What follows belongs to an exercise in optimizing a design on an open flow for small area; a production flow would make more cautious choices. RTL that was checked went through simulation tests only; none was proved equivalent to the original. Some runs may be left out. An edit can pass the tests and still lose a function that they never use. Function not checked in runs 5 and 6: the RTL went through the layout flow alone. The clock port is modelled as an ideal driver; clocking choices that lean on that would not hold on a real chip.

## config.mk

```make
export PLATFORM = sky130hd
export DESIGN_NAME = Decoder
export DESIGN_NICKNAME = Decoder
export VERILOG_FILES = /design/flow/design.v
export SDC_FILE = /design/flow/constraint.sdc
export NUM_CORES = 8
export LEC_CHECK = 0
export CAP_MARGIN = 20
export CORE_MARGIN = 2
export CORE_UTILIZATION = 30
export PLACE_DENSITY = 0.4
export SLEW_MARGIN = 20
```

## constraint.sdc

```tcl
create_clock -name core_clock -period 8.5 [get_ports {clk_390p625M}]
set_input_delay 1.7000 -clock core_clock [delete_from_list [all_inputs] [get_ports {clk_390p625M}]]
set_output_delay 1.7000 -clock core_clock [all_outputs]
set_load 0.01 [all_outputs]
```

## design.v

```verilog
package definitions;
    parameter POLY   = 10'b1000110011   ;
    typedef enum logic [1:0]{
        RECEIVE_PRBS_0  =   2'b00,
        RECEIVE_PRBS_1  =   2'b01,
        RECEIVE_PRBS_2  =   2'b11,
        RECEIVE_PRBS_3  =   2'b10
    } prbs_state_t;
    typedef enum logic [2:0] {
        ALIGNING        =   3'b000,
        IDLE_B_CHECKING =   3'b001,
        SYNC            =   3'b011,
        UNSTABLE_SYNC   =   3'b010,
        OUT_OF_STEP     =   3'b110
    } sync_state_t;
    typedef enum logic [4:0] {
        IDLEB           =   5'b00000,
        DATA1           =   5'b00001,
        DATA2           =   5'b00011,
        DATA3           =   5'b00010,
        DATA4           =   5'b00110,
        DATA5           =   5'b00111,
        DATA6           =   5'b00101,
        DATA7           =   5'b00100,
        DATA8           =   5'b01100,
        DATA9           =   5'b01101,
        DATA10          =   5'b01111,
        DATA11          =   5'b01110,
        DATA12          =   5'b01010,
        DATA13          =   5'b01011,
        DATA14          =   5'b01001,
        DATA15          =   5'b01000,
        DATA16          =   5'b11000,
        DATA17          =   5'b11001,
        DATA18          =   5'b11011,
        DATA19          =   5'b11010,
        DATA20          =   5'b11110,
        DATA21          =   5'b11111,
        DATA22          =   5'b11101,
        DATA23          =   5'b11100,
        DATA24          =   5'b10100,
        DATA25          =   5'b10101,
        DATA_TAIL       =   5'b10111
    } frame_state_t;
    typedef struct packed {
        logic [1:0] sync_head   ;
        logic [61:0]information ;
    } frame_t;
    typedef struct packed {
        logic [7:0][195:0]   word;
    } valid_data_t;
    typedef struct packed {
        logic [26:1][61:0]   information ;
    } information_t;
    typedef struct packed {
        frame_t  [26:1]      frame       ;
    } packet_t;
endpackage
module block_sync(
    input wire          clk_390p625M        ,
    input wire          rst_n               ,
    input wire   [63:0] data_from_CDR       ,
    input wire   [ 1:0] sync_warning_ctrl   ,
    input wire   [ 7:0] resync_ctrl         ,
    input wire          idle_b_check_result ,
    output logic        block_sync_rdy      ,
    output logic [63:0] data_aligned        ,
    output logic        idle_b_check_en     ,
    output logic        decoder_sync_rdy    ,
    output logic        decoder_sync_warning
);
    definitions::sync_state_t            curr_state              ;
    definitions::sync_state_t            next_state              ;
    logic           [63:0]  dly_data_from_CDR       ;
    wire            [126:0] data_two_cycle          ;
    logic           [63:0]  sync_head_ptr           ;
    logic           [10:0]  sync_head_cnt           ;
    logic                   sync_head_cnt_overflow  ;
    logic           [5:0]   sum_sync_head_ptr       ;
    logic                   alignment               ;
    logic           [63:0]  data_aligned_tmp        ;
    always_ff @( posedge clk_390p625M or negedge rst_n ) begin : delay_input_data
        if(!rst_n)begin
            dly_data_from_CDR <= '0;
        end
        else begin
            dly_data_from_CDR <= data_from_CDR;
        end
    end
    assign data_two_cycle = {data_from_CDR,dly_data_from_CDR[62:0]};
    always_ff @( posedge clk_390p625M or negedge rst_n ) begin : set_ready
        if(!rst_n)begin
            decoder_sync_rdy <= 0;
        end
        else if(curr_state == definitions::SYNC)begin
            decoder_sync_rdy <= 1;
        end
        else begin
            decoder_sync_rdy <= decoder_sync_rdy;
        end
    end
    always_ff @( posedge clk_390p625M or negedge rst_n ) begin : set_warning
        if(!rst_n)begin
            decoder_sync_warning <= 0;
        end
        else if(curr_state == definitions::OUT_OF_STEP)begin
            decoder_sync_warning <= 1;
        end
        else begin
            decoder_sync_warning <= decoder_sync_warning;
        end
    end
    always_ff @( posedge clk_390p625M or negedge rst_n ) begin : set_curr_state
        if(!rst_n)begin
            curr_state <= definitions::ALIGNING;
        end
        else begin
            curr_state <= next_state;
        end
    end
    always_comb begin : set_next_state
        unique case(curr_state)
            definitions::ALIGNING:begin
                block_sync_rdy  = 0;
                idle_b_check_en = 1;
                if(alignment)begin
                    next_state = definitions::IDLE_B_CHECKING;
                end
                else begin
                    next_state = definitions::ALIGNING;
                end
            end
            definitions::IDLE_B_CHECKING:begin
                block_sync_rdy  = 0;
                idle_b_check_en = 1;
                if(idle_b_check_result)begin
                    next_state = definitions::SYNC;
                end
                else begin
                    next_state = definitions::ALIGNING;
                end
            end
            definitions::SYNC:begin
                block_sync_rdy  = 1;
                idle_b_check_en = 0;
                if(data_aligned_tmp[63] ^ data_aligned_tmp[62] == 0)begin
                    next_state = definitions::UNSTABLE_SYNC;
                end
                else begin
                    next_state = definitions::SYNC;
                end
            end
            definitions::UNSTABLE_SYNC:begin
                block_sync_rdy  = 1;
                idle_b_check_en = 0;
                if(sync_head_cnt_overflow)begin
                    next_state = definitions::OUT_OF_STEP;
                end
                else if(data_aligned_tmp[63] ^ data_aligned_tmp[62] == 0)begin
                    next_state = definitions::UNSTABLE_SYNC;
                end
                else begin
                    next_state = definitions::SYNC;
                end
            end
            definitions::OUT_OF_STEP:begin
                block_sync_rdy  = 0;
                idle_b_check_en = 0;
                if(sync_head_cnt_overflow)begin
                    next_state = definitions::SYNC;
                end
                else begin
                    next_state = definitions::OUT_OF_STEP;
                end
            end
            default:begin
                block_sync_rdy  = 0;
                idle_b_check_en = 0;
                next_state = definitions::OUT_OF_STEP;
            end
        endcase
    end
    always_comb begin : detect_1
        integer i;
        for(i = 0;i < 64; i= i + 1)begin:loop
            if(i == 0)      sum_sync_head_ptr = sync_head_ptr[i];
            else            sum_sync_head_ptr = sync_head_ptr[i] + sum_sync_head_ptr;
        end:loop
    end
    always_ff @( posedge clk_390p625M or negedge rst_n ) begin : detect_sync_head
        integer i;
        if(!rst_n)begin
            sync_head_ptr                          <= '1;
            {sync_head_cnt_overflow,sync_head_cnt} <= 1;
            alignment                              <= 0;
        end
        else begin
            unique case(curr_state)
                definitions::ALIGNING:begin
                    if(sync_head_ptr == '0)begin
                        sync_head_ptr                           <= '1   ;
                        {sync_head_cnt_overflow,sync_head_cnt}  <= 1    ;
                        alignment                               <= 0    ;
                    end
                    else if(sync_head_cnt_overflow)begin
                        if(sum_sync_head_ptr != 1)begin
                            sync_head_ptr                           <= '1   ;
                            {sync_head_cnt_overflow,sync_head_cnt}  <= 1    ;
                            alignment                               <= 0    ;
                        end
                        else begin
                            sync_head_ptr                           <= sync_head_ptr    ;
                            sync_head_cnt                           <= 1                ;
                            sync_head_cnt_overflow                  <= 1                ;
                            alignment                               <= 1                ;
                        end
                    end
                    else begin
                        integer i;
                        for(i = 62; i < 126; i = i + 1)begin
                            sync_head_ptr[i-62] <= data_two_cycle[i+1] & (!data_two_cycle[i]) & sync_head_ptr[i-62];
                        end
                        sync_head_cnt[10:6]                         <= 0                                                ;
                        {sync_head_cnt_overflow,sync_head_cnt[5:0]} <= {sync_head_cnt_overflow,sync_head_cnt[5:0]} + 1  ;
                        alignment                                   <= 0                                                ;
                    end
                end
                definitions::IDLE_B_CHECKING:begin
                    if(!idle_b_check_result)begin
                        sync_head_ptr                           <= '1   ;
                        {sync_head_cnt_overflow,sync_head_cnt}  <= 1    ;
                        alignment                               <= 0    ;
                    end
                    else begin
                        sync_head_ptr                           <= sync_head_ptr                            ;
                        {sync_head_cnt_overflow,sync_head_cnt}  <= 1                                        ;
                        alignment                               <= alignment                                ;
                    end
                end
                definitions::SYNC:begin
                    sync_head_ptr                               <= sync_head_ptr                            ;
                    {sync_head_cnt_overflow,sync_head_cnt}      <= 1                                        ;
                    alignment                                   <= alignment                                ;
                end
                definitions::UNSTABLE_SYNC:begin
                    sync_head_ptr                               <= sync_head_ptr                            ;
                    alignment                                   <= 1                                        ;
                    if(sync_head_cnt == {sync_warning_ctrl,1'b0})begin
                        sync_head_cnt_overflow                  <= 1                                        ;
                        sync_head_cnt                           <= 1                                        ;
                    end
                    else begin
                        sync_head_cnt_overflow                  <= 0                                        ;
                        sync_head_cnt                           <= sync_head_cnt + 1                        ;
                    end
                end
                definitions::OUT_OF_STEP:begin
                    if(sync_head_ptr == '0)begin
                        sync_head_ptr                           <= '1   ;
                        {sync_head_cnt_overflow,sync_head_cnt}  <= 1    ;
                        alignment                               <= 0    ;
                    end
                    else if(sync_head_cnt_overflow)begin
                        if(sum_sync_head_ptr != 1)begin
                            sync_head_ptr                           <= '1   ;
                            {sync_head_cnt_overflow,sync_head_cnt}  <= 1    ;
                            alignment                               <= 0    ;
                        end
                        else begin
                            sync_head_ptr                           <= sync_head_ptr    ;
                            sync_head_cnt                           <= 1                ;
                            sync_head_cnt_overflow                  <= 1                ;
                            alignment                               <= 1                ;
                        end
                    end
                    else begin
                        integer i;
                        for(i = 62; i < 126; i = i + 1)begin
                            sync_head_ptr[i-62] <= (data_two_cycle[i+1] ^ data_two_cycle[i]) & sync_head_ptr[i-62];
                        end
                        if(sync_head_cnt == {resync_ctrl,3'b0})begin
                            sync_head_cnt           <= '1   ;
                            sync_head_cnt_overflow  <= 1    ;
                        end
                        else begin
                            sync_head_cnt           <= sync_head_cnt + 1;
                            sync_head_cnt_overflow  <= 0                ;
                        end
                        alignment                   <= 0                ;
                    end
                end
                default:begin
                    if(sync_head_ptr == '0)begin
                        sync_head_ptr                           <= '1   ;
                        {sync_head_cnt_overflow,sync_head_cnt}  <= 1    ;
                        alignment                               <= 0    ;
                    end
                    else if(sync_head_cnt_overflow)begin
                        if(sum_sync_head_ptr != 1)begin
                            sync_head_ptr                           <= '1   ;
                            {sync_head_cnt_overflow,sync_head_cnt}  <= 1    ;
                            alignment                               <= 0    ;
                        end
                        else begin
                            sync_head_ptr                           <= sync_head_ptr    ;
                            sync_head_cnt                           <= 1                ;
                            sync_head_cnt_overflow                  <= 1                ;
                            alignment                               <= 1                ;
                        end
                    end
                    else begin
                        integer i;
                        for(i = 62; i < 126; i = i + 1)begin
                            sync_head_ptr[i-62] <= (data_two_cycle[i+1] ^ data_two_cycle[i]) && sync_head_ptr[i-62];
                        end
                        if(sync_head_cnt == {resync_ctrl,3'b0})begin
                            sync_head_cnt           <= '1   ;
                            sync_head_cnt_overflow  <= 1    ;
                        end
                        else begin
                            sync_head_cnt           <= sync_head_cnt + 1;
                            sync_head_cnt_overflow  <= 0                ;
                        end
                        alignment                   <= 0                ;
                    end
                end
            endcase
        end
    end:detect_sync_head
    always_comb begin : output_aligned_data_tmp
        priority case(1'b1)
            sync_head_ptr[0 ]:data_aligned_tmp = data_two_cycle[63 :0 ];
            sync_head_ptr[1 ]:data_aligned_tmp = data_two_cycle[64 :1 ];
            sync_head_ptr[2 ]:data_aligned_tmp = data_two_cycle[65 :2 ];
            sync_head_ptr[3 ]:data_aligned_tmp = data_two_cycle[66 :3 ];
            sync_head_ptr[4 ]:data_aligned_tmp = data_two_cycle[67 :4 ];
            sync_head_ptr[5 ]:data_aligned_tmp = data_two_cycle[68 :5 ];
            sync_head_ptr[6 ]:data_aligned_tmp = data_two_cycle[69 :6 ];
            sync_head_ptr[7 ]:data_aligned_tmp = data_two_cycle[70 :7 ];
            sync_head_ptr[8 ]:data_aligned_tmp = data_two_cycle[71 :8 ];
            sync_head_ptr[9 ]:data_aligned_tmp = data_two_cycle[72 :9 ];
            sync_head_ptr[10]:data_aligned_tmp = data_two_cycle[73 :10];
            sync_head_ptr[11]:data_aligned_tmp = data_two_cycle[74 :11];
            sync_head_ptr[12]:data_aligned_tmp = data_two_cycle[75 :12];
            sync_head_ptr[13]:data_aligned_tmp = data_two_cycle[76 :13];
            sync_head_ptr[14]:data_aligned_tmp = data_two_cycle[77 :14];
            sync_head_ptr[15]:data_aligned_tmp = data_two_cycle[78 :15];
            sync_head_ptr[16]:data_aligned_tmp = data_two_cycle[79 :16];
            sync_head_ptr[17]:data_aligned_tmp = data_two_cycle[80 :17];
            sync_head_ptr[18]:data_aligned_tmp = data_two_cycle[81 :18];
            sync_head_ptr[19]:data_aligned_tmp = data_two_cycle[82 :19];
            sync_head_ptr[20]:data_aligned_tmp = data_two_cycle[83 :20];
            sync_head_ptr[21]:data_aligned_tmp = data_two_cycle[84 :21];
            sync_head_ptr[22]:data_aligned_tmp = data_two_cycle[85 :22];
            sync_head_ptr[23]:data_aligned_tmp = data_two_cycle[86 :23];
            sync_head_ptr[24]:data_aligned_tmp = data_two_cycle[87 :24];
            sync_head_ptr[25]:data_aligned_tmp = data_two_cycle[88 :25];
            sync_head_ptr[26]:data_aligned_tmp = data_two_cycle[89 :26];
            sync_head_ptr[27]:data_aligned_tmp = data_two_cycle[90 :27];
            sync_head_ptr[28]:data_aligned_tmp = data_two_cycle[91 :28];
            sync_head_ptr[29]:data_aligned_tmp = data_two_cycle[92 :29];
            sync_head_ptr[30]:data_aligned_tmp = data_two_cycle[93 :30];
            sync_head_ptr[31]:data_aligned_tmp = data_two_cycle[94 :31];
            sync_head_ptr[32]:data_aligned_tmp = data_two_cycle[95 :32];
            sync_head_ptr[33]:data_aligned_tmp = data_two_cycle[96 :33];
            sync_head_ptr[34]:data_aligned_tmp = data_two_cycle[97 :34];
            sync_head_ptr[35]:data_aligned_tmp = data_two_cycle[98 :35];
            sync_head_ptr[36]:data_aligned_tmp = data_two_cycle[99 :36];
            sync_head_ptr[37]:data_aligned_tmp = data_two_cycle[100:37];
            sync_head_ptr[38]:data_aligned_tmp = data_two_cycle[101:38];
            sync_head_ptr[39]:data_aligned_tmp = data_two_cycle[102:39];
            sync_head_ptr[40]:data_aligned_tmp = data_two_cycle[103:40];
            sync_head_ptr[41]:data_aligned_tmp = data_two_cycle[104:41];
            sync_head_ptr[42]:data_aligned_tmp = data_two_cycle[105:42];
            sync_head_ptr[43]:data_aligned_tmp = data_two_cycle[106:43];
            sync_head_ptr[44]:data_aligned_tmp = data_two_cycle[107:44];
            sync_head_ptr[45]:data_aligned_tmp = data_two_cycle[108:45];
            sync_head_ptr[46]:data_aligned_tmp = data_two_cycle[109:46];
            sync_head_ptr[47]:data_aligned_tmp = data_two_cycle[110:47];
            sync_head_ptr[48]:data_aligned_tmp = data_two_cycle[111:48];
            sync_head_ptr[49]:data_aligned_tmp = data_two_cycle[112:49];
            sync_head_ptr[50]:data_aligned_tmp = data_two_cycle[113:50];
            sync_head_ptr[51]:data_aligned_tmp = data_two_cycle[114:51];
            sync_head_ptr[52]:data_aligned_tmp = data_two_cycle[115:52];
            sync_head_ptr[53]:data_aligned_tmp = data_two_cycle[116:53];
            sync_head_ptr[54]:data_aligned_tmp = data_two_cycle[117:54];
            sync_head_ptr[55]:data_aligned_tmp = data_two_cycle[118:55];
            sync_head_ptr[56]:data_aligned_tmp = data_two_cycle[119:56];
            sync_head_ptr[57]:data_aligned_tmp = data_two_cycle[120:57];
            sync_head_ptr[58]:data_aligned_tmp = data_two_cycle[121:58];
            sync_head_ptr[59]:data_aligned_tmp = data_two_cycle[122:59];
            sync_head_ptr[60]:data_aligned_tmp = data_two_cycle[123:60];
            sync_head_ptr[61]:data_aligned_tmp = data_two_cycle[124:61];
            sync_head_ptr[62]:data_aligned_tmp = data_two_cycle[125:62];
            sync_head_ptr[63]:data_aligned_tmp = data_two_cycle[126:63];
            default          :data_aligned_tmp = data_two_cycle[126:63];
        endcase
    end
    always_ff @( posedge clk_390p625M or negedge rst_n ) begin : output_data_aligned
        if(!rst_n)begin
            data_aligned <= '0;
        end
        else begin
            data_aligned <= data_aligned_tmp;
        end
    end
endmodule
module descrambler#(
    parameter DATA_WIDTH = 62
)(
    input wire                      clk_390p625M        ,
    input wire                      rst_n               ,
    input wire [0:DATA_WIDTH - 1]   scrambled_data_in   ,
    input wire                      idle_b_check_en     ,
    output logic [DATA_WIDTH - 1:0] unscrambled_data_out,
    output logic                    idle_b_check_result
);
    parameter POLY_WIDTH = 58;
    integer                 i           ;
    logic [POLY_WIDTH-1:0]  poly        ;
    logic [POLY_WIDTH-1:0]  poly_temp   ;
    logic [0:DATA_WIDTH-1]  data_temp   ;
    logic                   xor_bit     ;
    always_comb begin:Descrambling
        poly_temp = poly;
        for(i = 0;i < DATA_WIDTH; i += 1)begin
            xor_bit = scrambled_data_in[i] ^ poly_temp[38] ^ poly_temp[57];
            poly_temp = {poly_temp[POLY_WIDTH-2:0],scrambled_data_in[i]};
            data_temp[i] = xor_bit;
        end
    end:Descrambling
    always_ff @(posedge clk_390p625M or negedge rst_n)begin
        if(!rst_n)begin
            unscrambled_data_out    <= {DATA_WIDTH{1'b0}};
            poly                    <= {POLY_WIDTH{1'b1}};
        end
        else begin
            unscrambled_data_out    <= data_temp    ;
            poly                    <= poly_temp    ;
        end
    end
    always_ff @( posedge clk_390p625M or negedge rst_n ) begin : Check_idle_b
        if(!rst_n)begin
           idle_b_check_result <= 0;
        end
        else if(idle_b_check_en)begin
            if(unscrambled_data_out == {{6'h2C},{7{8'hBC}}})begin
                idle_b_check_result <= 1;
            end
            else begin
                idle_b_check_result <= 0;
            end
        end
        else begin
            idle_b_check_result <= idle_b_check_result;
        end
    end
endmodule
module frame_check(
    input wire              clk_390p625M            ,
    input wire              rst_n                   ,
    input wire [1:0]        sync_head               ,
    input wire [3:0]        packet_tail             ,
	input wire  			block_sync_rdy			,
    output definitions::frame_state_t    curr_state              ,
    output logic [29:0]     packet_count            ,
    output logic            packet_count_overflow   ,
    output logic            packet_wrong			,
	output logic 			dly_data_tail_flag
);
    definitions::frame_state_t           next_state          ;
	logic 					data_tail_flag 		;
	always_ff @( posedge clk_390p625M or negedge rst_n ) begin : delay_tail_flag
		if(!rst_n)begin
			dly_data_tail_flag <= 0;
		end
		else begin
			dly_data_tail_flag <= data_tail_flag;
		end
	end
    always_ff @( posedge clk_390p625M or negedge rst_n ) begin : set_curr_state
        if(!rst_n)begin
            curr_state <= definitions::IDLEB;
        end
        else begin
            curr_state <= next_state;
        end
    end
    always_comb begin : set_next_state
		if(!block_sync_rdy)begin
			next_state 		= definitions::IDLEB	;
			packet_wrong 	= 0		;
			data_tail_flag 	= 0		;
		end
		else begin
			data_tail_flag = 0;
        	unique case(curr_state)
        	    definitions::IDLEB:begin
        	        if(sync_head == 2'b01)begin
						next_state 		= definitions::DATA1	;
						packet_wrong 	= 0		;
					end
        	        else begin
						next_state		= definitions::IDLEB	;
						packet_wrong	= 0		;
					end
        	    end
        	    definitions::DATA1:begin
	    	        if(sync_head == 2'b10 && packet_tail == 4'b0011)begin
        	    		next_state      =   definitions::DATA_TAIL   ;
        	    		packet_wrong    =   1           ;
        	    	end
        	    	else begin
        	    		next_state      =   definitions::DATA2		;
        	    		packet_wrong    =   0           ;
        	    	end
        	    end
        	    definitions::DATA2:begin
        	    	if(sync_head == 2'b10 && packet_tail == 4'b0011)begin
        	    		next_state      =   definitions::DATA_TAIL   ;
        	    		packet_wrong    =   1           ;
        	    	end
        	    	else begin
        	    		next_state      =   definitions::DATA3		;
        	    		packet_wrong    =   0           ;
        	    	end
        	    end
        	    definitions::DATA3:begin
        	    	if(sync_head == 2'b10 && packet_tail == 4'b0011)begin
        	    		next_state      =   definitions::DATA_TAIL   ;
        	    		packet_wrong    =   1           ;
        	    	end
        	    	else begin
        	    		next_state      =   definitions::DATA4		;
        	    		packet_wrong    =   0           ;
        	    	end
        	    end
        	    definitions::DATA4:begin
        	    	if(sync_head == 2'b10 && packet_tail == 4'b0011)begin
        	    		next_state      =   definitions::DATA_TAIL   ;
        	    		packet_wrong    =   1           ;
        	    	end
        	    	else begin
        	    		next_state      =   definitions::DATA5		;
        	    		packet_wrong    =   0           ;
        	    	end
        	    end
        	    definitions::DATA5:begin
        	    	if(sync_head == 2'b10 && packet_tail == 4'b0011)begin
        	    		next_state      =   definitions::DATA_TAIL   ;
        	    		packet_wrong    =   1           ;
        	    	end
        	    	else begin
        	    		next_state      =   definitions::DATA6		;
        	    		packet_wrong    =   0           ;
        	    	end
        	    end
        	    definitions::DATA6:begin
        	    	if(sync_head == 2'b10 && packet_tail == 4'b0011)begin
        	    		next_state      =   definitions::DATA_TAIL   ;
        	    		packet_wrong    =   1           ;
        	    	end
        	    	else begin
        	    		next_state      =   definitions::DATA7		;
        	    		packet_wrong    =   0           ;
        	    	end
        	    end
        	    definitions::DATA7:begin
        	    	if(sync_head == 2'b10 && packet_tail == 4'b0011)begin
        	    		next_state      =   definitions::DATA_TAIL   ;
        	    		packet_wrong    =   1           ;
        	    	end
        	    	else begin
        	    		next_state      =   definitions::DATA8		;
        	    		packet_wrong    =   0           ;
        	    	end
        	    end
        	    definitions::DATA8:begin
        	    	if(sync_head == 2'b10 && packet_tail == 4'b0011)begin
        	    		next_state      =   definitions::DATA_TAIL   ;
        	    		packet_wrong    =   1           ;
        	    	end
        	    	else begin
        	    		next_state      =   definitions::DATA9		;
        	    		packet_wrong    =   0           ;
        	    	end
        	    end
        	    definitions::DATA9:begin
        	    	if(sync_head == 2'b10 && packet_tail == 4'b0011)begin
        	    		next_state      =   definitions::DATA_TAIL   ;
        	    		packet_wrong    =   1           ;
        	    	end
        	    	else begin
        	    		next_state      =   definitions::DATA10		;
        	    		packet_wrong    =   0           ;
        	    	end
        	    end
        	    definitions::DATA10:begin
        	    	if(sync_head == 2'b10 && packet_tail == 4'b0011)begin
        	    		next_state      =   definitions::DATA_TAIL   ;
        	    		packet_wrong    =   1           ;
        	    	end
        	    	else begin
        	    		next_state      =   definitions::DATA11		;
        	    		packet_wrong    =   0           ;
        	    	end
        	    end
        	    definitions::DATA11:begin
        	    	if(sync_head == 2'b10 && packet_tail == 4'b0011)begin
        	    		next_state      =   definitions::DATA_TAIL   ;
        	    		packet_wrong    =   1           ;
        	    	end
        	    	else begin
        	    		next_state      =   definitions::DATA12		;
        	    		packet_wrong    =   0           ;
        	    	end
        	    end
        	    definitions::DATA12:begin
        	    	if(sync_head == 2'b10 && packet_tail == 4'b0011)begin
        	    		next_state      =   definitions::DATA_TAIL   ;
        	    		packet_wrong    =   1           ;
        	    	end
        	    	else begin
        	    		next_state      =   definitions::DATA13		;
        	    		packet_wrong    =   0           ;
        	    	end
        	    end
        	    definitions::DATA13:begin
        	    	if(sync_head == 2'b10 && packet_tail == 4'b0011)begin
        	    		next_state      =   definitions::DATA_TAIL   ;
        	    		packet_wrong    =   1           ;
        	    	end
        	    	else begin
        	    		next_state      =   definitions::DATA14		;
        	    		packet_wrong    =   0           ;
        	    	end
        	    end
        	    definitions::DATA14:begin
        	    	if(sync_head == 2'b10 && packet_tail == 4'b0011)begin
        	    		next_state      =   definitions::DATA_TAIL   ;
        	    		packet_wrong    =   1           ;
        	    	end
        	    	else begin
        	    		next_state      =   definitions::DATA15		;
        	    		packet_wrong    =   0           ;
        	    	end
        	    end
        	    definitions::DATA15:begin
        	    	if(sync_head == 2'b10 && packet_tail == 4'b0011)begin
        	    		next_state      =   definitions::DATA_TAIL   ;
        	    		packet_wrong    =   1           ;
        	    	end
        	    	else begin
        	    		next_state      =   definitions::DATA16		;
        	    		packet_wrong    =   0           ;
        	    	end
        	    end
        	    definitions::DATA16:begin
        	    	if(sync_head == 2'b10 && packet_tail == 4'b0011)begin
        	    		next_state      =   definitions::DATA_TAIL   ;
        	    		packet_wrong    =   1           ;
        	    	end
        	    	else begin
        	    		next_state      =   definitions::DATA17		;
        	    		packet_wrong    =   0           ;
        	    	end
        	    end
        	    definitions::DATA17:begin
        	    	if(sync_head == 2'b10 && packet_tail == 4'b0011)begin
        	    		next_state      =   definitions::DATA_TAIL   ;
        	    		packet_wrong    =   1           ;
        	    	end
        	    	else begin
        	    		next_state      =   definitions::DATA18		;
        	    		packet_wrong    =   0           ;
        	    	end
        	    end
        	    definitions::DATA18:begin
        	    	if(sync_head == 2'b10 && packet_tail == 4'b0011)begin
        	    		next_state      =   definitions::DATA_TAIL   ;
        	    		packet_wrong    =   1           ;
        	    	end
        	    	else begin
        	    		next_state      =   definitions::DATA19		;
        	    		packet_wrong    =   0           ;
        	    	end
        	    end
        	    definitions::DATA19:begin
        	    	if(sync_head == 2'b10 && packet_tail == 4'b0011)begin
        	    		next_state      =   definitions::DATA_TAIL   ;
        	    		packet_wrong    =   1           ;
        	    	end
        	    	else begin
        	    		next_state      =   definitions::DATA20		;
        	    		packet_wrong    =   0           ;
        	    	end
        	    end
        	    definitions::DATA20:begin
        	    	if(sync_head == 2'b10 && packet_tail == 4'b0011)begin
        	    		next_state      =   definitions::DATA_TAIL   ;
        	    		packet_wrong    =   1           ;
        	    	end
        	    	else begin
        	    		next_state      =   definitions::DATA21		;
        	    		packet_wrong    =   0           ;
        	    	end
        	    end
        	    definitions::DATA21:begin
        	    	if(sync_head == 2'b10 && packet_tail == 4'b0011)begin
        	    		next_state      =   definitions::DATA_TAIL   ;
        	    		packet_wrong    =   1           ;
        	    	end
        	    	else begin
        	    		next_state      =   definitions::DATA22		;
        	    		packet_wrong    =   0           ;
        	    	end
        	    end
        	    definitions::DATA22:begin
        	    	if(sync_head == 2'b10 && packet_tail == 4'b0011)begin
        	    		next_state      =   definitions::DATA_TAIL   ;
        	    		packet_wrong    =   1           ;
        	    	end
        	    	else begin
        	    		next_state      =   definitions::DATA23		;
        	    		packet_wrong    =   0           ;
        	    	end
        	    end
        	    definitions::DATA23:begin
        	    	if(sync_head == 2'b10 && packet_tail == 4'b0011)begin
        	    		next_state      =   definitions::DATA_TAIL   ;
        	    		packet_wrong    =   1           ;
        	    	end
        	    	else begin
        	    		next_state      =   definitions::DATA24		;
        	    		packet_wrong    =   0           ;
        	    	end
        	    end
        	    definitions::DATA24:begin
        	    	if(sync_head == 2'b10 && packet_tail == 4'b0011)begin
        	    		next_state      =   definitions::DATA_TAIL   ;
        	    		packet_wrong    =   1           ;
        	    	end
        	    	else begin
        	    		next_state      =   definitions::DATA25		;
        	    		packet_wrong    =   0           ;
        	    	end
        	    end
        	    definitions::DATA25:begin
        	    	if(sync_head == 2'b10 && packet_tail == 4'b0011)begin
        	    		next_state      =   definitions::DATA_TAIL   ;
        	    		packet_wrong    =   0           ;
        	    	end
        	    	else begin
        	    		next_state      =   definitions::DATA_TAIL   ;
        	    		packet_wrong    =   1           ;
        	    	end
        	    end
        	    definitions::DATA_TAIL:begin
					data_tail_flag = 1;
        	        if(sync_head == 2'b10)begin
        	            if(packet_tail == 4'b0011)begin
        	                next_state  =   definitions::DATA_TAIL   ;
        	                packet_wrong=   1           ;
        	            end
        	            else begin
        	                next_state  =   definitions::IDLEB       ;
        	                packet_wrong=   0           ;
        	            end
        	        end
        	        else if(sync_head == 2'b01)begin
        	            next_state      = definitions::DATA1         ;
        	            packet_wrong    = 0             ;
        	        end
        	        else begin
        	            next_state      = definitions::IDLEB         ;
        	            packet_wrong    = 1             ;
        	        end
        	    end
        	    default:begin
        	        next_state      = definitions::IDLEB         ;
        	        packet_wrong    = 0             ;
        	    end
        	endcase
		end
    end
    always_ff @( posedge clk_390p625M or negedge rst_n ) begin : count_error_frame
        if(!rst_n)begin
            {packet_count_overflow,packet_count} <= 1;
        end
        else if(curr_state == definitions::DATA1)begin
            if(packet_count_overflow)begin
                {packet_count_overflow,packet_count} <= 1;
            end
            else begin
                {packet_count_overflow,packet_count} <= {packet_count_overflow,packet_count} + 1;
            end
        end
        else begin
            {packet_count_overflow,packet_count} <= {packet_count_overflow,packet_count};
        end
    end
endmodule
module crc10_15bit (
    input wire [14:0]   data_in ,
    input wire [9:0]    lfsr_q  ,
    output wire [9:0]   crc_out
);
    logic [9:0]   lfsr_c;
    assign crc_out = lfsr_c;
    always_comb begin
        lfsr_c[0] = lfsr_q[4] ^ data_in[0] ^ data_in[1] ^ data_in[2] ^ data_in[3] ^ data_in[4]  ^ data_in[9] ;
        lfsr_c[1] = lfsr_q[0] ^ lfsr_q[4]  ^ lfsr_q[5]  ^ data_in[0] ^ data_in[5] ^ data_in[9]  ^ data_in[10];
        lfsr_c[2] = lfsr_q[1] ^ lfsr_q[5]  ^ lfsr_q[6]  ^ data_in[1] ^ data_in[6] ^ data_in[10] ^ data_in[11];
        lfsr_c[3] = lfsr_q[2] ^ lfsr_q[6]  ^ lfsr_q[7]  ^ data_in[2] ^ data_in[7] ^ data_in[11] ^ data_in[12];
        lfsr_c[4] = lfsr_q[3] ^ lfsr_q[4]  ^ lfsr_q[7]  ^ lfsr_q[8]  ^ data_in[0] ^ data_in[1]  ^ data_in[2] ^ data_in[4]  ^ data_in[8]  ^ data_in[9] ^ data_in[12] ^ data_in[13];
        lfsr_c[5] = lfsr_q[0] ^ lfsr_q[5]  ^ lfsr_q[8]  ^ lfsr_q[9]  ^ data_in[0] ^ data_in[4]  ^ data_in[5] ^ data_in[10] ^ data_in[13] ^ data_in[14];
        lfsr_c[6] = lfsr_q[0] ^ lfsr_q[1]  ^ lfsr_q[6]  ^ lfsr_q[9]  ^ data_in[1] ^ data_in[5]  ^ data_in[6] ^ data_in[11] ^ data_in[14] ;
        lfsr_c[7] = lfsr_q[1] ^ lfsr_q[2]  ^ lfsr_q[7]  ^ data_in[2] ^ data_in[6] ^ data_in[7]  ^ data_in[12];
        lfsr_c[8] = lfsr_q[2] ^ lfsr_q[3]  ^ lfsr_q[8]  ^ data_in[3] ^ data_in[7] ^ data_in[8]  ^ data_in[13];
        lfsr_c[9] = lfsr_q[3] ^ lfsr_q[9]  ^ data_in[0] ^ data_in[1] ^ data_in[2] ^ data_in[3]  ^ data_in[8] ^ data_in[14] ;
    end
endmodule
module crc10_16bit (
    input wire [15:0]   data_in ,
    input wire [9:0]    lfsr_q  ,
    output wire [9:0]    crc_out
);
    logic [9:0]   lfsr_c  ;
    assign crc_out = lfsr_c;
    always_comb begin
        lfsr_c[0] = lfsr_q[3] ^ lfsr_q[9] ^ data_in[0] ^ data_in[1] ^ data_in[2] ^ data_in[3]  ^ data_in[4]  ^ data_in[9]  ^ data_in[15] ;
        lfsr_c[1] = lfsr_q[3] ^ lfsr_q[4] ^ lfsr_q[9]  ^ data_in[0] ^ data_in[5] ^ data_in[9]  ^ data_in[10] ^ data_in[15] ;
        lfsr_c[2] = lfsr_q[0] ^ lfsr_q[4] ^ lfsr_q[5]  ^ data_in[1] ^ data_in[6] ^ data_in[10] ^ data_in[11] ;
        lfsr_c[3] = lfsr_q[1] ^ lfsr_q[5] ^ lfsr_q[6]  ^ data_in[2] ^ data_in[7] ^ data_in[11] ^ data_in[12] ;
        lfsr_c[4] = lfsr_q[2] ^ lfsr_q[3] ^ lfsr_q[6]  ^ lfsr_q[7]  ^ lfsr_q[9]  ^ data_in[0]  ^ data_in[1]  ^ data_in[2]  ^ data_in[4]  ^ data_in[8]  ^ data_in[9] ^ data_in[12] ^ data_in[13] ^ data_in[15];
        lfsr_c[5] = lfsr_q[4] ^ lfsr_q[7] ^ lfsr_q[8]  ^ lfsr_q[9]  ^ data_in[0] ^ data_in[4]  ^ data_in[5]  ^ data_in[10] ^ data_in[13] ^ data_in[14] ^ data_in[15];
        lfsr_c[6] = lfsr_q[0] ^ lfsr_q[5] ^ lfsr_q[8]  ^ lfsr_q[9]  ^ data_in[1] ^ data_in[5]  ^ data_in[6]  ^ data_in[11] ^ data_in[14] ^ data_in[15] ;
        lfsr_c[7] = lfsr_q[0] ^ lfsr_q[1] ^ lfsr_q[6]  ^ lfsr_q[9]  ^ data_in[2] ^ data_in[6]  ^ data_in[7]  ^ data_in[12] ^ data_in[15] ;
        lfsr_c[8] = lfsr_q[1] ^ lfsr_q[2] ^ lfsr_q[7]  ^ data_in[3] ^ data_in[7] ^ data_in[8]  ^ data_in[13] ;
        lfsr_c[9] = lfsr_q[2] ^ lfsr_q[8] ^ lfsr_q[9]  ^ data_in[0] ^ data_in[1] ^ data_in[2]  ^ data_in[3]  ^ data_in[8]  ^ data_in[14] ^ data_in[15] ;
    end
endmodule
module crc10(
    input wire          clk_390p625M            ,
    input wire          rst_n                   ,
    input wire [61:0]   crc10_data_in           ,
    input definitions::frame_state_t frame_state             ,
    input wire          packet_count_overflow   ,
    output reg [21:0]   error_packet_cnt        ,
    output reg          check_result
);
    logic [9:0]         group1_lfsr_q ;
    logic [9:0]         group2_lfsr_q ;
    logic [9:0]         group3_lfsr_q ;
    logic [9:0]         group4_lfsr_q ;
    wire  [9:0]         group1_crc_out;
    wire  [9:0]         group2_crc_out;
    wire  [9:0]         group3_crc_out;
    wire  [9:0]         group4_crc_out;
    wire  [14:0]        group1_data_in;
    wire  [15:0]        group2_data_in;
    wire  [14:0]        group3_data_in;
    wire  [15:0]        group4_data_in;
    logic               delay_frame_tail_flag   ;
    wire                crc10_en                ;
    wire                frame_tail_flag         ;
    assign crc10_en       = (frame_state == definitions::IDLEB)?     (1'b0):(1'b1);
    assign frame_tail_flag= (frame_state == definitions::DATA_TAIL)? (1'b1):(1'b0);
    assign group1_data_in = {frame_tail_flag}?          (crc10_data_in[61:47]                            ):(crc10_data_in[61:47]);
    assign group2_data_in = {frame_tail_flag}?          ({crc10_data_in[46:44],crc10_data_in[33:24],3'b0}):(crc10_data_in[46:31]);
    assign group3_data_in = {frame_tail_flag}?          ({crc10_data_in[23:14],5'b0}                     ):(crc10_data_in[30:16]);
    assign group4_data_in = {frame_tail_flag}?          ({crc10_data_in[13: 4],6'b0}                     ):(crc10_data_in[15: 0]);
    always_ff @( posedge clk_390p625M or negedge rst_n ) begin
        if(!rst_n)begin
            delay_frame_tail_flag <= 1'b0;
        end
        else begin
            delay_frame_tail_flag <= frame_tail_flag;
        end
    end
    always_ff @( posedge clk_390p625M or negedge rst_n ) begin
        if(!rst_n)begin
            group1_lfsr_q <= '0;
            group2_lfsr_q <= '0;
            group3_lfsr_q <= '0;
            group4_lfsr_q <= '0;
        end
        else if(frame_tail_flag)begin
            group1_lfsr_q <= '0  ;
            group2_lfsr_q <= '0  ;
            group3_lfsr_q <= '0  ;
            group4_lfsr_q <= '0  ;
        end
        else if(crc10_en)begin
            group1_lfsr_q <= group1_crc_out ;
            group2_lfsr_q <= group2_crc_out ;
            group3_lfsr_q <= group3_crc_out ;
            group4_lfsr_q <= group4_crc_out ;
        end
        else begin
            group1_lfsr_q <= '0  ;
            group2_lfsr_q <= '0  ;
            group3_lfsr_q <= '0  ;
            group4_lfsr_q <= '0  ;
        end
    end
    crc10_15bit group1_crc10_15bit(
        .data_in  ( group1_data_in  ),
        .lfsr_q   ( group1_lfsr_q   ),
        .crc_out  ( group1_crc_out  )
    );
    crc10_16bit group2_crc10_16bit(
        .data_in  ( group2_data_in  ),
        .lfsr_q   ( group2_lfsr_q   ),
        .crc_out  ( group2_crc_out  )
    );
    crc10_15bit group3_crc10_15bit(
        .data_in  ( group3_data_in  ),
        .lfsr_q   ( group3_lfsr_q   ),
        .crc_out  ( group3_crc_out  )
    );
    crc10_16bit group4_crc10_16bit(
        .data_in  ( group4_data_in  ),
        .lfsr_q   ( group4_lfsr_q   ),
        .crc_out  ( group4_crc_out  )
    );
    always_ff @( posedge clk_390p625M or negedge rst_n ) begin
        if(!rst_n)begin
            check_result        <= '1   ;
        end
        else if(frame_tail_flag)begin
            if(group1_crc_out != crc10_data_in[43:34])begin
                check_result        <= '0   ;
            end
            else if(group2_crc_out != '0)begin
                check_result        <= '0   ;
            end
            else if(group3_crc_out != '0)begin
                check_result        <= '0   ;
            end
            else if(group4_crc_out != '0)begin
                check_result        <= '0   ;
            end
            else begin
                check_result        <= 1    ;
            end
        end
        else begin
            check_result        <= check_result     ;
        end
    end
    always_ff @( posedge clk_390p625M or negedge rst_n ) begin
        if(!rst_n)begin
            error_packet_cnt    <= '0   ;
        end
        else if(packet_count_overflow)begin
            error_packet_cnt <= '0;
        end
        else if(frame_tail_flag)begin
            if(group1_crc_out != crc10_data_in[43:34])begin
                if(error_packet_cnt == '1)begin
                    error_packet_cnt <= '1;
                end
                else begin
                    error_packet_cnt <= error_packet_cnt + 1;
                end
            end
            else if(group2_crc_out != '0)begin
                if(error_packet_cnt == '1)begin
                    error_packet_cnt <= '1;
                end
                else begin
                    error_packet_cnt <= error_packet_cnt + 1;
                end
            end
            else if(group3_crc_out != '0)begin
                if(error_packet_cnt == '1)begin
                    error_packet_cnt <= '1;
                end
                else begin
                    error_packet_cnt <= error_packet_cnt + 1;
                end
            end
            else if(group4_crc_out != '0)begin
                if(error_packet_cnt == '1)begin
                    error_packet_cnt <= '1;
                end
                else begin
                    error_packet_cnt <= error_packet_cnt + 1;
                end
            end
            else begin
                error_packet_cnt    <= error_packet_cnt;
            end
        end
        else begin
            error_packet_cnt    <= error_packet_cnt ;
        end
    end
endmodule
module deserializer(
    input wire                  clk_390p625M        ,
    input wire                  rst_n               ,
    input wire [61:0]           unscrambled_data    ,
    input definitions::frame_state_t         frame_state         ,
    input wire                  dly_data_tail_flag  ,
    output logic [8:1][195:0]   data_1568bit
);
    logic [1567:0]      data_1568bit_temp       ;
    always_ff @( posedge clk_390p625M or negedge rst_n ) begin : stitch_data
        if(!rst_n)begin
            data_1568bit_temp <= '1;
        end
        else begin
            case(frame_state)
                definitions::IDLEB  :    data_1568bit_temp <= data_1568bit_temp;
                definitions::DATA1  :    data_1568bit_temp <= {unscrambled_data,data_1568bit_temp[1505:0]};
                definitions::DATA2  :    data_1568bit_temp <= {data_1568bit_temp[1567:1506],unscrambled_data,data_1568bit_temp[1443:0]};
                definitions::DATA3  :    data_1568bit_temp <= {data_1568bit_temp[1567:1444],unscrambled_data,data_1568bit_temp[1381:0]};
                definitions::DATA4  :    data_1568bit_temp <= {data_1568bit_temp[1567:1372],unscrambled_data,data_1568bit_temp[1309:0]};
                definitions::DATA5  :    data_1568bit_temp <= {data_1568bit_temp[1567:1310],unscrambled_data,data_1568bit_temp[1247:0]};
                definitions::DATA6  :    data_1568bit_temp <= {data_1568bit_temp[1567:1248],unscrambled_data,data_1568bit_temp[1185:0]};
                definitions::DATA7  :    data_1568bit_temp <= {data_1568bit_temp[1567:1176],unscrambled_data,data_1568bit_temp[1113:0]};
                definitions::DATA8  :    data_1568bit_temp <= {data_1568bit_temp[1567:1114],unscrambled_data,data_1568bit_temp[1051:0]};
                definitions::DATA9  :    data_1568bit_temp <= {data_1568bit_temp[1567:1052],unscrambled_data,data_1568bit_temp[989 :0]};
                definitions::DATA10 :    data_1568bit_temp <= {data_1568bit_temp[1567:980 ],unscrambled_data,data_1568bit_temp[917 :0]};
                definitions::DATA11 :    data_1568bit_temp <= {data_1568bit_temp[1567:918 ],unscrambled_data,data_1568bit_temp[855 :0]};
                definitions::DATA12 :    data_1568bit_temp <= {data_1568bit_temp[1567:856 ],unscrambled_data,data_1568bit_temp[793 :0]};
                definitions::DATA13 :    data_1568bit_temp <= {data_1568bit_temp[1567:784 ],unscrambled_data,data_1568bit_temp[721 :0]};
                definitions::DATA14 :    data_1568bit_temp <= {data_1568bit_temp[1567:722 ],unscrambled_data,data_1568bit_temp[659 :0]};
                definitions::DATA15 :    data_1568bit_temp <= {data_1568bit_temp[1567:660 ],unscrambled_data,data_1568bit_temp[597 :0]};
                definitions::DATA16 :    data_1568bit_temp <= {data_1568bit_temp[1567:588 ],unscrambled_data,data_1568bit_temp[525 :0]};
                definitions::DATA17 :    data_1568bit_temp <= {data_1568bit_temp[1567:526 ],unscrambled_data,data_1568bit_temp[463 :0]};
                definitions::DATA18 :    data_1568bit_temp <= {data_1568bit_temp[1567:464 ],unscrambled_data,data_1568bit_temp[401 :0]};
                definitions::DATA19 :    data_1568bit_temp <= {data_1568bit_temp[1567:392 ],unscrambled_data,data_1568bit_temp[329 :0]};
                definitions::DATA20 :    data_1568bit_temp <= {data_1568bit_temp[1567:330 ],unscrambled_data,data_1568bit_temp[267 :0]};
                definitions::DATA21 :    data_1568bit_temp <= {data_1568bit_temp[1567:268 ],unscrambled_data,data_1568bit_temp[205 :0]};
                definitions::DATA22 :    data_1568bit_temp <= {data_1568bit_temp[1567:196 ],unscrambled_data,data_1568bit_temp[133 :0]};
                definitions::DATA23 :    data_1568bit_temp <= {data_1568bit_temp[1567:134 ],unscrambled_data,data_1568bit_temp[71  :0]};
                definitions::DATA24 :    data_1568bit_temp <= {data_1568bit_temp[1567:72  ],unscrambled_data,data_1568bit_temp[9   :0]};
                definitions::DATA25 :begin
                    data_1568bit_temp[1381:1372]    <= unscrambled_data[61:52];
                    data_1568bit_temp[1185:1176]    <= unscrambled_data[51:42];
                    data_1568bit_temp[989 :980 ]    <= unscrambled_data[41:32];
                    data_1568bit_temp[793 :784 ]    <= unscrambled_data[31:22];
                    data_1568bit_temp[597 :588 ]    <= unscrambled_data[21:12];
                    data_1568bit_temp[401 :392 ]    <= unscrambled_data[11:2 ];
                    data_1568bit_temp[205 :204 ]    <= unscrambled_data[1 :0 ];
                end
                definitions::DATA_TAIL:begin
                    data_1568bit_temp[203 :196 ]    <= unscrambled_data[61:54];
                    data_1568bit_temp[9   :0   ]    <= unscrambled_data[53:44];
                end
                default:data_1568bit_temp = data_1568bit_temp;
            endcase
        end
    end : stitch_data
    always_ff @( posedge clk_390p625M or negedge rst_n ) begin : output_stitched_data
        if(!rst_n)begin
            data_1568bit <= '1;
        end
        else if(dly_data_tail_flag)begin
            data_1568bit[8] <= data_1568bit_temp[1567:1372];
            data_1568bit[7] <= data_1568bit_temp[1371:1176];
            data_1568bit[6] <= data_1568bit_temp[1175:980 ];
            data_1568bit[5] <= data_1568bit_temp[979 :784 ];
            data_1568bit[4] <= data_1568bit_temp[783 :588 ];
            data_1568bit[3] <= data_1568bit_temp[587 :392 ];
            data_1568bit[2] <= data_1568bit_temp[391 :196 ];
            data_1568bit[1] <= data_1568bit_temp[195 :0   ];
        end
    end
endmodule
module Decoder(
    input wire              clk_390p625M        ,
    input wire              rst_n               ,
    input wire [63:0]       data_from_CDR       ,
    input wire [ 1:0]       sync_warning_ctrl   ,
    input wire [ 7:0]       resync_ctrl         ,
    input wire              monitor_EN          ,
    output logic            prbs31_sync_ready   ,
    output logic [9:0]      error_bit_count     ,
    output logic            decoder_sync_ready  ,
    output logic            decoder_sync_warning,
    output logic [1567:0]   data_1568bit        ,
    output logic [29:0]     packet_count        ,
    output logic [21:0]     error_packet_count  ,
    output logic            crc10_check_result
);
    wire            idle_b_check_result     ;
    wire            block_sync_rdy          ;
    wire [63:0]     data_aligned            ;
    wire            idle_b_check_en         ;
    wire [61:0]     unscrambled_data        ;
    wire            packet_count_overflow   ;
    wire            packet_wrong            ;
    wire            dly_data_tail_flag      ;
    logic [1:0]     sync_head               ;
    definitions::frame_state_t   frame_state             ;
    logic [61:0]    delay_unscrambled_data  ;
    assign prbs31_sync_ready = 1'b0;
    assign error_bit_count   = '0;
    always_ff @( posedge clk_390p625M or negedge rst_n ) begin
        if(!rst_n)begin
            sync_head <= '0;
            delay_unscrambled_data <= '0;
        end
        else begin
            sync_head <= data_aligned[63:62];
            delay_unscrambled_data <= unscrambled_data;
        end
    end
block_sync u_block_sync(
    .clk_390p625M            ( clk_390p625M            ),
    .rst_n                   ( rst_n                   ),
    .data_from_CDR           ( data_from_CDR           ),
    .sync_warning_ctrl       ( sync_warning_ctrl       ),
    .resync_ctrl             ( resync_ctrl             ),
    .idle_b_check_result     ( idle_b_check_result     ),
    .block_sync_rdy          ( block_sync_rdy          ),
    .data_aligned            ( data_aligned            ),
    .idle_b_check_en         ( idle_b_check_en         ),
    .decoder_sync_rdy        ( decoder_sync_ready      ),
    .decoder_sync_warning    ( decoder_sync_warning    )
);
descrambler#(
    .DATA_WIDTH                  ( 62 )
)u_descrambler(
    .clk_390p625M                ( clk_390p625M                ),
    .rst_n                       ( rst_n                       ),
    .scrambled_data_in           ( data_aligned[61:0]          ),
    .idle_b_check_en             ( idle_b_check_en             ),
    .unscrambled_data_out        ( unscrambled_data            ),
    .idle_b_check_result         ( idle_b_check_result         )
);
frame_check u_frame_check(
    .clk_390p625M                 ( clk_390p625M                 ),
    .rst_n                        ( rst_n                        ),
    .sync_head                    ( sync_head                    ),
    .packet_tail                  ( unscrambled_data[3:0]        ),
    .block_sync_rdy               ( block_sync_rdy               ),
    .curr_state                   ( frame_state                  ),
    .packet_count                 ( packet_count                 ),
    .packet_count_overflow        ( packet_count_overflow        ),
    .packet_wrong                 ( packet_wrong                 ),
    .dly_data_tail_flag           ( dly_data_tail_flag           )
);
crc10 u_crc10(
    .clk_390p625M               ( clk_390p625M               ),
    .rst_n                      ( rst_n                      ),
    .crc10_data_in              ( delay_unscrambled_data     ),
    .frame_state                ( frame_state                ),
    .packet_count_overflow      ( packet_count_overflow      ),
    .error_packet_cnt           ( error_packet_count         ),
    .check_result               ( crc10_check_result         )
);
deserializer u_deserializer(
    .clk_390p625M               ( clk_390p625M               ),
    .rst_n                      ( rst_n                      ),
    .unscrambled_data           ( delay_unscrambled_data     ),
    .frame_state                ( frame_state                ),
    .dly_data_tail_flag         ( dly_data_tail_flag         ),
    .data_1568bit               ( data_1568bit               )
);
endmodule
```

## run.sh

```bash
#!/bin/bash
# synth_recipe.tcl (not shown) runs the flow's synth.tcl, then flattens the netlist and writes it again
# the make line also repeats each setting of config.mk as NAME=value (left out here)
make -C /OpenROAD-flow-scripts/flow DESIGN_CONFIG=/design/flow/config.mk WORK_HOME=/design/flow/orfs CLKGATE_MAP_FILE= SYNTH_SCRIPT=/design/flow/synth_recipe.tcl finish
```

Figure 1. Routing congestion map (run 1).
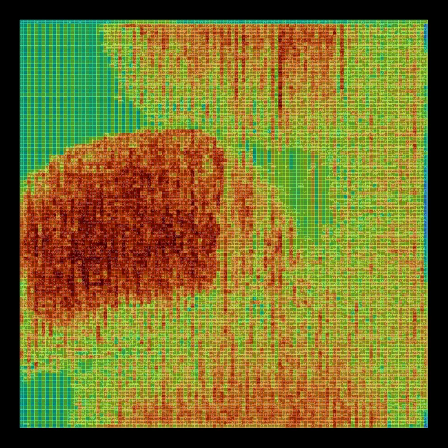
GRT busiest layer: met2
Post-Route Utilization: 0.369
total track usage: 0.309

Figure 2. Hierarchy map of the flops (run 1).
(1 px per um)
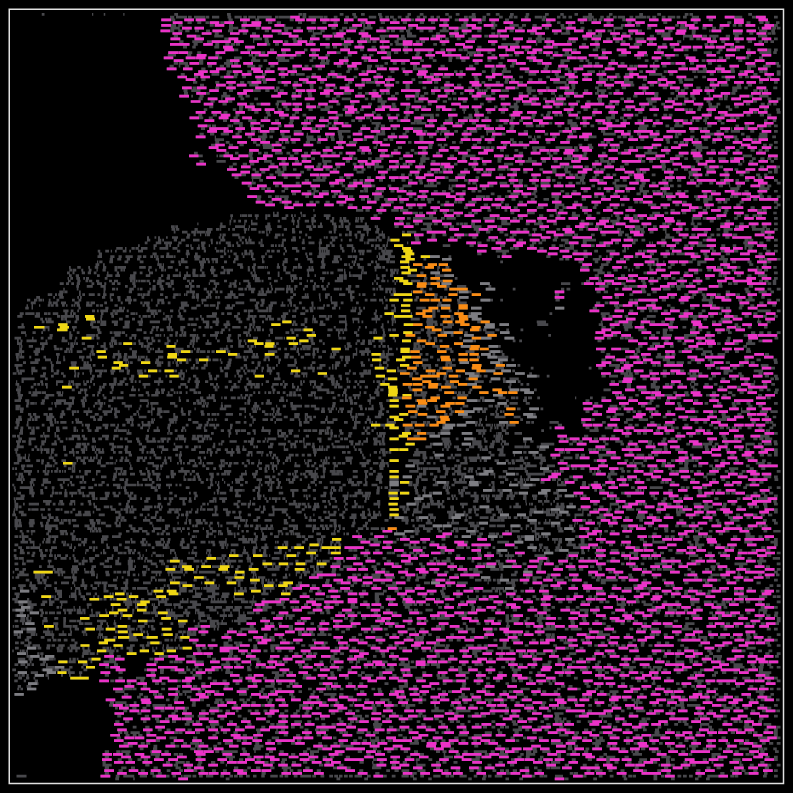
legend:
  u_block_sync:
    colour: yellow
    sequential_cells: 209
  u_deserializer:
    colour: magenta
    sequential_cells: 3136
    where: widely spread
  u_descrambler:
    colour: orange
    sequential_cells: 121
    where: centre

Figure 3. Cell classes on the final placement (run 1).
(1 px per um)
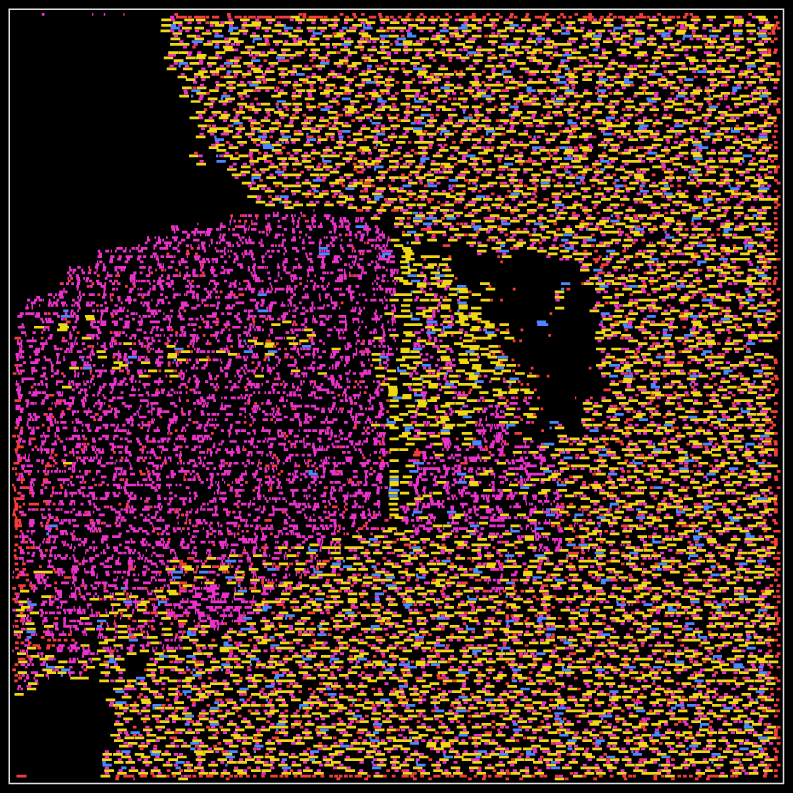
legend:
  combinational and other logic:
    colour: magenta
    cells: 9321
    share_of_their_area: 37%
  sequential cells:
    colour: yellow
    cells: 3630
    share_of_their_area: 46%
  remaining buffers and delay cells:
    colour: red
    cells: 2326
    share_of_their_area: 11%
  clock drivers and dummy loads:
    colour: blue
    cells: 756
    share_of_their_area: 6.6%

==> reports/metrics.yaml, run 1 <==
crit_fanout: 8
r2r.worst_path.cells: 24
io_pins: 1711
setup_slack_ns: 0.388
critical_path.slowest_cell: "fa_1"
antenna_found_initial: 101
min_from: "u_descrambler.unscrambled_data_out[38]"
grt-ovfl-total: 0
netlist_area_um2: 177000
drive_gt1_frac: 0.493
ys.flop_type: "dfstp_2"
initial_core_util: 0.301
holdPathEnd: "delay_unscrambled_data[38]"
synth.area.top_cells: "dfstp_2 48%, mux2_2 20%, dfrtp_1 5.2%"
cts_setup_buffers: 0
ys_top_cells_by_count: "3261 x dfstp_2, 3133 x mux2_2, 1386 x clkbuf_1, 705 x a21oi_1, 649 x nand2_1"
wl_met2_um: 442000
insertion_delay_ns: 1.03
place_worst_setup_slack_ns: 0.0836
place_hpwl_um: 649000
rows: 282
cts_sinks: 3630
ys_seq_area_frac: 0.535
cts_resized: 0
slowest_delay_ns: 0.58
grt_pass1_vias: 136000
clock_tree.root_cell: "clkbuf_16"
dr_total_vias: 143000
finalClockSkew_ns: 0.0765
reg.largest.list: "u_deserializer.data_1568bit (1568), u_deserializer.data_1568bit_temp (1568)"
yosys.area_share.simple: 0.0458
critPathCapture: "u_block_sync.sync_head_ptr[57]"
synth_top_family_by_area: "multiplexers"
core_um2: 589000
grt_max_degree: 161
top_layer: "met5"
port-buffer-count: 1698
crit_path_frequent_cell: "fa_1"
h-tree-depth: 5
crit_path_start_kind: "register"
fmax_mhz: 123
synth_edf_count: 0
r2r_start: "u_block_sync.sync_head_ptr[0]"
ys_async_sr_fraction: 1.00
final_cell_mix: "3258 x dfstp_2, 3133 x mux2_2, 1665 x clkdlybuf4s50_1, 703 x a21oi_1, 629 x nand2_1"
die_h_um: 773
critPathBufInv: 7
crit_cells: 24
numCtsBuffers: 421
finalCritPeriodShare: 0.954
worst_slew_pin_slew_ns: 1.31
yosysTopAreaCell: "dfstp_2"
wl_per_cell_um: 40.3
die_area_um2: 597000
muxShareOfSynthArea: 0.203
cp_top_family: "adder cells"
ctsHoldBuffers: 0
die_w_um: 773
drv_cap: 0
synth_adder_area_share: 0.0119
first_pass_iters: 12
max-slew-margin-rel: 0.106
syn_area_per_cell_um2: 12.1
ys_warn_count: 8
totalWireLength_um: 963000
syn_to_final_growth_pct: 22.6
crit_path_start: "u_block_sync.sync_head_ptr[0]"
synth-xor-area-share: 0.0187
setup_tns_ns: 0
endpoint_kind: "register"
r2r_end: "u_block_sync.sync_head_ptr[57]"
final_common_cell: "dfstp_2"
dr_wl_met3_um: 91900
r2r_slack_ns: 0.39
fin_crit_ns: 8.11
hold_class: "reg2reg"
holdPathStages: 0
cts_tree: "done"
syn-instance-count: 14600
cp_cell_sequence: "inv_1 > ha_1 > inv_1 > fa_1 > inv_1 > fa_1 > fa_1 > fa_1 > fa_1 > fa_1 > inv_1 > fa_1 > fa_1 > fa_1 > buf_4 > inv_1 > fa_1 > nor3_1 > o2111ai_1 > o32a_2 > nor2b_4 > buf_4 > nor2_1 > a21oi_1"
ys_seq_elements: 3630
netlist.area_leader.share: 0.483
setup_viol: 0
nets: 15900
via_per_inst: 5.99
critical_path_required_ns: 9.35
outcome: "no timing/DRC/antenna violations"
grt_pass1_wl_um: 1300000
place.gp.congestion: 1.01
==> run 1: per-layer routing <==
metal / track usage / vias up
met5: 0.00223 / -
met4: 0.143 / 38
met3: 0.0953 / 2948
met2: 0.502 / 9192
met1: 0.375 / 74300
li1: - / 56600
==> run 1: metrics by stage <==
stage	hold slack (ns)	area, um2	instances	util
after floorplan	0.331	177000	14600	-
after global placement	0.355	203000	23100	0.345
after detailed placement	0.357	203000	23100	0.345
after CTS	0.371	217000	23800	0.368
after global routing	0.377	217000	23800	0.369
final	0.371	217000	23900	0.369
==> run 1: layout make-up <==
type,instances,area (um2)
repair buffers,2326,22200
well taps,7810,9770
inverters,229,860
multi-input cells,9092,75700
diodes,55,138
flip-flops and latches,3630,95100
fillers,57700,372000
clock inverters,96,1160
clock buffers,660,12500
Figure 4. Where the registers sit (run 1).
(1 px per um)
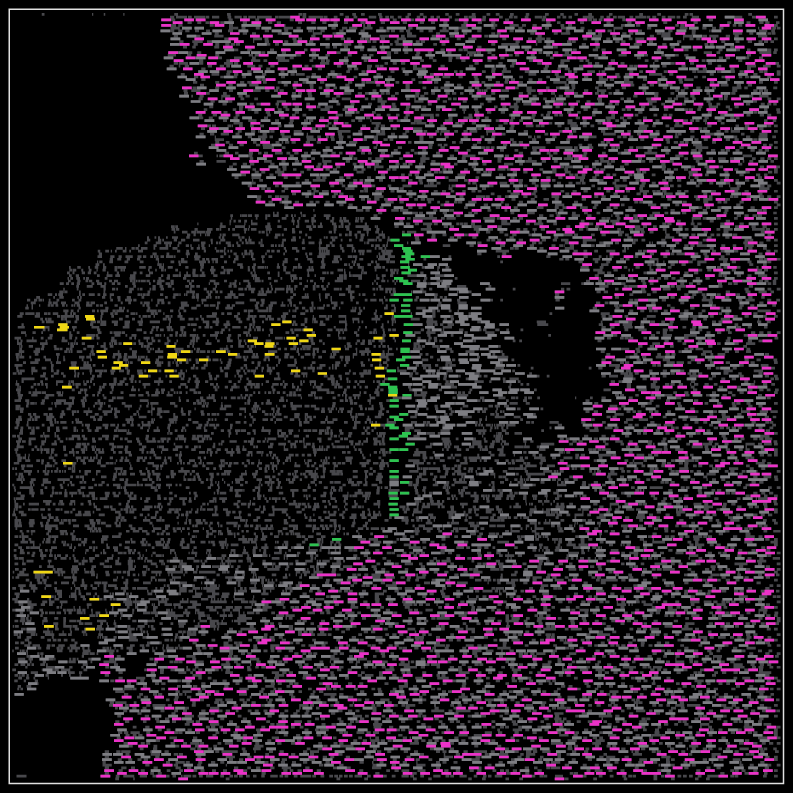

## Run 2: files that changed since run 1, shown whole
removed: run.sh
==> design.v <==
module crc10_15bit (
    input wire [14:0]   data_in ,
    input wire [9:0]    lfsr_q  ,
    output wire [9:0]   crc_out
);
    logic [9:0]   lfsr_c;
    assign crc_out = lfsr_c;
    always_comb begin
        lfsr_c[0] = lfsr_q[4] ^ data_in[0] ^ data_in[1] ^ data_in[2] ^ data_in[3] ^ data_in[4]  ^ data_in[9] ;
        lfsr_c[1] = lfsr_q[0] ^ lfsr_q[4]  ^ lfsr_q[5]  ^ data_in[0] ^ data_in[5] ^ data_in[9]  ^ data_in[10];
        lfsr_c[2] = lfsr_q[1] ^ lfsr_q[5]  ^ lfsr_q[6]  ^ data_in[1] ^ data_in[6] ^ data_in[10] ^ data_in[11];
        lfsr_c[3] = lfsr_q[2] ^ lfsr_q[6]  ^ lfsr_q[7]  ^ data_in[2] ^ data_in[7] ^ data_in[11] ^ data_in[12];
        lfsr_c[4] = lfsr_q[3] ^ lfsr_q[4]  ^ lfsr_q[7]  ^ lfsr_q[8]  ^ data_in[0] ^ data_in[1]  ^ data_in[2] ^ data_in[4]  ^ data_in[8]  ^ data_in[9] ^ data_in[12] ^ data_in[13];
        lfsr_c[5] = lfsr_q[0] ^ lfsr_q[5]  ^ lfsr_q[8]  ^ lfsr_q[9]  ^ data_in[0] ^ data_in[4]  ^ data_in[5] ^ data_in[10] ^ data_in[13] ^ data_in[14];
        lfsr_c[6] = lfsr_q[0] ^ lfsr_q[1]  ^ lfsr_q[6]  ^ lfsr_q[9]  ^ data_in[1] ^ data_in[5]  ^ data_in[6] ^ data_in[11] ^ data_in[14] ;
        lfsr_c[7] = lfsr_q[1] ^ lfsr_q[2]  ^ lfsr_q[7]  ^ data_in[2] ^ data_in[6] ^ data_in[7]  ^ data_in[12];
        lfsr_c[8] = lfsr_q[2] ^ lfsr_q[3]  ^ lfsr_q[8]  ^ data_in[3] ^ data_in[7] ^ data_in[8]  ^ data_in[13];
        lfsr_c[9] = lfsr_q[3] ^ lfsr_q[9]  ^ data_in[0] ^ data_in[1] ^ data_in[2] ^ data_in[3]  ^ data_in[8] ^ data_in[14] ;
    end
endmodule
module crc10_16bit (
    input wire [15:0]   data_in ,
    input wire [9:0]    lfsr_q  ,
    output wire [9:0]    crc_out
);
    logic [9:0]   lfsr_c  ;
    assign crc_out = lfsr_c;
    always_comb begin
        lfsr_c[0] = lfsr_q[3] ^ lfsr_q[9] ^ data_in[0] ^ data_in[1] ^ data_in[2] ^ data_in[3]  ^ data_in[4]  ^ data_in[9]  ^ data_in[15] ;
        lfsr_c[1] = lfsr_q[3] ^ lfsr_q[4] ^ lfsr_q[9]  ^ data_in[0] ^ data_in[5] ^ data_in[9]  ^ data_in[10] ^ data_in[15] ;
        lfsr_c[2] = lfsr_q[0] ^ lfsr_q[4] ^ lfsr_q[5]  ^ data_in[1] ^ data_in[6] ^ data_in[10] ^ data_in[11] ;
        lfsr_c[3] = lfsr_q[1] ^ lfsr_q[5] ^ lfsr_q[6]  ^ data_in[2] ^ data_in[7] ^ data_in[11] ^ data_in[12] ;
        lfsr_c[4] = lfsr_q[2] ^ lfsr_q[3] ^ lfsr_q[6]  ^ lfsr_q[7]  ^ lfsr_q[9]  ^ data_in[0]  ^ data_in[1]  ^ data_in[2]  ^ data_in[4]  ^ data_in[8]  ^ data_in[9] ^ data_in[12] ^ data_in[13] ^ data_in[15];
        lfsr_c[5] = lfsr_q[4] ^ lfsr_q[7] ^ lfsr_q[8]  ^ lfsr_q[9]  ^ data_in[0] ^ data_in[4]  ^ data_in[5]  ^ data_in[10] ^ data_in[13] ^ data_in[14] ^ data_in[15];
        lfsr_c[6] = lfsr_q[0] ^ lfsr_q[5] ^ lfsr_q[8]  ^ lfsr_q[9]  ^ data_in[1] ^ data_in[5]  ^ data_in[6]  ^ data_in[11] ^ data_in[14] ^ data_in[15] ;
        lfsr_c[7] = lfsr_q[0] ^ lfsr_q[1] ^ lfsr_q[6]  ^ lfsr_q[9]  ^ data_in[2] ^ data_in[6]  ^ data_in[7]  ^ data_in[12] ^ data_in[15] ;
        lfsr_c[8] = lfsr_q[1] ^ lfsr_q[2] ^ lfsr_q[7]  ^ data_in[3] ^ data_in[7] ^ data_in[8]  ^ data_in[13] ;
        lfsr_c[9] = lfsr_q[2] ^ lfsr_q[8] ^ lfsr_q[9]  ^ data_in[0] ^ data_in[1] ^ data_in[2]  ^ data_in[3]  ^ data_in[8]  ^ data_in[14] ^ data_in[15] ;
    end
endmodule
module Decoder(
    input wire              clk_390p625M        ,
    input wire              rst_n               ,
    input wire [63:0]       data_from_CDR       ,
    input wire [ 1:0]       sync_warning_ctrl   ,
    input wire [ 7:0]       resync_ctrl         ,
    input wire              monitor_EN          ,
    output logic            prbs31_sync_ready   ,
    output logic [9:0]      error_bit_count     ,
    output logic            decoder_sync_ready  ,
    output logic            decoder_sync_warning,
    output logic [1567:0]   data_1568bit        ,
    output logic [29:0]     packet_count        ,
    output logic [21:0]     error_packet_count  ,
    output logic            crc10_check_result
);
    assign prbs31_sync_ready = 1'b0;
    assign error_bit_count   = '0;
    localparam logic [2:0] S_ALIGN = 3'b000;
    localparam logic [2:0] S_IDLEB = 3'b001;
    localparam logic [2:0] S_SYNC  = 3'b011;
    localparam logic [2:0] S_UNST  = 3'b010;
    localparam logic [2:0] S_OOS   = 3'b110;
    logic [62:0]    dly_data;
    wire  [126:0]   dtc = {data_from_CDR, dly_data};
    logic [2:0]     bs_state;
    logic [2:0]     bs_next;
    logic [63:0]    ptr;
    logic [10:0]    cnt;
    logic           ovf;
    logic           align;
    logic           idle_res;
    logic           bs_rdy;
    logic           idle_en;
    logic [63:0]    dal;
    logic [63:0]    dal_tmp;
    always_ff @(posedge clk_390p625M or negedge rst_n) begin
        if (!rst_n) dly_data[62] <= 1'b0;
        else        dly_data[62] <= data_from_CDR[62];
    end
    always_ff @(posedge clk_390p625M) begin
        dly_data[61:0] <= data_from_CDR[61:0];
        dal            <= dal_tmp;
    end
    logic [5:0]     pidx;
    logic           pany;
    logic           pmany;
    always_comb begin
        logic [63:0] a;
        logic [63:0] m;
        logic [5:0]  ix [64];
        a = ptr;
        m = '0;
        for (int n = 0; n < 64; n++) ix[n] = '0;
        for (int l = 0; l < 6; l++) begin
            for (int n = 0; n < (32 >> l); n++) begin
                ix[n] = a[2*n] ? ix[2*n] : (ix[2*n+1] | (6'd1 << l));
                m[n]  = m[2*n] | m[2*n+1] | (a[2*n] & a[2*n+1]);
                a[n]  = a[2*n] | a[2*n+1];
            end
        end
        pidx  = ix[0];
        pany  = a[0];
        pmany = m[0];
    end
    wire [94:0] sh1 = pidx[5] ? dtc[126:32] : dtc[94:0];
    wire [78:0] sh2 = pidx[4] ? sh1[94:16]  : sh1[78:0];
    wire [70:0] sh3 = pidx[3] ? sh2[78:8]   : sh2[70:0];
    wire [66:0] sh4 = pidx[2] ? sh3[70:4]   : sh3[66:0];
    wire [64:0] sh5 = pidx[1] ? sh4[66:2]   : sh4[64:0];
    assign dal_tmp  = pidx[0] ? sh5[64:1]   : sh5[63:0];
    wire head_bad = dal_tmp[63] ~^ dal_tmp[62];
    always_comb begin
        case (bs_state)
            S_ALIGN: begin bs_rdy = 0; idle_en = 1; bs_next = align    ? S_IDLEB : S_ALIGN; end
            S_IDLEB: begin bs_rdy = 0; idle_en = 1; bs_next = idle_res ? S_SYNC  : S_ALIGN; end
            S_SYNC : begin bs_rdy = 1; idle_en = 0; bs_next = head_bad ? S_UNST  : S_SYNC;  end
            S_UNST : begin bs_rdy = 1; idle_en = 0; bs_next = ovf ? S_OOS : (head_bad ? S_UNST : S_SYNC); end
            S_OOS  : begin bs_rdy = 0; idle_en = 0; bs_next = ovf      ? S_SYNC  : S_OOS;   end
            default: begin bs_rdy = 0; idle_en = 0; bs_next = S_OOS; end
        endcase
    end
    always_ff @(posedge clk_390p625M or negedge rst_n) begin
        if (!rst_n) begin
            bs_state             <= S_ALIGN;
            decoder_sync_ready   <= 1'b0;
            decoder_sync_warning <= 1'b0;
        end
        else begin
            bs_state             <= bs_next;
            decoder_sync_ready   <= decoder_sync_ready   | (bs_state == S_SYNC);
            decoder_sync_warning <= decoder_sync_warning | (bs_state == S_OOS);
        end
    end
    wire [63:0] h10;
    wire [63:0] hok;
    genvar gj;
    generate
        for (gj = 0; gj < 64; gj++) begin : g_head
            assign h10[gj] = dtc[gj+63] & ~dtc[gj+62];
            assign hok[gj] = dtc[gj+63] ^  dtc[gj+62];
        end
    endgenerate
    always_ff @(posedge clk_390p625M or negedge rst_n) begin
        if (!rst_n) begin
            ptr         <= '1;
            {ovf, cnt}  <= 12'd1;
            align       <= 1'b0;
        end
        else begin
            case (bs_state)
                S_IDLEB: begin
                    {ovf, cnt} <= 12'd1;
                    if (!idle_res) begin
                        ptr   <= '1;
                        align <= 1'b0;
                    end
                end
                S_SYNC: begin
                    {ovf, cnt} <= 12'd1;
                end
                S_UNST: begin
                    align <= 1'b1;
                    if (cnt == {8'd0, sync_warning_ctrl, 1'b0}) begin
                        ovf <= 1'b1;
                        cnt <= 11'd1;
                    end
                    else begin
                        ovf <= 1'b0;
                        cnt <= cnt + 11'd1;
                    end
                end
                default: begin
                    if (!pany || (ovf && pmany)) begin
                        ptr        <= '1;
                        {ovf, cnt} <= 12'd1;
                        align      <= 1'b0;
                    end
                    else if (ovf) begin
                        cnt   <= 11'd1;
                        align <= 1'b1;
                    end
                    else if (bs_state == S_ALIGN) begin
                        ptr                <= ptr & h10;
                        cnt[10:6]          <= '0;
                        {ovf, cnt[5:0]}    <= {1'b0, cnt[5:0]} + 7'd1;
                        align              <= 1'b0;
                    end
                    else begin
                        ptr   <= ptr & hok;
                        align <= 1'b0;
                        if (cnt == {resync_ctrl, 3'b0}) begin
                            cnt <= '1;
                            ovf <= 1'b1;
                        end
                        else begin
                            cnt <= cnt + 11'd1;
                            ovf <= 1'b0;
                        end
                    end
                end
            endcase
        end
    end
    logic [57:0]    poly;
    logic [57:0]    poly_next;
    logic [61:0]    ud;
    logic [61:0]    ud_next;
    always_comb begin
        logic [57:0] p;
        logic        s;
        p = poly;
        for (int i = 61; i >= 0; i--) begin
            s          = dal[i];
            ud_next[i] = s ^ p[38] ^ p[57];
            p          = {p[56:0], s};
        end
        poly_next = p;
    end
    always_ff @(posedge clk_390p625M) begin
        ud   <= ud_next;
        poly <= poly_next;
    end
    always_ff @(posedge clk_390p625M or negedge rst_n) begin
        if (!rst_n)       idle_res <= 1'b0;
        else if (idle_en) idle_res <= (ud == {6'h2C, {7{8'hBC}}});
    end
    logic [1:0]     sh;
    logic [61:0]    dud;
    logic [4:0]     fs;
    logic [4:0]     fs_next;
    logic           tail_flag;
    logic           dly_tail;
    logic           ndly_tail;   
    logic [4:0]     fs_n;        
    logic           pc_ovf;
    always_ff @(posedge clk_390p625M) begin
        sh  <= dal[63:62];
        dud <= ud;
    end
    wire sh10    = (sh == 2'b10);
    wire sh01    = (sh == 2'b01);
    wire pt_ok   = (ud[3:0] == 4'b0011);
    always_comb begin
        tail_flag = 1'b0;
        if (!bs_rdy)           fs_next = 5'd0;
        else if (fs == 5'd0)   fs_next = sh01 ? 5'd1 : 5'd0;
        else if (fs == 5'd26) begin
            tail_flag = 1'b1;
            fs_next   = sh10 ? (pt_ok ? 5'd26 : 5'd0) : (sh01 ? 5'd1 : 5'd0);
        end
        else if (fs == 5'd25)  fs_next = 5'd26;
        else                   fs_next = (sh10 && pt_ok) ? 5'd26 : fs + 5'd1;
    end
    always_ff @(posedge clk_390p625M or negedge rst_n) begin
        if (!rst_n) begin
            fs        <= 5'd0;
            fs_n      <= 5'h1f;
            dly_tail  <= 1'b0;
            ndly_tail <= 1'b1;
        end
        else begin
            fs        <= fs_next;
            fs_n      <= ~fs_next;
            dly_tail  <= tail_flag;
            ndly_tail <= ~tail_flag;
        end
    end
    always_ff @(posedge clk_390p625M or negedge rst_n) begin
        if (!rst_n)
            {pc_ovf, packet_count} <= 31'd1;
        else if (fs == 5'd1)
            {pc_ovf, packet_count} <= pc_ovf ? 31'd1 : {pc_ovf, packet_count} + 31'd1;
    end
    wire        crc_en = (fs != 5'd0);
    wire        ftail  = (fs == 5'd26);
    logic [9:0] q1, q2, q3, q4;
    wire  [9:0] c1, c2, c3, c4;
    wire [14:0] g1_in = dud[61:47];
    wire [15:0] g2_in = ftail ? {dud[46:44], dud[33:24], 3'b0} : dud[46:31];
    wire [14:0] g3_in = ftail ? {dud[23:14], 5'b0}             : dud[30:16];
    wire [15:0] g4_in = ftail ? {dud[13:4], 6'b0}              : dud[15:0];
    crc10_15bit u_g1 (.data_in(g1_in), .lfsr_q(q1), .crc_out(c1));
    crc10_16bit u_g2 (.data_in(g2_in), .lfsr_q(q2), .crc_out(c2));
    crc10_15bit u_g3 (.data_in(g3_in), .lfsr_q(q3), .crc_out(c3));
    crc10_16bit u_g4 (.data_in(g4_in), .lfsr_q(q4), .crc_out(c4));
    wire crc_run = crc_en & ~ftail;
    wire crc_ok  = (c1 == dud[43:34]) & ~|c2 & ~|c3 & ~|c4;
    always_ff @(posedge clk_390p625M or negedge rst_n) begin
        if (!rst_n) begin
            q1 <= '0; q2 <= '0; q3 <= '0; q4 <= '0;
        end
        else begin
            q1 <= crc_run ? c1 : 10'd0;
            q2 <= crc_run ? c2 : 10'd0;
            q3 <= crc_run ? c3 : 10'd0;
            q4 <= crc_run ? c4 : 10'd0;
        end
    end
    always_ff @(posedge clk_390p625M or negedge rst_n) begin
        if (!rst_n)     crc10_check_result <= 1'b1;
        else if (ftail) crc10_check_result <= crc_ok;
    end
    always_ff @(posedge clk_390p625M or negedge rst_n) begin
        if (!rst_n)
            error_packet_count <= '0;
        else if (pc_ovf)
            error_packet_count <= '0;
        else if (ftail && !crc_ok && error_packet_count != '1)
            error_packet_count <= error_packet_count + 22'd1;
    end
    logic [26:1]    wr;
    logic           oflag;
    logic [26:1]    we;
    logic [26:1]    nwe;
    logic [26:1]    g;
    logic [1567:0]  tmp_n;
    logic [1567:0]  out_n;
    logic [1567:0]  wdat_n;      
    logic [1567:0]  webit;
    logic [1567:0]  nwebit;
    logic [1567:0]  gbit;
    genvar gk;
    generate
        for (gk = 1; gk <= 26; gk++) begin : g_slot
            localparam logic [4:0] K  = gk;
            localparam logic [4:0] KN = ~K;
            assign we[gk]  = (fs == K);
            assign nwe[gk] = (fs_n != KN);
            assign g[gk]   = dly_tail & wr[gk];
        end
    endgenerate
    always_comb begin
        wdat_n = '0;
        webit  = '0;
        nwebit = '0;
        gbit   = '0;
        for (int k = 1; k <= 24; k++) begin
            wdat_n[1567 - 196*((k-1)/3) - 62*((k-1)%3) -: 62] = ~dud;
            webit [1567 - 196*((k-1)/3) - 62*((k-1)%3) -: 62] = {62{we[k]}};
            nwebit[1567 - 196*((k-1)/3) - 62*((k-1)%3) -: 62] = {62{nwe[k]}};
            gbit  [1567 - 196*((k-1)/3) - 62*((k-1)%3) -: 62] = {62{g[k]}};
        end
        for (int w = 0; w < 6; w++) begin
            wdat_n[1381 - 196*w -: 10] = ~dud[61 - 10*w -: 10];
            webit [1381 - 196*w -: 10] = {10{we[25]}};
            nwebit[1381 - 196*w -: 10] = {10{nwe[25]}};
            gbit  [1381 - 196*w -: 10] = {10{g[25]}};
        end
        wdat_n[205:204] = ~dud[1:0];
        webit [205:204] = {2{we[25]}};
        nwebit[205:204] = {2{nwe[25]}};
        gbit  [205:204] = {2{g[25]}};
        wdat_n[203:196] = ~dud[61:54];
        webit [203:196] = {8{we[26]}};
        nwebit[203:196] = {8{nwe[26]}};
        gbit  [203:196] = {8{g[26]}};
        wdat_n[9:0]     = ~dud[53:44];
        webit [9:0]     = {10{we[26]}};
        nwebit[9:0]     = {10{nwe[26]}};
        gbit  [9:0]     = {10{g[26]}};
    end
    always_ff @(posedge clk_390p625M or negedge rst_n) begin
        if (!rst_n) begin
            wr    <= '0;
            oflag <= 1'b0;
        end
        else begin
            wr    <= wr | we;
            oflag <= oflag | dly_tail;
        end
    end
    always_ff @(posedge clk_390p625M) begin
        tmp_n <= (webit & wdat_n) | (nwebit & tmp_n);
        out_n <= (gbit & tmp_n) | ({1568{ndly_tail}} & out_n);
    end
    assign data_1568bit = ~(out_n & {1568{oflag}});
endmodule
==> flow/run.sh <==
#!/bin/bash
# Own layout flow: the standard layout (standard.sh), with buf_1 port
# buffers and a clock tree of clkbuf_8 without dummy loads.
export BUFFER_PORTS_ARGS="-buffer_cell sky130_fd_sc_hd__buf_1"
export CTS_ARGS="-sink_clustering_enable -repair_clock_nets -dont_use_dummy_load -buf_list sky130_fd_sc_hd__clkbuf_8 -sink_clustering_size 16 -sink_clustering_max_diameter 50"
bash standard.sh > standard.log 2>&1
==> standard.sh <==
#!/bin/bash
# synth_recipe.tcl (not shown) runs the flow's synth.tcl, then flattens the netlist and writes it again
# the make line also repeats each setting of config.mk as NAME=value (left out here)
make -C /OpenROAD-flow-scripts/flow DESIGN_CONFIG=/design/flow/config.mk WORK_HOME=/design/flow/orfs CLKGATE_MAP_FILE= SYNTH_SCRIPT=/design/flow/synth_recipe.tcl "${@:-finish}"
==> config.mk <==
export PLATFORM = sky130hd
export DESIGN_NAME = Decoder
export DESIGN_NICKNAME = Decoder
export VERILOG_FILES = /design/flow/design.v
export SDC_FILE = /design/flow/constraint.sdc
export NUM_CORES = 8
export LEC_CHECK = 0
export CAP_MARGIN = 20
export CORE_MARGIN = 2
export CORE_UTILIZATION = 50
export PLACE_DENSITY = 0.6
export SLEW_MARGIN = 20
Figure 5. Where the registers sit (run 2).
(1 px per um)
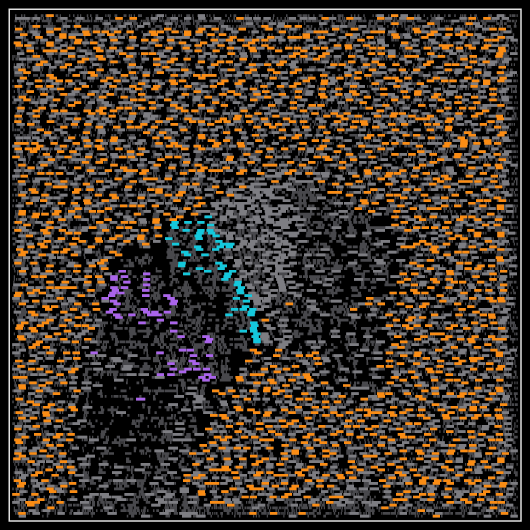
legend:
  tmp_n:
    colour: orange
    sequential_cells: 1568
    where: widely spread
  dly_data:
    colour: purple
    sequential_cells: 63
  dal:
    colour: cyan
    sequential_cells: 64
    where: centre
not coloured: 1968

Figure 6. Routing congestion map (run 2).
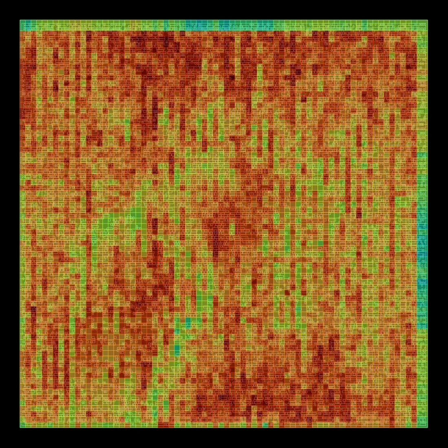
detailed-route wire length per cell: 32.5 um
met3 global-route usage: 0.122

==> reports/metrics.yaml, run 2 <==
muxShareOfSynthArea: 0.0316  # -0.171
ys_warn_count: 4  # -4
met2_usage: 0.639  # +0.136
critPathBufInv: 3  # -4
initial_core_util: 0.503  # +0.203
die_h_um: 510  # -34%
drt_iter0_markers: 13300
setup_tns_ns: 0  # unchanged
arrival_ns: 4.18
drive_gt1_frac: 0.0590  # -0.434
n_tap_cell: 3366  # -57%
ys_async_sr_fraction: 0.0592  # -0.941
place.gp.congestion: 0.983  # -2.4%
insertion_delay_ns: 1.21  # +0.18 ns
multi_input_area_um2: 49100  # -35%
drv_slew: 0
hold_class: "reg2reg"
ctsHoldBuffers: 0  # unchanged
dr_wl_met3_um: 59600  # -35%
largest_cell_class: "registers"
fin_crit_ns: 5.88  # -2.23 ns
core_um2: 254000  # -57%
clockBufferCount: 367  # -44%
ys.flop_type: "dfxtp_1"
crit_fanout: 98  # +90
port-buffer-count: 1698  # unchanged
fillCellCount: 23300  # -60%
fmax_mhz: 170  # +38%
antenna_found_initial: 83  # -18%
netlist_area_um2: 128000  # -28%
critical_path.slowest_cell: "dfrtp_4"
wl_met1_um: 218000
synth_edf_count: 0  # unchanged
worstSetupPathType: "reg2out"
worst_slew_pin_slew_ns: 1.29  # -0.0173 ns
drv_cap: 0  # unchanged
ys_seq_elements: 3663  # +0.91%
seq_cells: 3663  # +0.91%
yosysMostFrequentCell: "dfxtp_1"
place_hpwl_um: 375000  # -42%
buffers: 1871  # -20%
yosys.area_share.simple: 0.124  # +0.0777
cts_resized: 0  # unchanged
top_layer: "met5"
ys_top_cells_by_count: "3446 x dfxtp_1, 3409 x nand2_1, 1686 x o21ai_0, 1573 x a22o_1, 1065 x clkbuf_1"
hold_viol_final: 0
busiest_layer: "met2"
die_area_um2: 260000  # -56%
reg.largest.list: "out_n (1568), tmp_n (1568)"
sh_seq_area: 0.528  # +0.0910
ant_nets: 0
multi_input_area_share: 0.347  # -0.000777
first_pass_iters: 8  # -4
synth.area.top_cells: "dfxtp_1 54%, a22o_1 11%, nand2_1 10%"
fin_util: 0.556  # +0.187
crit_path_frequent_cell: "buf_4"
grt-ovfl-total: 0  # unchanged
rsz0062_at_grt: "no"
cts_tree: "done"
syn_area_per_cell_um2: 9.61  # -21%
final-clk-cell-share: 0.0357  # -0.0272
syn_to_final_growth_pct: 10.4
n_antenna_cell: 46  # -16%
cp_cell_sequence: "buf_4 > buf_4 > nand2_1 > buf_1"
synth_compound_area_frac: 0.189
yosysTopAreaCell: "dfxtp_1"
numCtsBuffers: 367  # -13%
finalCritPeriodShare: 0.691  # -0.263
synth-xor-area-share: 0.0282  # +0.00948
cts.clk_slew.worst_paths_ns: 0.09
setup_viol: 0  # unchanged
cp_top_family: "buffers and inverters"
drc_errors: 0
grt_max_degree: 209  # +30%
crit_path_start_kind: "register"
netlist.area_leader.share: 0.539  # +0.0554
grt_pass1_wl_um: 789000  # -39%
nets: 14600  # -8.5%
synth.distinct_cells: 83
syn-instance-count: 13300  # -8.8%
slowest_delay_ns: 0.92  # +0.34 ns
endpoint_kind: "output port"
cts_setup_buffers: 0  # unchanged
multi_input_cells: 8412  # -7.5%
io_pins: 1711  # unchanged
h-tree-depth: 5  # unchanged
via_per_inst: 6.16  # +2.9%
inverters: 95  # -59%
grt_use_met1: 0.518  # +0.144
clock_tree.root_cell: "clkbuf_8"
dr_total_vias: 110000  # -23%
synth_adder_area_share: 0.00713  # -0.00475
outcome: "no timing/DRC/antenna violations"
cts_sinks: 3663  # +0.91%
critical_path_required_ns: 6.80  # -2.55 ns
grt.total_usage: 0.425  # +0.115
totalWireLength_um: 579000  # -40%
synth_top_family_by_area: "compound AO/OA/AOI/OAI gates"
final_cell_mix: "3384 x dfxtp_1, 3372 x nand2_1, 1697 x buf_1, 1686 x o21ai_0, 1573 x a22o_1"
ys_seq_area_frac: 0.582  # +0.0465
clk_path_buf_depth: 4
max-slew-margin-rel: 0.140  # +0.0341
wl_met2_um: 253000  # -43%
buf_share: 0.0556  # -0.0466
regArea_um2: 74700  # -21%
rows: 185  # -34%
final_common_cell: "dfxtp_1"
finalClockSkew_ns: 0.160  # +0.0832 ns
die_w_um: 510  # -34%
grt_pass1_vias: 102000  # -26%
Figure 7. Cell classes on the final placement (run 2).
(1 px per um)
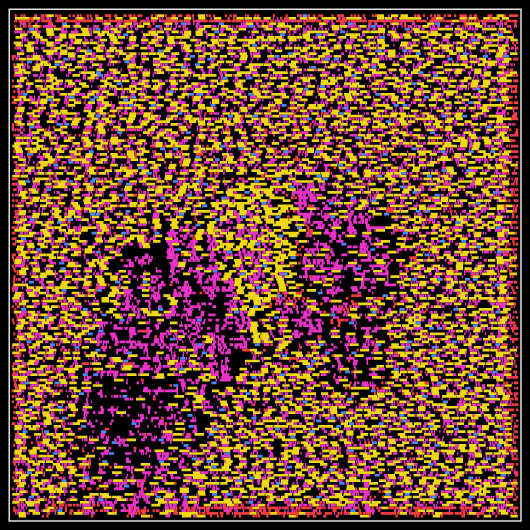
legend:
  sequential cells:
    colour: yellow
    cells: 3663
    share_of_their_area: 54%
  combinational and other logic:
    colour: magenta
    cells: 8507
    share_of_their_area: 36%
  remaining buffers and delay cells:
    colour: red
    cells: 1871
    share_of_their_area: 5.7%
  clock drivers:
    colour: blue
    cells: 367
    share_of_their_area: 3.7%

## run 2: cell count changes after synthesis, moves of 546 or more
| cell | delta |
|---|---|
| a21oi_1 | -546 |
| a22o_1 | +1557 |
| dfstp_2 | -3188 |
| dfxtp_1 | +3446 |
| mux2_2 | -3084 |
| nand2_1 | +2760 |
| o21ai_0 | +1085 |
## run 2: per-stage QoR
step | cells | setup slack (ns) | instance area [um2] | hold slack [ns]
floorplan | 13300 | 4.76 | 128000 | 0.310
global placement | 17400 | 3.19 | 136000 | 0.317
detailed placement | 17400 | 3.11 | 136000 | 0.318
CTS | 17800 | 2.58 | 141000 | 0.310
global route | 17800 | 2.49 | 141000 | 0.312
finish | 17800 | 2.62 | 141000 | 0.305
## run 2: worst paths after layout
check / startpoint / to / slack (ns) / cells after the start
min in group asynchronous: rst_n / cnt[5] / 0.59 / 1
min: ud[40] / dud[40] / 0.31 / 0
min reg2reg: ud[40] / dud[40] / 0.31 / 0
max: oflag / data_1568bit[207] / 2.62 / 4
max reg2reg: fs[0] / error_packet_count[8] / 3.04 / 13
max in group asynchronous: rst_n / packet_count[17] / 6.41 / 2
==> inputs of run 3 (changes only) <==
--- a/config.mk
+++ b/config.mk
@@ -8,5 +8,5 @@
 export CAP_MARGIN = 20
 export CORE_MARGIN = 2
-export CORE_UTILIZATION = 50
-export PLACE_DENSITY = 0.6
+export CORE_UTILIZATION = 65
+export PLACE_DENSITY = 0.75
 export SLEW_MARGIN = 20
==> reports/metrics.yaml, run 3 <==
syn_area_per_cell_um2: 9.61  # unchanged
synth.distinct_cells: 83  # unchanged
outcome: "stopped before the end"
syn-instance-count: 13300  # unchanged
ys_async_sr_fraction: 0.0592  # unchanged
ys_seq_area_frac: 0.582  # unchanged
netlist_area_um2: 128000  # unchanged
synth.area.top_cells: "dfxtp_1 54%, a22o_1 11%, nand2_1 10%"
yosysMostFrequentCell: "dfxtp_1"
ys_seq_elements: 3663  # unchanged
synth_edf_count: 0  # unchanged
die_h_um: 448  # -12%
initial_core_util: 0.656  # +0.152
yosysTopAreaCell: "dfxtp_1"
ys_top_cells_by_count: "3446 x dfxtp_1, 3409 x nand2_1, 1686 x o21ai_0, 1573 x a22o_1, 1065 x clkbuf_1"
rows: 162  # -12%
stop_error: "[ERROR PPL-0024] Number of IO pins (1711) exceeds maximum number of available positions (1620). Increase the die perimeter from 1791.62um to 2326.96um."
lastStage: "I/O pin placement"
die_w_um: 448  # -12%
netlist.area_leader.share: 0.539  # unchanged
ys_warn_count: 4  # unchanged
ys.flop_type: "dfxtp_1"
==> run 3: cell families after synthesis <==
group | count (synthesis) | synth area share
and+or+nand+nor | 3977 | 0.124
other | 1 | 0.0000293
buffers and inverters | 1260 | 0.0385
AOI/OAI and AO/OA | 3581 | 0.189
muxes | 394 | 0.0316
DFF | 3663 | 0.582
adders and majority gates | 73 | 0.00713
xor gates and xnor gates | 376 | 0.0282
==> inputs of run 4 (changes only) <==
==> run.sh (new file) <==
#!/bin/bash
# synth_recipe.tcl (not shown) runs the flow's synth.tcl, then flattens the netlist and writes it again
# the make line also repeats each setting of config.mk as NAME=value (left out here)
make -C /OpenROAD-flow-scripts/flow DESIGN_CONFIG=/design/flow/config.mk WORK_HOME=/design/flow/orfs CLKGATE_MAP_FILE= SYNTH_SCRIPT=/design/flow/synth_recipe.tcl finish
--- a/config.mk
+++ b/config.mk
@@ -8,5 +8,5 @@
 export CAP_MARGIN = 20
 export CORE_MARGIN = 2
-export CORE_UTILIZATION = 65
-export PLACE_DENSITY = 0.75
+export CORE_UTILIZATION = 30
+export PLACE_DENSITY = 0.4
 export SLEW_MARGIN = 20
removed: flow/run.sh
removed: standard.sh
Figure 8. Layout detail (run 4).
Region (154, 483) to (174, 503) um. Cells in grey, sequential cells in the stronger grey; small squares are vias.
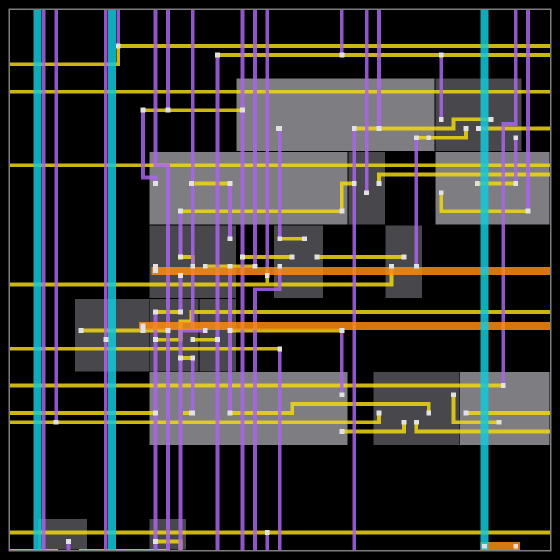
legend:
  metal 4:
    colour: cyan
  metal 3:
    colour: orange
  metal 2:
    colour: purple
  metal 1:
    colour: yellow
cells with their middle in the window: 13
netlist names of flops here include: out_n (2), tmp_n (2)
sequential cells in the window: 4
most frequent: dfxtp_1 (4), nand2_1 (3), a22o_1 (3)

Figure 9. Signal wires on met2 (run 4).
(1 px per um)
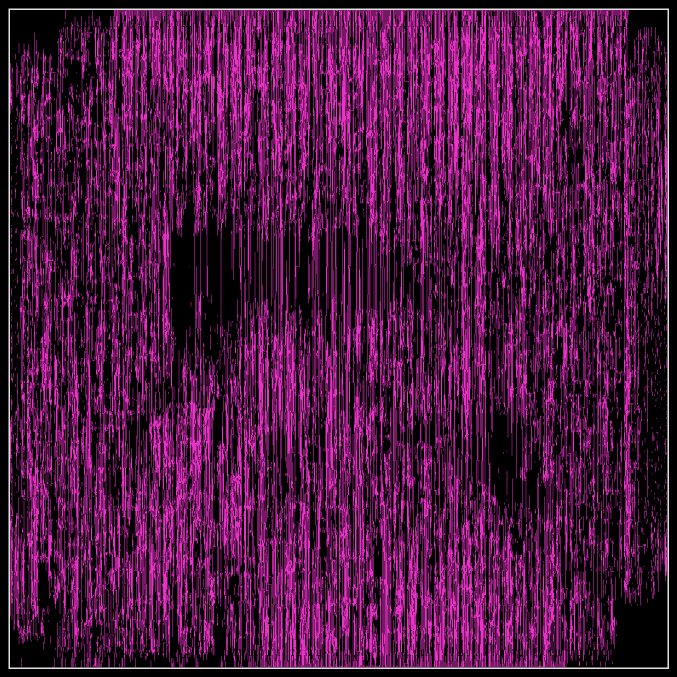
wire length on this layer: 309 mm
main direction: vertical

==> reports/metrics.yaml, run 4 <==
outcome: "no timing/DRC/antenna violations"
cts_sinks: 3663
antenna_found_initial: 66
wl_per_cell_um: 32.3
use_met3: 0.0544
endpoint_kind: "output port"
place.gp.congestion: 0.880
hold_class: "reg2reg"
crit_path_start: "oflag"
cts_resized: 0
reg.largest.list: "out_n (1568), tmp_n (1568)"
ys.flop_type: "dfxtp_1"
cts_tree: "done"
max-slew-margin-rel: 0.190
crit_fanout: 76
sh_seq_area: 0.456
clockBufferCount: 624
ys_seq_area_frac: 0.582  # unchanged
regArea_um2: 74700
final-clk-cell-share: 0.0838
clock_tree.root_cell: "clkbuf_16"
hold_viol_final: 0
core_um2: 424000
grt.total_usage: 0.294
ys_top_cells_by_count: "3446 x dfxtp_1, 3409 x nand2_1, 1686 x o21ai_0, 1573 x a22o_1, 1065 x clkbuf_1"
rsz0062_at_grt: "no"
finalCritPeriodShare: 0.687
r2r_start: "fs[0]"
die_area_um2: 432000
fin_crit_ns: 5.84
multi_input_area_share: 0.300
ant_nets: 0
crit_path_frequent_cell: "buf_4"
place_hpwl_um: 436000
syn-instance-count: 13300  # unchanged
h-tree-depth: 5
seq_cells: 3663
numCtsBuffers: 415
arrival_ns: 4.14
buffers: 1877
first_pass_iters: 6
io_pins: 1711
grt_pass1_vias: 103000
rows: 239  # +48%
critical_path_required_ns: 6.80
grt_max_degree: 203
fmax_mhz: 171
busiest_layer: "met2"
holdPathStages: 0
die_w_um: 657  # +47%
cts.clk_slew.worst_paths_ns: 0.06
die_h_um: 657  # +47%
drc_errors: 0
drv_slew: 0
netlist_area_um2: 128000  # unchanged
n_tap_cell: 5663
via_per_inst: 5.19
ys_seq_elements: 3663  # unchanged
finalClockSkew_ns: 0.0315
cts_setup_buffers: 0
insertion_delay_ns: 0.97
netlist.area_leader.share: 0.539  # unchanged
yosysTopAreaCell: "dfxtp_1"
holdPathEnd: "dud[61]"
initial_core_util: 0.302  # -0.354
ys_async_sr_fraction: 0.0592  # unchanged
min_from: "ud[61]"
drive_gt1_frac: 0.0765
critical_path.slowest_cell: "dfrtp_4"
yosysMostFrequentCell: "dfxtp_1"
dpl-instance-area_um2: 150000
final_cell_mix: "3384 x dfxtp_1, 3372 x nand2_1, 1697 x clkdlybuf4s50_1, 1686 x o21ai_0, 1573 x a22o_1"
drt_iter0_markers: 8655
largest_cell_class: "registers"
r2r.worst_path.cells: 12
nets: 14600
synth.distinct_cells: 83  # unchanged
fillCellCount: 41800
worstSetupPathType: "reg2out"
critPathCapture: "data_1568bit[951]"
crit_path_start_kind: "register"
grt-ovfl-total: 0
r2r_end: "error_packet_count[8]"
n_antenna_cell: 35
multi_input_area_um2: 49200
synth_edf_count: 0  # unchanged
totalWireLength_um: 662000
dr_total_vias: 106000
clk_path_buf_depth: 4
syn_to_final_growth_pct: 27.8
drv_cap: 0
setup_tns_ns: 0
port-buffer-count: 1698
ctsHoldBuffers: 0
grt_pass1_wl_um: 895000
synth.area.top_cells: "dfxtp_1 54%, a22o_1 11%, nand2_1 10%"
met2_usage: 0.486
multi_input_cells: 8412
buf_share: 0.113
syn_area_per_cell_um2: 9.61  # unchanged
setup_viol: 0
ys_warn_count: 4  # unchanged
cp_cell_sequence: "buf_4 > buf_4 > nand2_1 > clkdlybuf4s50_1"
stdcell_area_um2: 164000
inverters: 95
grt_use_met1: 0.362
slowest_delay_ns: 0.87
fin_util: 0.386
final_common_cell: "dfxtp_1"
r2r_slack_ns: 2.88
worst_slew_pin_slew_ns: 1.22
Figure 10. Where the registers sit (run 4).
(1 px per um)
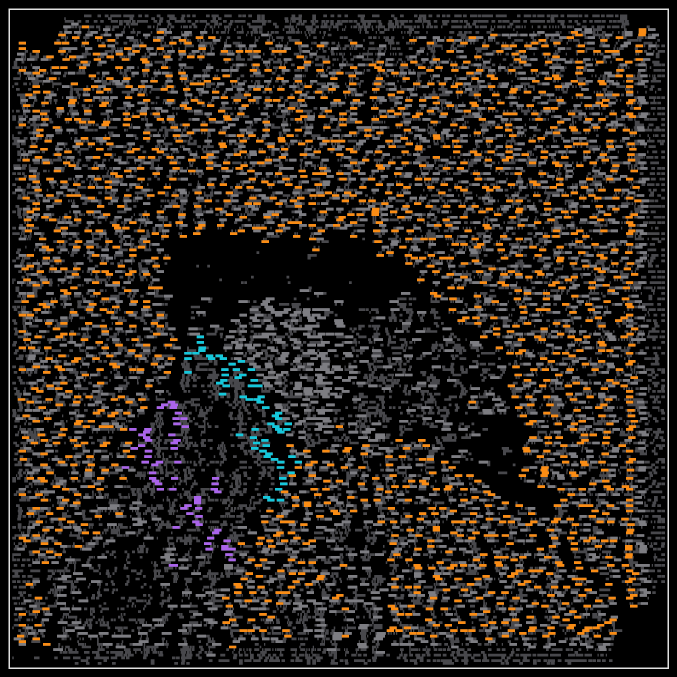
legend:
  tmp_n:
    colour: orange
    sequential_cells: 1568
    where: widely spread
  dly_data:
    colour: purple
    sequential_cells: 63
  dal:
    colour: cyan
    sequential_cells: 64
not coloured: 1968

-- run 4: cell counts after synthesis --
Identical to the previous run, type by type.
-- run 4: per-stage QoR --
step | hold slack, ns | instances | worst slack [ns]
2_1_floorplan | 0.310 | 13300 | 4.76
3_3_place_gp | 0.328 | 19700 | 2.98
3_5_place_dp | 0.327 | 19700 | 2.91
4_1_cts | 0.332 | 20500 | 2.46
5_1_grt | 0.340 | 20500 | 2.53
6_report | 0.341 | 20500 | 2.66
-- run 4: cells by family (layout without fill, tap and decap cells) --
group | count (synthesis) | in the layout | share of synthesized area
compound gates | 3581 | 3581 | 0.189
xor+xnor | 376 | 376 | 0.0282
fa+ha+maj | 73 | 73 | 0.00713
buf+inv | 1260 | 2714 | 0.0385
flops | 3663 | 3663 | 0.582
mux | 394 | 394 | 0.0316
other cells | 1 | 46 | 0.0000293
simple gates | 3977 | 3977 | 0.124
-- run 4: routing by layer --
layer  vias to the layer above  routed length [um]
met5                         -                  27
met4                         4               40700
met3                       956               41500
met2                      3896              309000
met1                     53500              270000
li1                      48000                   -
-- run 4: worst max-delay path: cells and delay by family, from the launching register on --
kind                   cells  cell delay [ns]
buffers and inverters      3             1.68
and+or+nand+nor            1             0.36
DFF                        1             0.87
==> inputs of run 5 (changes only) <==
--- a/design.v
+++ b/design.v
@@ -353,11 +353,11 @@
         gbit  [205:204] = {2{g[25]}};
         wdat_n[203:196] = ~dud[61:54];
-        webit [203:196] = {8{we[26]}};
-        nwebit[203:196] = {8{nwe[26]}};
-        gbit  [203:196] = {8{g[26]}};
+        webit [203:196] = '1;
+        nwebit[203:196] = '0;
+        gbit  [203:196] = {8{dly_tail}};
         wdat_n[9:0]     = ~dud[53:44];
-        webit [9:0]     = {10{we[26]}};
-        nwebit[9:0]     = {10{nwe[26]}};
-        gbit  [9:0]     = {10{g[26]}};
+        webit [9:0]     = '1;
+        nwebit[9:0]     = '0;
+        gbit  [9:0]     = {10{dly_tail}};
     end
     always_ff @(posedge clk_390p625M or negedge rst_n) begin
==> flow/run.sh (new file) <==
#!/bin/bash
# Own layout flow: the standard layout (standard.sh), with buf_1 port
# buffers, pins one track apart and a clock tree of clkbuf_8 without dummy loads.
export BUFFER_PORTS_ARGS="-buffer_cell sky130_fd_sc_hd__buf_1"
export PLACE_PINS_ARGS="-min_distance 1 -min_distance_in_tracks"
export CTS_ARGS="-sink_clustering_enable -repair_clock_nets -dont_use_dummy_load -buf_list sky130_fd_sc_hd__clkbuf_8 -sink_clustering_size 16 -sink_clustering_max_diameter 50"
bash standard.sh > standard.log 2>&1
==> standard.sh (new file) <==
#!/bin/bash
# synth_recipe.tcl (not shown) runs the flow's synth.tcl, then flattens the netlist and writes it again
# the make line also repeats each setting of config.mk as NAME=value (left out here)
make -C /OpenROAD-flow-scripts/flow DESIGN_CONFIG=/design/flow/config.mk WORK_HOME=/design/flow/orfs CLKGATE_MAP_FILE= SYNTH_SCRIPT=/design/flow/synth_recipe.tcl "${@:-finish}"
--- a/config.mk
+++ b/config.mk
@@ -8,5 +8,5 @@
 export CAP_MARGIN = 20
 export CORE_MARGIN = 2
-export CORE_UTILIZATION = 30
-export PLACE_DENSITY = 0.4
+export CORE_UTILIZATION = 65
+export PLACE_DENSITY = 0.75
 export SLEW_MARGIN = 20
removed: run.sh
==> reports/metrics.yaml, run 5 <==
yosysTopAreaCell: "dfxtp_1"
yosysMostFrequentCell: "dfxtp_1"
outcome: "stopped before the end"
synth.distinct_cells: 87  # +4.8%
ys_top_cells_by_count: "3446 x dfxtp_1, 3330 x nand2_1, 1651 x o21ai_0, 1574 x a22o_1, 1083 x clkbuf_1"
clock_tree.root_cell: "clkbuf_8"
netlist_area_um2: 127000  # -0.58%
cts_setup_buffers: 0  # unchanged
h-tree-depth: 5  # unchanged
stop_error: "[ERROR GRT-0116] Global routing finished with congestion. Check the congestion regions in the DRC Viewer."
syn-instance-count: 13200  # -0.92%
synth.area.top_cells: "dfxtp_1 54%, a22o_1 11%, nand2_1 9.8%"
ys_async_sr_fraction: 0.0590  # -0.000257
place_hpwl_um: 314000  # -28%
cts_resized: 0  # unchanged
initial_core_util: 0.654  # +0.352
grt_pass1_vias: 104000
netlist.area_leader.share: 0.542  # +0.00315
ys.flop_type: "dfxtp_1"
rows: 162  # -32%
grt_pass1_wl_um: 706000
clk_path_buf_depth: 4  # unchanged
die_w_um: 447  # -32%
numCtsBuffers: 305  # -27%
die_h_um: 447  # -32%
grt_max_degree: 246
place.gp.congestion: 1.00  # +14%
grt-ovfl-total: 12
ys_warn_count: 4  # unchanged
ys_seq_area_frac: 0.585  # +0.00321
ctsHoldBuffers: 0  # unchanged
grt.total_usage: 0.484
io_pins: 1711  # unchanged
lastStage: "global routing"
synth_edf_count: 0  # unchanged
cts_sinks: 3662  # -0.027%
port-buffer-count: 1698  # unchanged
ys_seq_elements: 3662  # -0.027%
syn_area_per_cell_um2: 9.64  # +0.34%
run 5: stage by stage:
stage               cell area [um2]  setup slack (ns)  cells  utilization
floorplan                    127000              4.80  13200            -
global placement             135000              3.40  16600        0.691
detailed placement           135000              3.32  16600        0.691
CTS                          139000              2.97  16900        0.713
run 5: kinds of logic after synthesis:
logic type | after synthesis | share of synthesized area
flip-flops | 3662 | 0.585
AND/OR/NAND/NOR | 3885 | 0.121
buffers and inverters | 1278 | 0.0387
adder cells (fa/ha/maj) | 75 | 0.00733
AO/OA/AOI/OAI | 3591 | 0.193
XOR/XNOR | 372 | 0.0277
multiplexers | 339 | 0.0275
other | 1 | 0.0000294
run 5: layer usage:
layer,global-route usage,GRT overflow
met5,0.0364,0
met1,0.589,0
met4,0.322,2
met3,0.200,0
met2,0.698,10
==> inputs of run 6 (changes only) <==
--- a/config.mk
+++ b/config.mk
@@ -8,5 +8,5 @@
 export CAP_MARGIN = 20
 export CORE_MARGIN = 2
-export CORE_UTILIZATION = 65
-export PLACE_DENSITY = 0.75
+export CORE_UTILIZATION = 55
+export PLACE_DENSITY = 0.65
 export SLEW_MARGIN = 20
Figure 11. Cell classes on the final placement (run 6).
(1 px per um)
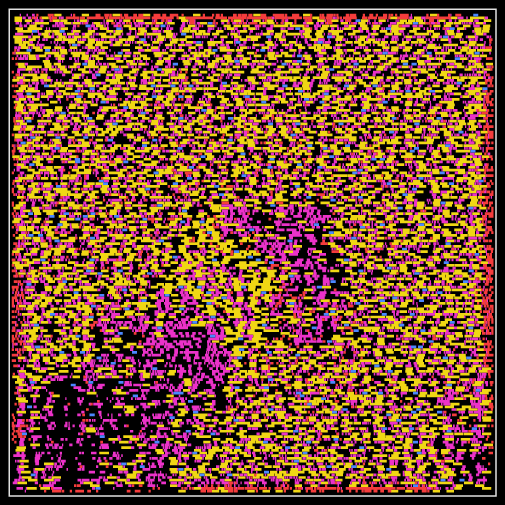
legend:
  clock drivers:
    colour: blue
    cells: 335
    share_of_their_area: 3.4%
  combinational and other logic:
    colour: magenta
    cells: 8390
    share_of_their_area: 36%
  sequential cells:
    colour: yellow
    cells: 3662
    share_of_their_area: 55%
  remaining buffers and delay cells:
    colour: red
    cells: 1886
    share_of_their_area: 5.8%

Figure 12. Signal wires on met2 (run 6).
(1 px per um)
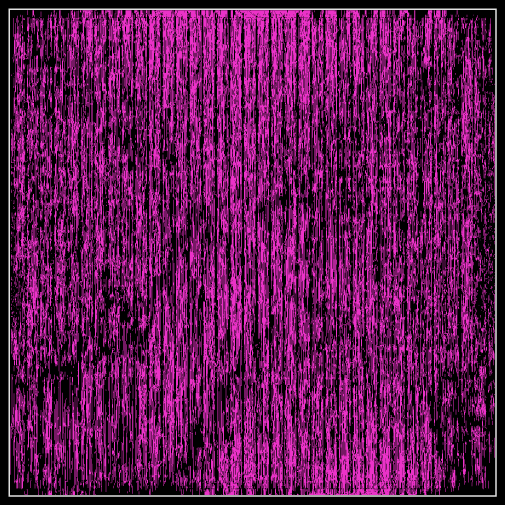
longest straight run: 151 um
nets with wire on the layer: 12078
wire length on this layer: 213 mm
main direction: vertical
share of all routed wire: 41%

Figure 13. Layout detail (run 6).
Region (111, 354) to (131, 374) um. Cells in grey, sequential cells in the stronger grey; small squares are vias.
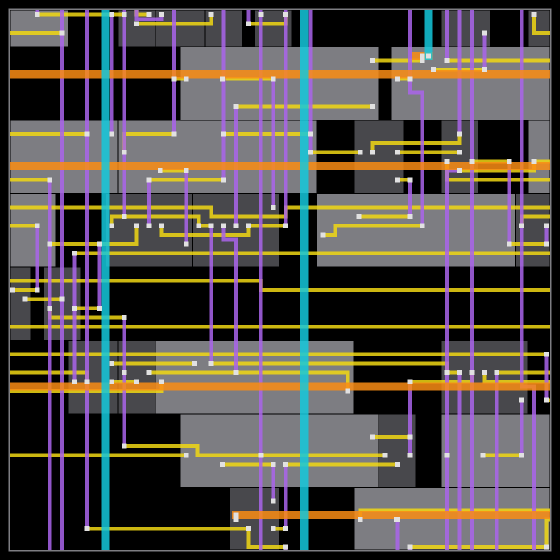
legend:
  metal 3:
    colour: orange
  metal 4:
    colour: cyan
  metal 2:
    colour: purple
  metal 1:
    colour: yellow
most frequent: dfxtp_1 (9), nand2_1 (4)
netlist names of flops here include: out_n (5), tmp_n (4)
sequential cells in the window: 9
cells with their middle in the window: 19

==> reports/metrics.yaml, run 6 <==
final_cell_mix: "3384 x dfxtp_1, 3298 x nand2_1, 1697 x buf_1, 1651 x o21ai_0, 1574 x a22o_1"
ys_seq_elements: 3662  # unchanged
netlist_area_um2: 127000  # unchanged
clk_path_buf_depth: 4  # unchanged
finalClockSkew_ns: 0.0999
syn_area_per_cell_um2: 9.64  # unchanged
hold_viol_final: 0
critical_path_required_ns: 9.48
r2r.worst_path.cells: 12
cts_setup_buffers: 0  # unchanged
cts_tree: "done"
ctsHoldBuffers: 0  # unchanged
cts_resized: 0  # unchanged
synth_edf_count: 0  # unchanged
place_hpwl_um: 329000  # +4.8%
syn-instance-count: 13200  # unchanged
port-buffer-count: 1698  # unchanged
yosysMostFrequentCell: "dfxtp_1"
totalWireLength_um: 517000
grt_pass1_wl_um: 723000
synth.distinct_cells: 87  # unchanged
crit_path_frequent_cell: "mux2i_1"
ys.flop_type: "dfxtp_1"
grt_pass1_vias: 98700
io_pins: 1711  # unchanged
critPathCapture: "error_packet_count[15]"
numCtsBuffers: 335  # +9.8%
antenna_found_initial: 53
drv_cap: 0
r2r_start: "fs[0]"
arrival_ns: 6.69
crit_path_start: "fs[0]"
drv_slew: 0
final_common_cell: "dfxtp_1"
crit_path_start_kind: "register"
grt-ovfl-total: 0
ys_async_sr_fraction: 0.0590  # unchanged
hold_class: "reg2reg"
h-tree-depth: 5  # unchanged
via_per_inst: 6.21
finalCritPeriodShare: 0.672
grt_max_degree: 228
first_pass_iters: 8
hold_ws_ns: 0.307
final-instance-count-excl-fill: 17300
drive_gt1_frac: 0.0570
place_worst_setup_slack_ns: 2.89  # -0.425 ns
netlist.area_leader.share: 0.542  # unchanged
cts_sinks: 3662  # unchanged
initial_core_util: 0.553  # -0.100
core_um2: 230000
placedCellCount: 17000  # +2.4%
grt.total_usage: 0.420
r2r_end: "error_packet_count[15]"
setup_tns_ns: 0
fin_util: 0.607
critPathBufInv: 1
dr_total_vias: 108000
ys_warn_count: 4  # unchanged
place.gp.congestion: 0.979  # -2.6%
die_h_um: 485  # +8.6%
holdPathEnd: "poly[16]"
yosysTopAreaCell: "dfxtp_1"
critical_path.slowest_cell: "nand4b_4"
cts.clk_slew.worst_paths_ns: 0.10
ys_seq_area_frac: 0.585  # unchanged
worstSetupPathType: "reg2reg"
rsz0062_at_grt: "no"
stdcell_area_um2: 140000
drc_errors: 0
max-slew-margin-rel: 0.0895
ant_nets: 0
nets: 14400
cp_top_family: "simple AND/OR/NAND/NOR gates"
die_w_um: 485  # +8.6%
syn_to_final_growth_pct: 9.75
endpoint_kind: "register"
clock_tree.root_cell: "clkbuf_8"
ys_top_cells_by_count: "3446 x dfxtp_1, 3330 x nand2_1, 1651 x o21ai_0, 1574 x a22o_1, 1083 x clkbuf_1"
synth.area.top_cells: "dfxtp_1 54%, a22o_1 11%, nand2_1 9.8%"
outcome: "no timing/DRC/antenna violations"
die_area_um2: 235000
rows: 176  # +8.6%
cp_cell_sequence: "inv_1 > ha_1 > nand4b_4 > mux2i_1 > xnor2_4 > xor2_2 > mux2i_1 > or4_1 > or4_4 > nor2_4 > and3b_1 > mux2_1"
reg.largest.list: "out_n (1568), tmp_n (1568)"
min_from: "dal[16]"
wl_per_cell_um: 29.8
slowest_delay_ns: 0.86
crit_fanout: 39
setup_viol: 0
insertion_delay_ns: 1.12
drt_iter0_markers: 13700
fin_crit_ns: 5.71
dpl-instance-area_um2: 135000  # +0.34%
worst_slew_pin_slew_ns: 1.37
setup_slack_ns: 2.79
crit_cells: 12
fmax_mhz: 175
holdPathStages: 0
r2r_slack_ns: 2.79
[run 6: cell counts after synthesis]
No cell type changed its count.
[run 6: layout make-up]
class	instances	area, um2
antenna	32	80.1
clock buffer	335	4610
fill	20200	90400
inverter	117	442
multi-input combinational	8273	48400
sequential	3662	74600
tap	3026	3790
timing repair buffer	1886	7910
[run 6: layer usage]
layer  GRT usage  part of all wire  vias up
li1            -                 -    47000
met1       0.543              0.39    52900
met2       0.589              0.41     6458
met3       0.157              0.13     1244
met4       0.263             0.070       18
met5      0.0167           0.00091        -
[run 6: logic make-up after synthesis]
family,synth area share
muxes,0.0275
buffers and inverters,0.0387
AOI/OAI and AO/OA,0.193
adders and majority gates,0.00733
DFF,0.585
xor gates and xnor gates,0.0277
other,0.0000294
and+or+nand+nor,0.121
Figure 14. Routing congestion map (run 6).
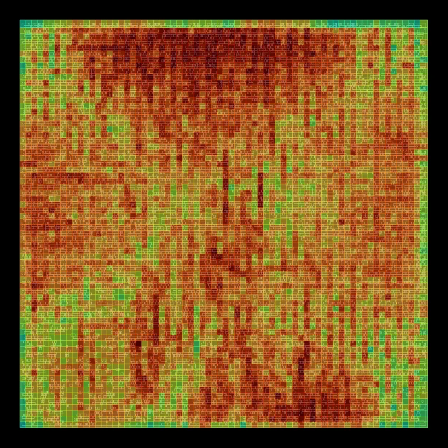

==> inputs of run 7 (changes only) <==
--- a/design.v
+++ b/design.v
@@ -222,7 +222,6 @@
         poly <= poly_next;
     end
-    always_ff @(posedge clk_390p625M or negedge rst_n) begin
-        if (!rst_n)       idle_res <= 1'b0;
-        else if (idle_en) idle_res <= (ud == {6'h2C, {7{8'hBC}}});
+    always_ff @(posedge clk_390p625M) begin
+        if (idle_en) idle_res <= (ud == {6'h2C, {7{8'hBC}}});
     end
     logic [1:0]     sh;
@@ -287,14 +286,9 @@
     wire crc_run = crc_en & ~ftail;
     wire crc_ok  = (c1 == dud[43:34]) & ~|c2 & ~|c3 & ~|c4;
-    always_ff @(posedge clk_390p625M or negedge rst_n) begin
-        if (!rst_n) begin
-            q1 <= '0; q2 <= '0; q3 <= '0; q4 <= '0;
-        end
-        else begin
-            q1 <= crc_run ? c1 : 10'd0;
-            q2 <= crc_run ? c2 : 10'd0;
-            q3 <= crc_run ? c3 : 10'd0;
-            q4 <= crc_run ? c4 : 10'd0;
-        end
+    always_ff @(posedge clk_390p625M) begin
+        q1 <= crc_run ? c1 : 10'd0;
+        q2 <= crc_run ? c2 : 10'd0;
+        q3 <= crc_run ? c3 : 10'd0;
+        q4 <= crc_run ? c4 : 10'd0;
     end
     always_ff @(posedge clk_390p625M or negedge rst_n) begin
--- a/config.mk
+++ b/config.mk
@@ -6,7 +6,7 @@
 export NUM_CORES = 8
 export LEC_CHECK = 0
-export CAP_MARGIN = 20
+export CAP_MARGIN = 5
 export CORE_MARGIN = 2
 export CORE_UTILIZATION = 55
 export PLACE_DENSITY = 0.65
-export SLEW_MARGIN = 20
+export SLEW_MARGIN = 5
Figure 15. Routing congestion map (run 7).
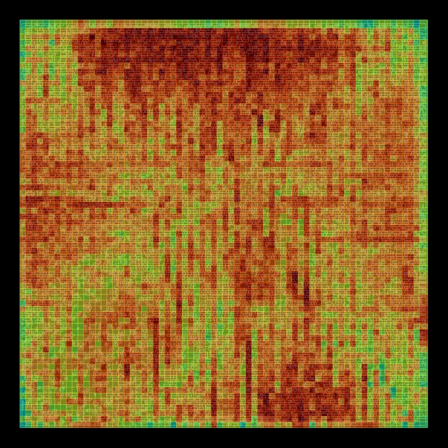
detailed-route wire length per cell: 29.7 um
met3 global-route usage: 0.167
total track usage: 0.420
met2 Resource Use GR: 0.590

Figure 16. Layout detail (run 7).
Region (111, 354) to (131, 374) um. Cells in grey, sequential cells in the stronger grey; small squares are vias.
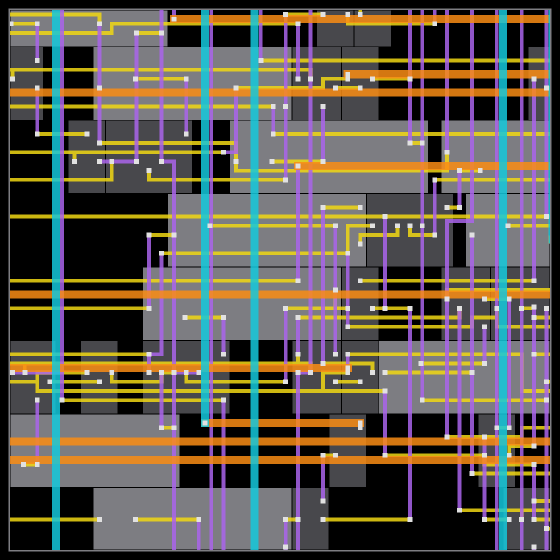
legend:
  metal 4:
    colour: cyan
  metal 2:
    colour: purple
  metal 1:
    colour: yellow
  metal 3:
    colour: orange
netlist names of flops here include: out_n (4), tmp_n (4)
sequential cells in the window: 8
most frequent: dfxtp_1 (8), nand2_1 (7), o21ai_0 (6)
cells with their middle in the window: 27

==> reports/metrics.yaml, run 7 <==
outcome: "no timing/DRC/antenna violations"
muxShareOfSynthArea: 0.0242  # -0.00326
cts.clk_slew.worst_paths_ns: 0.10  # about the same
drt_iter0_markers: 13200  # -3.6%
clock_tree.root_cell: "clkbuf_8"
rows: 176  # unchanged
critPathCapture: "data_1568bit[494]"
ys.flop_type: "dfxtp_1"
worstSetupPathType: "reg2out"
totalWireLength_um: 517000  # about the same
drive_gt1_frac: 0.0573  # +0.000371
netlist.area_leader.share: 0.547  # +0.00533
grt_pass1_wl_um: 724000  # +0.19%
synth_edf_count: 1  # +1
synth_adder_area_share: 0.00716  # -0.000170
setup_viol: 0  # unchanged
hold_ws_ns: 0.310  # +0.00371 ns
drc_errors: 0  # unchanged
place.gp.congestion: 0.955  # -2.4%
fmax_mhz: 176  # +0.78%
netlist_area_um2: 128000  # +0.17%
yosys.area_share.simple: 0.123  # +0.00238
final-clk-cell-share: 0.0336  # +0.000574
finalClockSkew_ns: 0.140  # +0.0401 ns
holdPathEnd: "poly[15]"
nets: 14500  # +0.57%
r2r_start: "fs[2]"
ant_nets: 0  # unchanged
seq_cells: 3662  # unchanged
syn_to_final_growth_pct: 9.62
numCtsBuffers: 341  # +1.8%
synth_compound_area_frac: 0.194  # +0.00129
wl_met1_um: 201000  # -0.18%
max-slew-margin-rel: 0.147  # +0.0576
cts_resized: 0  # unchanged
regArea_um2: 74400  # -0.26%
final_common_cell: "dfxtp_1"
io_pins: 1711  # unchanged
die_h_um: 486  # about the same
setup_tns_ns: 0  # unchanged
dr_total_vias: 108000  # +0.30%
synth-xor-area-share: 0.0292  # +0.00153
initial_core_util: 0.554  # about the same
antenna_found_initial: 54  # +1.9%
fin_crit_ns: 5.67  # -0.0440 ns
drv_cap: 0  # unchanged
drv_slew: 0  # unchanged
buffers: 1882  # -0.21%
sh_seq_area: 0.532  # -0.00166
ys_warn_count: 4  # unchanged
endpoint_kind: "output port"
arrival_ns: 3.97  # -2.72 ns
top_layer: "met5"
via_per_inst: 6.20  # -0.12%
r2r.worst_path.cells: 11  # -1
crit_path_start: "oflag"
yosysTopAreaCell: "dfxtp_1"
multi_input_cells: 8352  # +0.95%
crit_path_start_kind: "register"
hold_viol_final: 0  # unchanged
die_area_um2: 236000  # +0.17%
core_um2: 230000  # about the same
buf_share: 0.0566  # -0.0000641
die_w_um: 486  # about the same
synth_top_family_by_area: "compound AO/OA/AOI/OAI gates"
insertion_delay_ns: 1.14  # +0.02 ns
dr_wl_met3_um: 67200  # +0.93%
port-buffer-count: 1698  # unchanged
multi_input_area_um2: 48600  # +0.44%
first_pass_iters: 8  # unchanged
syn-instance-count: 13300  # +0.62%
r2r_slack_ns: 2.97  # +0.18 ns
cts_tree: "done"
ys_async_sr_fraction: 0.0478  # -0.0112
synth.distinct_cells: 99  # +14%
hold_class: "reg2reg"
grt_max_degree: 237  # +3.9%
yosysMostFrequentCell: "dfxtp_1"
inverters: 118  # +0.85%
worst_slew_pin_slew_ns: 1.28  # -0.0812 ns
ys_seq_elements: 3662  # unchanged
clk_path_buf_depth: 4  # unchanged
clockBufferCount: 341  # +1.8%
rsz0062_at_grt: "no"
n_tap_cell: 3026  # unchanged
finalCritPeriodShare: 0.667  # -0.00518
fillCellCount: 20300  # +0.78%
syn_area_per_cell_um2: 9.60  # -0.44%
busiest_layer: "met2"
ys_seq_area_frac: 0.582  # -0.00255
cts_sinks: 3662  # unchanged
cts_setup_buffers: 0  # unchanged
ctsHoldBuffers: 0  # unchanged
crit_fanout: 230  # +490%
grt-ovfl-total: 0  # unchanged
Figure 17. Cell classes on the final placement (run 7).
(1 px per um)
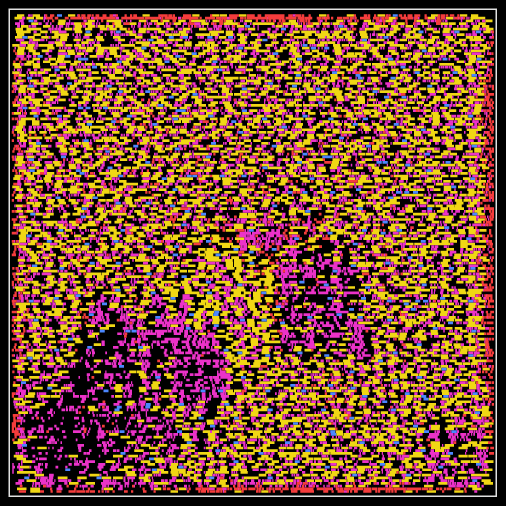
legend:
  sequential cells:
    colour: yellow
    cells: 3662
    share_of_their_area: 55%
  remaining buffers and delay cells:
    colour: red
    cells: 1882
    share_of_their_area: 5.8%
  combinational and other logic:
    colour: magenta
    cells: 8470
    share_of_their_area: 36%
  clock drivers:
    colour: blue
    cells: 341
    share_of_their_area: 3.5%

-- run 7: cell count changes after synthesis, moves of 14 or more --
cell and delta:
a21oi_1 +59, dfrtp_1 -41, clkbuf_1 -19, o21ai_0 +19, buf_2 +16, mux2i_1 -21
xnor3_1 +14, o22a_1 -25, dfxtp_1 +40, nor4_1 -14, nand2_1 +26, a2bb2oi_1 -38
-- run 7: stage by stage --
stage | util | worst slack, ns | cells | cell area [um2]
5_1_grt | 0.607 | 2.71 | 17400 | 140000
4_1_cts | 0.607 | 2.88 | 17400 | 140000
2_1_floorplan | - | 5.27 | 13300 | 128000
3_5_place_dp | 0.586 | 3.04 | 17000 | 135000
6_report | 0.607 | 2.83 | 17400 | 140000
3_3_place_gp | 0.586 | 3.13 | 17000 | 135000
-- run 7: worst max-delay path, cell delays in order (launching register included) --
cell,delay [ns]
dfrtp_4,1.00
buf_12,0.63
nand2_1,0.55
buf_1,0.27
Figure 18. Where the registers sit (run 7).
(1 px per um)
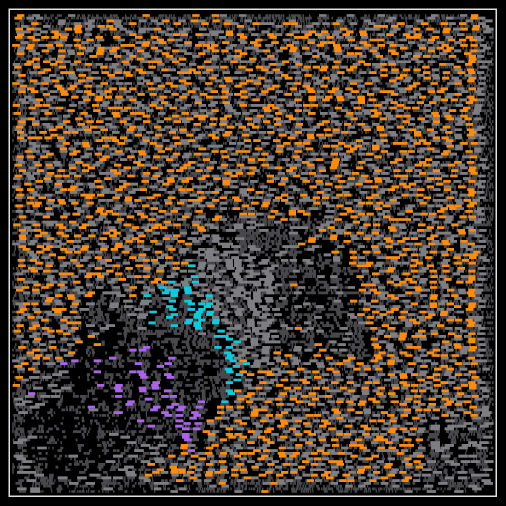

==> inputs of run 8 (changes only) <==
--- a/config.mk
+++ b/config.mk
@@ -9,4 +9,5 @@
 export CORE_MARGIN = 2
 export CORE_UTILIZATION = 55
+export GPL_TIMING_DRIVEN = 0
 export PLACE_DENSITY = 0.65
 export SLEW_MARGIN = 5
Figure 19. Where the registers sit (run 8).
(1 px per um)
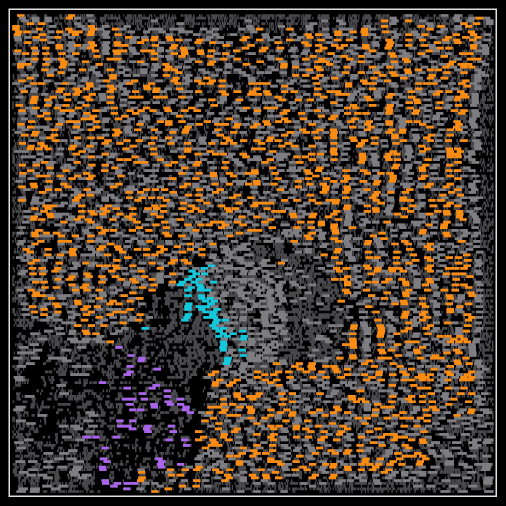
legend:
  dly_data:
    colour: purple
    sequential_cells: 63
    where: south-west
  dal:
    colour: cyan
    sequential_cells: 64
  tmp_n:
    colour: orange
    sequential_cells: 1568
    where: widely spread
not coloured: 1967

Figure 20. Cell classes on the final placement (run 8).
(1 px per um)
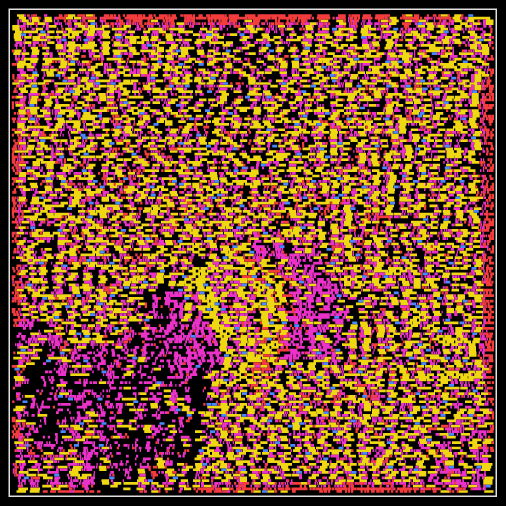
legend:
  combinational and other logic:
    colour: magenta
    cells: 8470
    share_of_their_area: 35%
  clock drivers:
    colour: blue
    cells: 338
    share_of_their_area: 3.3%
  sequential cells:
    colour: yellow
    cells: 3662
    share_of_their_area: 53%
  remaining buffers and delay cells:
    colour: red
    cells: 2881
    share_of_their_area: 8.2%

Figure 21. Layout detail (run 8).
Region (111, 354) to (131, 374) um. Cells in grey, sequential cells in the stronger grey; small squares are vias.
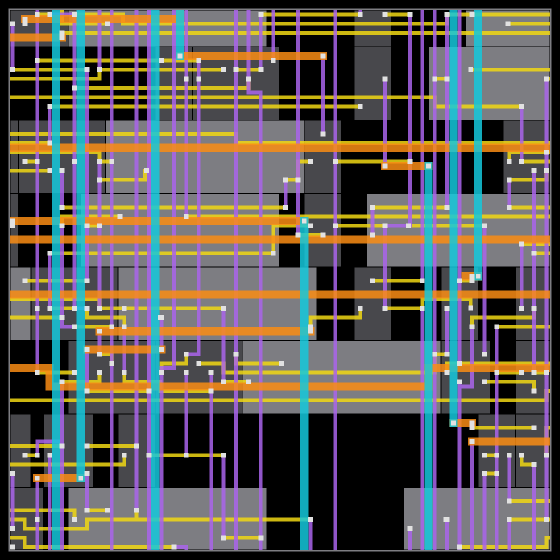
legend:
  metal 3:
    colour: orange
  metal 1:
    colour: yellow
  metal 2:
    colour: purple
  metal 4:
    colour: cyan
netlist names of flops here include: out_n (4), tmp_n (4)
sequential cells in the window: 8
cells with their middle in the window: 29
most frequent: nand2_1 (9), dfxtp_1 (8), a22o_1 (6)

==> reports/metrics.yaml, run 8 <==
met2_usage: 0.662  # +0.0723
crit_path_start_kind: "register"
numCtsBuffers: 338  # -0.88%
cts_setup_buffers: 0  # unchanged
die_h_um: 486  # unchanged
fin_crit_ns: 6.36  # +0.689 ns
setup_tns_ns: 0  # unchanged
so_faults: "max-capacitance violations, max-slew violations"
dr_wl_met3_um: 72500  # +7.8%
dpl-instance-area_um2: 138000  # +2.4%
top_layer: "met5"
final-instance-count-excl-fill: 18400  # +5.8%
drt_iter0_markers: 14300  # +8.3%
synth_top_family_by_area: "compound AO/OA/AOI/OAI gates"
via_per_inst: 6.22  # +0.24%
worst_slew_pin_slew_ns: 1.57  # +0.289 ns
insertion_delay_ns: 1.11  # -0.03 ns
r2r.worst_path.cells: 11  # unchanged
netlist_area_um2: 128000  # unchanged
antenna_found_initial: 52  # -3.7%
synth_adder_area_share: 0.00716  # unchanged
cts_sinks: 3662  # unchanged
drv_slew: 28  # +28
grt-ovfl-total: 0  # unchanged
grt.total_usage: 0.454  # +0.0342
clk_path_buf_depth: 4  # unchanged
nets: 15500  # +6.9%
worstSetupPathType: "reg2out"
totalWireLength_um: 559000  # +8.1%
rows: 176  # unchanged
multi_input_cells: 8352  # unchanged
busiest_layer: "met2"
use_met3: 0.158  # -0.00861
seq_cells: 3662  # unchanged
grt_pass1_wl_um: 770000  # +6.3%
crit_fanout: 10  # -96%
ys_async_sr_fraction: 0.0478  # unchanged
ys_seq_elements: 3662  # unchanged
syn_to_final_growth_pct: 12.1
place.gp.congestion: 1.02  # +7.3%
cts.clk_slew.worst_paths_ns: 0.10  # about the same
cts_resized: 0  # unchanged
wl_met1_um: 205000  # +2.1%
ys_seq_area_frac: 0.582  # unchanged
initial_core_util: 0.554  # unchanged
arrival_ns: 4.66  # +0.69 ns
holdPathEnd: "poly[12]"
setup_viol: 0  # unchanged
finalClockSkew_ns: 0.135  # -0.00517 ns
drv_cap: 4  # +4
hold_viol_final: 0  # unchanged
drc_errors: 0  # unchanged
slowest_delay_ns: 0.92  # -0.08 ns
buffers: 2881  # +53%
endpoint_kind: "output port"
outcome: "failed layout checks"
rsz0062_at_grt: "no"
synth.distinct_cells: 99  # unchanged
max-slew-margin-rel: -0.0489  # -0.196
==> run 8: cell types whose count changed in the layout (fill, tap and decap cells not counted), sizes merged <==
cell	delta
buf	-66
clkbuf	+1062
diode	+17
==> run 8: worst max path at each step <==
| stage | start | end | cells after the start |
|---|---|---|---|
| 2_1_floorplan | fs[0] | error_packet_count[8] | 13 |
| 3_3_place_gp | rst_n | error_packet_count[20] | 1 |
| 3_5_place_dp | fs[0] | error_packet_count[8] | 13 |
| 4_1_cts | oflag | data_1568bit[660] | 5 |
| 5_1_grt | oflag | data_1568bit[721] | 5 |
| 6_report | oflag | data_1568bit[719] | 5 |
==> run 8: worst max-delay path: cells and delay by family (launching register included) <==
kind	cells	cell delay [ns]
buf+inv	4	2.61
flops	1	0.37
simple gates	1	0.56
==> run 8: cells by family after synthesis <==
kind of cell | count (synthesis)
XOR/XNOR | 376
AO/OA/AOI/OAI | 3648
adder cells (fa/ha/maj) | 73
multiplexers | 303
flip-flops | 3662
AND/OR/NAND/NOR | 3941
buffers and inverters | 1281
other | 1
Figure 22. Signal wires on met2 (run 8).
(1 px per um)
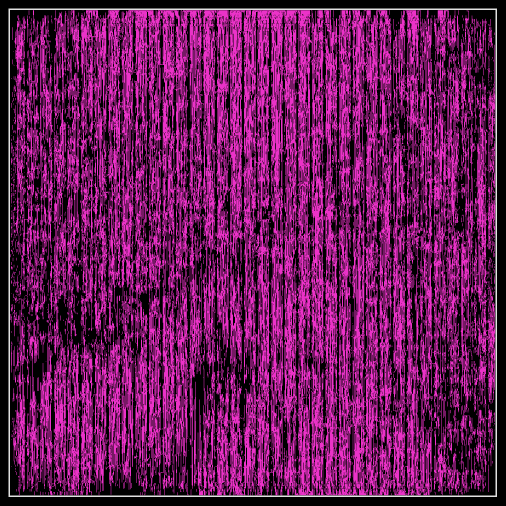

==> inputs of run 9 (changes only) <==
--- a/config.mk
+++ b/config.mk
@@ -6,8 +6,7 @@
 export NUM_CORES = 8
 export LEC_CHECK = 0
-export CAP_MARGIN = 5
+export CAP_MARGIN = 20
 export CORE_MARGIN = 2
 export CORE_UTILIZATION = 55
-export GPL_TIMING_DRIVEN = 0
 export PLACE_DENSITY = 0.65
-export SLEW_MARGIN = 5
+export SLEW_MARGIN = 20
Figure 23. Signal wires on met2 (run 9).
(1 px per um)
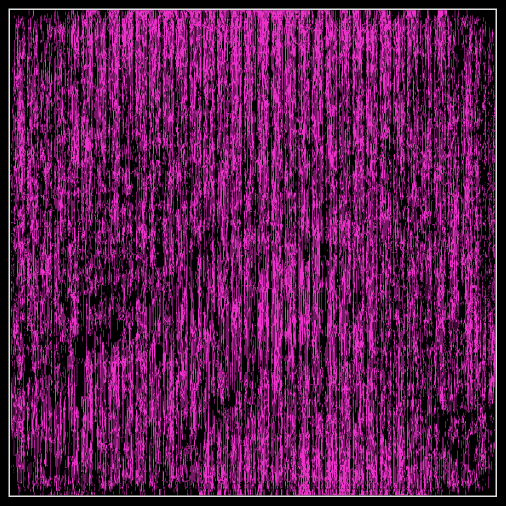
nets with wire on the layer: 12207
wire length on this layer: 211 mm
longest straight run: 162 um

Figure 24. Cell classes on the final placement (run 9).
(1 px per um)
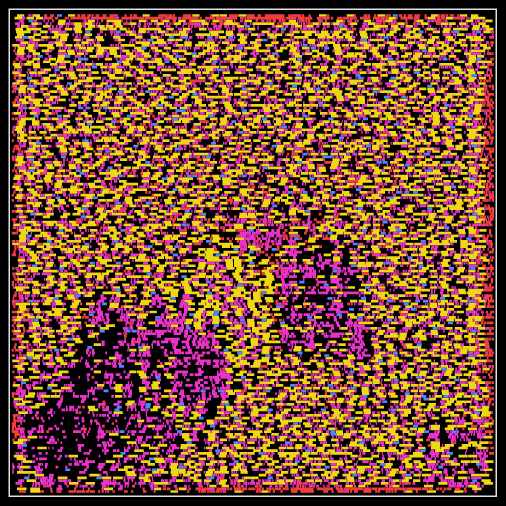
legend:
  combinational and other logic:
    colour: magenta
    cells: 8470
    share_of_their_area: 36%
  sequential cells:
    colour: yellow
    cells: 3662
    share_of_their_area: 55%
  remaining buffers and delay cells:
    colour: red
    cells: 1883
    share_of_their_area: 5.8%
  clock drivers:
    colour: blue
    cells: 341
    share_of_their_area: 3.5%

==> reports/metrics.yaml, run 9 <==
ant_nets: 0
crit_fanout: 230  # +220
clk_path_buf_depth: 4  # unchanged
via_per_inst: 6.19  # -0.39%
synth_adder_area_share: 0.00716  # unchanged
critical_path_required_ns: 6.80
final_cell_mix: "3424 x dfxtp_1, 3323 x nand2_1, 1696 x buf_1, 1670 x o21ai_0, 1572 x a22o_1"
endpoint_kind: "output port"
ys_top_cells_by_count: "3486 x dfxtp_1, 3356 x nand2_1, 1670 x o21ai_0, 1572 x a22o_1, 1064 x clkbuf_1"
yosys.area_share.simple: 0.123
worstSetupPathType: "reg2out"
fmax_mhz: 179
cts_sinks: 3662  # unchanged
insertion_delay_ns: 1.15  # +0.04 ns
drv_cap: 0  # -4
finalClockSkew_ns: 0.140  # +0.00531 ns
netlist_area_um2: 128000  # unchanged
critPathCapture: "data_1568bit[99]"
ctsHoldBuffers: 0
syn_to_final_growth_pct: 9.64
r2r.worst_path.cells: 11  # unchanged
ys_seq_elements: 3662  # unchanged
yosysMostFrequentCell: "dfxtp_1"
crit_path_start_kind: "register"
outcome: "no timing/DRC/antenna violations"
antenna_found_initial: 54  # +3.8%
die_area_um2: 236000
first_pass_iters: 6
syn_area_per_cell_um2: 9.60
cts.clk_slew.worst_paths_ns: 0.10  # about the same
setup_slack_ns: 2.92
synth_compound_area_frac: 0.194
critical_path.slowest_cell: "dfrtp_4"
nets: 14500  # -6.4%
die_w_um: 486
h-tree-depth: 5
worst_slew_pin_slew_ns: 1.35  # -0.226 ns
dpl-instance-area_um2: 135000  # -2.3%
fillCellCount: 20300
drive_gt1_frac: 0.0575
port-buffer-count: 1698
placedCellCount: 17000
core_um2: 230000
dr_total_vias: 108000
final_common_cell: "dfxtp_1"
ys_warn_count: 4
min_from: "dal[15]"
totalWireLength_um: 518000  # -7.5%
ys.flop_type: "dfxtp_1"
setup_viol: 0  # unchanged
synth.area.top_cells: "dfxtp_1 55%, a22o_1 11%, nand2_1 9.9%"
synth.distinct_cells: 99  # unchanged
grt.total_usage: 0.420  # -0.0342
r2r_slack_ns: 2.98
yosysTopAreaCell: "dfxtp_1"
grt_pass1_vias: 99200
muxShareOfSynthArea: 0.0242
finalCritPeriodShare: 0.657
arrival_ns: 3.88  # -0.78 ns
numCtsBuffers: 341  # +0.89%
cp_cell_sequence: "buf_12 > nand2_1 > buf_1"
stdcell_area_um2: 140000
drt_iter0_markers: 13300  # -7.0%
netlist.area_leader.share: 0.547
synth-xor-area-share: 0.0292
synth_edf_count: 1
rows: 176  # unchanged
setup_tns_ns: 0  # unchanged
fin_crit_ns: 5.58  # -0.776 ns
hold_viol_final: 0  # unchanged
place_worst_setup_slack_ns: 3.04
max-slew-margin-rel: 0.102  # +0.150
drc_errors: 0  # unchanged
grt_pass1_wl_um: 724000  # -6.0%
cts_tree: "done"
crit_path_start: "oflag"
clock_tree.root_cell: "clkbuf_8"
synth_top_family_by_area: "compound AO/OA/AOI/OAI gates"
holdPathStages: 0
holdPathEnd: "poly[15]"
die_h_um: 486  # unchanged
rsz0062_at_grt: "no"
cts_resized: 0  # unchanged
initial_core_util: 0.554  # unchanged
final-instance-count-excl-fill: 17400  # -5.5%
slowest_delay_ns: 1.01  # +0.09 ns
ys_async_sr_fraction: 0.0478  # unchanged
grt-ovfl-total: 0  # unchanged
cts_setup_buffers: 0  # unchanged
ys_seq_area_frac: 0.582  # unchanged
drv_slew: 0  # -100%
place.gp.congestion: 0.955  # -6.8%
grt_max_degree: 237
Figure 25. Routing congestion map (run 9).
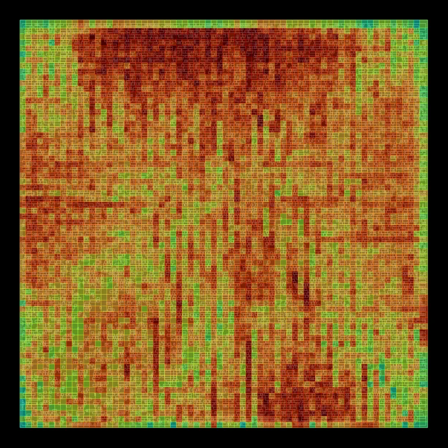
detailed-route wire length per cell: 29.7 um
met1 Use GR: 0.538
Post-Route Utilization: 0.607

## run 9: changes by cell type in the layout (fill, tap and decap cells not counted), moves of 20 or more
cell      previous run  this run
and2_1              40        13
and2_2               0        21
buf_1             1716      1696
buf_2               46         0
buf_4               24       172
clkbuf_1          1030         0
clkbuf_2            36         1
dfxtp_1           3486      3424
dfxtp_2              0        62
nand2_1           3356      3323
nand2_2              1        28
## run 9: cell type report
| cell class | instances | area (um2) | share of cell area |
|---|---|---|---|
| diodes | 23 | 57.6 | 0.000412 |
| clock buffers | 341 | 4690 | 0.0336 |
| inverters | 118 | 443 | 0.00317 |
| multi-input cells | 8352 | 48600 | 0.347 |
| flip-flops and latches | 3662 | 74400 | 0.532 |
| well taps | 3026 | 3790 | 0.0271 |
| repair buffers | 1883 | 7940 | 0.0568 |
## run 9: critical path, delay by kind of cell, from the launching register on
kind                   cells  cell delay, ns
flip-flops                 1            1.01
AND/OR/NAND/NOR            1            0.42
buffers and inverters      2            0.92
## run 9: routing by layer
metal	vias up	share of wire	GRT usage
li1	47200	-	-
met1	53100	0.39	0.538
met2	6083	0.41	0.590
met3	1335	0.13	0.167
met4	34	0.072	0.258
met5	-	0.0019	0.0245
Figure 26. Where the registers sit (run 9).
(1 px per um)
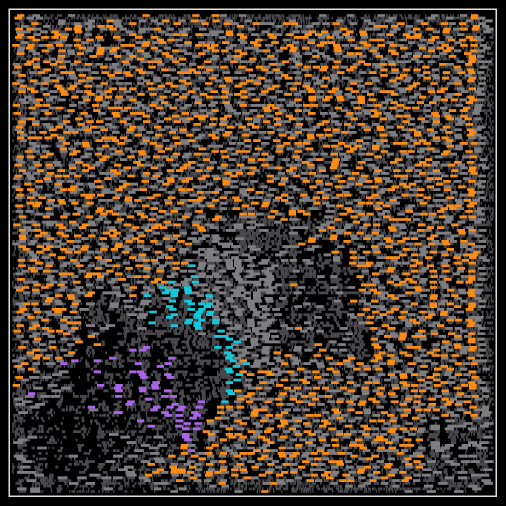

## Run 10: files that changed since run 9, shown whole
==> design.v <==
module crc10_g1 (
    input  wire [14:0] data_in,
    input  wire [9:0]  lfsr_q,
    output wire [9:0]  crc_out
);
    assign crc_out[0] = lfsr_q[3] ^ data_in[3] ^ data_in[12];
    assign crc_out[1] = lfsr_q[4] ^ lfsr_q[8] ^ data_in[5] ^ data_in[10] ^ data_in[14];
    assign crc_out[2] = lfsr_q[1] ^ lfsr_q[3] ^ data_in[2] ^ data_in[7] ^ data_in[11] ^ data_in[12];
    assign crc_out[3] = lfsr_q[3] ^ lfsr_q[4] ^ lfsr_q[7] ^ data_in[2] ^ data_in[6] ^ data_in[7] ^ data_in[12];
    assign crc_out[4] = lfsr_q[0] ^ lfsr_q[1] ^ lfsr_q[9] ^ data_in[0] ^ data_in[5] ^ data_in[9] ^ data_in[10];
    assign crc_out[5] = lfsr_q[5] ^ lfsr_q[9] ^ data_in[1] ^ data_in[2] ^ data_in[3] ^ data_in[4] ^ data_in[14];
    assign crc_out[6] = lfsr_q[7] ^ data_in[3] ^ data_in[7];
    assign crc_out[7] = lfsr_q[4] ^ lfsr_q[7] ^ lfsr_q[8] ^ lfsr_q[9] ^ data_in[1] ^ data_in[6] ^ data_in[10] ^ data_in[11];
    assign crc_out[8] = lfsr_q[2] ^ lfsr_q[6] ^ lfsr_q[8] ^ data_in[8] ^ data_in[13];
    assign crc_out[9] = lfsr_q[2] ^ data_in[0] ^ data_in[4] ^ data_in[8];
endmodule
module crc10_g2 (
    input  wire [15:0] data_in,
    input  wire [9:0]  lfsr_q,
    output wire [9:0]  crc_out
);
    assign crc_out[0] = lfsr_q[2] ^ lfsr_q[4] ^ lfsr_q[7] ^ data_in[4] ^ data_in[9] ^ data_in[13] ^ data_in[14];
    assign crc_out[1] = lfsr_q[6] ^ lfsr_q[7] ^ data_in[3] ^ data_in[12];
    assign crc_out[2] = lfsr_q[1] ^ lfsr_q[8] ^ lfsr_q[9] ^ data_in[8] ^ data_in[13];
    assign crc_out[3] = lfsr_q[3] ^ lfsr_q[7] ^ lfsr_q[8] ^ lfsr_q[9] ^ data_in[4] ^ data_in[5] ^ data_in[6] ^ data_in[7];
    assign crc_out[4] = lfsr_q[5] ^ data_in[3] ^ data_in[7];
    assign crc_out[5] = lfsr_q[0] ^ lfsr_q[8] ^ data_in[0] ^ data_in[5] ^ data_in[9] ^ data_in[10] ^ data_in[15];
    assign crc_out[6] = lfsr_q[2] ^ lfsr_q[4] ^ data_in[1] ^ data_in[5] ^ data_in[14];
    assign crc_out[7] = lfsr_q[2] ^ lfsr_q[5] ^ data_in[6] ^ data_in[11] ^ data_in[15];
    assign crc_out[8] = lfsr_q[0] ^ data_in[2] ^ data_in[3] ^ data_in[7] ^ data_in[11];
    assign crc_out[9] = lfsr_q[0] ^ lfsr_q[1] ^ data_in[1] ^ data_in[10] ^ data_in[15];
endmodule
module crc10_g3 (
    input  wire [14:0] data_in,
    input  wire [9:0]  lfsr_q,
    output wire [9:0]  crc_out
);
    assign crc_out[0] = lfsr_q[1] ^ lfsr_q[7] ^ data_in[5] ^ data_in[10] ^ data_in[14];
    assign crc_out[1] = lfsr_q[0] ^ lfsr_q[3] ^ lfsr_q[4] ^ data_in[0] ^ data_in[5] ^ data_in[9] ^ data_in[10];
    assign crc_out[2] = lfsr_q[3] ^ lfsr_q[6] ^ lfsr_q[9] ^ data_in[7] ^ data_in[12];
    assign crc_out[3] = lfsr_q[2] ^ lfsr_q[8] ^ data_in[3] ^ data_in[12];
    assign crc_out[4] = lfsr_q[3] ^ lfsr_q[9] ^ data_in[0] ^ data_in[4] ^ data_in[8];
    assign crc_out[5] = lfsr_q[5] ^ lfsr_q[9] ^ data_in[4] ^ data_in[5] ^ data_in[6] ^ data_in[7];
    assign crc_out[6] = lfsr_q[0] ^ lfsr_q[4] ^ lfsr_q[7] ^ data_in[1] ^ data_in[10];
    assign crc_out[7] = lfsr_q[2] ^ lfsr_q[7] ^ lfsr_q[9] ^ data_in[8] ^ data_in[13];
    assign crc_out[8] = lfsr_q[1] ^ data_in[2] ^ data_in[6];
    assign crc_out[9] = lfsr_q[0] ^ data_in[2] ^ data_in[3] ^ data_in[7] ^ data_in[11];
endmodule
module crc10_g4 (
    input  wire [15:0] data_in,
    input  wire [9:0]  lfsr_q,
    output wire [9:0]  crc_out
);
    assign crc_out[0] = lfsr_q[2] ^ lfsr_q[4] ^ lfsr_q[7] ^ data_in[4] ^ data_in[9] ^ data_in[13] ^ data_in[14];
    assign crc_out[1] = lfsr_q[6] ^ lfsr_q[7] ^ data_in[3] ^ data_in[12];
    assign crc_out[2] = lfsr_q[1] ^ lfsr_q[8] ^ lfsr_q[9] ^ data_in[8] ^ data_in[13];
    assign crc_out[3] = lfsr_q[3] ^ lfsr_q[7] ^ lfsr_q[8] ^ lfsr_q[9] ^ data_in[4] ^ data_in[5] ^ data_in[6] ^ data_in[7];
    assign crc_out[4] = lfsr_q[5] ^ data_in[3] ^ data_in[7];
    assign crc_out[5] = lfsr_q[0] ^ lfsr_q[8] ^ data_in[0] ^ data_in[5] ^ data_in[9] ^ data_in[10] ^ data_in[15];
    assign crc_out[6] = lfsr_q[2] ^ lfsr_q[4] ^ data_in[1] ^ data_in[5] ^ data_in[14];
    assign crc_out[7] = lfsr_q[2] ^ lfsr_q[5] ^ data_in[6] ^ data_in[11] ^ data_in[15];
    assign crc_out[8] = lfsr_q[0] ^ data_in[2] ^ data_in[3] ^ data_in[7] ^ data_in[11];
    assign crc_out[9] = lfsr_q[0] ^ lfsr_q[1] ^ data_in[1] ^ data_in[10] ^ data_in[15];
endmodule
module crc10_g1_check (
    input  wire [9:0] u,
    input  wire [9:0] x,
    output wire       ok
);
    wire t0 = u[1] ^ u[4] ^ u[5];
    wire t1 = u[4];
    wire t2 = u[7];
    wire t3 = u[2];
    wire t4 = u[0] ^ u[1] ^ u[4] ^ u[5] ^ u[8];
    wire t5 = u[1] ^ u[8] ^ u[9];
    wire t6 = u[1] ^ u[7];
    wire t7 = u[3];
    wire t8 = u[6] ^ u[8];
    wire t9 = u[5] ^ u[9];
    assign ok = ({t9,t8,t7,t6,t5,t4,t3,t2,t1,t0} == x);
endmodule
module Decoder(
    input wire              clk_390p625M        ,
    input wire              rst_n               ,
    input wire [63:0]       data_from_CDR       ,
    input wire [ 1:0]       sync_warning_ctrl   ,
    input wire [ 7:0]       resync_ctrl         ,
    input wire              monitor_EN          ,
    output logic            prbs31_sync_ready   ,
    output logic [9:0]      error_bit_count     ,
    output logic            decoder_sync_ready  ,
    output logic            decoder_sync_warning,
    output logic [1567:0]   data_1568bit        ,
    output logic [29:0]     packet_count        ,
    output logic [21:0]     error_packet_count  ,
    output logic            crc10_check_result
);
    assign prbs31_sync_ready = 1'b0;
    assign error_bit_count   = '0;
    localparam logic [2:0] S_ALIGN = 3'b000;
    localparam logic [2:0] S_IDLEB = 3'b001;
    localparam logic [2:0] S_SYNC  = 3'b011;
    localparam logic [2:0] S_UNST  = 3'b010;
    localparam logic [2:0] S_OOS   = 3'b110;
    logic [62:0]    dly_data;
    wire  [126:0]   dtc = {data_from_CDR, dly_data};
    logic [2:0]     bs_state;
    logic [2:0]     bs_next;
    logic [63:0]    ptr;
    logic [10:0]    cnt;
    logic           ovf;
    logic           align;
    logic           idle_res;
    logic           bs_rdy;
    logic           idle_en;
    logic [63:0]    dal;
    logic [63:0]    dal_tmp;
    always_ff @(posedge clk_390p625M or negedge rst_n) begin
        if (!rst_n) dly_data[62] <= 1'b0;
        else        dly_data[62] <= data_from_CDR[62];
    end
    always_ff @(posedge clk_390p625M) begin
        dly_data[61:0] <= data_from_CDR[61:0];
        dal            <= dal_tmp;
    end
    logic [5:0]     pidx;
    logic           pany;
    logic           pmany;
    always_comb begin
        logic [63:0] a;
        logic [63:0] m;
        logic [5:0]  ix [64];
        a = ptr;
        m = '0;
        for (int n = 0; n < 64; n++) ix[n] = '0;
        for (int l = 0; l < 6; l++) begin
            for (int n = 0; n < (32 >> l); n++) begin
                ix[n] = a[2*n] ? ix[2*n] : (ix[2*n+1] | (6'd1 << l));
                m[n]  = m[2*n] | m[2*n+1] | (a[2*n] & a[2*n+1]);
                a[n]  = a[2*n] | a[2*n+1];
            end
        end
        pidx  = ix[0];
        pany  = a[0];
        pmany = m[0];
    end
    wire [94:0] sh1 = pidx[5] ? dtc[126:32] : dtc[94:0];
    wire [78:0] sh2 = pidx[4] ? sh1[94:16]  : sh1[78:0];
    wire [70:0] sh3 = pidx[3] ? sh2[78:8]   : sh2[70:0];
    wire [66:0] sh4 = pidx[2] ? sh3[70:4]   : sh3[66:0];
    wire [64:0] sh5 = pidx[1] ? sh4[66:2]   : sh4[64:0];
    assign dal_tmp  = pidx[0] ? sh5[64:1]   : sh5[63:0];
    wire head_bad = dal_tmp[63] ~^ dal_tmp[62];
    always_comb begin
        case (bs_state)
            S_ALIGN: begin bs_rdy = 0; idle_en = 1; bs_next = align    ? S_IDLEB : S_ALIGN; end
            S_IDLEB: begin bs_rdy = 0; idle_en = 1; bs_next = idle_res ? S_SYNC  : S_ALIGN; end
            S_SYNC : begin bs_rdy = 1; idle_en = 0; bs_next = head_bad ? S_UNST  : S_SYNC;  end
            S_UNST : begin bs_rdy = 1; idle_en = 0; bs_next = ovf ? S_OOS : (head_bad ? S_UNST : S_SYNC); end
            S_OOS  : begin bs_rdy = 0; idle_en = 0; bs_next = ovf      ? S_SYNC  : S_OOS;   end
            default: begin bs_rdy = 0; idle_en = 0; bs_next = S_OOS; end
        endcase
    end
    always_ff @(posedge clk_390p625M or negedge rst_n) begin
        if (!rst_n) begin
            bs_state             <= S_ALIGN;
            decoder_sync_ready   <= 1'b0;
            decoder_sync_warning <= 1'b0;
        end
        else begin
            bs_state             <= bs_next;
            decoder_sync_ready   <= decoder_sync_ready   | (bs_state == S_SYNC);
            decoder_sync_warning <= decoder_sync_warning | (bs_state == S_OOS);
        end
    end
    wire [63:0] h10;
    wire [63:0] hok;
    genvar gj;
    generate
        for (gj = 0; gj < 64; gj++) begin : g_head
            assign h10[gj] = dtc[gj+63] & ~dtc[gj+62];
            assign hok[gj] = dtc[gj+63] ^  dtc[gj+62];
        end
    endgenerate
    always_ff @(posedge clk_390p625M or negedge rst_n) begin
        if (!rst_n) begin
            ptr         <= '1;
            {ovf, cnt}  <= 12'd1;
            align       <= 1'b0;
        end
        else begin
            case (bs_state)
                S_IDLEB: begin
                    {ovf, cnt} <= 12'd1;
                    if (!idle_res) begin
                        ptr   <= '1;
                        align <= 1'b0;
                    end
                end
                S_SYNC: begin
                    {ovf, cnt} <= 12'd1;
                end
                S_UNST: begin
                    align <= 1'b1;
                    if (cnt == {8'd0, sync_warning_ctrl, 1'b0}) begin
                        ovf <= 1'b1;
                        cnt <= 11'd1;
                    end
                    else begin
                        ovf <= 1'b0;
                        cnt <= cnt + 11'd1;
                    end
                end
                default: begin
                    if (!pany || (ovf && pmany)) begin
                        ptr        <= '1;
                        {ovf, cnt} <= 12'd1;
                        align      <= 1'b0;
                    end
                    else if (ovf) begin
                        cnt   <= 11'd1;
                        align <= 1'b1;
                    end
                    else if (bs_state == S_ALIGN) begin
                        ptr                <= ptr & h10;
                        cnt[10:6]          <= '0;
                        {ovf, cnt[5:0]}    <= {1'b0, cnt[5:0]} + 7'd1;
                        align              <= 1'b0;
                    end
                    else begin
                        ptr   <= ptr & hok;
                        align <= 1'b0;
                        if (cnt == {resync_ctrl, 3'b0}) begin
                            cnt <= '1;
                            ovf <= 1'b1;
                        end
                        else begin
                            cnt <= cnt + 11'd1;
                            ovf <= 1'b0;
                        end
                    end
                end
            endcase
        end
    end
    logic [57:0]    poly;
    logic [57:0]    poly_next;
    logic [61:0]    ud;
    logic [61:0]    ud_next;
    always_comb begin
        logic [57:0] p;
        logic        s;
        p = poly;
        for (int i = 61; i >= 0; i--) begin
            s          = dal[i];
            ud_next[i] = s ^ p[38] ^ p[57];
            p          = {p[56:0], s};
        end
        poly_next = p;
    end
    always_ff @(posedge clk_390p625M) begin
        ud   <= ud_next;
        poly <= poly_next;
    end
    always_ff @(posedge clk_390p625M) begin
        if (idle_en) idle_res <= (ud == {6'h2C, {7{8'hBC}}});
    end
    logic [1:0]     sh;
    logic [61:0]    dud;
    logic [4:0]     fs;
    logic [4:0]     fs_next;
    logic           tail_flag;
    logic           dly_tail;
    logic           ndly_tail;   
    logic [4:0]     fs_n;        
    logic           pc_ovf;
    always_ff @(posedge clk_390p625M) begin
        sh  <= dal[63:62];
        dud <= ud;
    end
    wire sh10    = (sh == 2'b10);
    wire sh01    = (sh == 2'b01);
    wire pt_ok   = (ud[3:0] == 4'b0011);
    always_comb begin
        tail_flag = 1'b0;
        if (!bs_rdy)           fs_next = 5'd0;
        else if (fs == 5'd0)   fs_next = sh01 ? 5'd1 : 5'd0;
        else if (fs == 5'd26) begin
            tail_flag = 1'b1;
            fs_next   = sh10 ? (pt_ok ? 5'd26 : 5'd0) : (sh01 ? 5'd1 : 5'd0);
        end
        else if (fs == 5'd25)  fs_next = 5'd26;
        else                   fs_next = (sh10 && pt_ok) ? 5'd26 : fs + 5'd1;
    end
    always_ff @(posedge clk_390p625M or negedge rst_n) begin
        if (!rst_n) begin
            fs        <= 5'd0;
            fs_n      <= 5'h1f;
            dly_tail  <= 1'b0;
            ndly_tail <= 1'b1;
        end
        else begin
            fs        <= fs_next;
            fs_n      <= ~fs_next;
            dly_tail  <= tail_flag;
            ndly_tail <= ~tail_flag;
        end
    end
    always_ff @(posedge clk_390p625M or negedge rst_n) begin
        if (!rst_n)
            {pc_ovf, packet_count} <= 31'd1;
        else if (fs == 5'd1)
            {pc_ovf, packet_count} <= pc_ovf ? 31'd1 : {pc_ovf, packet_count} + 31'd1;
    end
    wire        crc_en = (fs != 5'd0);
    wire        ftail  = (fs == 5'd26);
    logic [9:0] q1, q2, q3, q4;
    wire  [9:0] c1, c2, c3, c4;
    wire [14:0] g1_in = dud[61:47];
    wire [15:0] g2_in = ftail ? {dud[46:44], dud[33:24], 3'b0} : dud[46:31];
    wire [14:0] g3_in = ftail ? {dud[23:14], 5'b0}             : dud[30:16];
    wire [15:0] g4_in = ftail ? {dud[13:4], 6'b0}              : dud[15:0];
    crc10_g1 u_g1 (.data_in(g1_in), .lfsr_q(q1), .crc_out(c1));
    crc10_g2 u_g2 (.data_in(g2_in), .lfsr_q(q2), .crc_out(c2));
    crc10_g3 u_g3 (.data_in(g3_in), .lfsr_q(q3), .crc_out(c3));
    crc10_g4 u_g4 (.data_in(g4_in), .lfsr_q(q4), .crc_out(c4));
    wire crc1_ok;
    crc10_g1_check u_g1_check (.u(c1), .x(dud[43:34]), .ok(crc1_ok));
    wire crc_run = crc_en & ~ftail;
    wire crc_ok  = crc1_ok & ~|c2 & ~|c3 & ~|c4;
    always_ff @(posedge clk_390p625M) begin
        q1 <= crc_run ? c1 : 10'd0;
        q2 <= crc_run ? c2 : 10'd0;
        q3 <= crc_run ? c3 : 10'd0;
        q4 <= crc_run ? c4 : 10'd0;
    end
    always_ff @(posedge clk_390p625M or negedge rst_n) begin
        if (!rst_n)     crc10_check_result <= 1'b1;
        else if (ftail) crc10_check_result <= crc_ok;
    end
    always_ff @(posedge clk_390p625M or negedge rst_n) begin
        if (!rst_n)
            error_packet_count <= '0;
        else if (pc_ovf)
            error_packet_count <= '0;
        else if (ftail && !crc_ok && error_packet_count != '1)
            error_packet_count <= error_packet_count + 22'd1;
    end
    logic [26:1]    wr;
    logic           oflag;
    logic [26:1]    we;
    logic [26:1]    nwe;
    logic [26:1]    g;
    logic [1567:0]  tmp_n;
    logic [1567:0]  out_n;
    logic [1567:0]  wdat_n;      
    logic [1567:0]  webit;
    logic [1567:0]  nwebit;
    logic [1567:0]  gbit;
    genvar gk;
    generate
        for (gk = 1; gk <= 26; gk++) begin : g_slot
            localparam logic [4:0] K  = gk;
            localparam logic [4:0] KN = ~K;
            assign we[gk]  = (fs == K);
            assign nwe[gk] = (fs_n != KN);
            assign g[gk]   = dly_tail & wr[gk];
        end
    endgenerate
    always_comb begin
        wdat_n = '0;
        webit  = '0;
        nwebit = '0;
        gbit   = '0;
        for (int k = 1; k <= 24; k++) begin
            wdat_n[1567 - 196*((k-1)/3) - 62*((k-1)%3) -: 62] = ~dud;
            webit [1567 - 196*((k-1)/3) - 62*((k-1)%3) -: 62] = {62{we[k]}};
            nwebit[1567 - 196*((k-1)/3) - 62*((k-1)%3) -: 62] = {62{nwe[k]}};
            gbit  [1567 - 196*((k-1)/3) - 62*((k-1)%3) -: 62] = {62{g[k]}};
        end
        for (int w = 0; w < 6; w++) begin
            wdat_n[1381 - 196*w -: 10] = ~dud[61 - 10*w -: 10];
            webit [1381 - 196*w -: 10] = {10{we[25]}};
            nwebit[1381 - 196*w -: 10] = {10{nwe[25]}};
            gbit  [1381 - 196*w -: 10] = {10{g[25]}};
        end
        wdat_n[205:204] = ~dud[1:0];
        webit [205:204] = {2{we[25]}};
        nwebit[205:204] = {2{nwe[25]}};
        gbit  [205:204] = {2{g[25]}};
        wdat_n[203:196] = ~dud[61:54];
        webit [203:196] = '1;
        nwebit[203:196] = '0;
        gbit  [203:196] = {8{dly_tail}};
        wdat_n[9:0]     = ~dud[53:44];
        webit [9:0]     = '1;
        nwebit[9:0]     = '0;
        gbit  [9:0]     = {10{dly_tail}};
    end
    always_ff @(posedge clk_390p625M or negedge rst_n) begin
        if (!rst_n) begin
            wr    <= '0;
            oflag <= 1'b0;
        end
        else begin
            wr    <= wr | we;
            oflag <= oflag | dly_tail;
        end
    end
    always_ff @(posedge clk_390p625M) begin
        tmp_n <= (webit & wdat_n) | (nwebit & tmp_n);
        out_n <= (gbit & tmp_n) | ({1568{ndly_tail}} & out_n);
    end
    assign data_1568bit = ~(out_n & {1568{oflag}});
endmodule
==> config.mk <==
export PLATFORM = sky130hd
export DESIGN_NAME = Decoder
export DESIGN_NICKNAME = Decoder
export VERILOG_FILES = /design/flow/design.v
export SDC_FILE = /design/flow/constraint.sdc
export NUM_CORES = 8
export LEC_CHECK = 0
export CAP_MARGIN = 20
export CORE_MARGIN = 2
export CORE_UTILIZATION = 55
export PLACE_DENSITY = 0.72
export SLEW_MARGIN = 20
Figure 27. Where the registers sit (run 10).
(1 px per um)
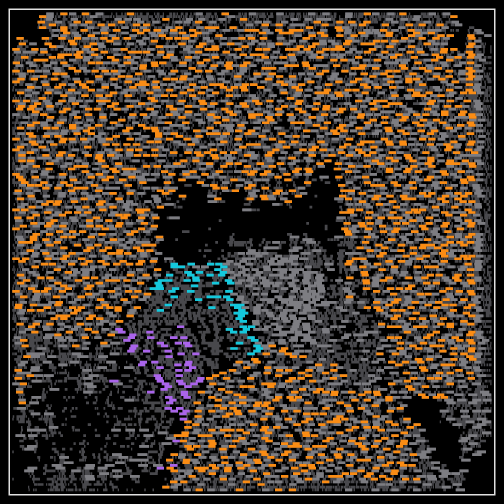
legend:
  dly_data:
    colour: purple
    sequential_cells: 63
  tmp_n:
    colour: orange
    sequential_cells: 1568
    where: widely spread
  dal:
    colour: cyan
    sequential_cells: 64
    where: centre

Figure 28. Signal wires on met2 (run 10).
(1 px per um)
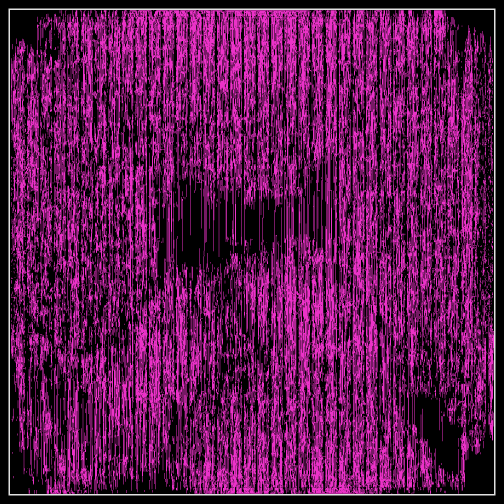
longest straight run: 160 um
share of all routed wire: 40%
nets with wire on the layer: 12155
main direction: vertical

Figure 29. Layout detail (run 10).
Region (111, 353) to (131, 373) um. Cells in grey, sequential cells in the stronger grey; small squares are vias.
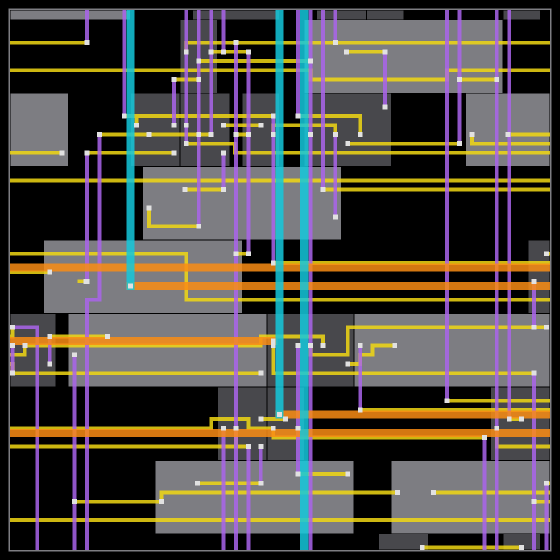
legend:
  metal 1:
    colour: yellow
  metal 4:
    colour: cyan
  metal 3:
    colour: orange
  metal 2:
    colour: purple
sequential cells in the window: 7
most frequent: dfxtp_1 (7), nand2_1 (4)
cells with their middle in the window: 18
netlist names of flops here include: out_n (4), tmp_n (3)

==> reports/metrics.yaml, run 10 <==
place.gp.congestion: 1.04  # +9.2%
crit_path_start_kind: "register"
core_um2: 229000  # -0.38%
endpoint_kind: "output port"
critical_path_required_ns: 6.80  # about the same
nets: 14300  # -1.1%
ys_seq_area_frac: 0.586  # +0.00379
initial_core_util: 0.552  # -0.00147
fillCellCount: 19700  # -2.9%
grt_pass1_wl_um: 720000  # -0.57%
port-buffer-count: 1698  # unchanged
synth_edf_count: 1  # unchanged
placedCellCount: 16900  # -0.92%
crit_fanout: 69  # -70%
syn_area_per_cell_um2: 9.66  # +0.65%
grt_max_degree: 253  # +6.8%
cts_setup_buffers: 0  # unchanged
synth_compound_area_frac: 0.191  # -0.00384
hold_class: "reg2reg"
holdPathEnd: "dud[43]"
r2r_slack_ns: 3.16  # +0.18 ns
place_hpwl_um: 326000
numCtsBuffers: 338  # -0.88%
dr_total_vias: 108000  # +0.45%
ys.flop_type: "dfxtp_1"
synth.distinct_cells: 85  # -14%
drv_cap: 0  # unchanged
r2r.worst_path.cells: 9  # -2
die_h_um: 484  # -0.32%
max-slew-margin-rel: 0.161  # +0.0590
ys_top_cells_by_count: "3486 x dfxtp_1, 3311 x nand2_1, 1665 x o21ai_0, 1569 x a22o_1, 1072 x clkbuf_1"
rsz0062_at_grt: "no"
ys_async_sr_fraction: 0.0478  # unchanged
h-tree-depth: 5  # unchanged
drc_errors: 0  # unchanged
first_pass_iters: 9  # +3
muxShareOfSynthArea: 0.0331  # +0.00888
outcome: "no timing/DRC/antenna violations"
via_per_inst: 6.27  # +1.3%
critPathBufInv: 3  # +1
clk_path_buf_depth: 4  # unchanged
slowest_delay_ns: 0.73  # -0.28 ns
cts.clk_slew.worst_paths_ns: 0.09  # about the same
synth_adder_area_share: 0.00721  # +0.0000466
grt.total_usage: 0.419  # -0.00146
critical_path.slowest_cell: "dfrtp_4"
grt_pass1_vias: 99500  # +0.38%
crit_path_start: "oflag"
die_area_um2: 234000  # -0.64%
fin_crit_ns: 5.53  # -0.0541 ns
holdPathStages: 0  # unchanged
yosys.area_share.simple: 0.120  # -0.00359
yosysTopAreaCell: "dfxtp_1"
min_from: "ud[43]"
final_cell_mix: "3424 x dfxtp_1, 3283 x nand2_1, 1697 x buf_1, 1665 x o21ai_0, 1569 x a22o_1"
clock_tree.root_cell: "clkbuf_8"
drv_slew: 0  # unchanged
cts_tree: "done"
die_w_um: 484  # -0.32%
yosysMostFrequentCell: "dfxtp_1"
critPathCapture: "data_1568bit[1207]"
cts_sinks: 3662  # unchanged
synth.area.top_cells: "dfxtp_1 55%, a22o_1 11%, nand2_1 9.8%"
ant_nets: 0  # unchanged
crit_path_frequent_cell: "buf_4"
final_common_cell: "dfxtp_1"
wl_per_cell_um: 29.9  # +0.40%
fmax_mhz: 181  # +0.98%
finalClockSkew_ns: 0.143  # +0.00315 ns
fin_util: 0.607  # about the same
netlist.area_leader.share: 0.551  # +0.00356
insertion_delay_ns: 1.19  # +0.04 ns
synth-xor-area-share: 0.0247  # -0.00452
rows: 176  # unchanged
setup_tns_ns: 0  # unchanged
worst_slew_pin_slew_ns: 1.26  # -0.0885 ns
cp_top_family: "buffers and inverters"
worstSetupPathType: "reg2out"
drive_gt1_frac: 0.0585  # +0.00107
hold_viol_final: 0  # unchanged
synth_top_family_by_area: "compound AO/OA/AOI/OAI gates"
crit_cells: 4  # +1
grt-ovfl-total: 0  # unchanged
finalCritPeriodShare: 0.651  # -0.00637
netlist_area_um2: 127000  # -0.65%
drt_iter0_markers: 14800  # +12%
ys_seq_elements: 3662  # unchanged
reg.largest.list: "out_n (1568), tmp_n (1568)"
antenna_found_initial: 42  # -22%
cp_cell_sequence: "buf_4 > buf_4 > nand2_1 > buf_1"
final-instance-count-excl-fill: 17300  # -0.87%
ys_warn_count: 2  # -2
arrival_ns: 3.83  # -0.05 ns
cts_resized: 0  # unchanged
setup_viol: 0  # unchanged
totalWireLength_um: 515000  # -0.47%
ctsHoldBuffers: 0  # unchanged
syn_to_final_growth_pct: 9.94
==> run 10: cell count changes after synthesis, sizes merged, moves of 13 or more <==
cell,before,now
nand2,3357,3312
nor3,27,14
mux2i,260,348
nor2,260,192
xor2,79,63
a21oi,186,141
xnor3,28,8
a211oi,44,21
or3,8,24
a31oi,21,6
==> run 10: final cells by class <==
type	instances	area [um2]	area share
timing repair buffer	1895	8050	0.0578
tap	3026	3790	0.0272
clock buffer	338	4650	0.0334
inverter	113	424	0.00304
sequential	3662	74400	0.534
multi-input combinational	8189	48000	0.344
antenna	31	77.6	0.000557
==> run 10: stage by stage <==
step,instance area [um2],setup slack (ns)
floorplan,127000,5.13
global placement,135000,3.36
detailed placement,135000,3.28
CTS,139000,3.06
global route,139000,2.87
finish,139000,2.97
==> run 10: routing by layer <==
metal | global-route usage | vias to the layer above | wire length, um
met5 | 0.0282 | - | 923
li1 | - | 46700 | -
met1 | 0.537 | 53000 | 197000
met2 | 0.580 | 7057 | 207000
met4 | 0.264 | 22 | 37800
met3 | 0.170 | 1481 | 71900
Figure 30. Cell classes on the final placement (run 10).
(1 px per um)
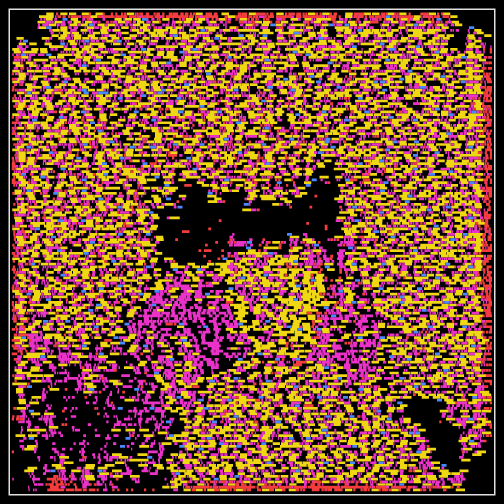

==> inputs of run 11 (changes only) <==
--- a/config.mk
+++ b/config.mk
@@ -9,4 +9,4 @@
 export CORE_MARGIN = 2
 export CORE_UTILIZATION = 55
-export PLACE_DENSITY = 0.72
+export PLACE_DENSITY = 0.65
 export SLEW_MARGIN = 20
Figure 31. Cell classes on the final placement (run 11).
(1 px per um)
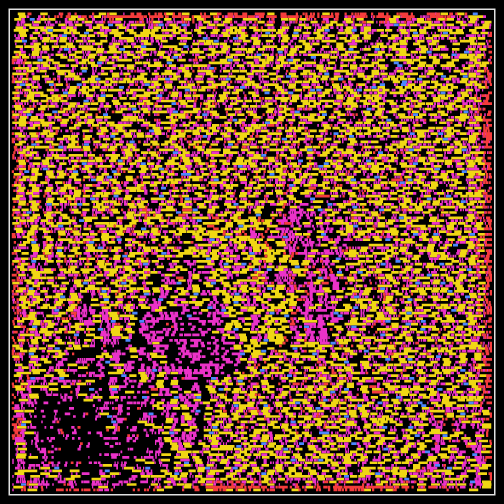
legend:
  sequential cells:
    colour: yellow
    cells: 3662
    share_of_their_area: 55%
  clock drivers:
    colour: blue
    cells: 329
    share_of_their_area: 3.3%
  combinational and other logic:
    colour: magenta
    cells: 8302
    share_of_their_area: 36%
  remaining buffers and delay cells:
    colour: red
    cells: 1891
    share_of_their_area: 5.9%

Figure 32. Routing congestion map (run 11).
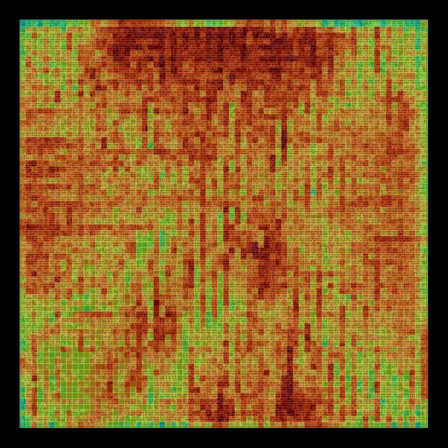
Post-Route Utilization: 0.606
met3 global-route usage: 0.168
total track usage: 0.419

Figure 33. Layout detail (run 11).
Region (111, 353) to (131, 373) um. Cells in grey, sequential cells in the stronger grey; small squares are vias.
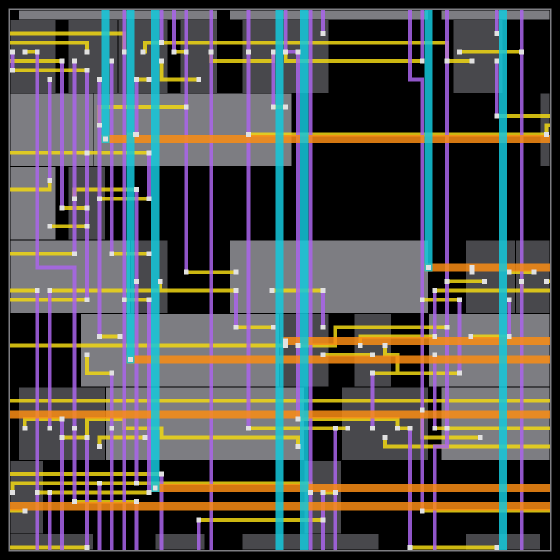
legend:
  metal 4:
    colour: cyan
  metal 2:
    colour: purple
  metal 3:
    colour: orange
  metal 1:
    colour: yellow
most frequent: nand2_1 (7), dfxtp_1 (7), o21ai_0 (5)
cells with their middle in the window: 23
netlist names of flops here include: tmp_n (5), out_n (2)
sequential cells in the window: 7

==> reports/metrics.yaml, run 11 <==
critical_path_required_ns: 6.80  # about the same
insertion_delay_ns: 1.16  # -0.03 ns
fmax_mhz: 181  # +0.30%
reg.largest.list: "out_n (1568), tmp_n (1568)"
initial_core_util: 0.552  # unchanged
hold_class: "reg2reg"
port-buffer-count: 1698  # unchanged
worst_slew_pin_slew_ns: 1.39  # +0.135 ns
netlist.area_leader.share: 0.551  # unchanged
outcome: "no timing/DRC/antenna violations"
arrival_ns: 3.81  # -0.02 ns
drv_cap: 0  # unchanged
die_h_um: 484  # unchanged
clk_path_buf_depth: 4  # unchanged
ant_nets: 0  # unchanged
min_from: "ud[36]"
place_hpwl_um: 327000  # +0.26%
final_cell_mix: "3424 x dfxtp_1, 3282 x nand2_1, 1697 x buf_1, 1665 x o21ai_0, 1569 x a22o_1"
critPathCapture: "data_1568bit[1036]"
cts_tree: "done"
crit_path_start: "oflag"
drc_errors: 0  # unchanged
nets: 14300  # -0.091%
ys_seq_elements: 3662  # unchanged
cts.clk_slew.worst_paths_ns: 0.08  # about the same
h-tree-depth: 5  # unchanged
r2r_slack_ns: 3.61  # +0.45 ns
wl_per_cell_um: 29.7  # -0.46%
die_w_um: 484  # unchanged
crit_path_start_kind: "register"
netlist_area_um2: 127000  # unchanged
finalCritPeriodShare: 0.649  # -0.00196
via_per_inst: 6.20  # -1.1%
rsz0062_at_grt: "no"
place.gp.congestion: 0.977  # -6.3%
cts_setup_buffers: 0  # unchanged
placedCellCount: 16900  # -0.030%
r2r.worst_path.cells: 8  # -1
antenna_found_initial: 54  # +29%
clock_tree.root_cell: "clkbuf_8"
rows: 176  # unchanged
numCtsBuffers: 329  # -2.7%
die_area_um2: 234000  # unchanged
totalWireLength_um: 512000  # -0.57%
stdcell_area_um2: 139000  # -0.14%
yosysTopAreaCell: "dfxtp_1"
synth.distinct_cells: 85  # unchanged
drv_slew: 0  # unchanged
synth.area.top_cells: "dfxtp_1 55%, a22o_1 11%, nand2_1 9.8%"
yosysMostFrequentCell: "dfxtp_1"
grt_pass1_wl_um: 718000  # -0.23%
grt-ovfl-total: 0  # unchanged
ys_warn_count: 2  # unchanged
holdPathEnd: "dud[36]"
cts_resized: 0  # unchanged
ys_async_sr_fraction: 0.0478  # unchanged
hold_viol_final: 0  # unchanged
grt_max_degree: 271  # +7.1%
ys_seq_area_frac: 0.586  # unchanged
holdPathStages: 0  # unchanged
cts_sinks: 3662  # unchanged
ys.flop_type: "dfxtp_1"
grt_pass1_vias: 97700  # -1.8%
final-instance-count-excl-fill: 17200  # -0.11%
syn_area_per_cell_um2: 9.66  # unchanged
syn_to_final_growth_pct: 9.79
drive_gt1_frac: 0.0577  # -0.000792
ys_top_cells_by_count: "3486 x dfxtp_1, 3311 x nand2_1, 1665 x o21ai_0, 1569 x a22o_1, 1072 x clkbuf_1"
setup_viol: 0  # unchanged
worstSetupPathType: "reg2out"
dr_total_vias: 107000  # -1.2%
final_common_cell: "dfxtp_1"
ctsHoldBuffers: 0  # unchanged
crit_fanout: 76  # +10%
fillCellCount: 20100  # +1.9%
[run 11: cell counts after synthesis]
Identical to the previous run, type by type.
[run 11: cell families after synthesis]
logic type,share of synthesized area
AOI/OAI and AO/OA,0.191
xor gates and xnor gates,0.0247
adders and majority gates,0.00721
buffers and inverters,0.0387
DFF,0.586
muxes,0.0331
other,0.0000296
and+or+nand+nor,0.120
[run 11: final cells by class]
class / instances / area [um2] / area share
timing repair buffer: 1891 / 8030 / 0.0577
tap: 3026 / 3790 / 0.0272
inverter: 113 / 424 / 0.00305
clock buffer: 329 / 4530 / 0.0325
sequential: 3662 / 74400 / 0.535
antenna: 25 / 62.6 / 0.000450
multi-input combinational: 8189 / 47900 / 0.345
[run 11: worst max-delay path, stage by stage, from the launching register on]
cell and delay, ns:
dfrtp_4 0.85, buf_4 0.64, buf_4 0.72, nand2_1 0.27, buf_1 0.20
[run 11: metal layers]
metal	global-route usage	vias to the layer above	routed length, um
met1	0.541	52700	199000
met5	0.0286	-	976
met3	0.168	1271	68400
li1	-	46700	-
met2	0.581	6193	209000
met4	0.254	44	35300
Figure 34. Where the registers sit (run 11).
(1 px per um)
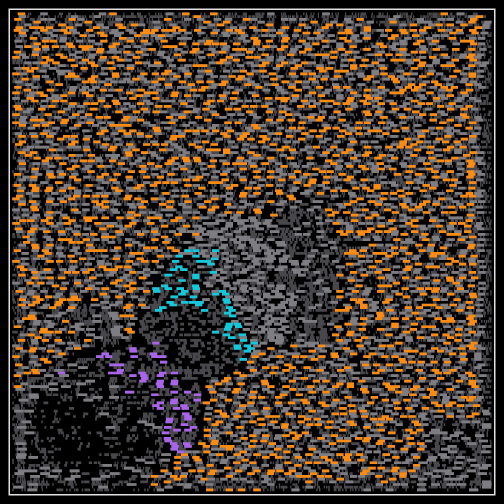

==> inputs of run 12 (changes only) <==
==> flow/run.sh (replaced) <==
#!/bin/bash
# Own layout flow: the standard layout (standard.sh), with buf_1 port
# buffers, pins one track apart and a clock tree of clkbuf_8 without dummy loads.
export BUFFER_PORTS_ARGS="-buffer_cell sky130_fd_sc_hd__buf_1"
export PLACE_PINS_ARGS="-min_distance 1 -min_distance_in_tracks"
export CTS_ARGS="-sink_clustering_enable -repair_clock_nets -dont_use_dummy_load -buf_list sky130_fd_sc_hd__clkbuf_8 -sink_clustering_size 16 -sink_clustering_max_diameter 60"
bash standard.sh > standard.log 2>&1
Figure 35. Where the registers sit (run 12).
(1 px per um)
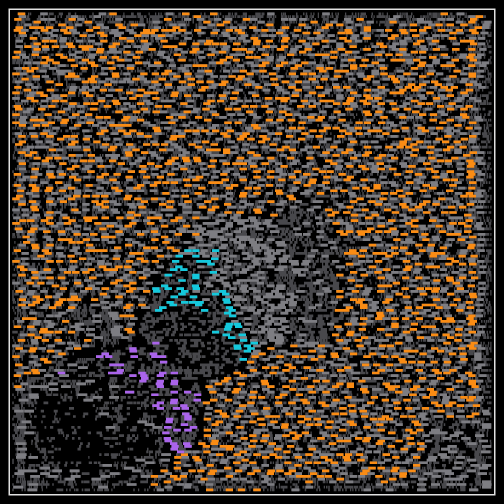
legend:
  dly_data:
    colour: purple
    sequential_cells: 63
  dal:
    colour: cyan
    sequential_cells: 64
    where: centre
  tmp_n:
    colour: orange
    sequential_cells: 1568
    where: widely spread
not coloured: 1967

Figure 36. Routing congestion map (run 12).
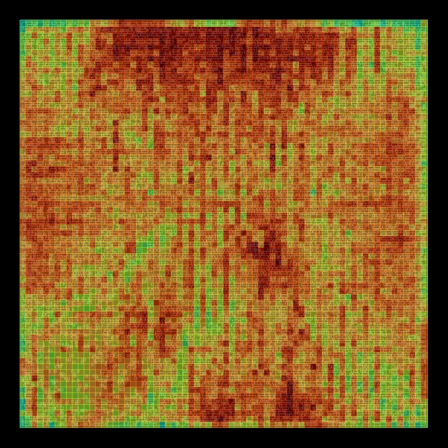
met1 Use GR: 0.540
Post-Route Utilization: 0.604
detailed-route wire length per cell: 29.8 um

Figure 37. Layout detail (run 12).
Region (111, 353) to (131, 373) um. Cells in grey, sequential cells in the stronger grey; small squares are vias.
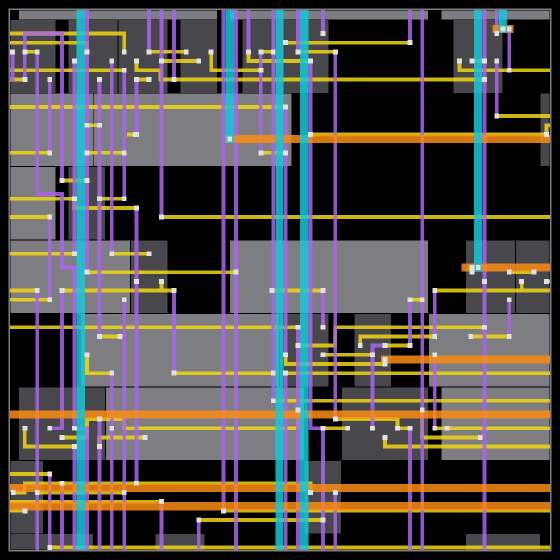
legend:
  metal 2:
    colour: purple
  metal 1:
    colour: yellow
  metal 3:
    colour: orange
  metal 4:
    colour: cyan
sequential cells in the window: 7
cells with their middle in the window: 23
netlist names of flops here include: tmp_n (5), out_n (2)
most frequent: nand2_1 (7), dfxtp_1 (7), o21ai_0 (5)

==> reports/metrics.yaml, run 12 <==
ant_nets: 0  # unchanged
syn_to_final_growth_pct: 9.33
drc_errors: 0  # unchanged
h-tree-depth: 5  # unchanged
busiest_layer: "met2"
yosysMostFrequentCell: "dfxtp_1"
ys.flop_type: "dfxtp_1"
outcome: "no timing/DRC/antenna violations"
ys_seq_elements: 3662  # unchanged
crit_fanout: 76  # unchanged
port-buffer-count: 1698  # unchanged
wl_met1_um: 200000  # +0.60%
place.gp.congestion: 0.977  # unchanged
drive_gt1_frac: 0.0549  # -0.00280
wl_met2_um: 208000  # -0.23%
cts_resized: 0  # unchanged
grt.total_usage: 0.419  # about the same
slowest_delay_ns: 0.86  # about the same
grt-ovfl-total: 0  # unchanged
cp_cell_sequence: "buf_4 > buf_4 > nand2_1 > buf_1"
crit_path_frequent_cell: "buf_4"
dr_total_vias: 106000  # -0.51%
ys_warn_count: 2  # unchanged
place_hpwl_um: 327000  # unchanged
fmax_mhz: 182  # +0.41%
critical_path_required_ns: 6.80  # about the same
final-instance-count-excl-fill: 17200  # -0.24%
use_met3: 0.168  # unchanged
hold_viol_final: 0  # unchanged
antenna_found_initial: 56  # +3.7%
critPathBufInv: 3  # unchanged
totalWireLength_um: 513000  # +0.15%
initial_core_util: 0.552  # unchanged
clock_tree.root_cell: "clkbuf_8"
met2_usage: 0.584  # +0.00293
worstSetupPathType: "reg2out"
cts_setup_buffers: 0  # unchanged
nets: 14300  # -0.29%
cts.clk_slew.worst_paths_ns: 0.10  # +0.02 ns
regArea_um2: 74400  # unchanged
crit_path_start_kind: "register"
ys_seq_area_frac: 0.586  # unchanged
arrival_ns: 3.79  # -0.02 ns
setup_viol: 0  # unchanged
syn_area_per_cell_um2: 9.66  # unchanged
cts_sinks: 3662  # unchanged
drv_cap: 0  # unchanged
die_h_um: 484  # unchanged
dr_wl_met3_um: 67800  # -0.83%
via_per_inst: 6.19  # -0.27%
numCtsBuffers: 287  # -13%
reg.largest.list: "out_n (1568), tmp_n (1568)"
fillCellCount: 20200  # +0.64%
top_layer: "met5"
worst_slew_pin_slew_ns: 1.25  # -0.143 ns
clk_path_buf_depth: 4  # unchanged
cp_top_family: "buffers and inverters"
finalCritPeriodShare: 0.646  # -0.00267
insertion_delay_ns: 1.12  # -0.04 ns
ys_async_sr_fraction: 0.0478  # unchanged
rows: 176  # unchanged
hold_class: "reg2reg"
netlist_area_um2: 127000  # unchanged
ctsHoldBuffers: 0  # unchanged
ys_top_cells_by_count: "3486 x dfxtp_1, 3311 x nand2_1, 1665 x o21ai_0, 1569 x a22o_1, 1072 x clkbuf_1"
synth.distinct_cells: 85  # unchanged
-- run 12: cell type report --
cell class,count,area share
diodes,25,0.000451
flip-flops and latches,3662,0.537
multi-input cells,8189,0.346
well taps,3026,0.0273
inverters,113,0.00306
repair buffers,1891,0.0579
clock buffers,287,0.0285
-- run 12: path summary, 6_finish.rpt --
| path | cells after the start | end | from | slack, ns |
|---|---|---|---|---|
| worst min register to register | 0 | dud[61] | ud[61] | 0.32 |
| worst max register to register | 8 | dal[10] | ptr[29] | 3.55 |
| worst max-delay path | 4 | data_1568bit[766] | oflag | 3.01 |
| worst min-delay path | 0 | dud[61] | ud[61] | 0.32 |
| min in group asynchronous | 1 | cnt[2] | rst_n | 0.57 |
| max in group asynchronous | 3 | error_packet_count[4] | rst_n | 6.07 |
-- run 12: kinds of logic after synthesis --
group / synth area share
compound gates: 0.191
xor+xnor: 0.0247
fa+ha+maj: 0.00721
buf+inv: 0.0387
flops: 0.586
mux: 0.0331
other cells: 0.0000296
simple gates: 0.120
Figure 38. Signal wires on met2 (run 12).
(1 px per um)
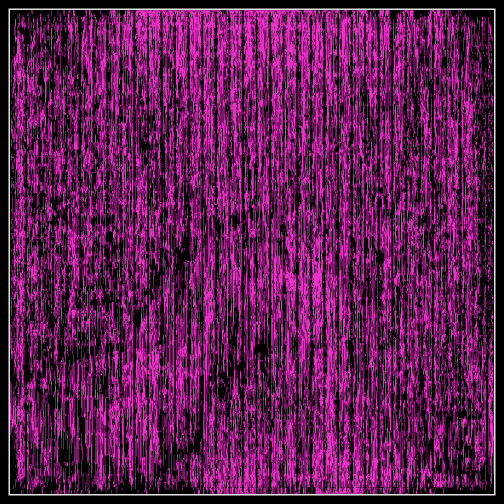

==> inputs of run 13 (changes only) <==
==> flow/run.sh (replaced) <==
#!/bin/bash
# Own layout flow: the standard layout (standard.sh), with buf_1 port
# buffers, pins one track apart, a clock tree of clkbuf_8 without dummy loads,
# and a power-recovery resizing pass after clock tree synthesis.
export BUFFER_PORTS_ARGS="-buffer_cell sky130_fd_sc_hd__buf_1"
export PLACE_PINS_ARGS="-min_distance 1 -min_distance_in_tracks"
export CTS_ARGS="-sink_clustering_enable -repair_clock_nets -dont_use_dummy_load -buf_list sky130_fd_sc_hd__clkbuf_8 -sink_clustering_size 16 -sink_clustering_max_diameter 60"
export POST_CTS_TCL="$(pwd)/flow/recover.tcl"
bash standard.sh > standard.log 2>&1
==> flow/recover.tcl (new file) <==
# After clock tree synthesis: downsize cells that have timing slack to spare
# (OpenRoad's power recovery), then legalize the placement again.
estimate_parasitics -placement
repair_timing -recover_power 100 -setup_margin 0.5
detailed_placement
check_placement -verbose
Figure 39. Signal wires on met2 (run 13).
(1 px per um)
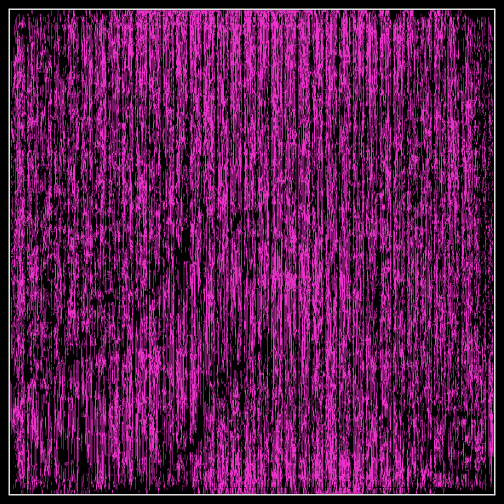
main direction: vertical
nets with wire on the layer: 12064
wire length on this layer: 210 mm
share of all routed wire: 41%

Figure 40. Where the registers sit (run 13).
(1 px per um)
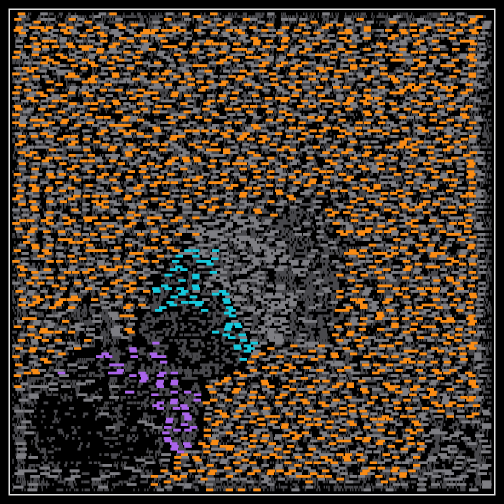
legend:
  tmp_n:
    colour: orange
    sequential_cells: 1568
    where: widely spread
  dal:
    colour: cyan
    sequential_cells: 64
    where: centre
  dly_data:
    colour: purple
    sequential_cells: 63
not coloured: 1967

Figure 41. Layout detail (run 13).
Region (111, 353) to (131, 373) um. Cells in grey, sequential cells in the stronger grey; small squares are vias.
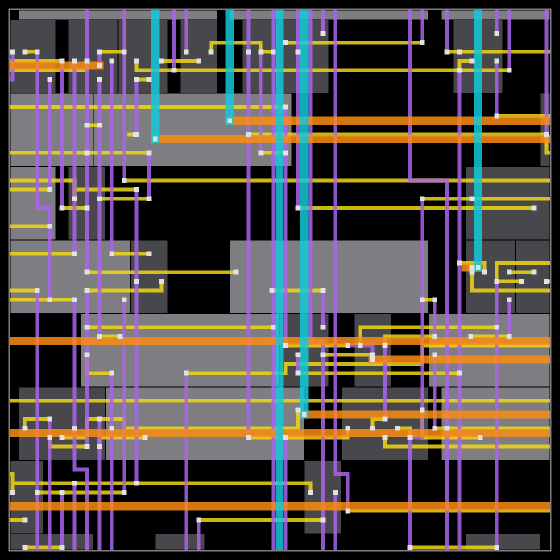
legend:
  metal 3:
    colour: orange
  metal 4:
    colour: cyan
  metal 2:
    colour: purple
  metal 1:
    colour: yellow
sequential cells in the window: 7
most frequent: nand2_1 (7), dfxtp_1 (7), o21ai_0 (5)
cells with their middle in the window: 23
netlist names of flops here include: tmp_n (5), out_n (2)

==> reports/metrics.yaml, run 13 <==
grt_max_degree: 271
dpl-instance-area_um2: 134000
synth_adder_area_share: 0.00721  # unchanged
stdcell_area_um2: 140000
drive_gt1_frac: 0.0569  # +0.00200
met2_usage: 0.587  # +0.00309
use_met3: 0.168  # about the same
fin_crit_ns: 5.39
fmax_mhz: 185  # +1.8%
synth.distinct_cells: 85  # unchanged
yosys.area_share.simple: 0.120  # unchanged
critical_path_required_ns: 6.80  # about the same
die_area_um2: 234000
dr_total_vias: 107000  # +0.32%
worst_slew_pin_slew_ns: 1.19  # -0.0616 ns
antenna_found_initial: 50  # -11%
synth-xor-area-share: 0.0247  # unchanged
drv_slew: 0
place.gp.congestion: 0.977  # unchanged
r2r_end: "dal[10]"
io_pins: 1711
r2r_start: "ptr[29]"
hold_class: "reg2reg"
crit_cells: 5  # +1
port-buffer-count: 1698  # unchanged
r2r.worst_path.cells: 9  # +1
initial_core_util: 0.552  # unchanged
first_pass_iters: 8
final_common_cell: "dfxtp_1"
finalClockSkew_ns: 0.132
setup_tns_ns: 0
hold_viol_final: 0  # unchanged
fillCellCount: 20100  # -0.66%
critPathBufInv: 4  # +1
place_worst_setup_slack_ns: 3.61
drc_errors: 0  # unchanged
drt_iter0_markers: 12900
grt-ovfl-total: 0  # unchanged
place_hpwl_um: 327000  # unchanged
top_layer: "met5"
nets: 14400  # +0.45%
hold_ws_ns: 0.324
ys_seq_area_frac: 0.586  # unchanged
critPathCapture: "data_1568bit[1036]"
ys_async_sr_fraction: 0.0478  # unchanged
finalCritPeriodShare: 0.634  # -0.0114
placedCellCount: 16900
syn-instance-count: 13100
wl_met2_um: 210000  # +0.73%
muxShareOfSynthArea: 0.0331  # unchanged
final-instance-count-excl-fill: 17300  # +0.38%
crit_path_start_kind: "register"
holdPathStages: 0  # unchanged
wl_per_cell_um: 29.7  # -0.29%
cts_sinks: 3662  # unchanged
busiest_layer: "met2"
rows: 176  # unchanged
grt_use_met1: 0.539  # about the same
drv_cap: 0  # unchanged
grt.total_usage: 0.419  # about the same
ys.flop_type: "dfxtp_1"
syn_area_per_cell_um2: 9.66  # unchanged
min_from: "ud[61]"
ys_top_cells_by_count: "3486 x dfxtp_1, 3311 x nand2_1, 1665 x o21ai_0, 1569 x a22o_1, 1072 x clkbuf_1"
ant_nets: 0  # unchanged
dr_wl_met3_um: 67200  # -0.87%
cp_top_family: "buffers and inverters"
critical_path.slowest_cell: "buf_4"
cts.clk_slew.worst_paths_ns: 0.10  # about the same
synth.area.top_cells: "dfxtp_1 55%, a22o_1 11%, nand2_1 9.8%"
via_per_inst: 6.18  # about the same
synth_compound_area_frac: 0.191  # unchanged
yosysMostFrequentCell: "dfxtp_1"
die_w_um: 484
final_cell_mix: "3433 x dfxtp_1, 3283 x nand2_1, 1665 x o21ai_0, 1569 x a22o_1, 1242 x buf_1"
rsz0062_at_grt: "no"
slowest_delay_ns: 0.71  # -0.15 ns
outcome: "no timing/DRC/antenna violations"
insertion_delay_ns: 1.13  # about the same
reg.largest.list: "out_n (1568), tmp_n (1568)"
worstSetupPathType: "reg2out"
arrival_ns: 3.69  # -0.10 ns
core_um2: 229000
holdPathEnd: "dud[61]"
die_h_um: 484  # unchanged
totalWireLength_um: 513000  # about the same
r2r_slack_ns: 3.60  # +0.05 ns
endpoint_kind: "output port"
wl_met1_um: 201000  # +0.17%
max-slew-margin-rel: 0.207
synth_top_family_by_area: "compound AO/OA/AOI/OAI gates"
ys_seq_elements: 3662  # unchanged
syn_to_final_growth_pct: 10.4
yosysTopAreaCell: "dfxtp_1"
grt_pass1_wl_um: 718000
crit_path_start: "oflag"
netlist_area_um2: 127000  # unchanged
crit_fanout: 76  # unchanged
crit_path_frequent_cell: "buf_4"
cts_tree: "done"
ys_warn_count: 2  # unchanged
netlist.area_leader.share: 0.551
cp_cell_sequence: "buf_12 > buf_4 > buf_4 > nand2_1 > buf_1"
synth_edf_count: 1
setup_slack_ns: 3.11
grt_pass1_vias: 97400
setup_viol: 0  # unchanged
[run 13: cell count changes in the layout (fill, tap and decap cells not counted), moves of 13 or more]
cell	delta
clkbuf_2	+13
buf_12	+30
clkbuf_4	+35
buf_4	-64
clkbuf_1	+465
buf_16	+32
buf_1	-455
[run 13: area by class of cell]
cell class	count	area, um2	area share
diodes	25	62.6	0.000447
clock buffers	287	3950	0.0282
inverters	113	424	0.00303
multi-input cells	8189	47900	0.342
flip-flops and latches	3662	74400	0.531
well taps	3026	3790	0.0271
repair buffers	1956	9470	0.0676
[run 13: logic make-up after synthesis]
logic type                 count (synthesis)
and+or+nand+nor                         3812
other                                      1
buffers and inverters                   1273
muxes                                    407
AOI/OAI and AO/OA                       3545
xor gates and xnor gates                 341
DFF                                     3662
adders and majority gates                 73
[run 13: metrics by stage]
step,util
detailed placement,0.586
global placement,0.586
finish,0.610
global route,0.610
floorplan,-
Figure 42. Routing congestion map (run 13).
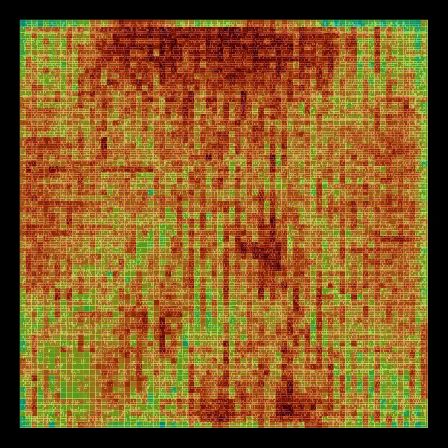

==> inputs of run 14 (changes only) <==
--- a/design.v
+++ b/design.v
@@ -145,10 +145,13 @@
         pmany = m[0];
     end
-    wire [94:0] sh1 = pidx[5] ? dtc[126:32] : dtc[94:0];
-    wire [78:0] sh2 = pidx[4] ? sh1[94:16]  : sh1[78:0];
-    wire [70:0] sh3 = pidx[3] ? sh2[78:8]   : sh2[70:0];
-    wire [66:0] sh4 = pidx[2] ? sh3[70:4]   : sh3[66:0];
-    wire [64:0] sh5 = pidx[1] ? sh4[66:2]   : sh4[64:0];
-    assign dal_tmp  = pidx[0] ? sh5[64:1]   : sh5[63:0];
+    wire [3:0] s2 = 4'b1 << pidx[5:4];
+    wire [3:0] s1 = 4'b1 << pidx[3:2];
+    wire [3:0] s0 = 4'b1 << pidx[1:0];
+    logic [78:0] sa; logic [66:0] sb;
+    always_comb begin
+        for (int j = 0; j < 79; j++) sa[j] = (s2[0] & dtc[j]) | (s2[1] & dtc[j+16]) | (s2[2] & dtc[j+32]) | (s2[3] & dtc[j+48]);
+        for (int j = 0; j < 67; j++) sb[j] = (s1[0] & sa[j]) | (s1[1] & sa[j+4]) | (s1[2] & sa[j+8]) | (s1[3] & sa[j+12]);
+        for (int j = 0; j < 64; j++) dal_tmp[j] = (s0[0] & sb[j]) | (s0[1] & sb[j+1]) | (s0[2] & sb[j+2]) | (s0[3] & sb[j+3]);
+    end
     wire head_bad = dal_tmp[63] ~^ dal_tmp[62];
     always_comb begin
==> flow/run.sh (replaced) <==
#!/bin/bash
# Own layout flow: the standard layout (standard.sh), with buf_1 port
# buffers, pins one track apart and a clock tree of clkbuf_8 without dummy loads.
export BUFFER_PORTS_ARGS="-buffer_cell sky130_fd_sc_hd__buf_1"
export PLACE_PINS_ARGS="-min_distance 1 -min_distance_in_tracks"
export CTS_ARGS="-sink_clustering_enable -repair_clock_nets -dont_use_dummy_load -buf_list sky130_fd_sc_hd__clkbuf_8 -sink_clustering_size 16 -sink_clustering_max_diameter 60"
bash standard.sh > standard.log 2>&1
removed: flow/recover.tcl
Figure 43. Routing congestion map (run 14).
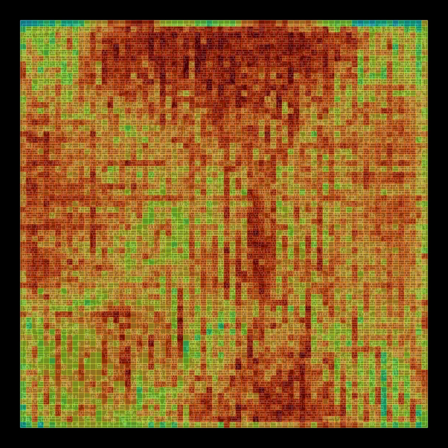
total track usage: 0.419
detailed-route wire length per cell: 29.8 um
Post-Route Utilization: 0.606
met1 Use GR: 0.546
met2 Resource Use GR: 0.584

Figure 44. Cell classes on the final placement (run 14).
(1 px per um)
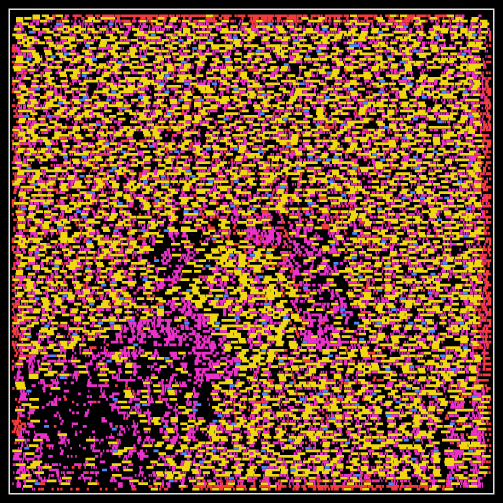
legend:
  sequential cells:
    colour: yellow
    cells: 3662
    share_of_their_area: 55%
  clock drivers:
    colour: blue
    cells: 288
    share_of_their_area: 3.0%
  remaining buffers and delay cells:
    colour: red
    cells: 1889
    share_of_their_area: 6.0%
  combinational and other logic:
    colour: magenta
    cells: 8311
    share_of_their_area: 36%

Figure 45. Layout detail (run 14).
Region (111, 352) to (131, 372) um. Cells in grey, sequential cells in the stronger grey; small squares are vias.
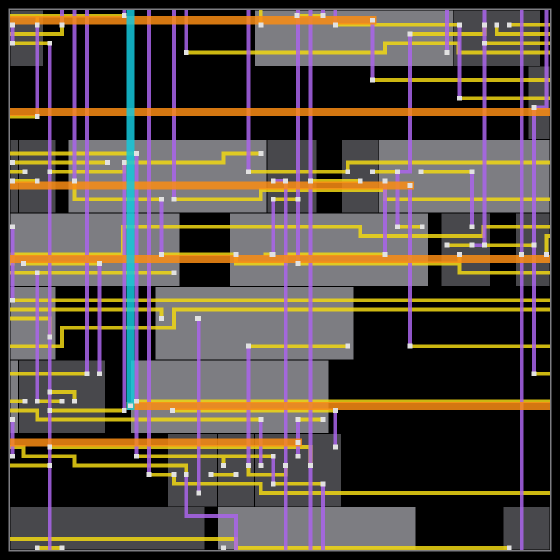
legend:
  metal 4:
    colour: cyan
  metal 2:
    colour: purple
  metal 1:
    colour: yellow
  metal 3:
    colour: orange
netlist names of flops here include: tmp_n (5), out_n (3)
sequential cells in the window: 8
most frequent: dfxtp_1 (8), nand2_1 (4)
cells with their middle in the window: 19

==> reports/metrics.yaml, run 14 <==
slowest_delay_ns: 0.89  # +0.18 ns
regArea_um2: 74400  # about the same
final_common_cell: "dfxtp_1"
die_h_um: 483  # -0.19%
stdcell_area_um2: 138000  # -1.4%
max-slew-margin-rel: 0.125  # -0.0815
setup_slack_ns: 3.08  # -0.0250 ns
nets: 14300  # -0.40%
drc_errors: 0  # unchanged
ant_nets: 0  # unchanged
endpoint_kind: "output port"
r2r_end: "ptr[21]"
place_hpwl_um: 325000  # -0.43%
r2r_start: "ptr[24]"
ys_seq_area_frac: 0.588  # +0.00223
die_area_um2: 233000  # -0.38%
hold_viol_final: 0  # unchanged
grt_pass1_vias: 97700  # +0.34%
synth.area.top_cells: "dfxtp_1 55%, a22o_1 11%, nand2_1 9.8%"
syn_to_final_growth_pct: 9.33
multi_input_area_um2: 47400  # -1.2%
holdPathEnd: "dud[20]"
ys_seq_elements: 3662  # unchanged
totalWireLength_um: 513000  # -0.13%
wl_met1_um: 202000  # +0.53%
ys_top_cells_by_count: "3486 x dfxtp_1, 3292 x nand2_1, 1690 x o21ai_0, 1571 x a22o_1, 1069 x clkbuf_1"
syn-instance-count: 13100  # +0.046%
cts_sinks: 3662  # unchanged
worst_slew_pin_slew_ns: 1.31  # +0.122 ns
core_um2: 228000  # -0.76%
drv_slew: 0  # unchanged
place.gp.congestion: 0.962  # -1.5%
initial_core_util: 0.554  # +0.00211
place_worst_setup_slack_ns: 3.33  # -0.285 ns
drive_gt1_frac: 0.0520  # -0.00493
final-instance-count-excl-fill: 17200  # -0.40%
cts_tree: "done"
cp_cell_sequence: "buf_4 > nand2_1 > buf_1"
yosysMostFrequentCell: "dfxtp_1"
grt_max_degree: 240  # -11%
crit_cells: 3  # -2
finalCritPeriodShare: 0.637  # +0.00294
holdPathStages: 0  # unchanged
setup_tns_ns: 0  # unchanged
min_from: "ud[20]"
first_pass_iters: 8  # unchanged
ys.flop_type: "dfxtp_1"
yosysTopAreaCell: "dfxtp_1"
r2r_slack_ns: 3.15  # -0.45 ns
critical_path_required_ns: 6.80  # about the same
io_pins: 1711  # unchanged
dr_wl_met3_um: 68500  # +1.9%
grt-ovfl-total: 0  # unchanged
cp_top_family: "buffers and inverters"
placedCellCount: 16900  # -0.059%
netlist.area_leader.share: 0.553  # +0.00210
drt_iter0_markers: 13400  # +3.9%
critPathCapture: "data_1568bit[978]"
fmax_mhz: 185  # -0.46%
busiest_layer: "met2"
r2r.worst_path.cells: 13  # +4
top_layer: "met5"
dpl-instance-area_um2: 134000  # -0.41%
reg.largest.list: "out_n (1568), tmp_n (1568)"
fillCellCount: 19900  # -0.95%
insertion_delay_ns: 1.12  # about the same
ys_async_sr_fraction: 0.0478  # unchanged
crit_path_start: "oflag"
antenna_found_initial: 67  # +34%
cts.clk_slew.worst_paths_ns: 0.09  # about the same
crit_fanout: 68  # -11%
die_w_um: 483  # -0.19%
port-buffer-count: 1698  # unchanged
wl_met2_um: 209000  # -0.49%
via_per_inst: 6.22  # +0.59%
worstSetupPathType: "reg2out"
netlist_area_um2: 126000  # -0.38%
crit_path_start_kind: "register"
hold_class: "reg2reg"
ys_warn_count: 2  # unchanged
drv_cap: 0  # unchanged
grt_pass1_wl_um: 717000  # -0.16%
synth.distinct_cells: 88  # +3.5%
dr_total_vias: 107000  # +0.19%
fin_crit_ns: 5.42  # +0.0250 ns
setup_viol: 0  # unchanged
rsz0062_at_grt: "no"
outcome: "no timing/DRC/antenna violations"
critical_path.slowest_cell: "dfrtp_4"
finalClockSkew_ns: 0.120  # -0.0122 ns
rows: 175  # -0.57%
syn_area_per_cell_um2: 9.62  # -0.42%
arrival_ns: 3.72  # +0.03 ns
critPathBufInv: 2  # -2
use_met3: 0.165  # -0.00373
final_cell_mix: "3424 x dfxtp_1, 3259 x nand2_1, 1697 x buf_1, 1690 x o21ai_0, 1571 x a22o_1"
==> run 14: cell types whose count changed after synthesis, sizes merged, moves of 16 or more <==
cell	previous run	this run
a21oi	141	118
a22oi	19	103
nand2	3312	3292
o22ai	15	33
a221oi	4	26
xor2	63	79
or3	24	6
a211oi	21	5
o21ai	1667	1692
mux2	55	7
nor2	192	236
mux2i	348	251
==> run 14: logic make-up after synthesis <==
kind of cell,Yosys count,synth area share
mux,258,0.0205
buf+inv,1283,0.0393
other cells,1,0.0000297
simple gates,3824,0.120
xor+xnor,357,0.0258
flops,3662,0.588
fa+ha+maj,73,0.00723
compound gates,3662,0.198
==> run 14: final cells by class <==
cell class                      count  area share
Antenna cell                       30    0.000544
Clock buffer                      288      0.0287
Inverter                          126     0.00344
Multi-Input combinational cell   8185       0.343
Sequential cell                  3662       0.539
Tap cell                         3009      0.0273
Timing Repair Buffer             1889      0.0582
==> inputs of run 15 (changes only) <==
--- a/design.v
+++ b/design.v
@@ -350,5 +350,5 @@
             error_packet_count <= error_packet_count + 22'd1;
     end
-    logic [26:1]    wr;
+    logic [4:0]     nwr;
     logic           oflag;
     logic [26:1]    we;
@@ -368,5 +368,5 @@
             assign we[gk]  = (fs == K);
             assign nwe[gk] = (fs_n != KN);
-            assign g[gk]   = dly_tail & wr[gk];
+            assign g[gk]   = dly_tail & (nwr >= K);
         end
     endgenerate
@@ -403,9 +403,10 @@
     always_ff @(posedge clk_390p625M or negedge rst_n) begin
         if (!rst_n) begin
-            wr    <= '0;
+            nwr   <= 5'd0;
             oflag <= 1'b0;
         end
         else begin
-            wr    <= wr | we;
+            if (fs == nwr + 5'd1 && nwr != 5'd25)
+                nwr <= nwr + 5'd1;
             oflag <= oflag | dly_tail;
         end
==> reports/metrics.yaml, run 15 <==
clk_path_buf_depth: 4
die_h_um: 483  # about the same
synth_edf_count: 1
place.gp.congestion: 0.985  # +2.4%
cts_setup_buffers: 0
ys_seq_elements: 3642  # -0.55%
syn-instance-count: 13100  # -0.076%
yosysTopAreaCell: "dfxtp_1"
grt-ovfl-total: 6
syn_area_per_cell_um2: 9.62  # about the same
io_pins: 1711  # unchanged
ys_async_sr_fraction: 0.0426  # -0.00523
ys_seq_area_frac: 0.585  # -0.00359
synth.area.top_cells: "dfxtp_1 55%, a22o_1 11%, nand2_1 9.9%"
netlist.area_leader.share: 0.553  # about the same
placedCellCount: 16900  # unchanged
grt_pass1_wl_um: 712000
place_worst_setup_slack_ns: 3.52  # +0.194 ns
outcome: "stopped before the end"
netlist_area_um2: 126000  # about the same
numCtsBuffers: 289
cts_resized: 0
yosysMostFrequentCell: "dfxtp_1"
grt_max_degree: 254
die_w_um: 483  # about the same
stop_error: "[ERROR GRT-0116] Global routing finished with congestion. Check the congestion regions in the DRC Viewer."
lastStage: "global routing"
grt.total_usage: 0.420
port-buffer-count: 1698  # unchanged
h-tree-depth: 5
rows: 175  # unchanged
initial_core_util: 0.554  # about the same
ys_warn_count: 2  # unchanged
ys.flop_type: "dfxtp_1"
ys_top_cells_by_count: "3486 x dfxtp_1, 3318 x nand2_1, 1622 x o21ai_0, 1575 x a22o_1, 1054 x clkbuf_1"
cts_sinks: 3642  # -0.55%
clock_tree.root_cell: "clkbuf_8"
dpl-instance-area_um2: 134000  # about the same
grt_pass1_vias: 102000
ctsHoldBuffers: 0
place_hpwl_um: 328000  # +0.78%
synth.distinct_cells: 96  # +9.1%
run 15: changes by cell type after synthesis, sizes merged, moves of 18 or more:
cell and change:
a22oi -56, and2 -28, clkbuf -19, dfrtp -20, mux2 +122, mux2i -101, nand2 +26, nand2b -21
nor2 +28, o21ai -18
run 15: logic make-up after synthesis:
logic type / after synthesis / share of synthesized area
AOI/OAI and AO/OA: 3645 / 0.198
xor gates and xnor gates: 365 / 0.0264
adders and majority gates: 78 / 0.00771
buffers and inverters: 1270 / 0.0393
DFF: 3642 / 0.585
muxes: 279 / 0.0234
other: 1 / 0.0000297
and+or+nand+nor: 3830 / 0.120
run 15: routing by layer:
metal  GRT usage  GRT overflow
met3       0.161             0
met4       0.225             2
met2       0.615             4
met1       0.533             0
met5      0.0131             0

==> screenshots <==
Signal wires on met2.
(1 px per um)
image #1
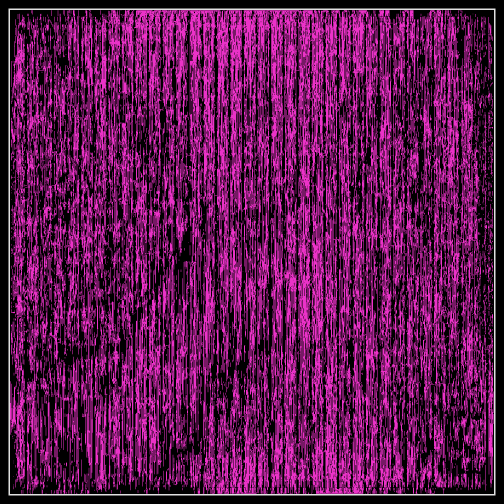
image #2
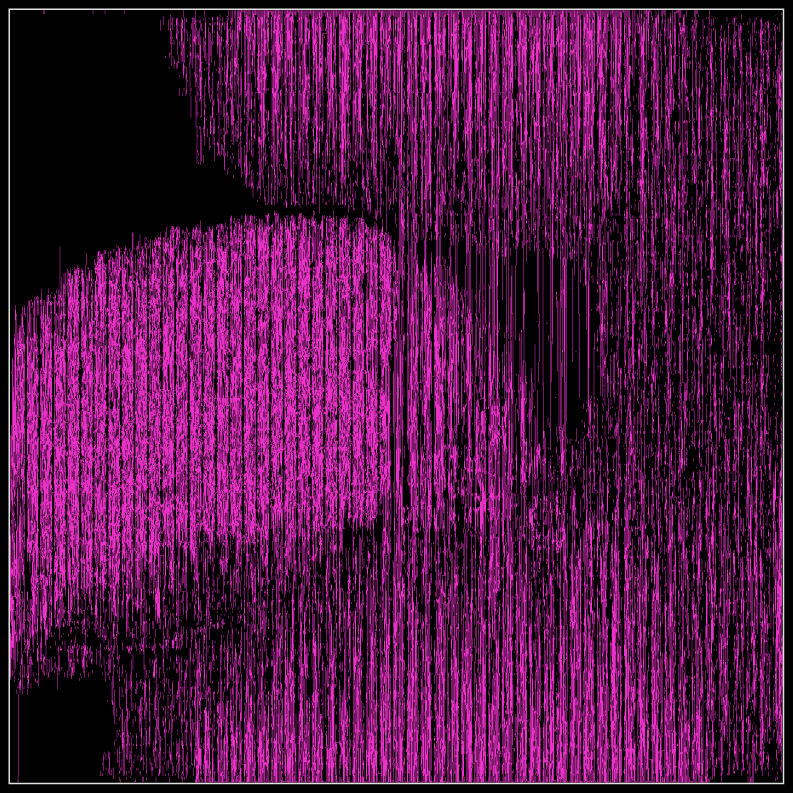
image #3
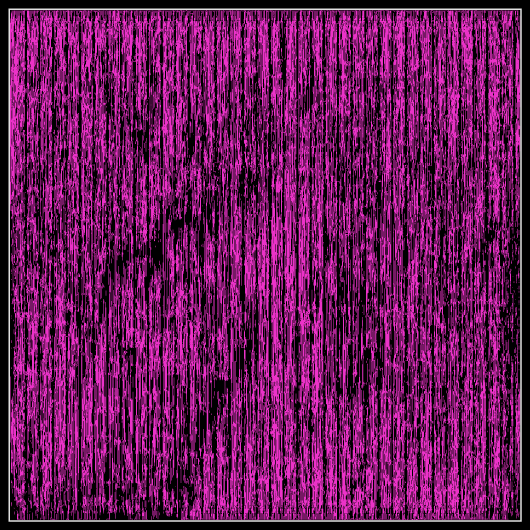
The one with the largest die is image #2.
| from | picture |
|---|---|
| run 2 | image #3 |
| run 1 | image #2 |
| run 11 | image #1 |


==> notes/layouts.md <==
Pictures saved along the way, in no particular order.

Cell classes on the final placement.
(1 px per um)
shot_01.png
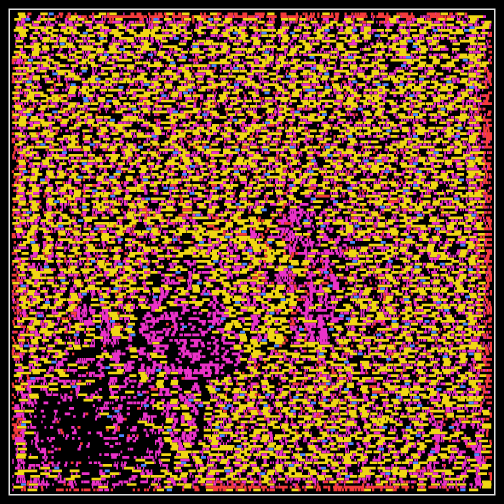
shot_02.png
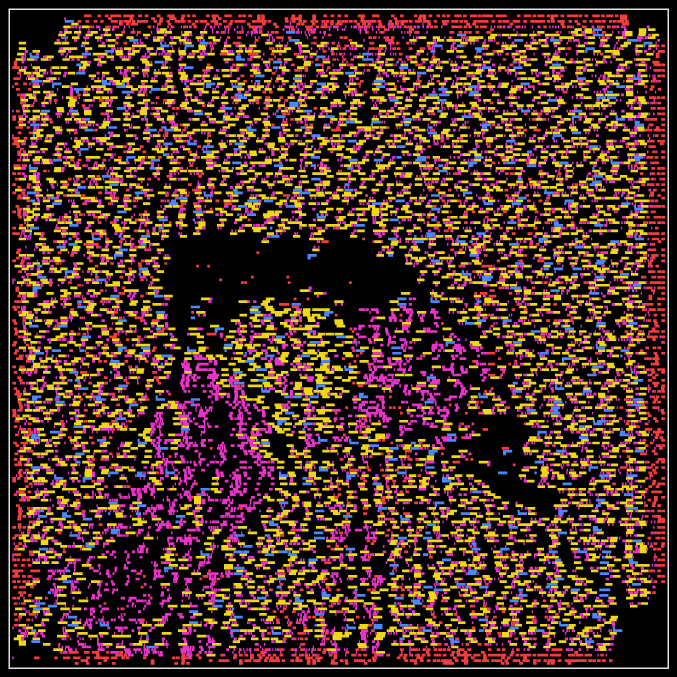
Run 4 is shot_02.png.
Run 12 is shot_01.png.
- highest utilization: shot_01.png
- most cells: shot_02.png

Key to shot_02.png:
legend:
  combinational and other logic:
    colour: magenta
    cells: 8507
    share_of_their_area: 32%
  clock drivers and dummy loads:
    colour: blue
    cells: 742
    share_of_their_area: 8.8%
  sequential cells:
    colour: yellow
    cells: 3663
    share_of_their_area: 48%
  remaining buffers and delay cells:
    colour: red
    cells: 1877
    share_of_their_area: 12%

==> re-timing with driven ports <==
How much do the figures lean on ideal ports? The routed layouts below were timed once more, with nothing changed but the port constraints. Step 1: set_driving_cell puts a clkbuf_16 on clk_390p625M and a buf_2 on each other input, an assumption about the parent block. Step 2 times the ports against the registers' clock, not the clock port: input delays grow and output delays shrink by t, the midpoint of the rising clock arrivals with the driver on. Slacks: no drivers / after step 1 / after step 2; pairs: no drivers / after step 1.
| run | t (ns) | setup WS [ns] | worst register clock-pin slew, ns | worst data-port slew with drivers (ns) |
|---|---|---|---|---|
| run 1 | 1.139 | 0.388 / 0.388 / 0.388 | 0.10 / 0.10 | 0.16 |
| run 2 | 1.226 | 2.623 / 2.520 / 3.043 | 0.11 / 0.11 | 0.19 |
| run 4 | 1.085 | 2.660 / 2.537 / 2.877 | 0.06 / 0.06 | 0.06 |
| run 6 | 1.176 | 2.785 / 2.765 / 2.785 | 0.11 / 0.11 | 0.17 |
| run 7 | 1.181 | 2.829 / 2.722 / 2.971 | 0.11 / 0.11 | 0.12 |
| run 8 | 1.159 | 2.141 / 2.029 / 3.188 | 0.11 / 0.11 | 0.10 |
| run 9 | 1.177 | 2.916 / 2.824 / 2.984 | 0.11 / 0.11 | 0.11 |
| run 10 | 1.192 | 2.970 / 2.889 / 3.162 | 0.11 / 0.11 | 0.11 |
| run 11 | 1.204 | 2.987 / 2.884 / 3.609 | 0.11 / 0.11 | 0.12 |
| run 12 | 1.170 | 3.010 / 2.908 / 3.552 | 0.11 / 0.11 | 0.12 |
| run 13 | 1.168 | 3.107 / 3.007 / 3.602 | 0.11 / 0.11 | 0.12 |
| run 14 | 1.165 | 3.082 / 2.978 / 3.148 | 0.11 / 0.11 | 0.22 |
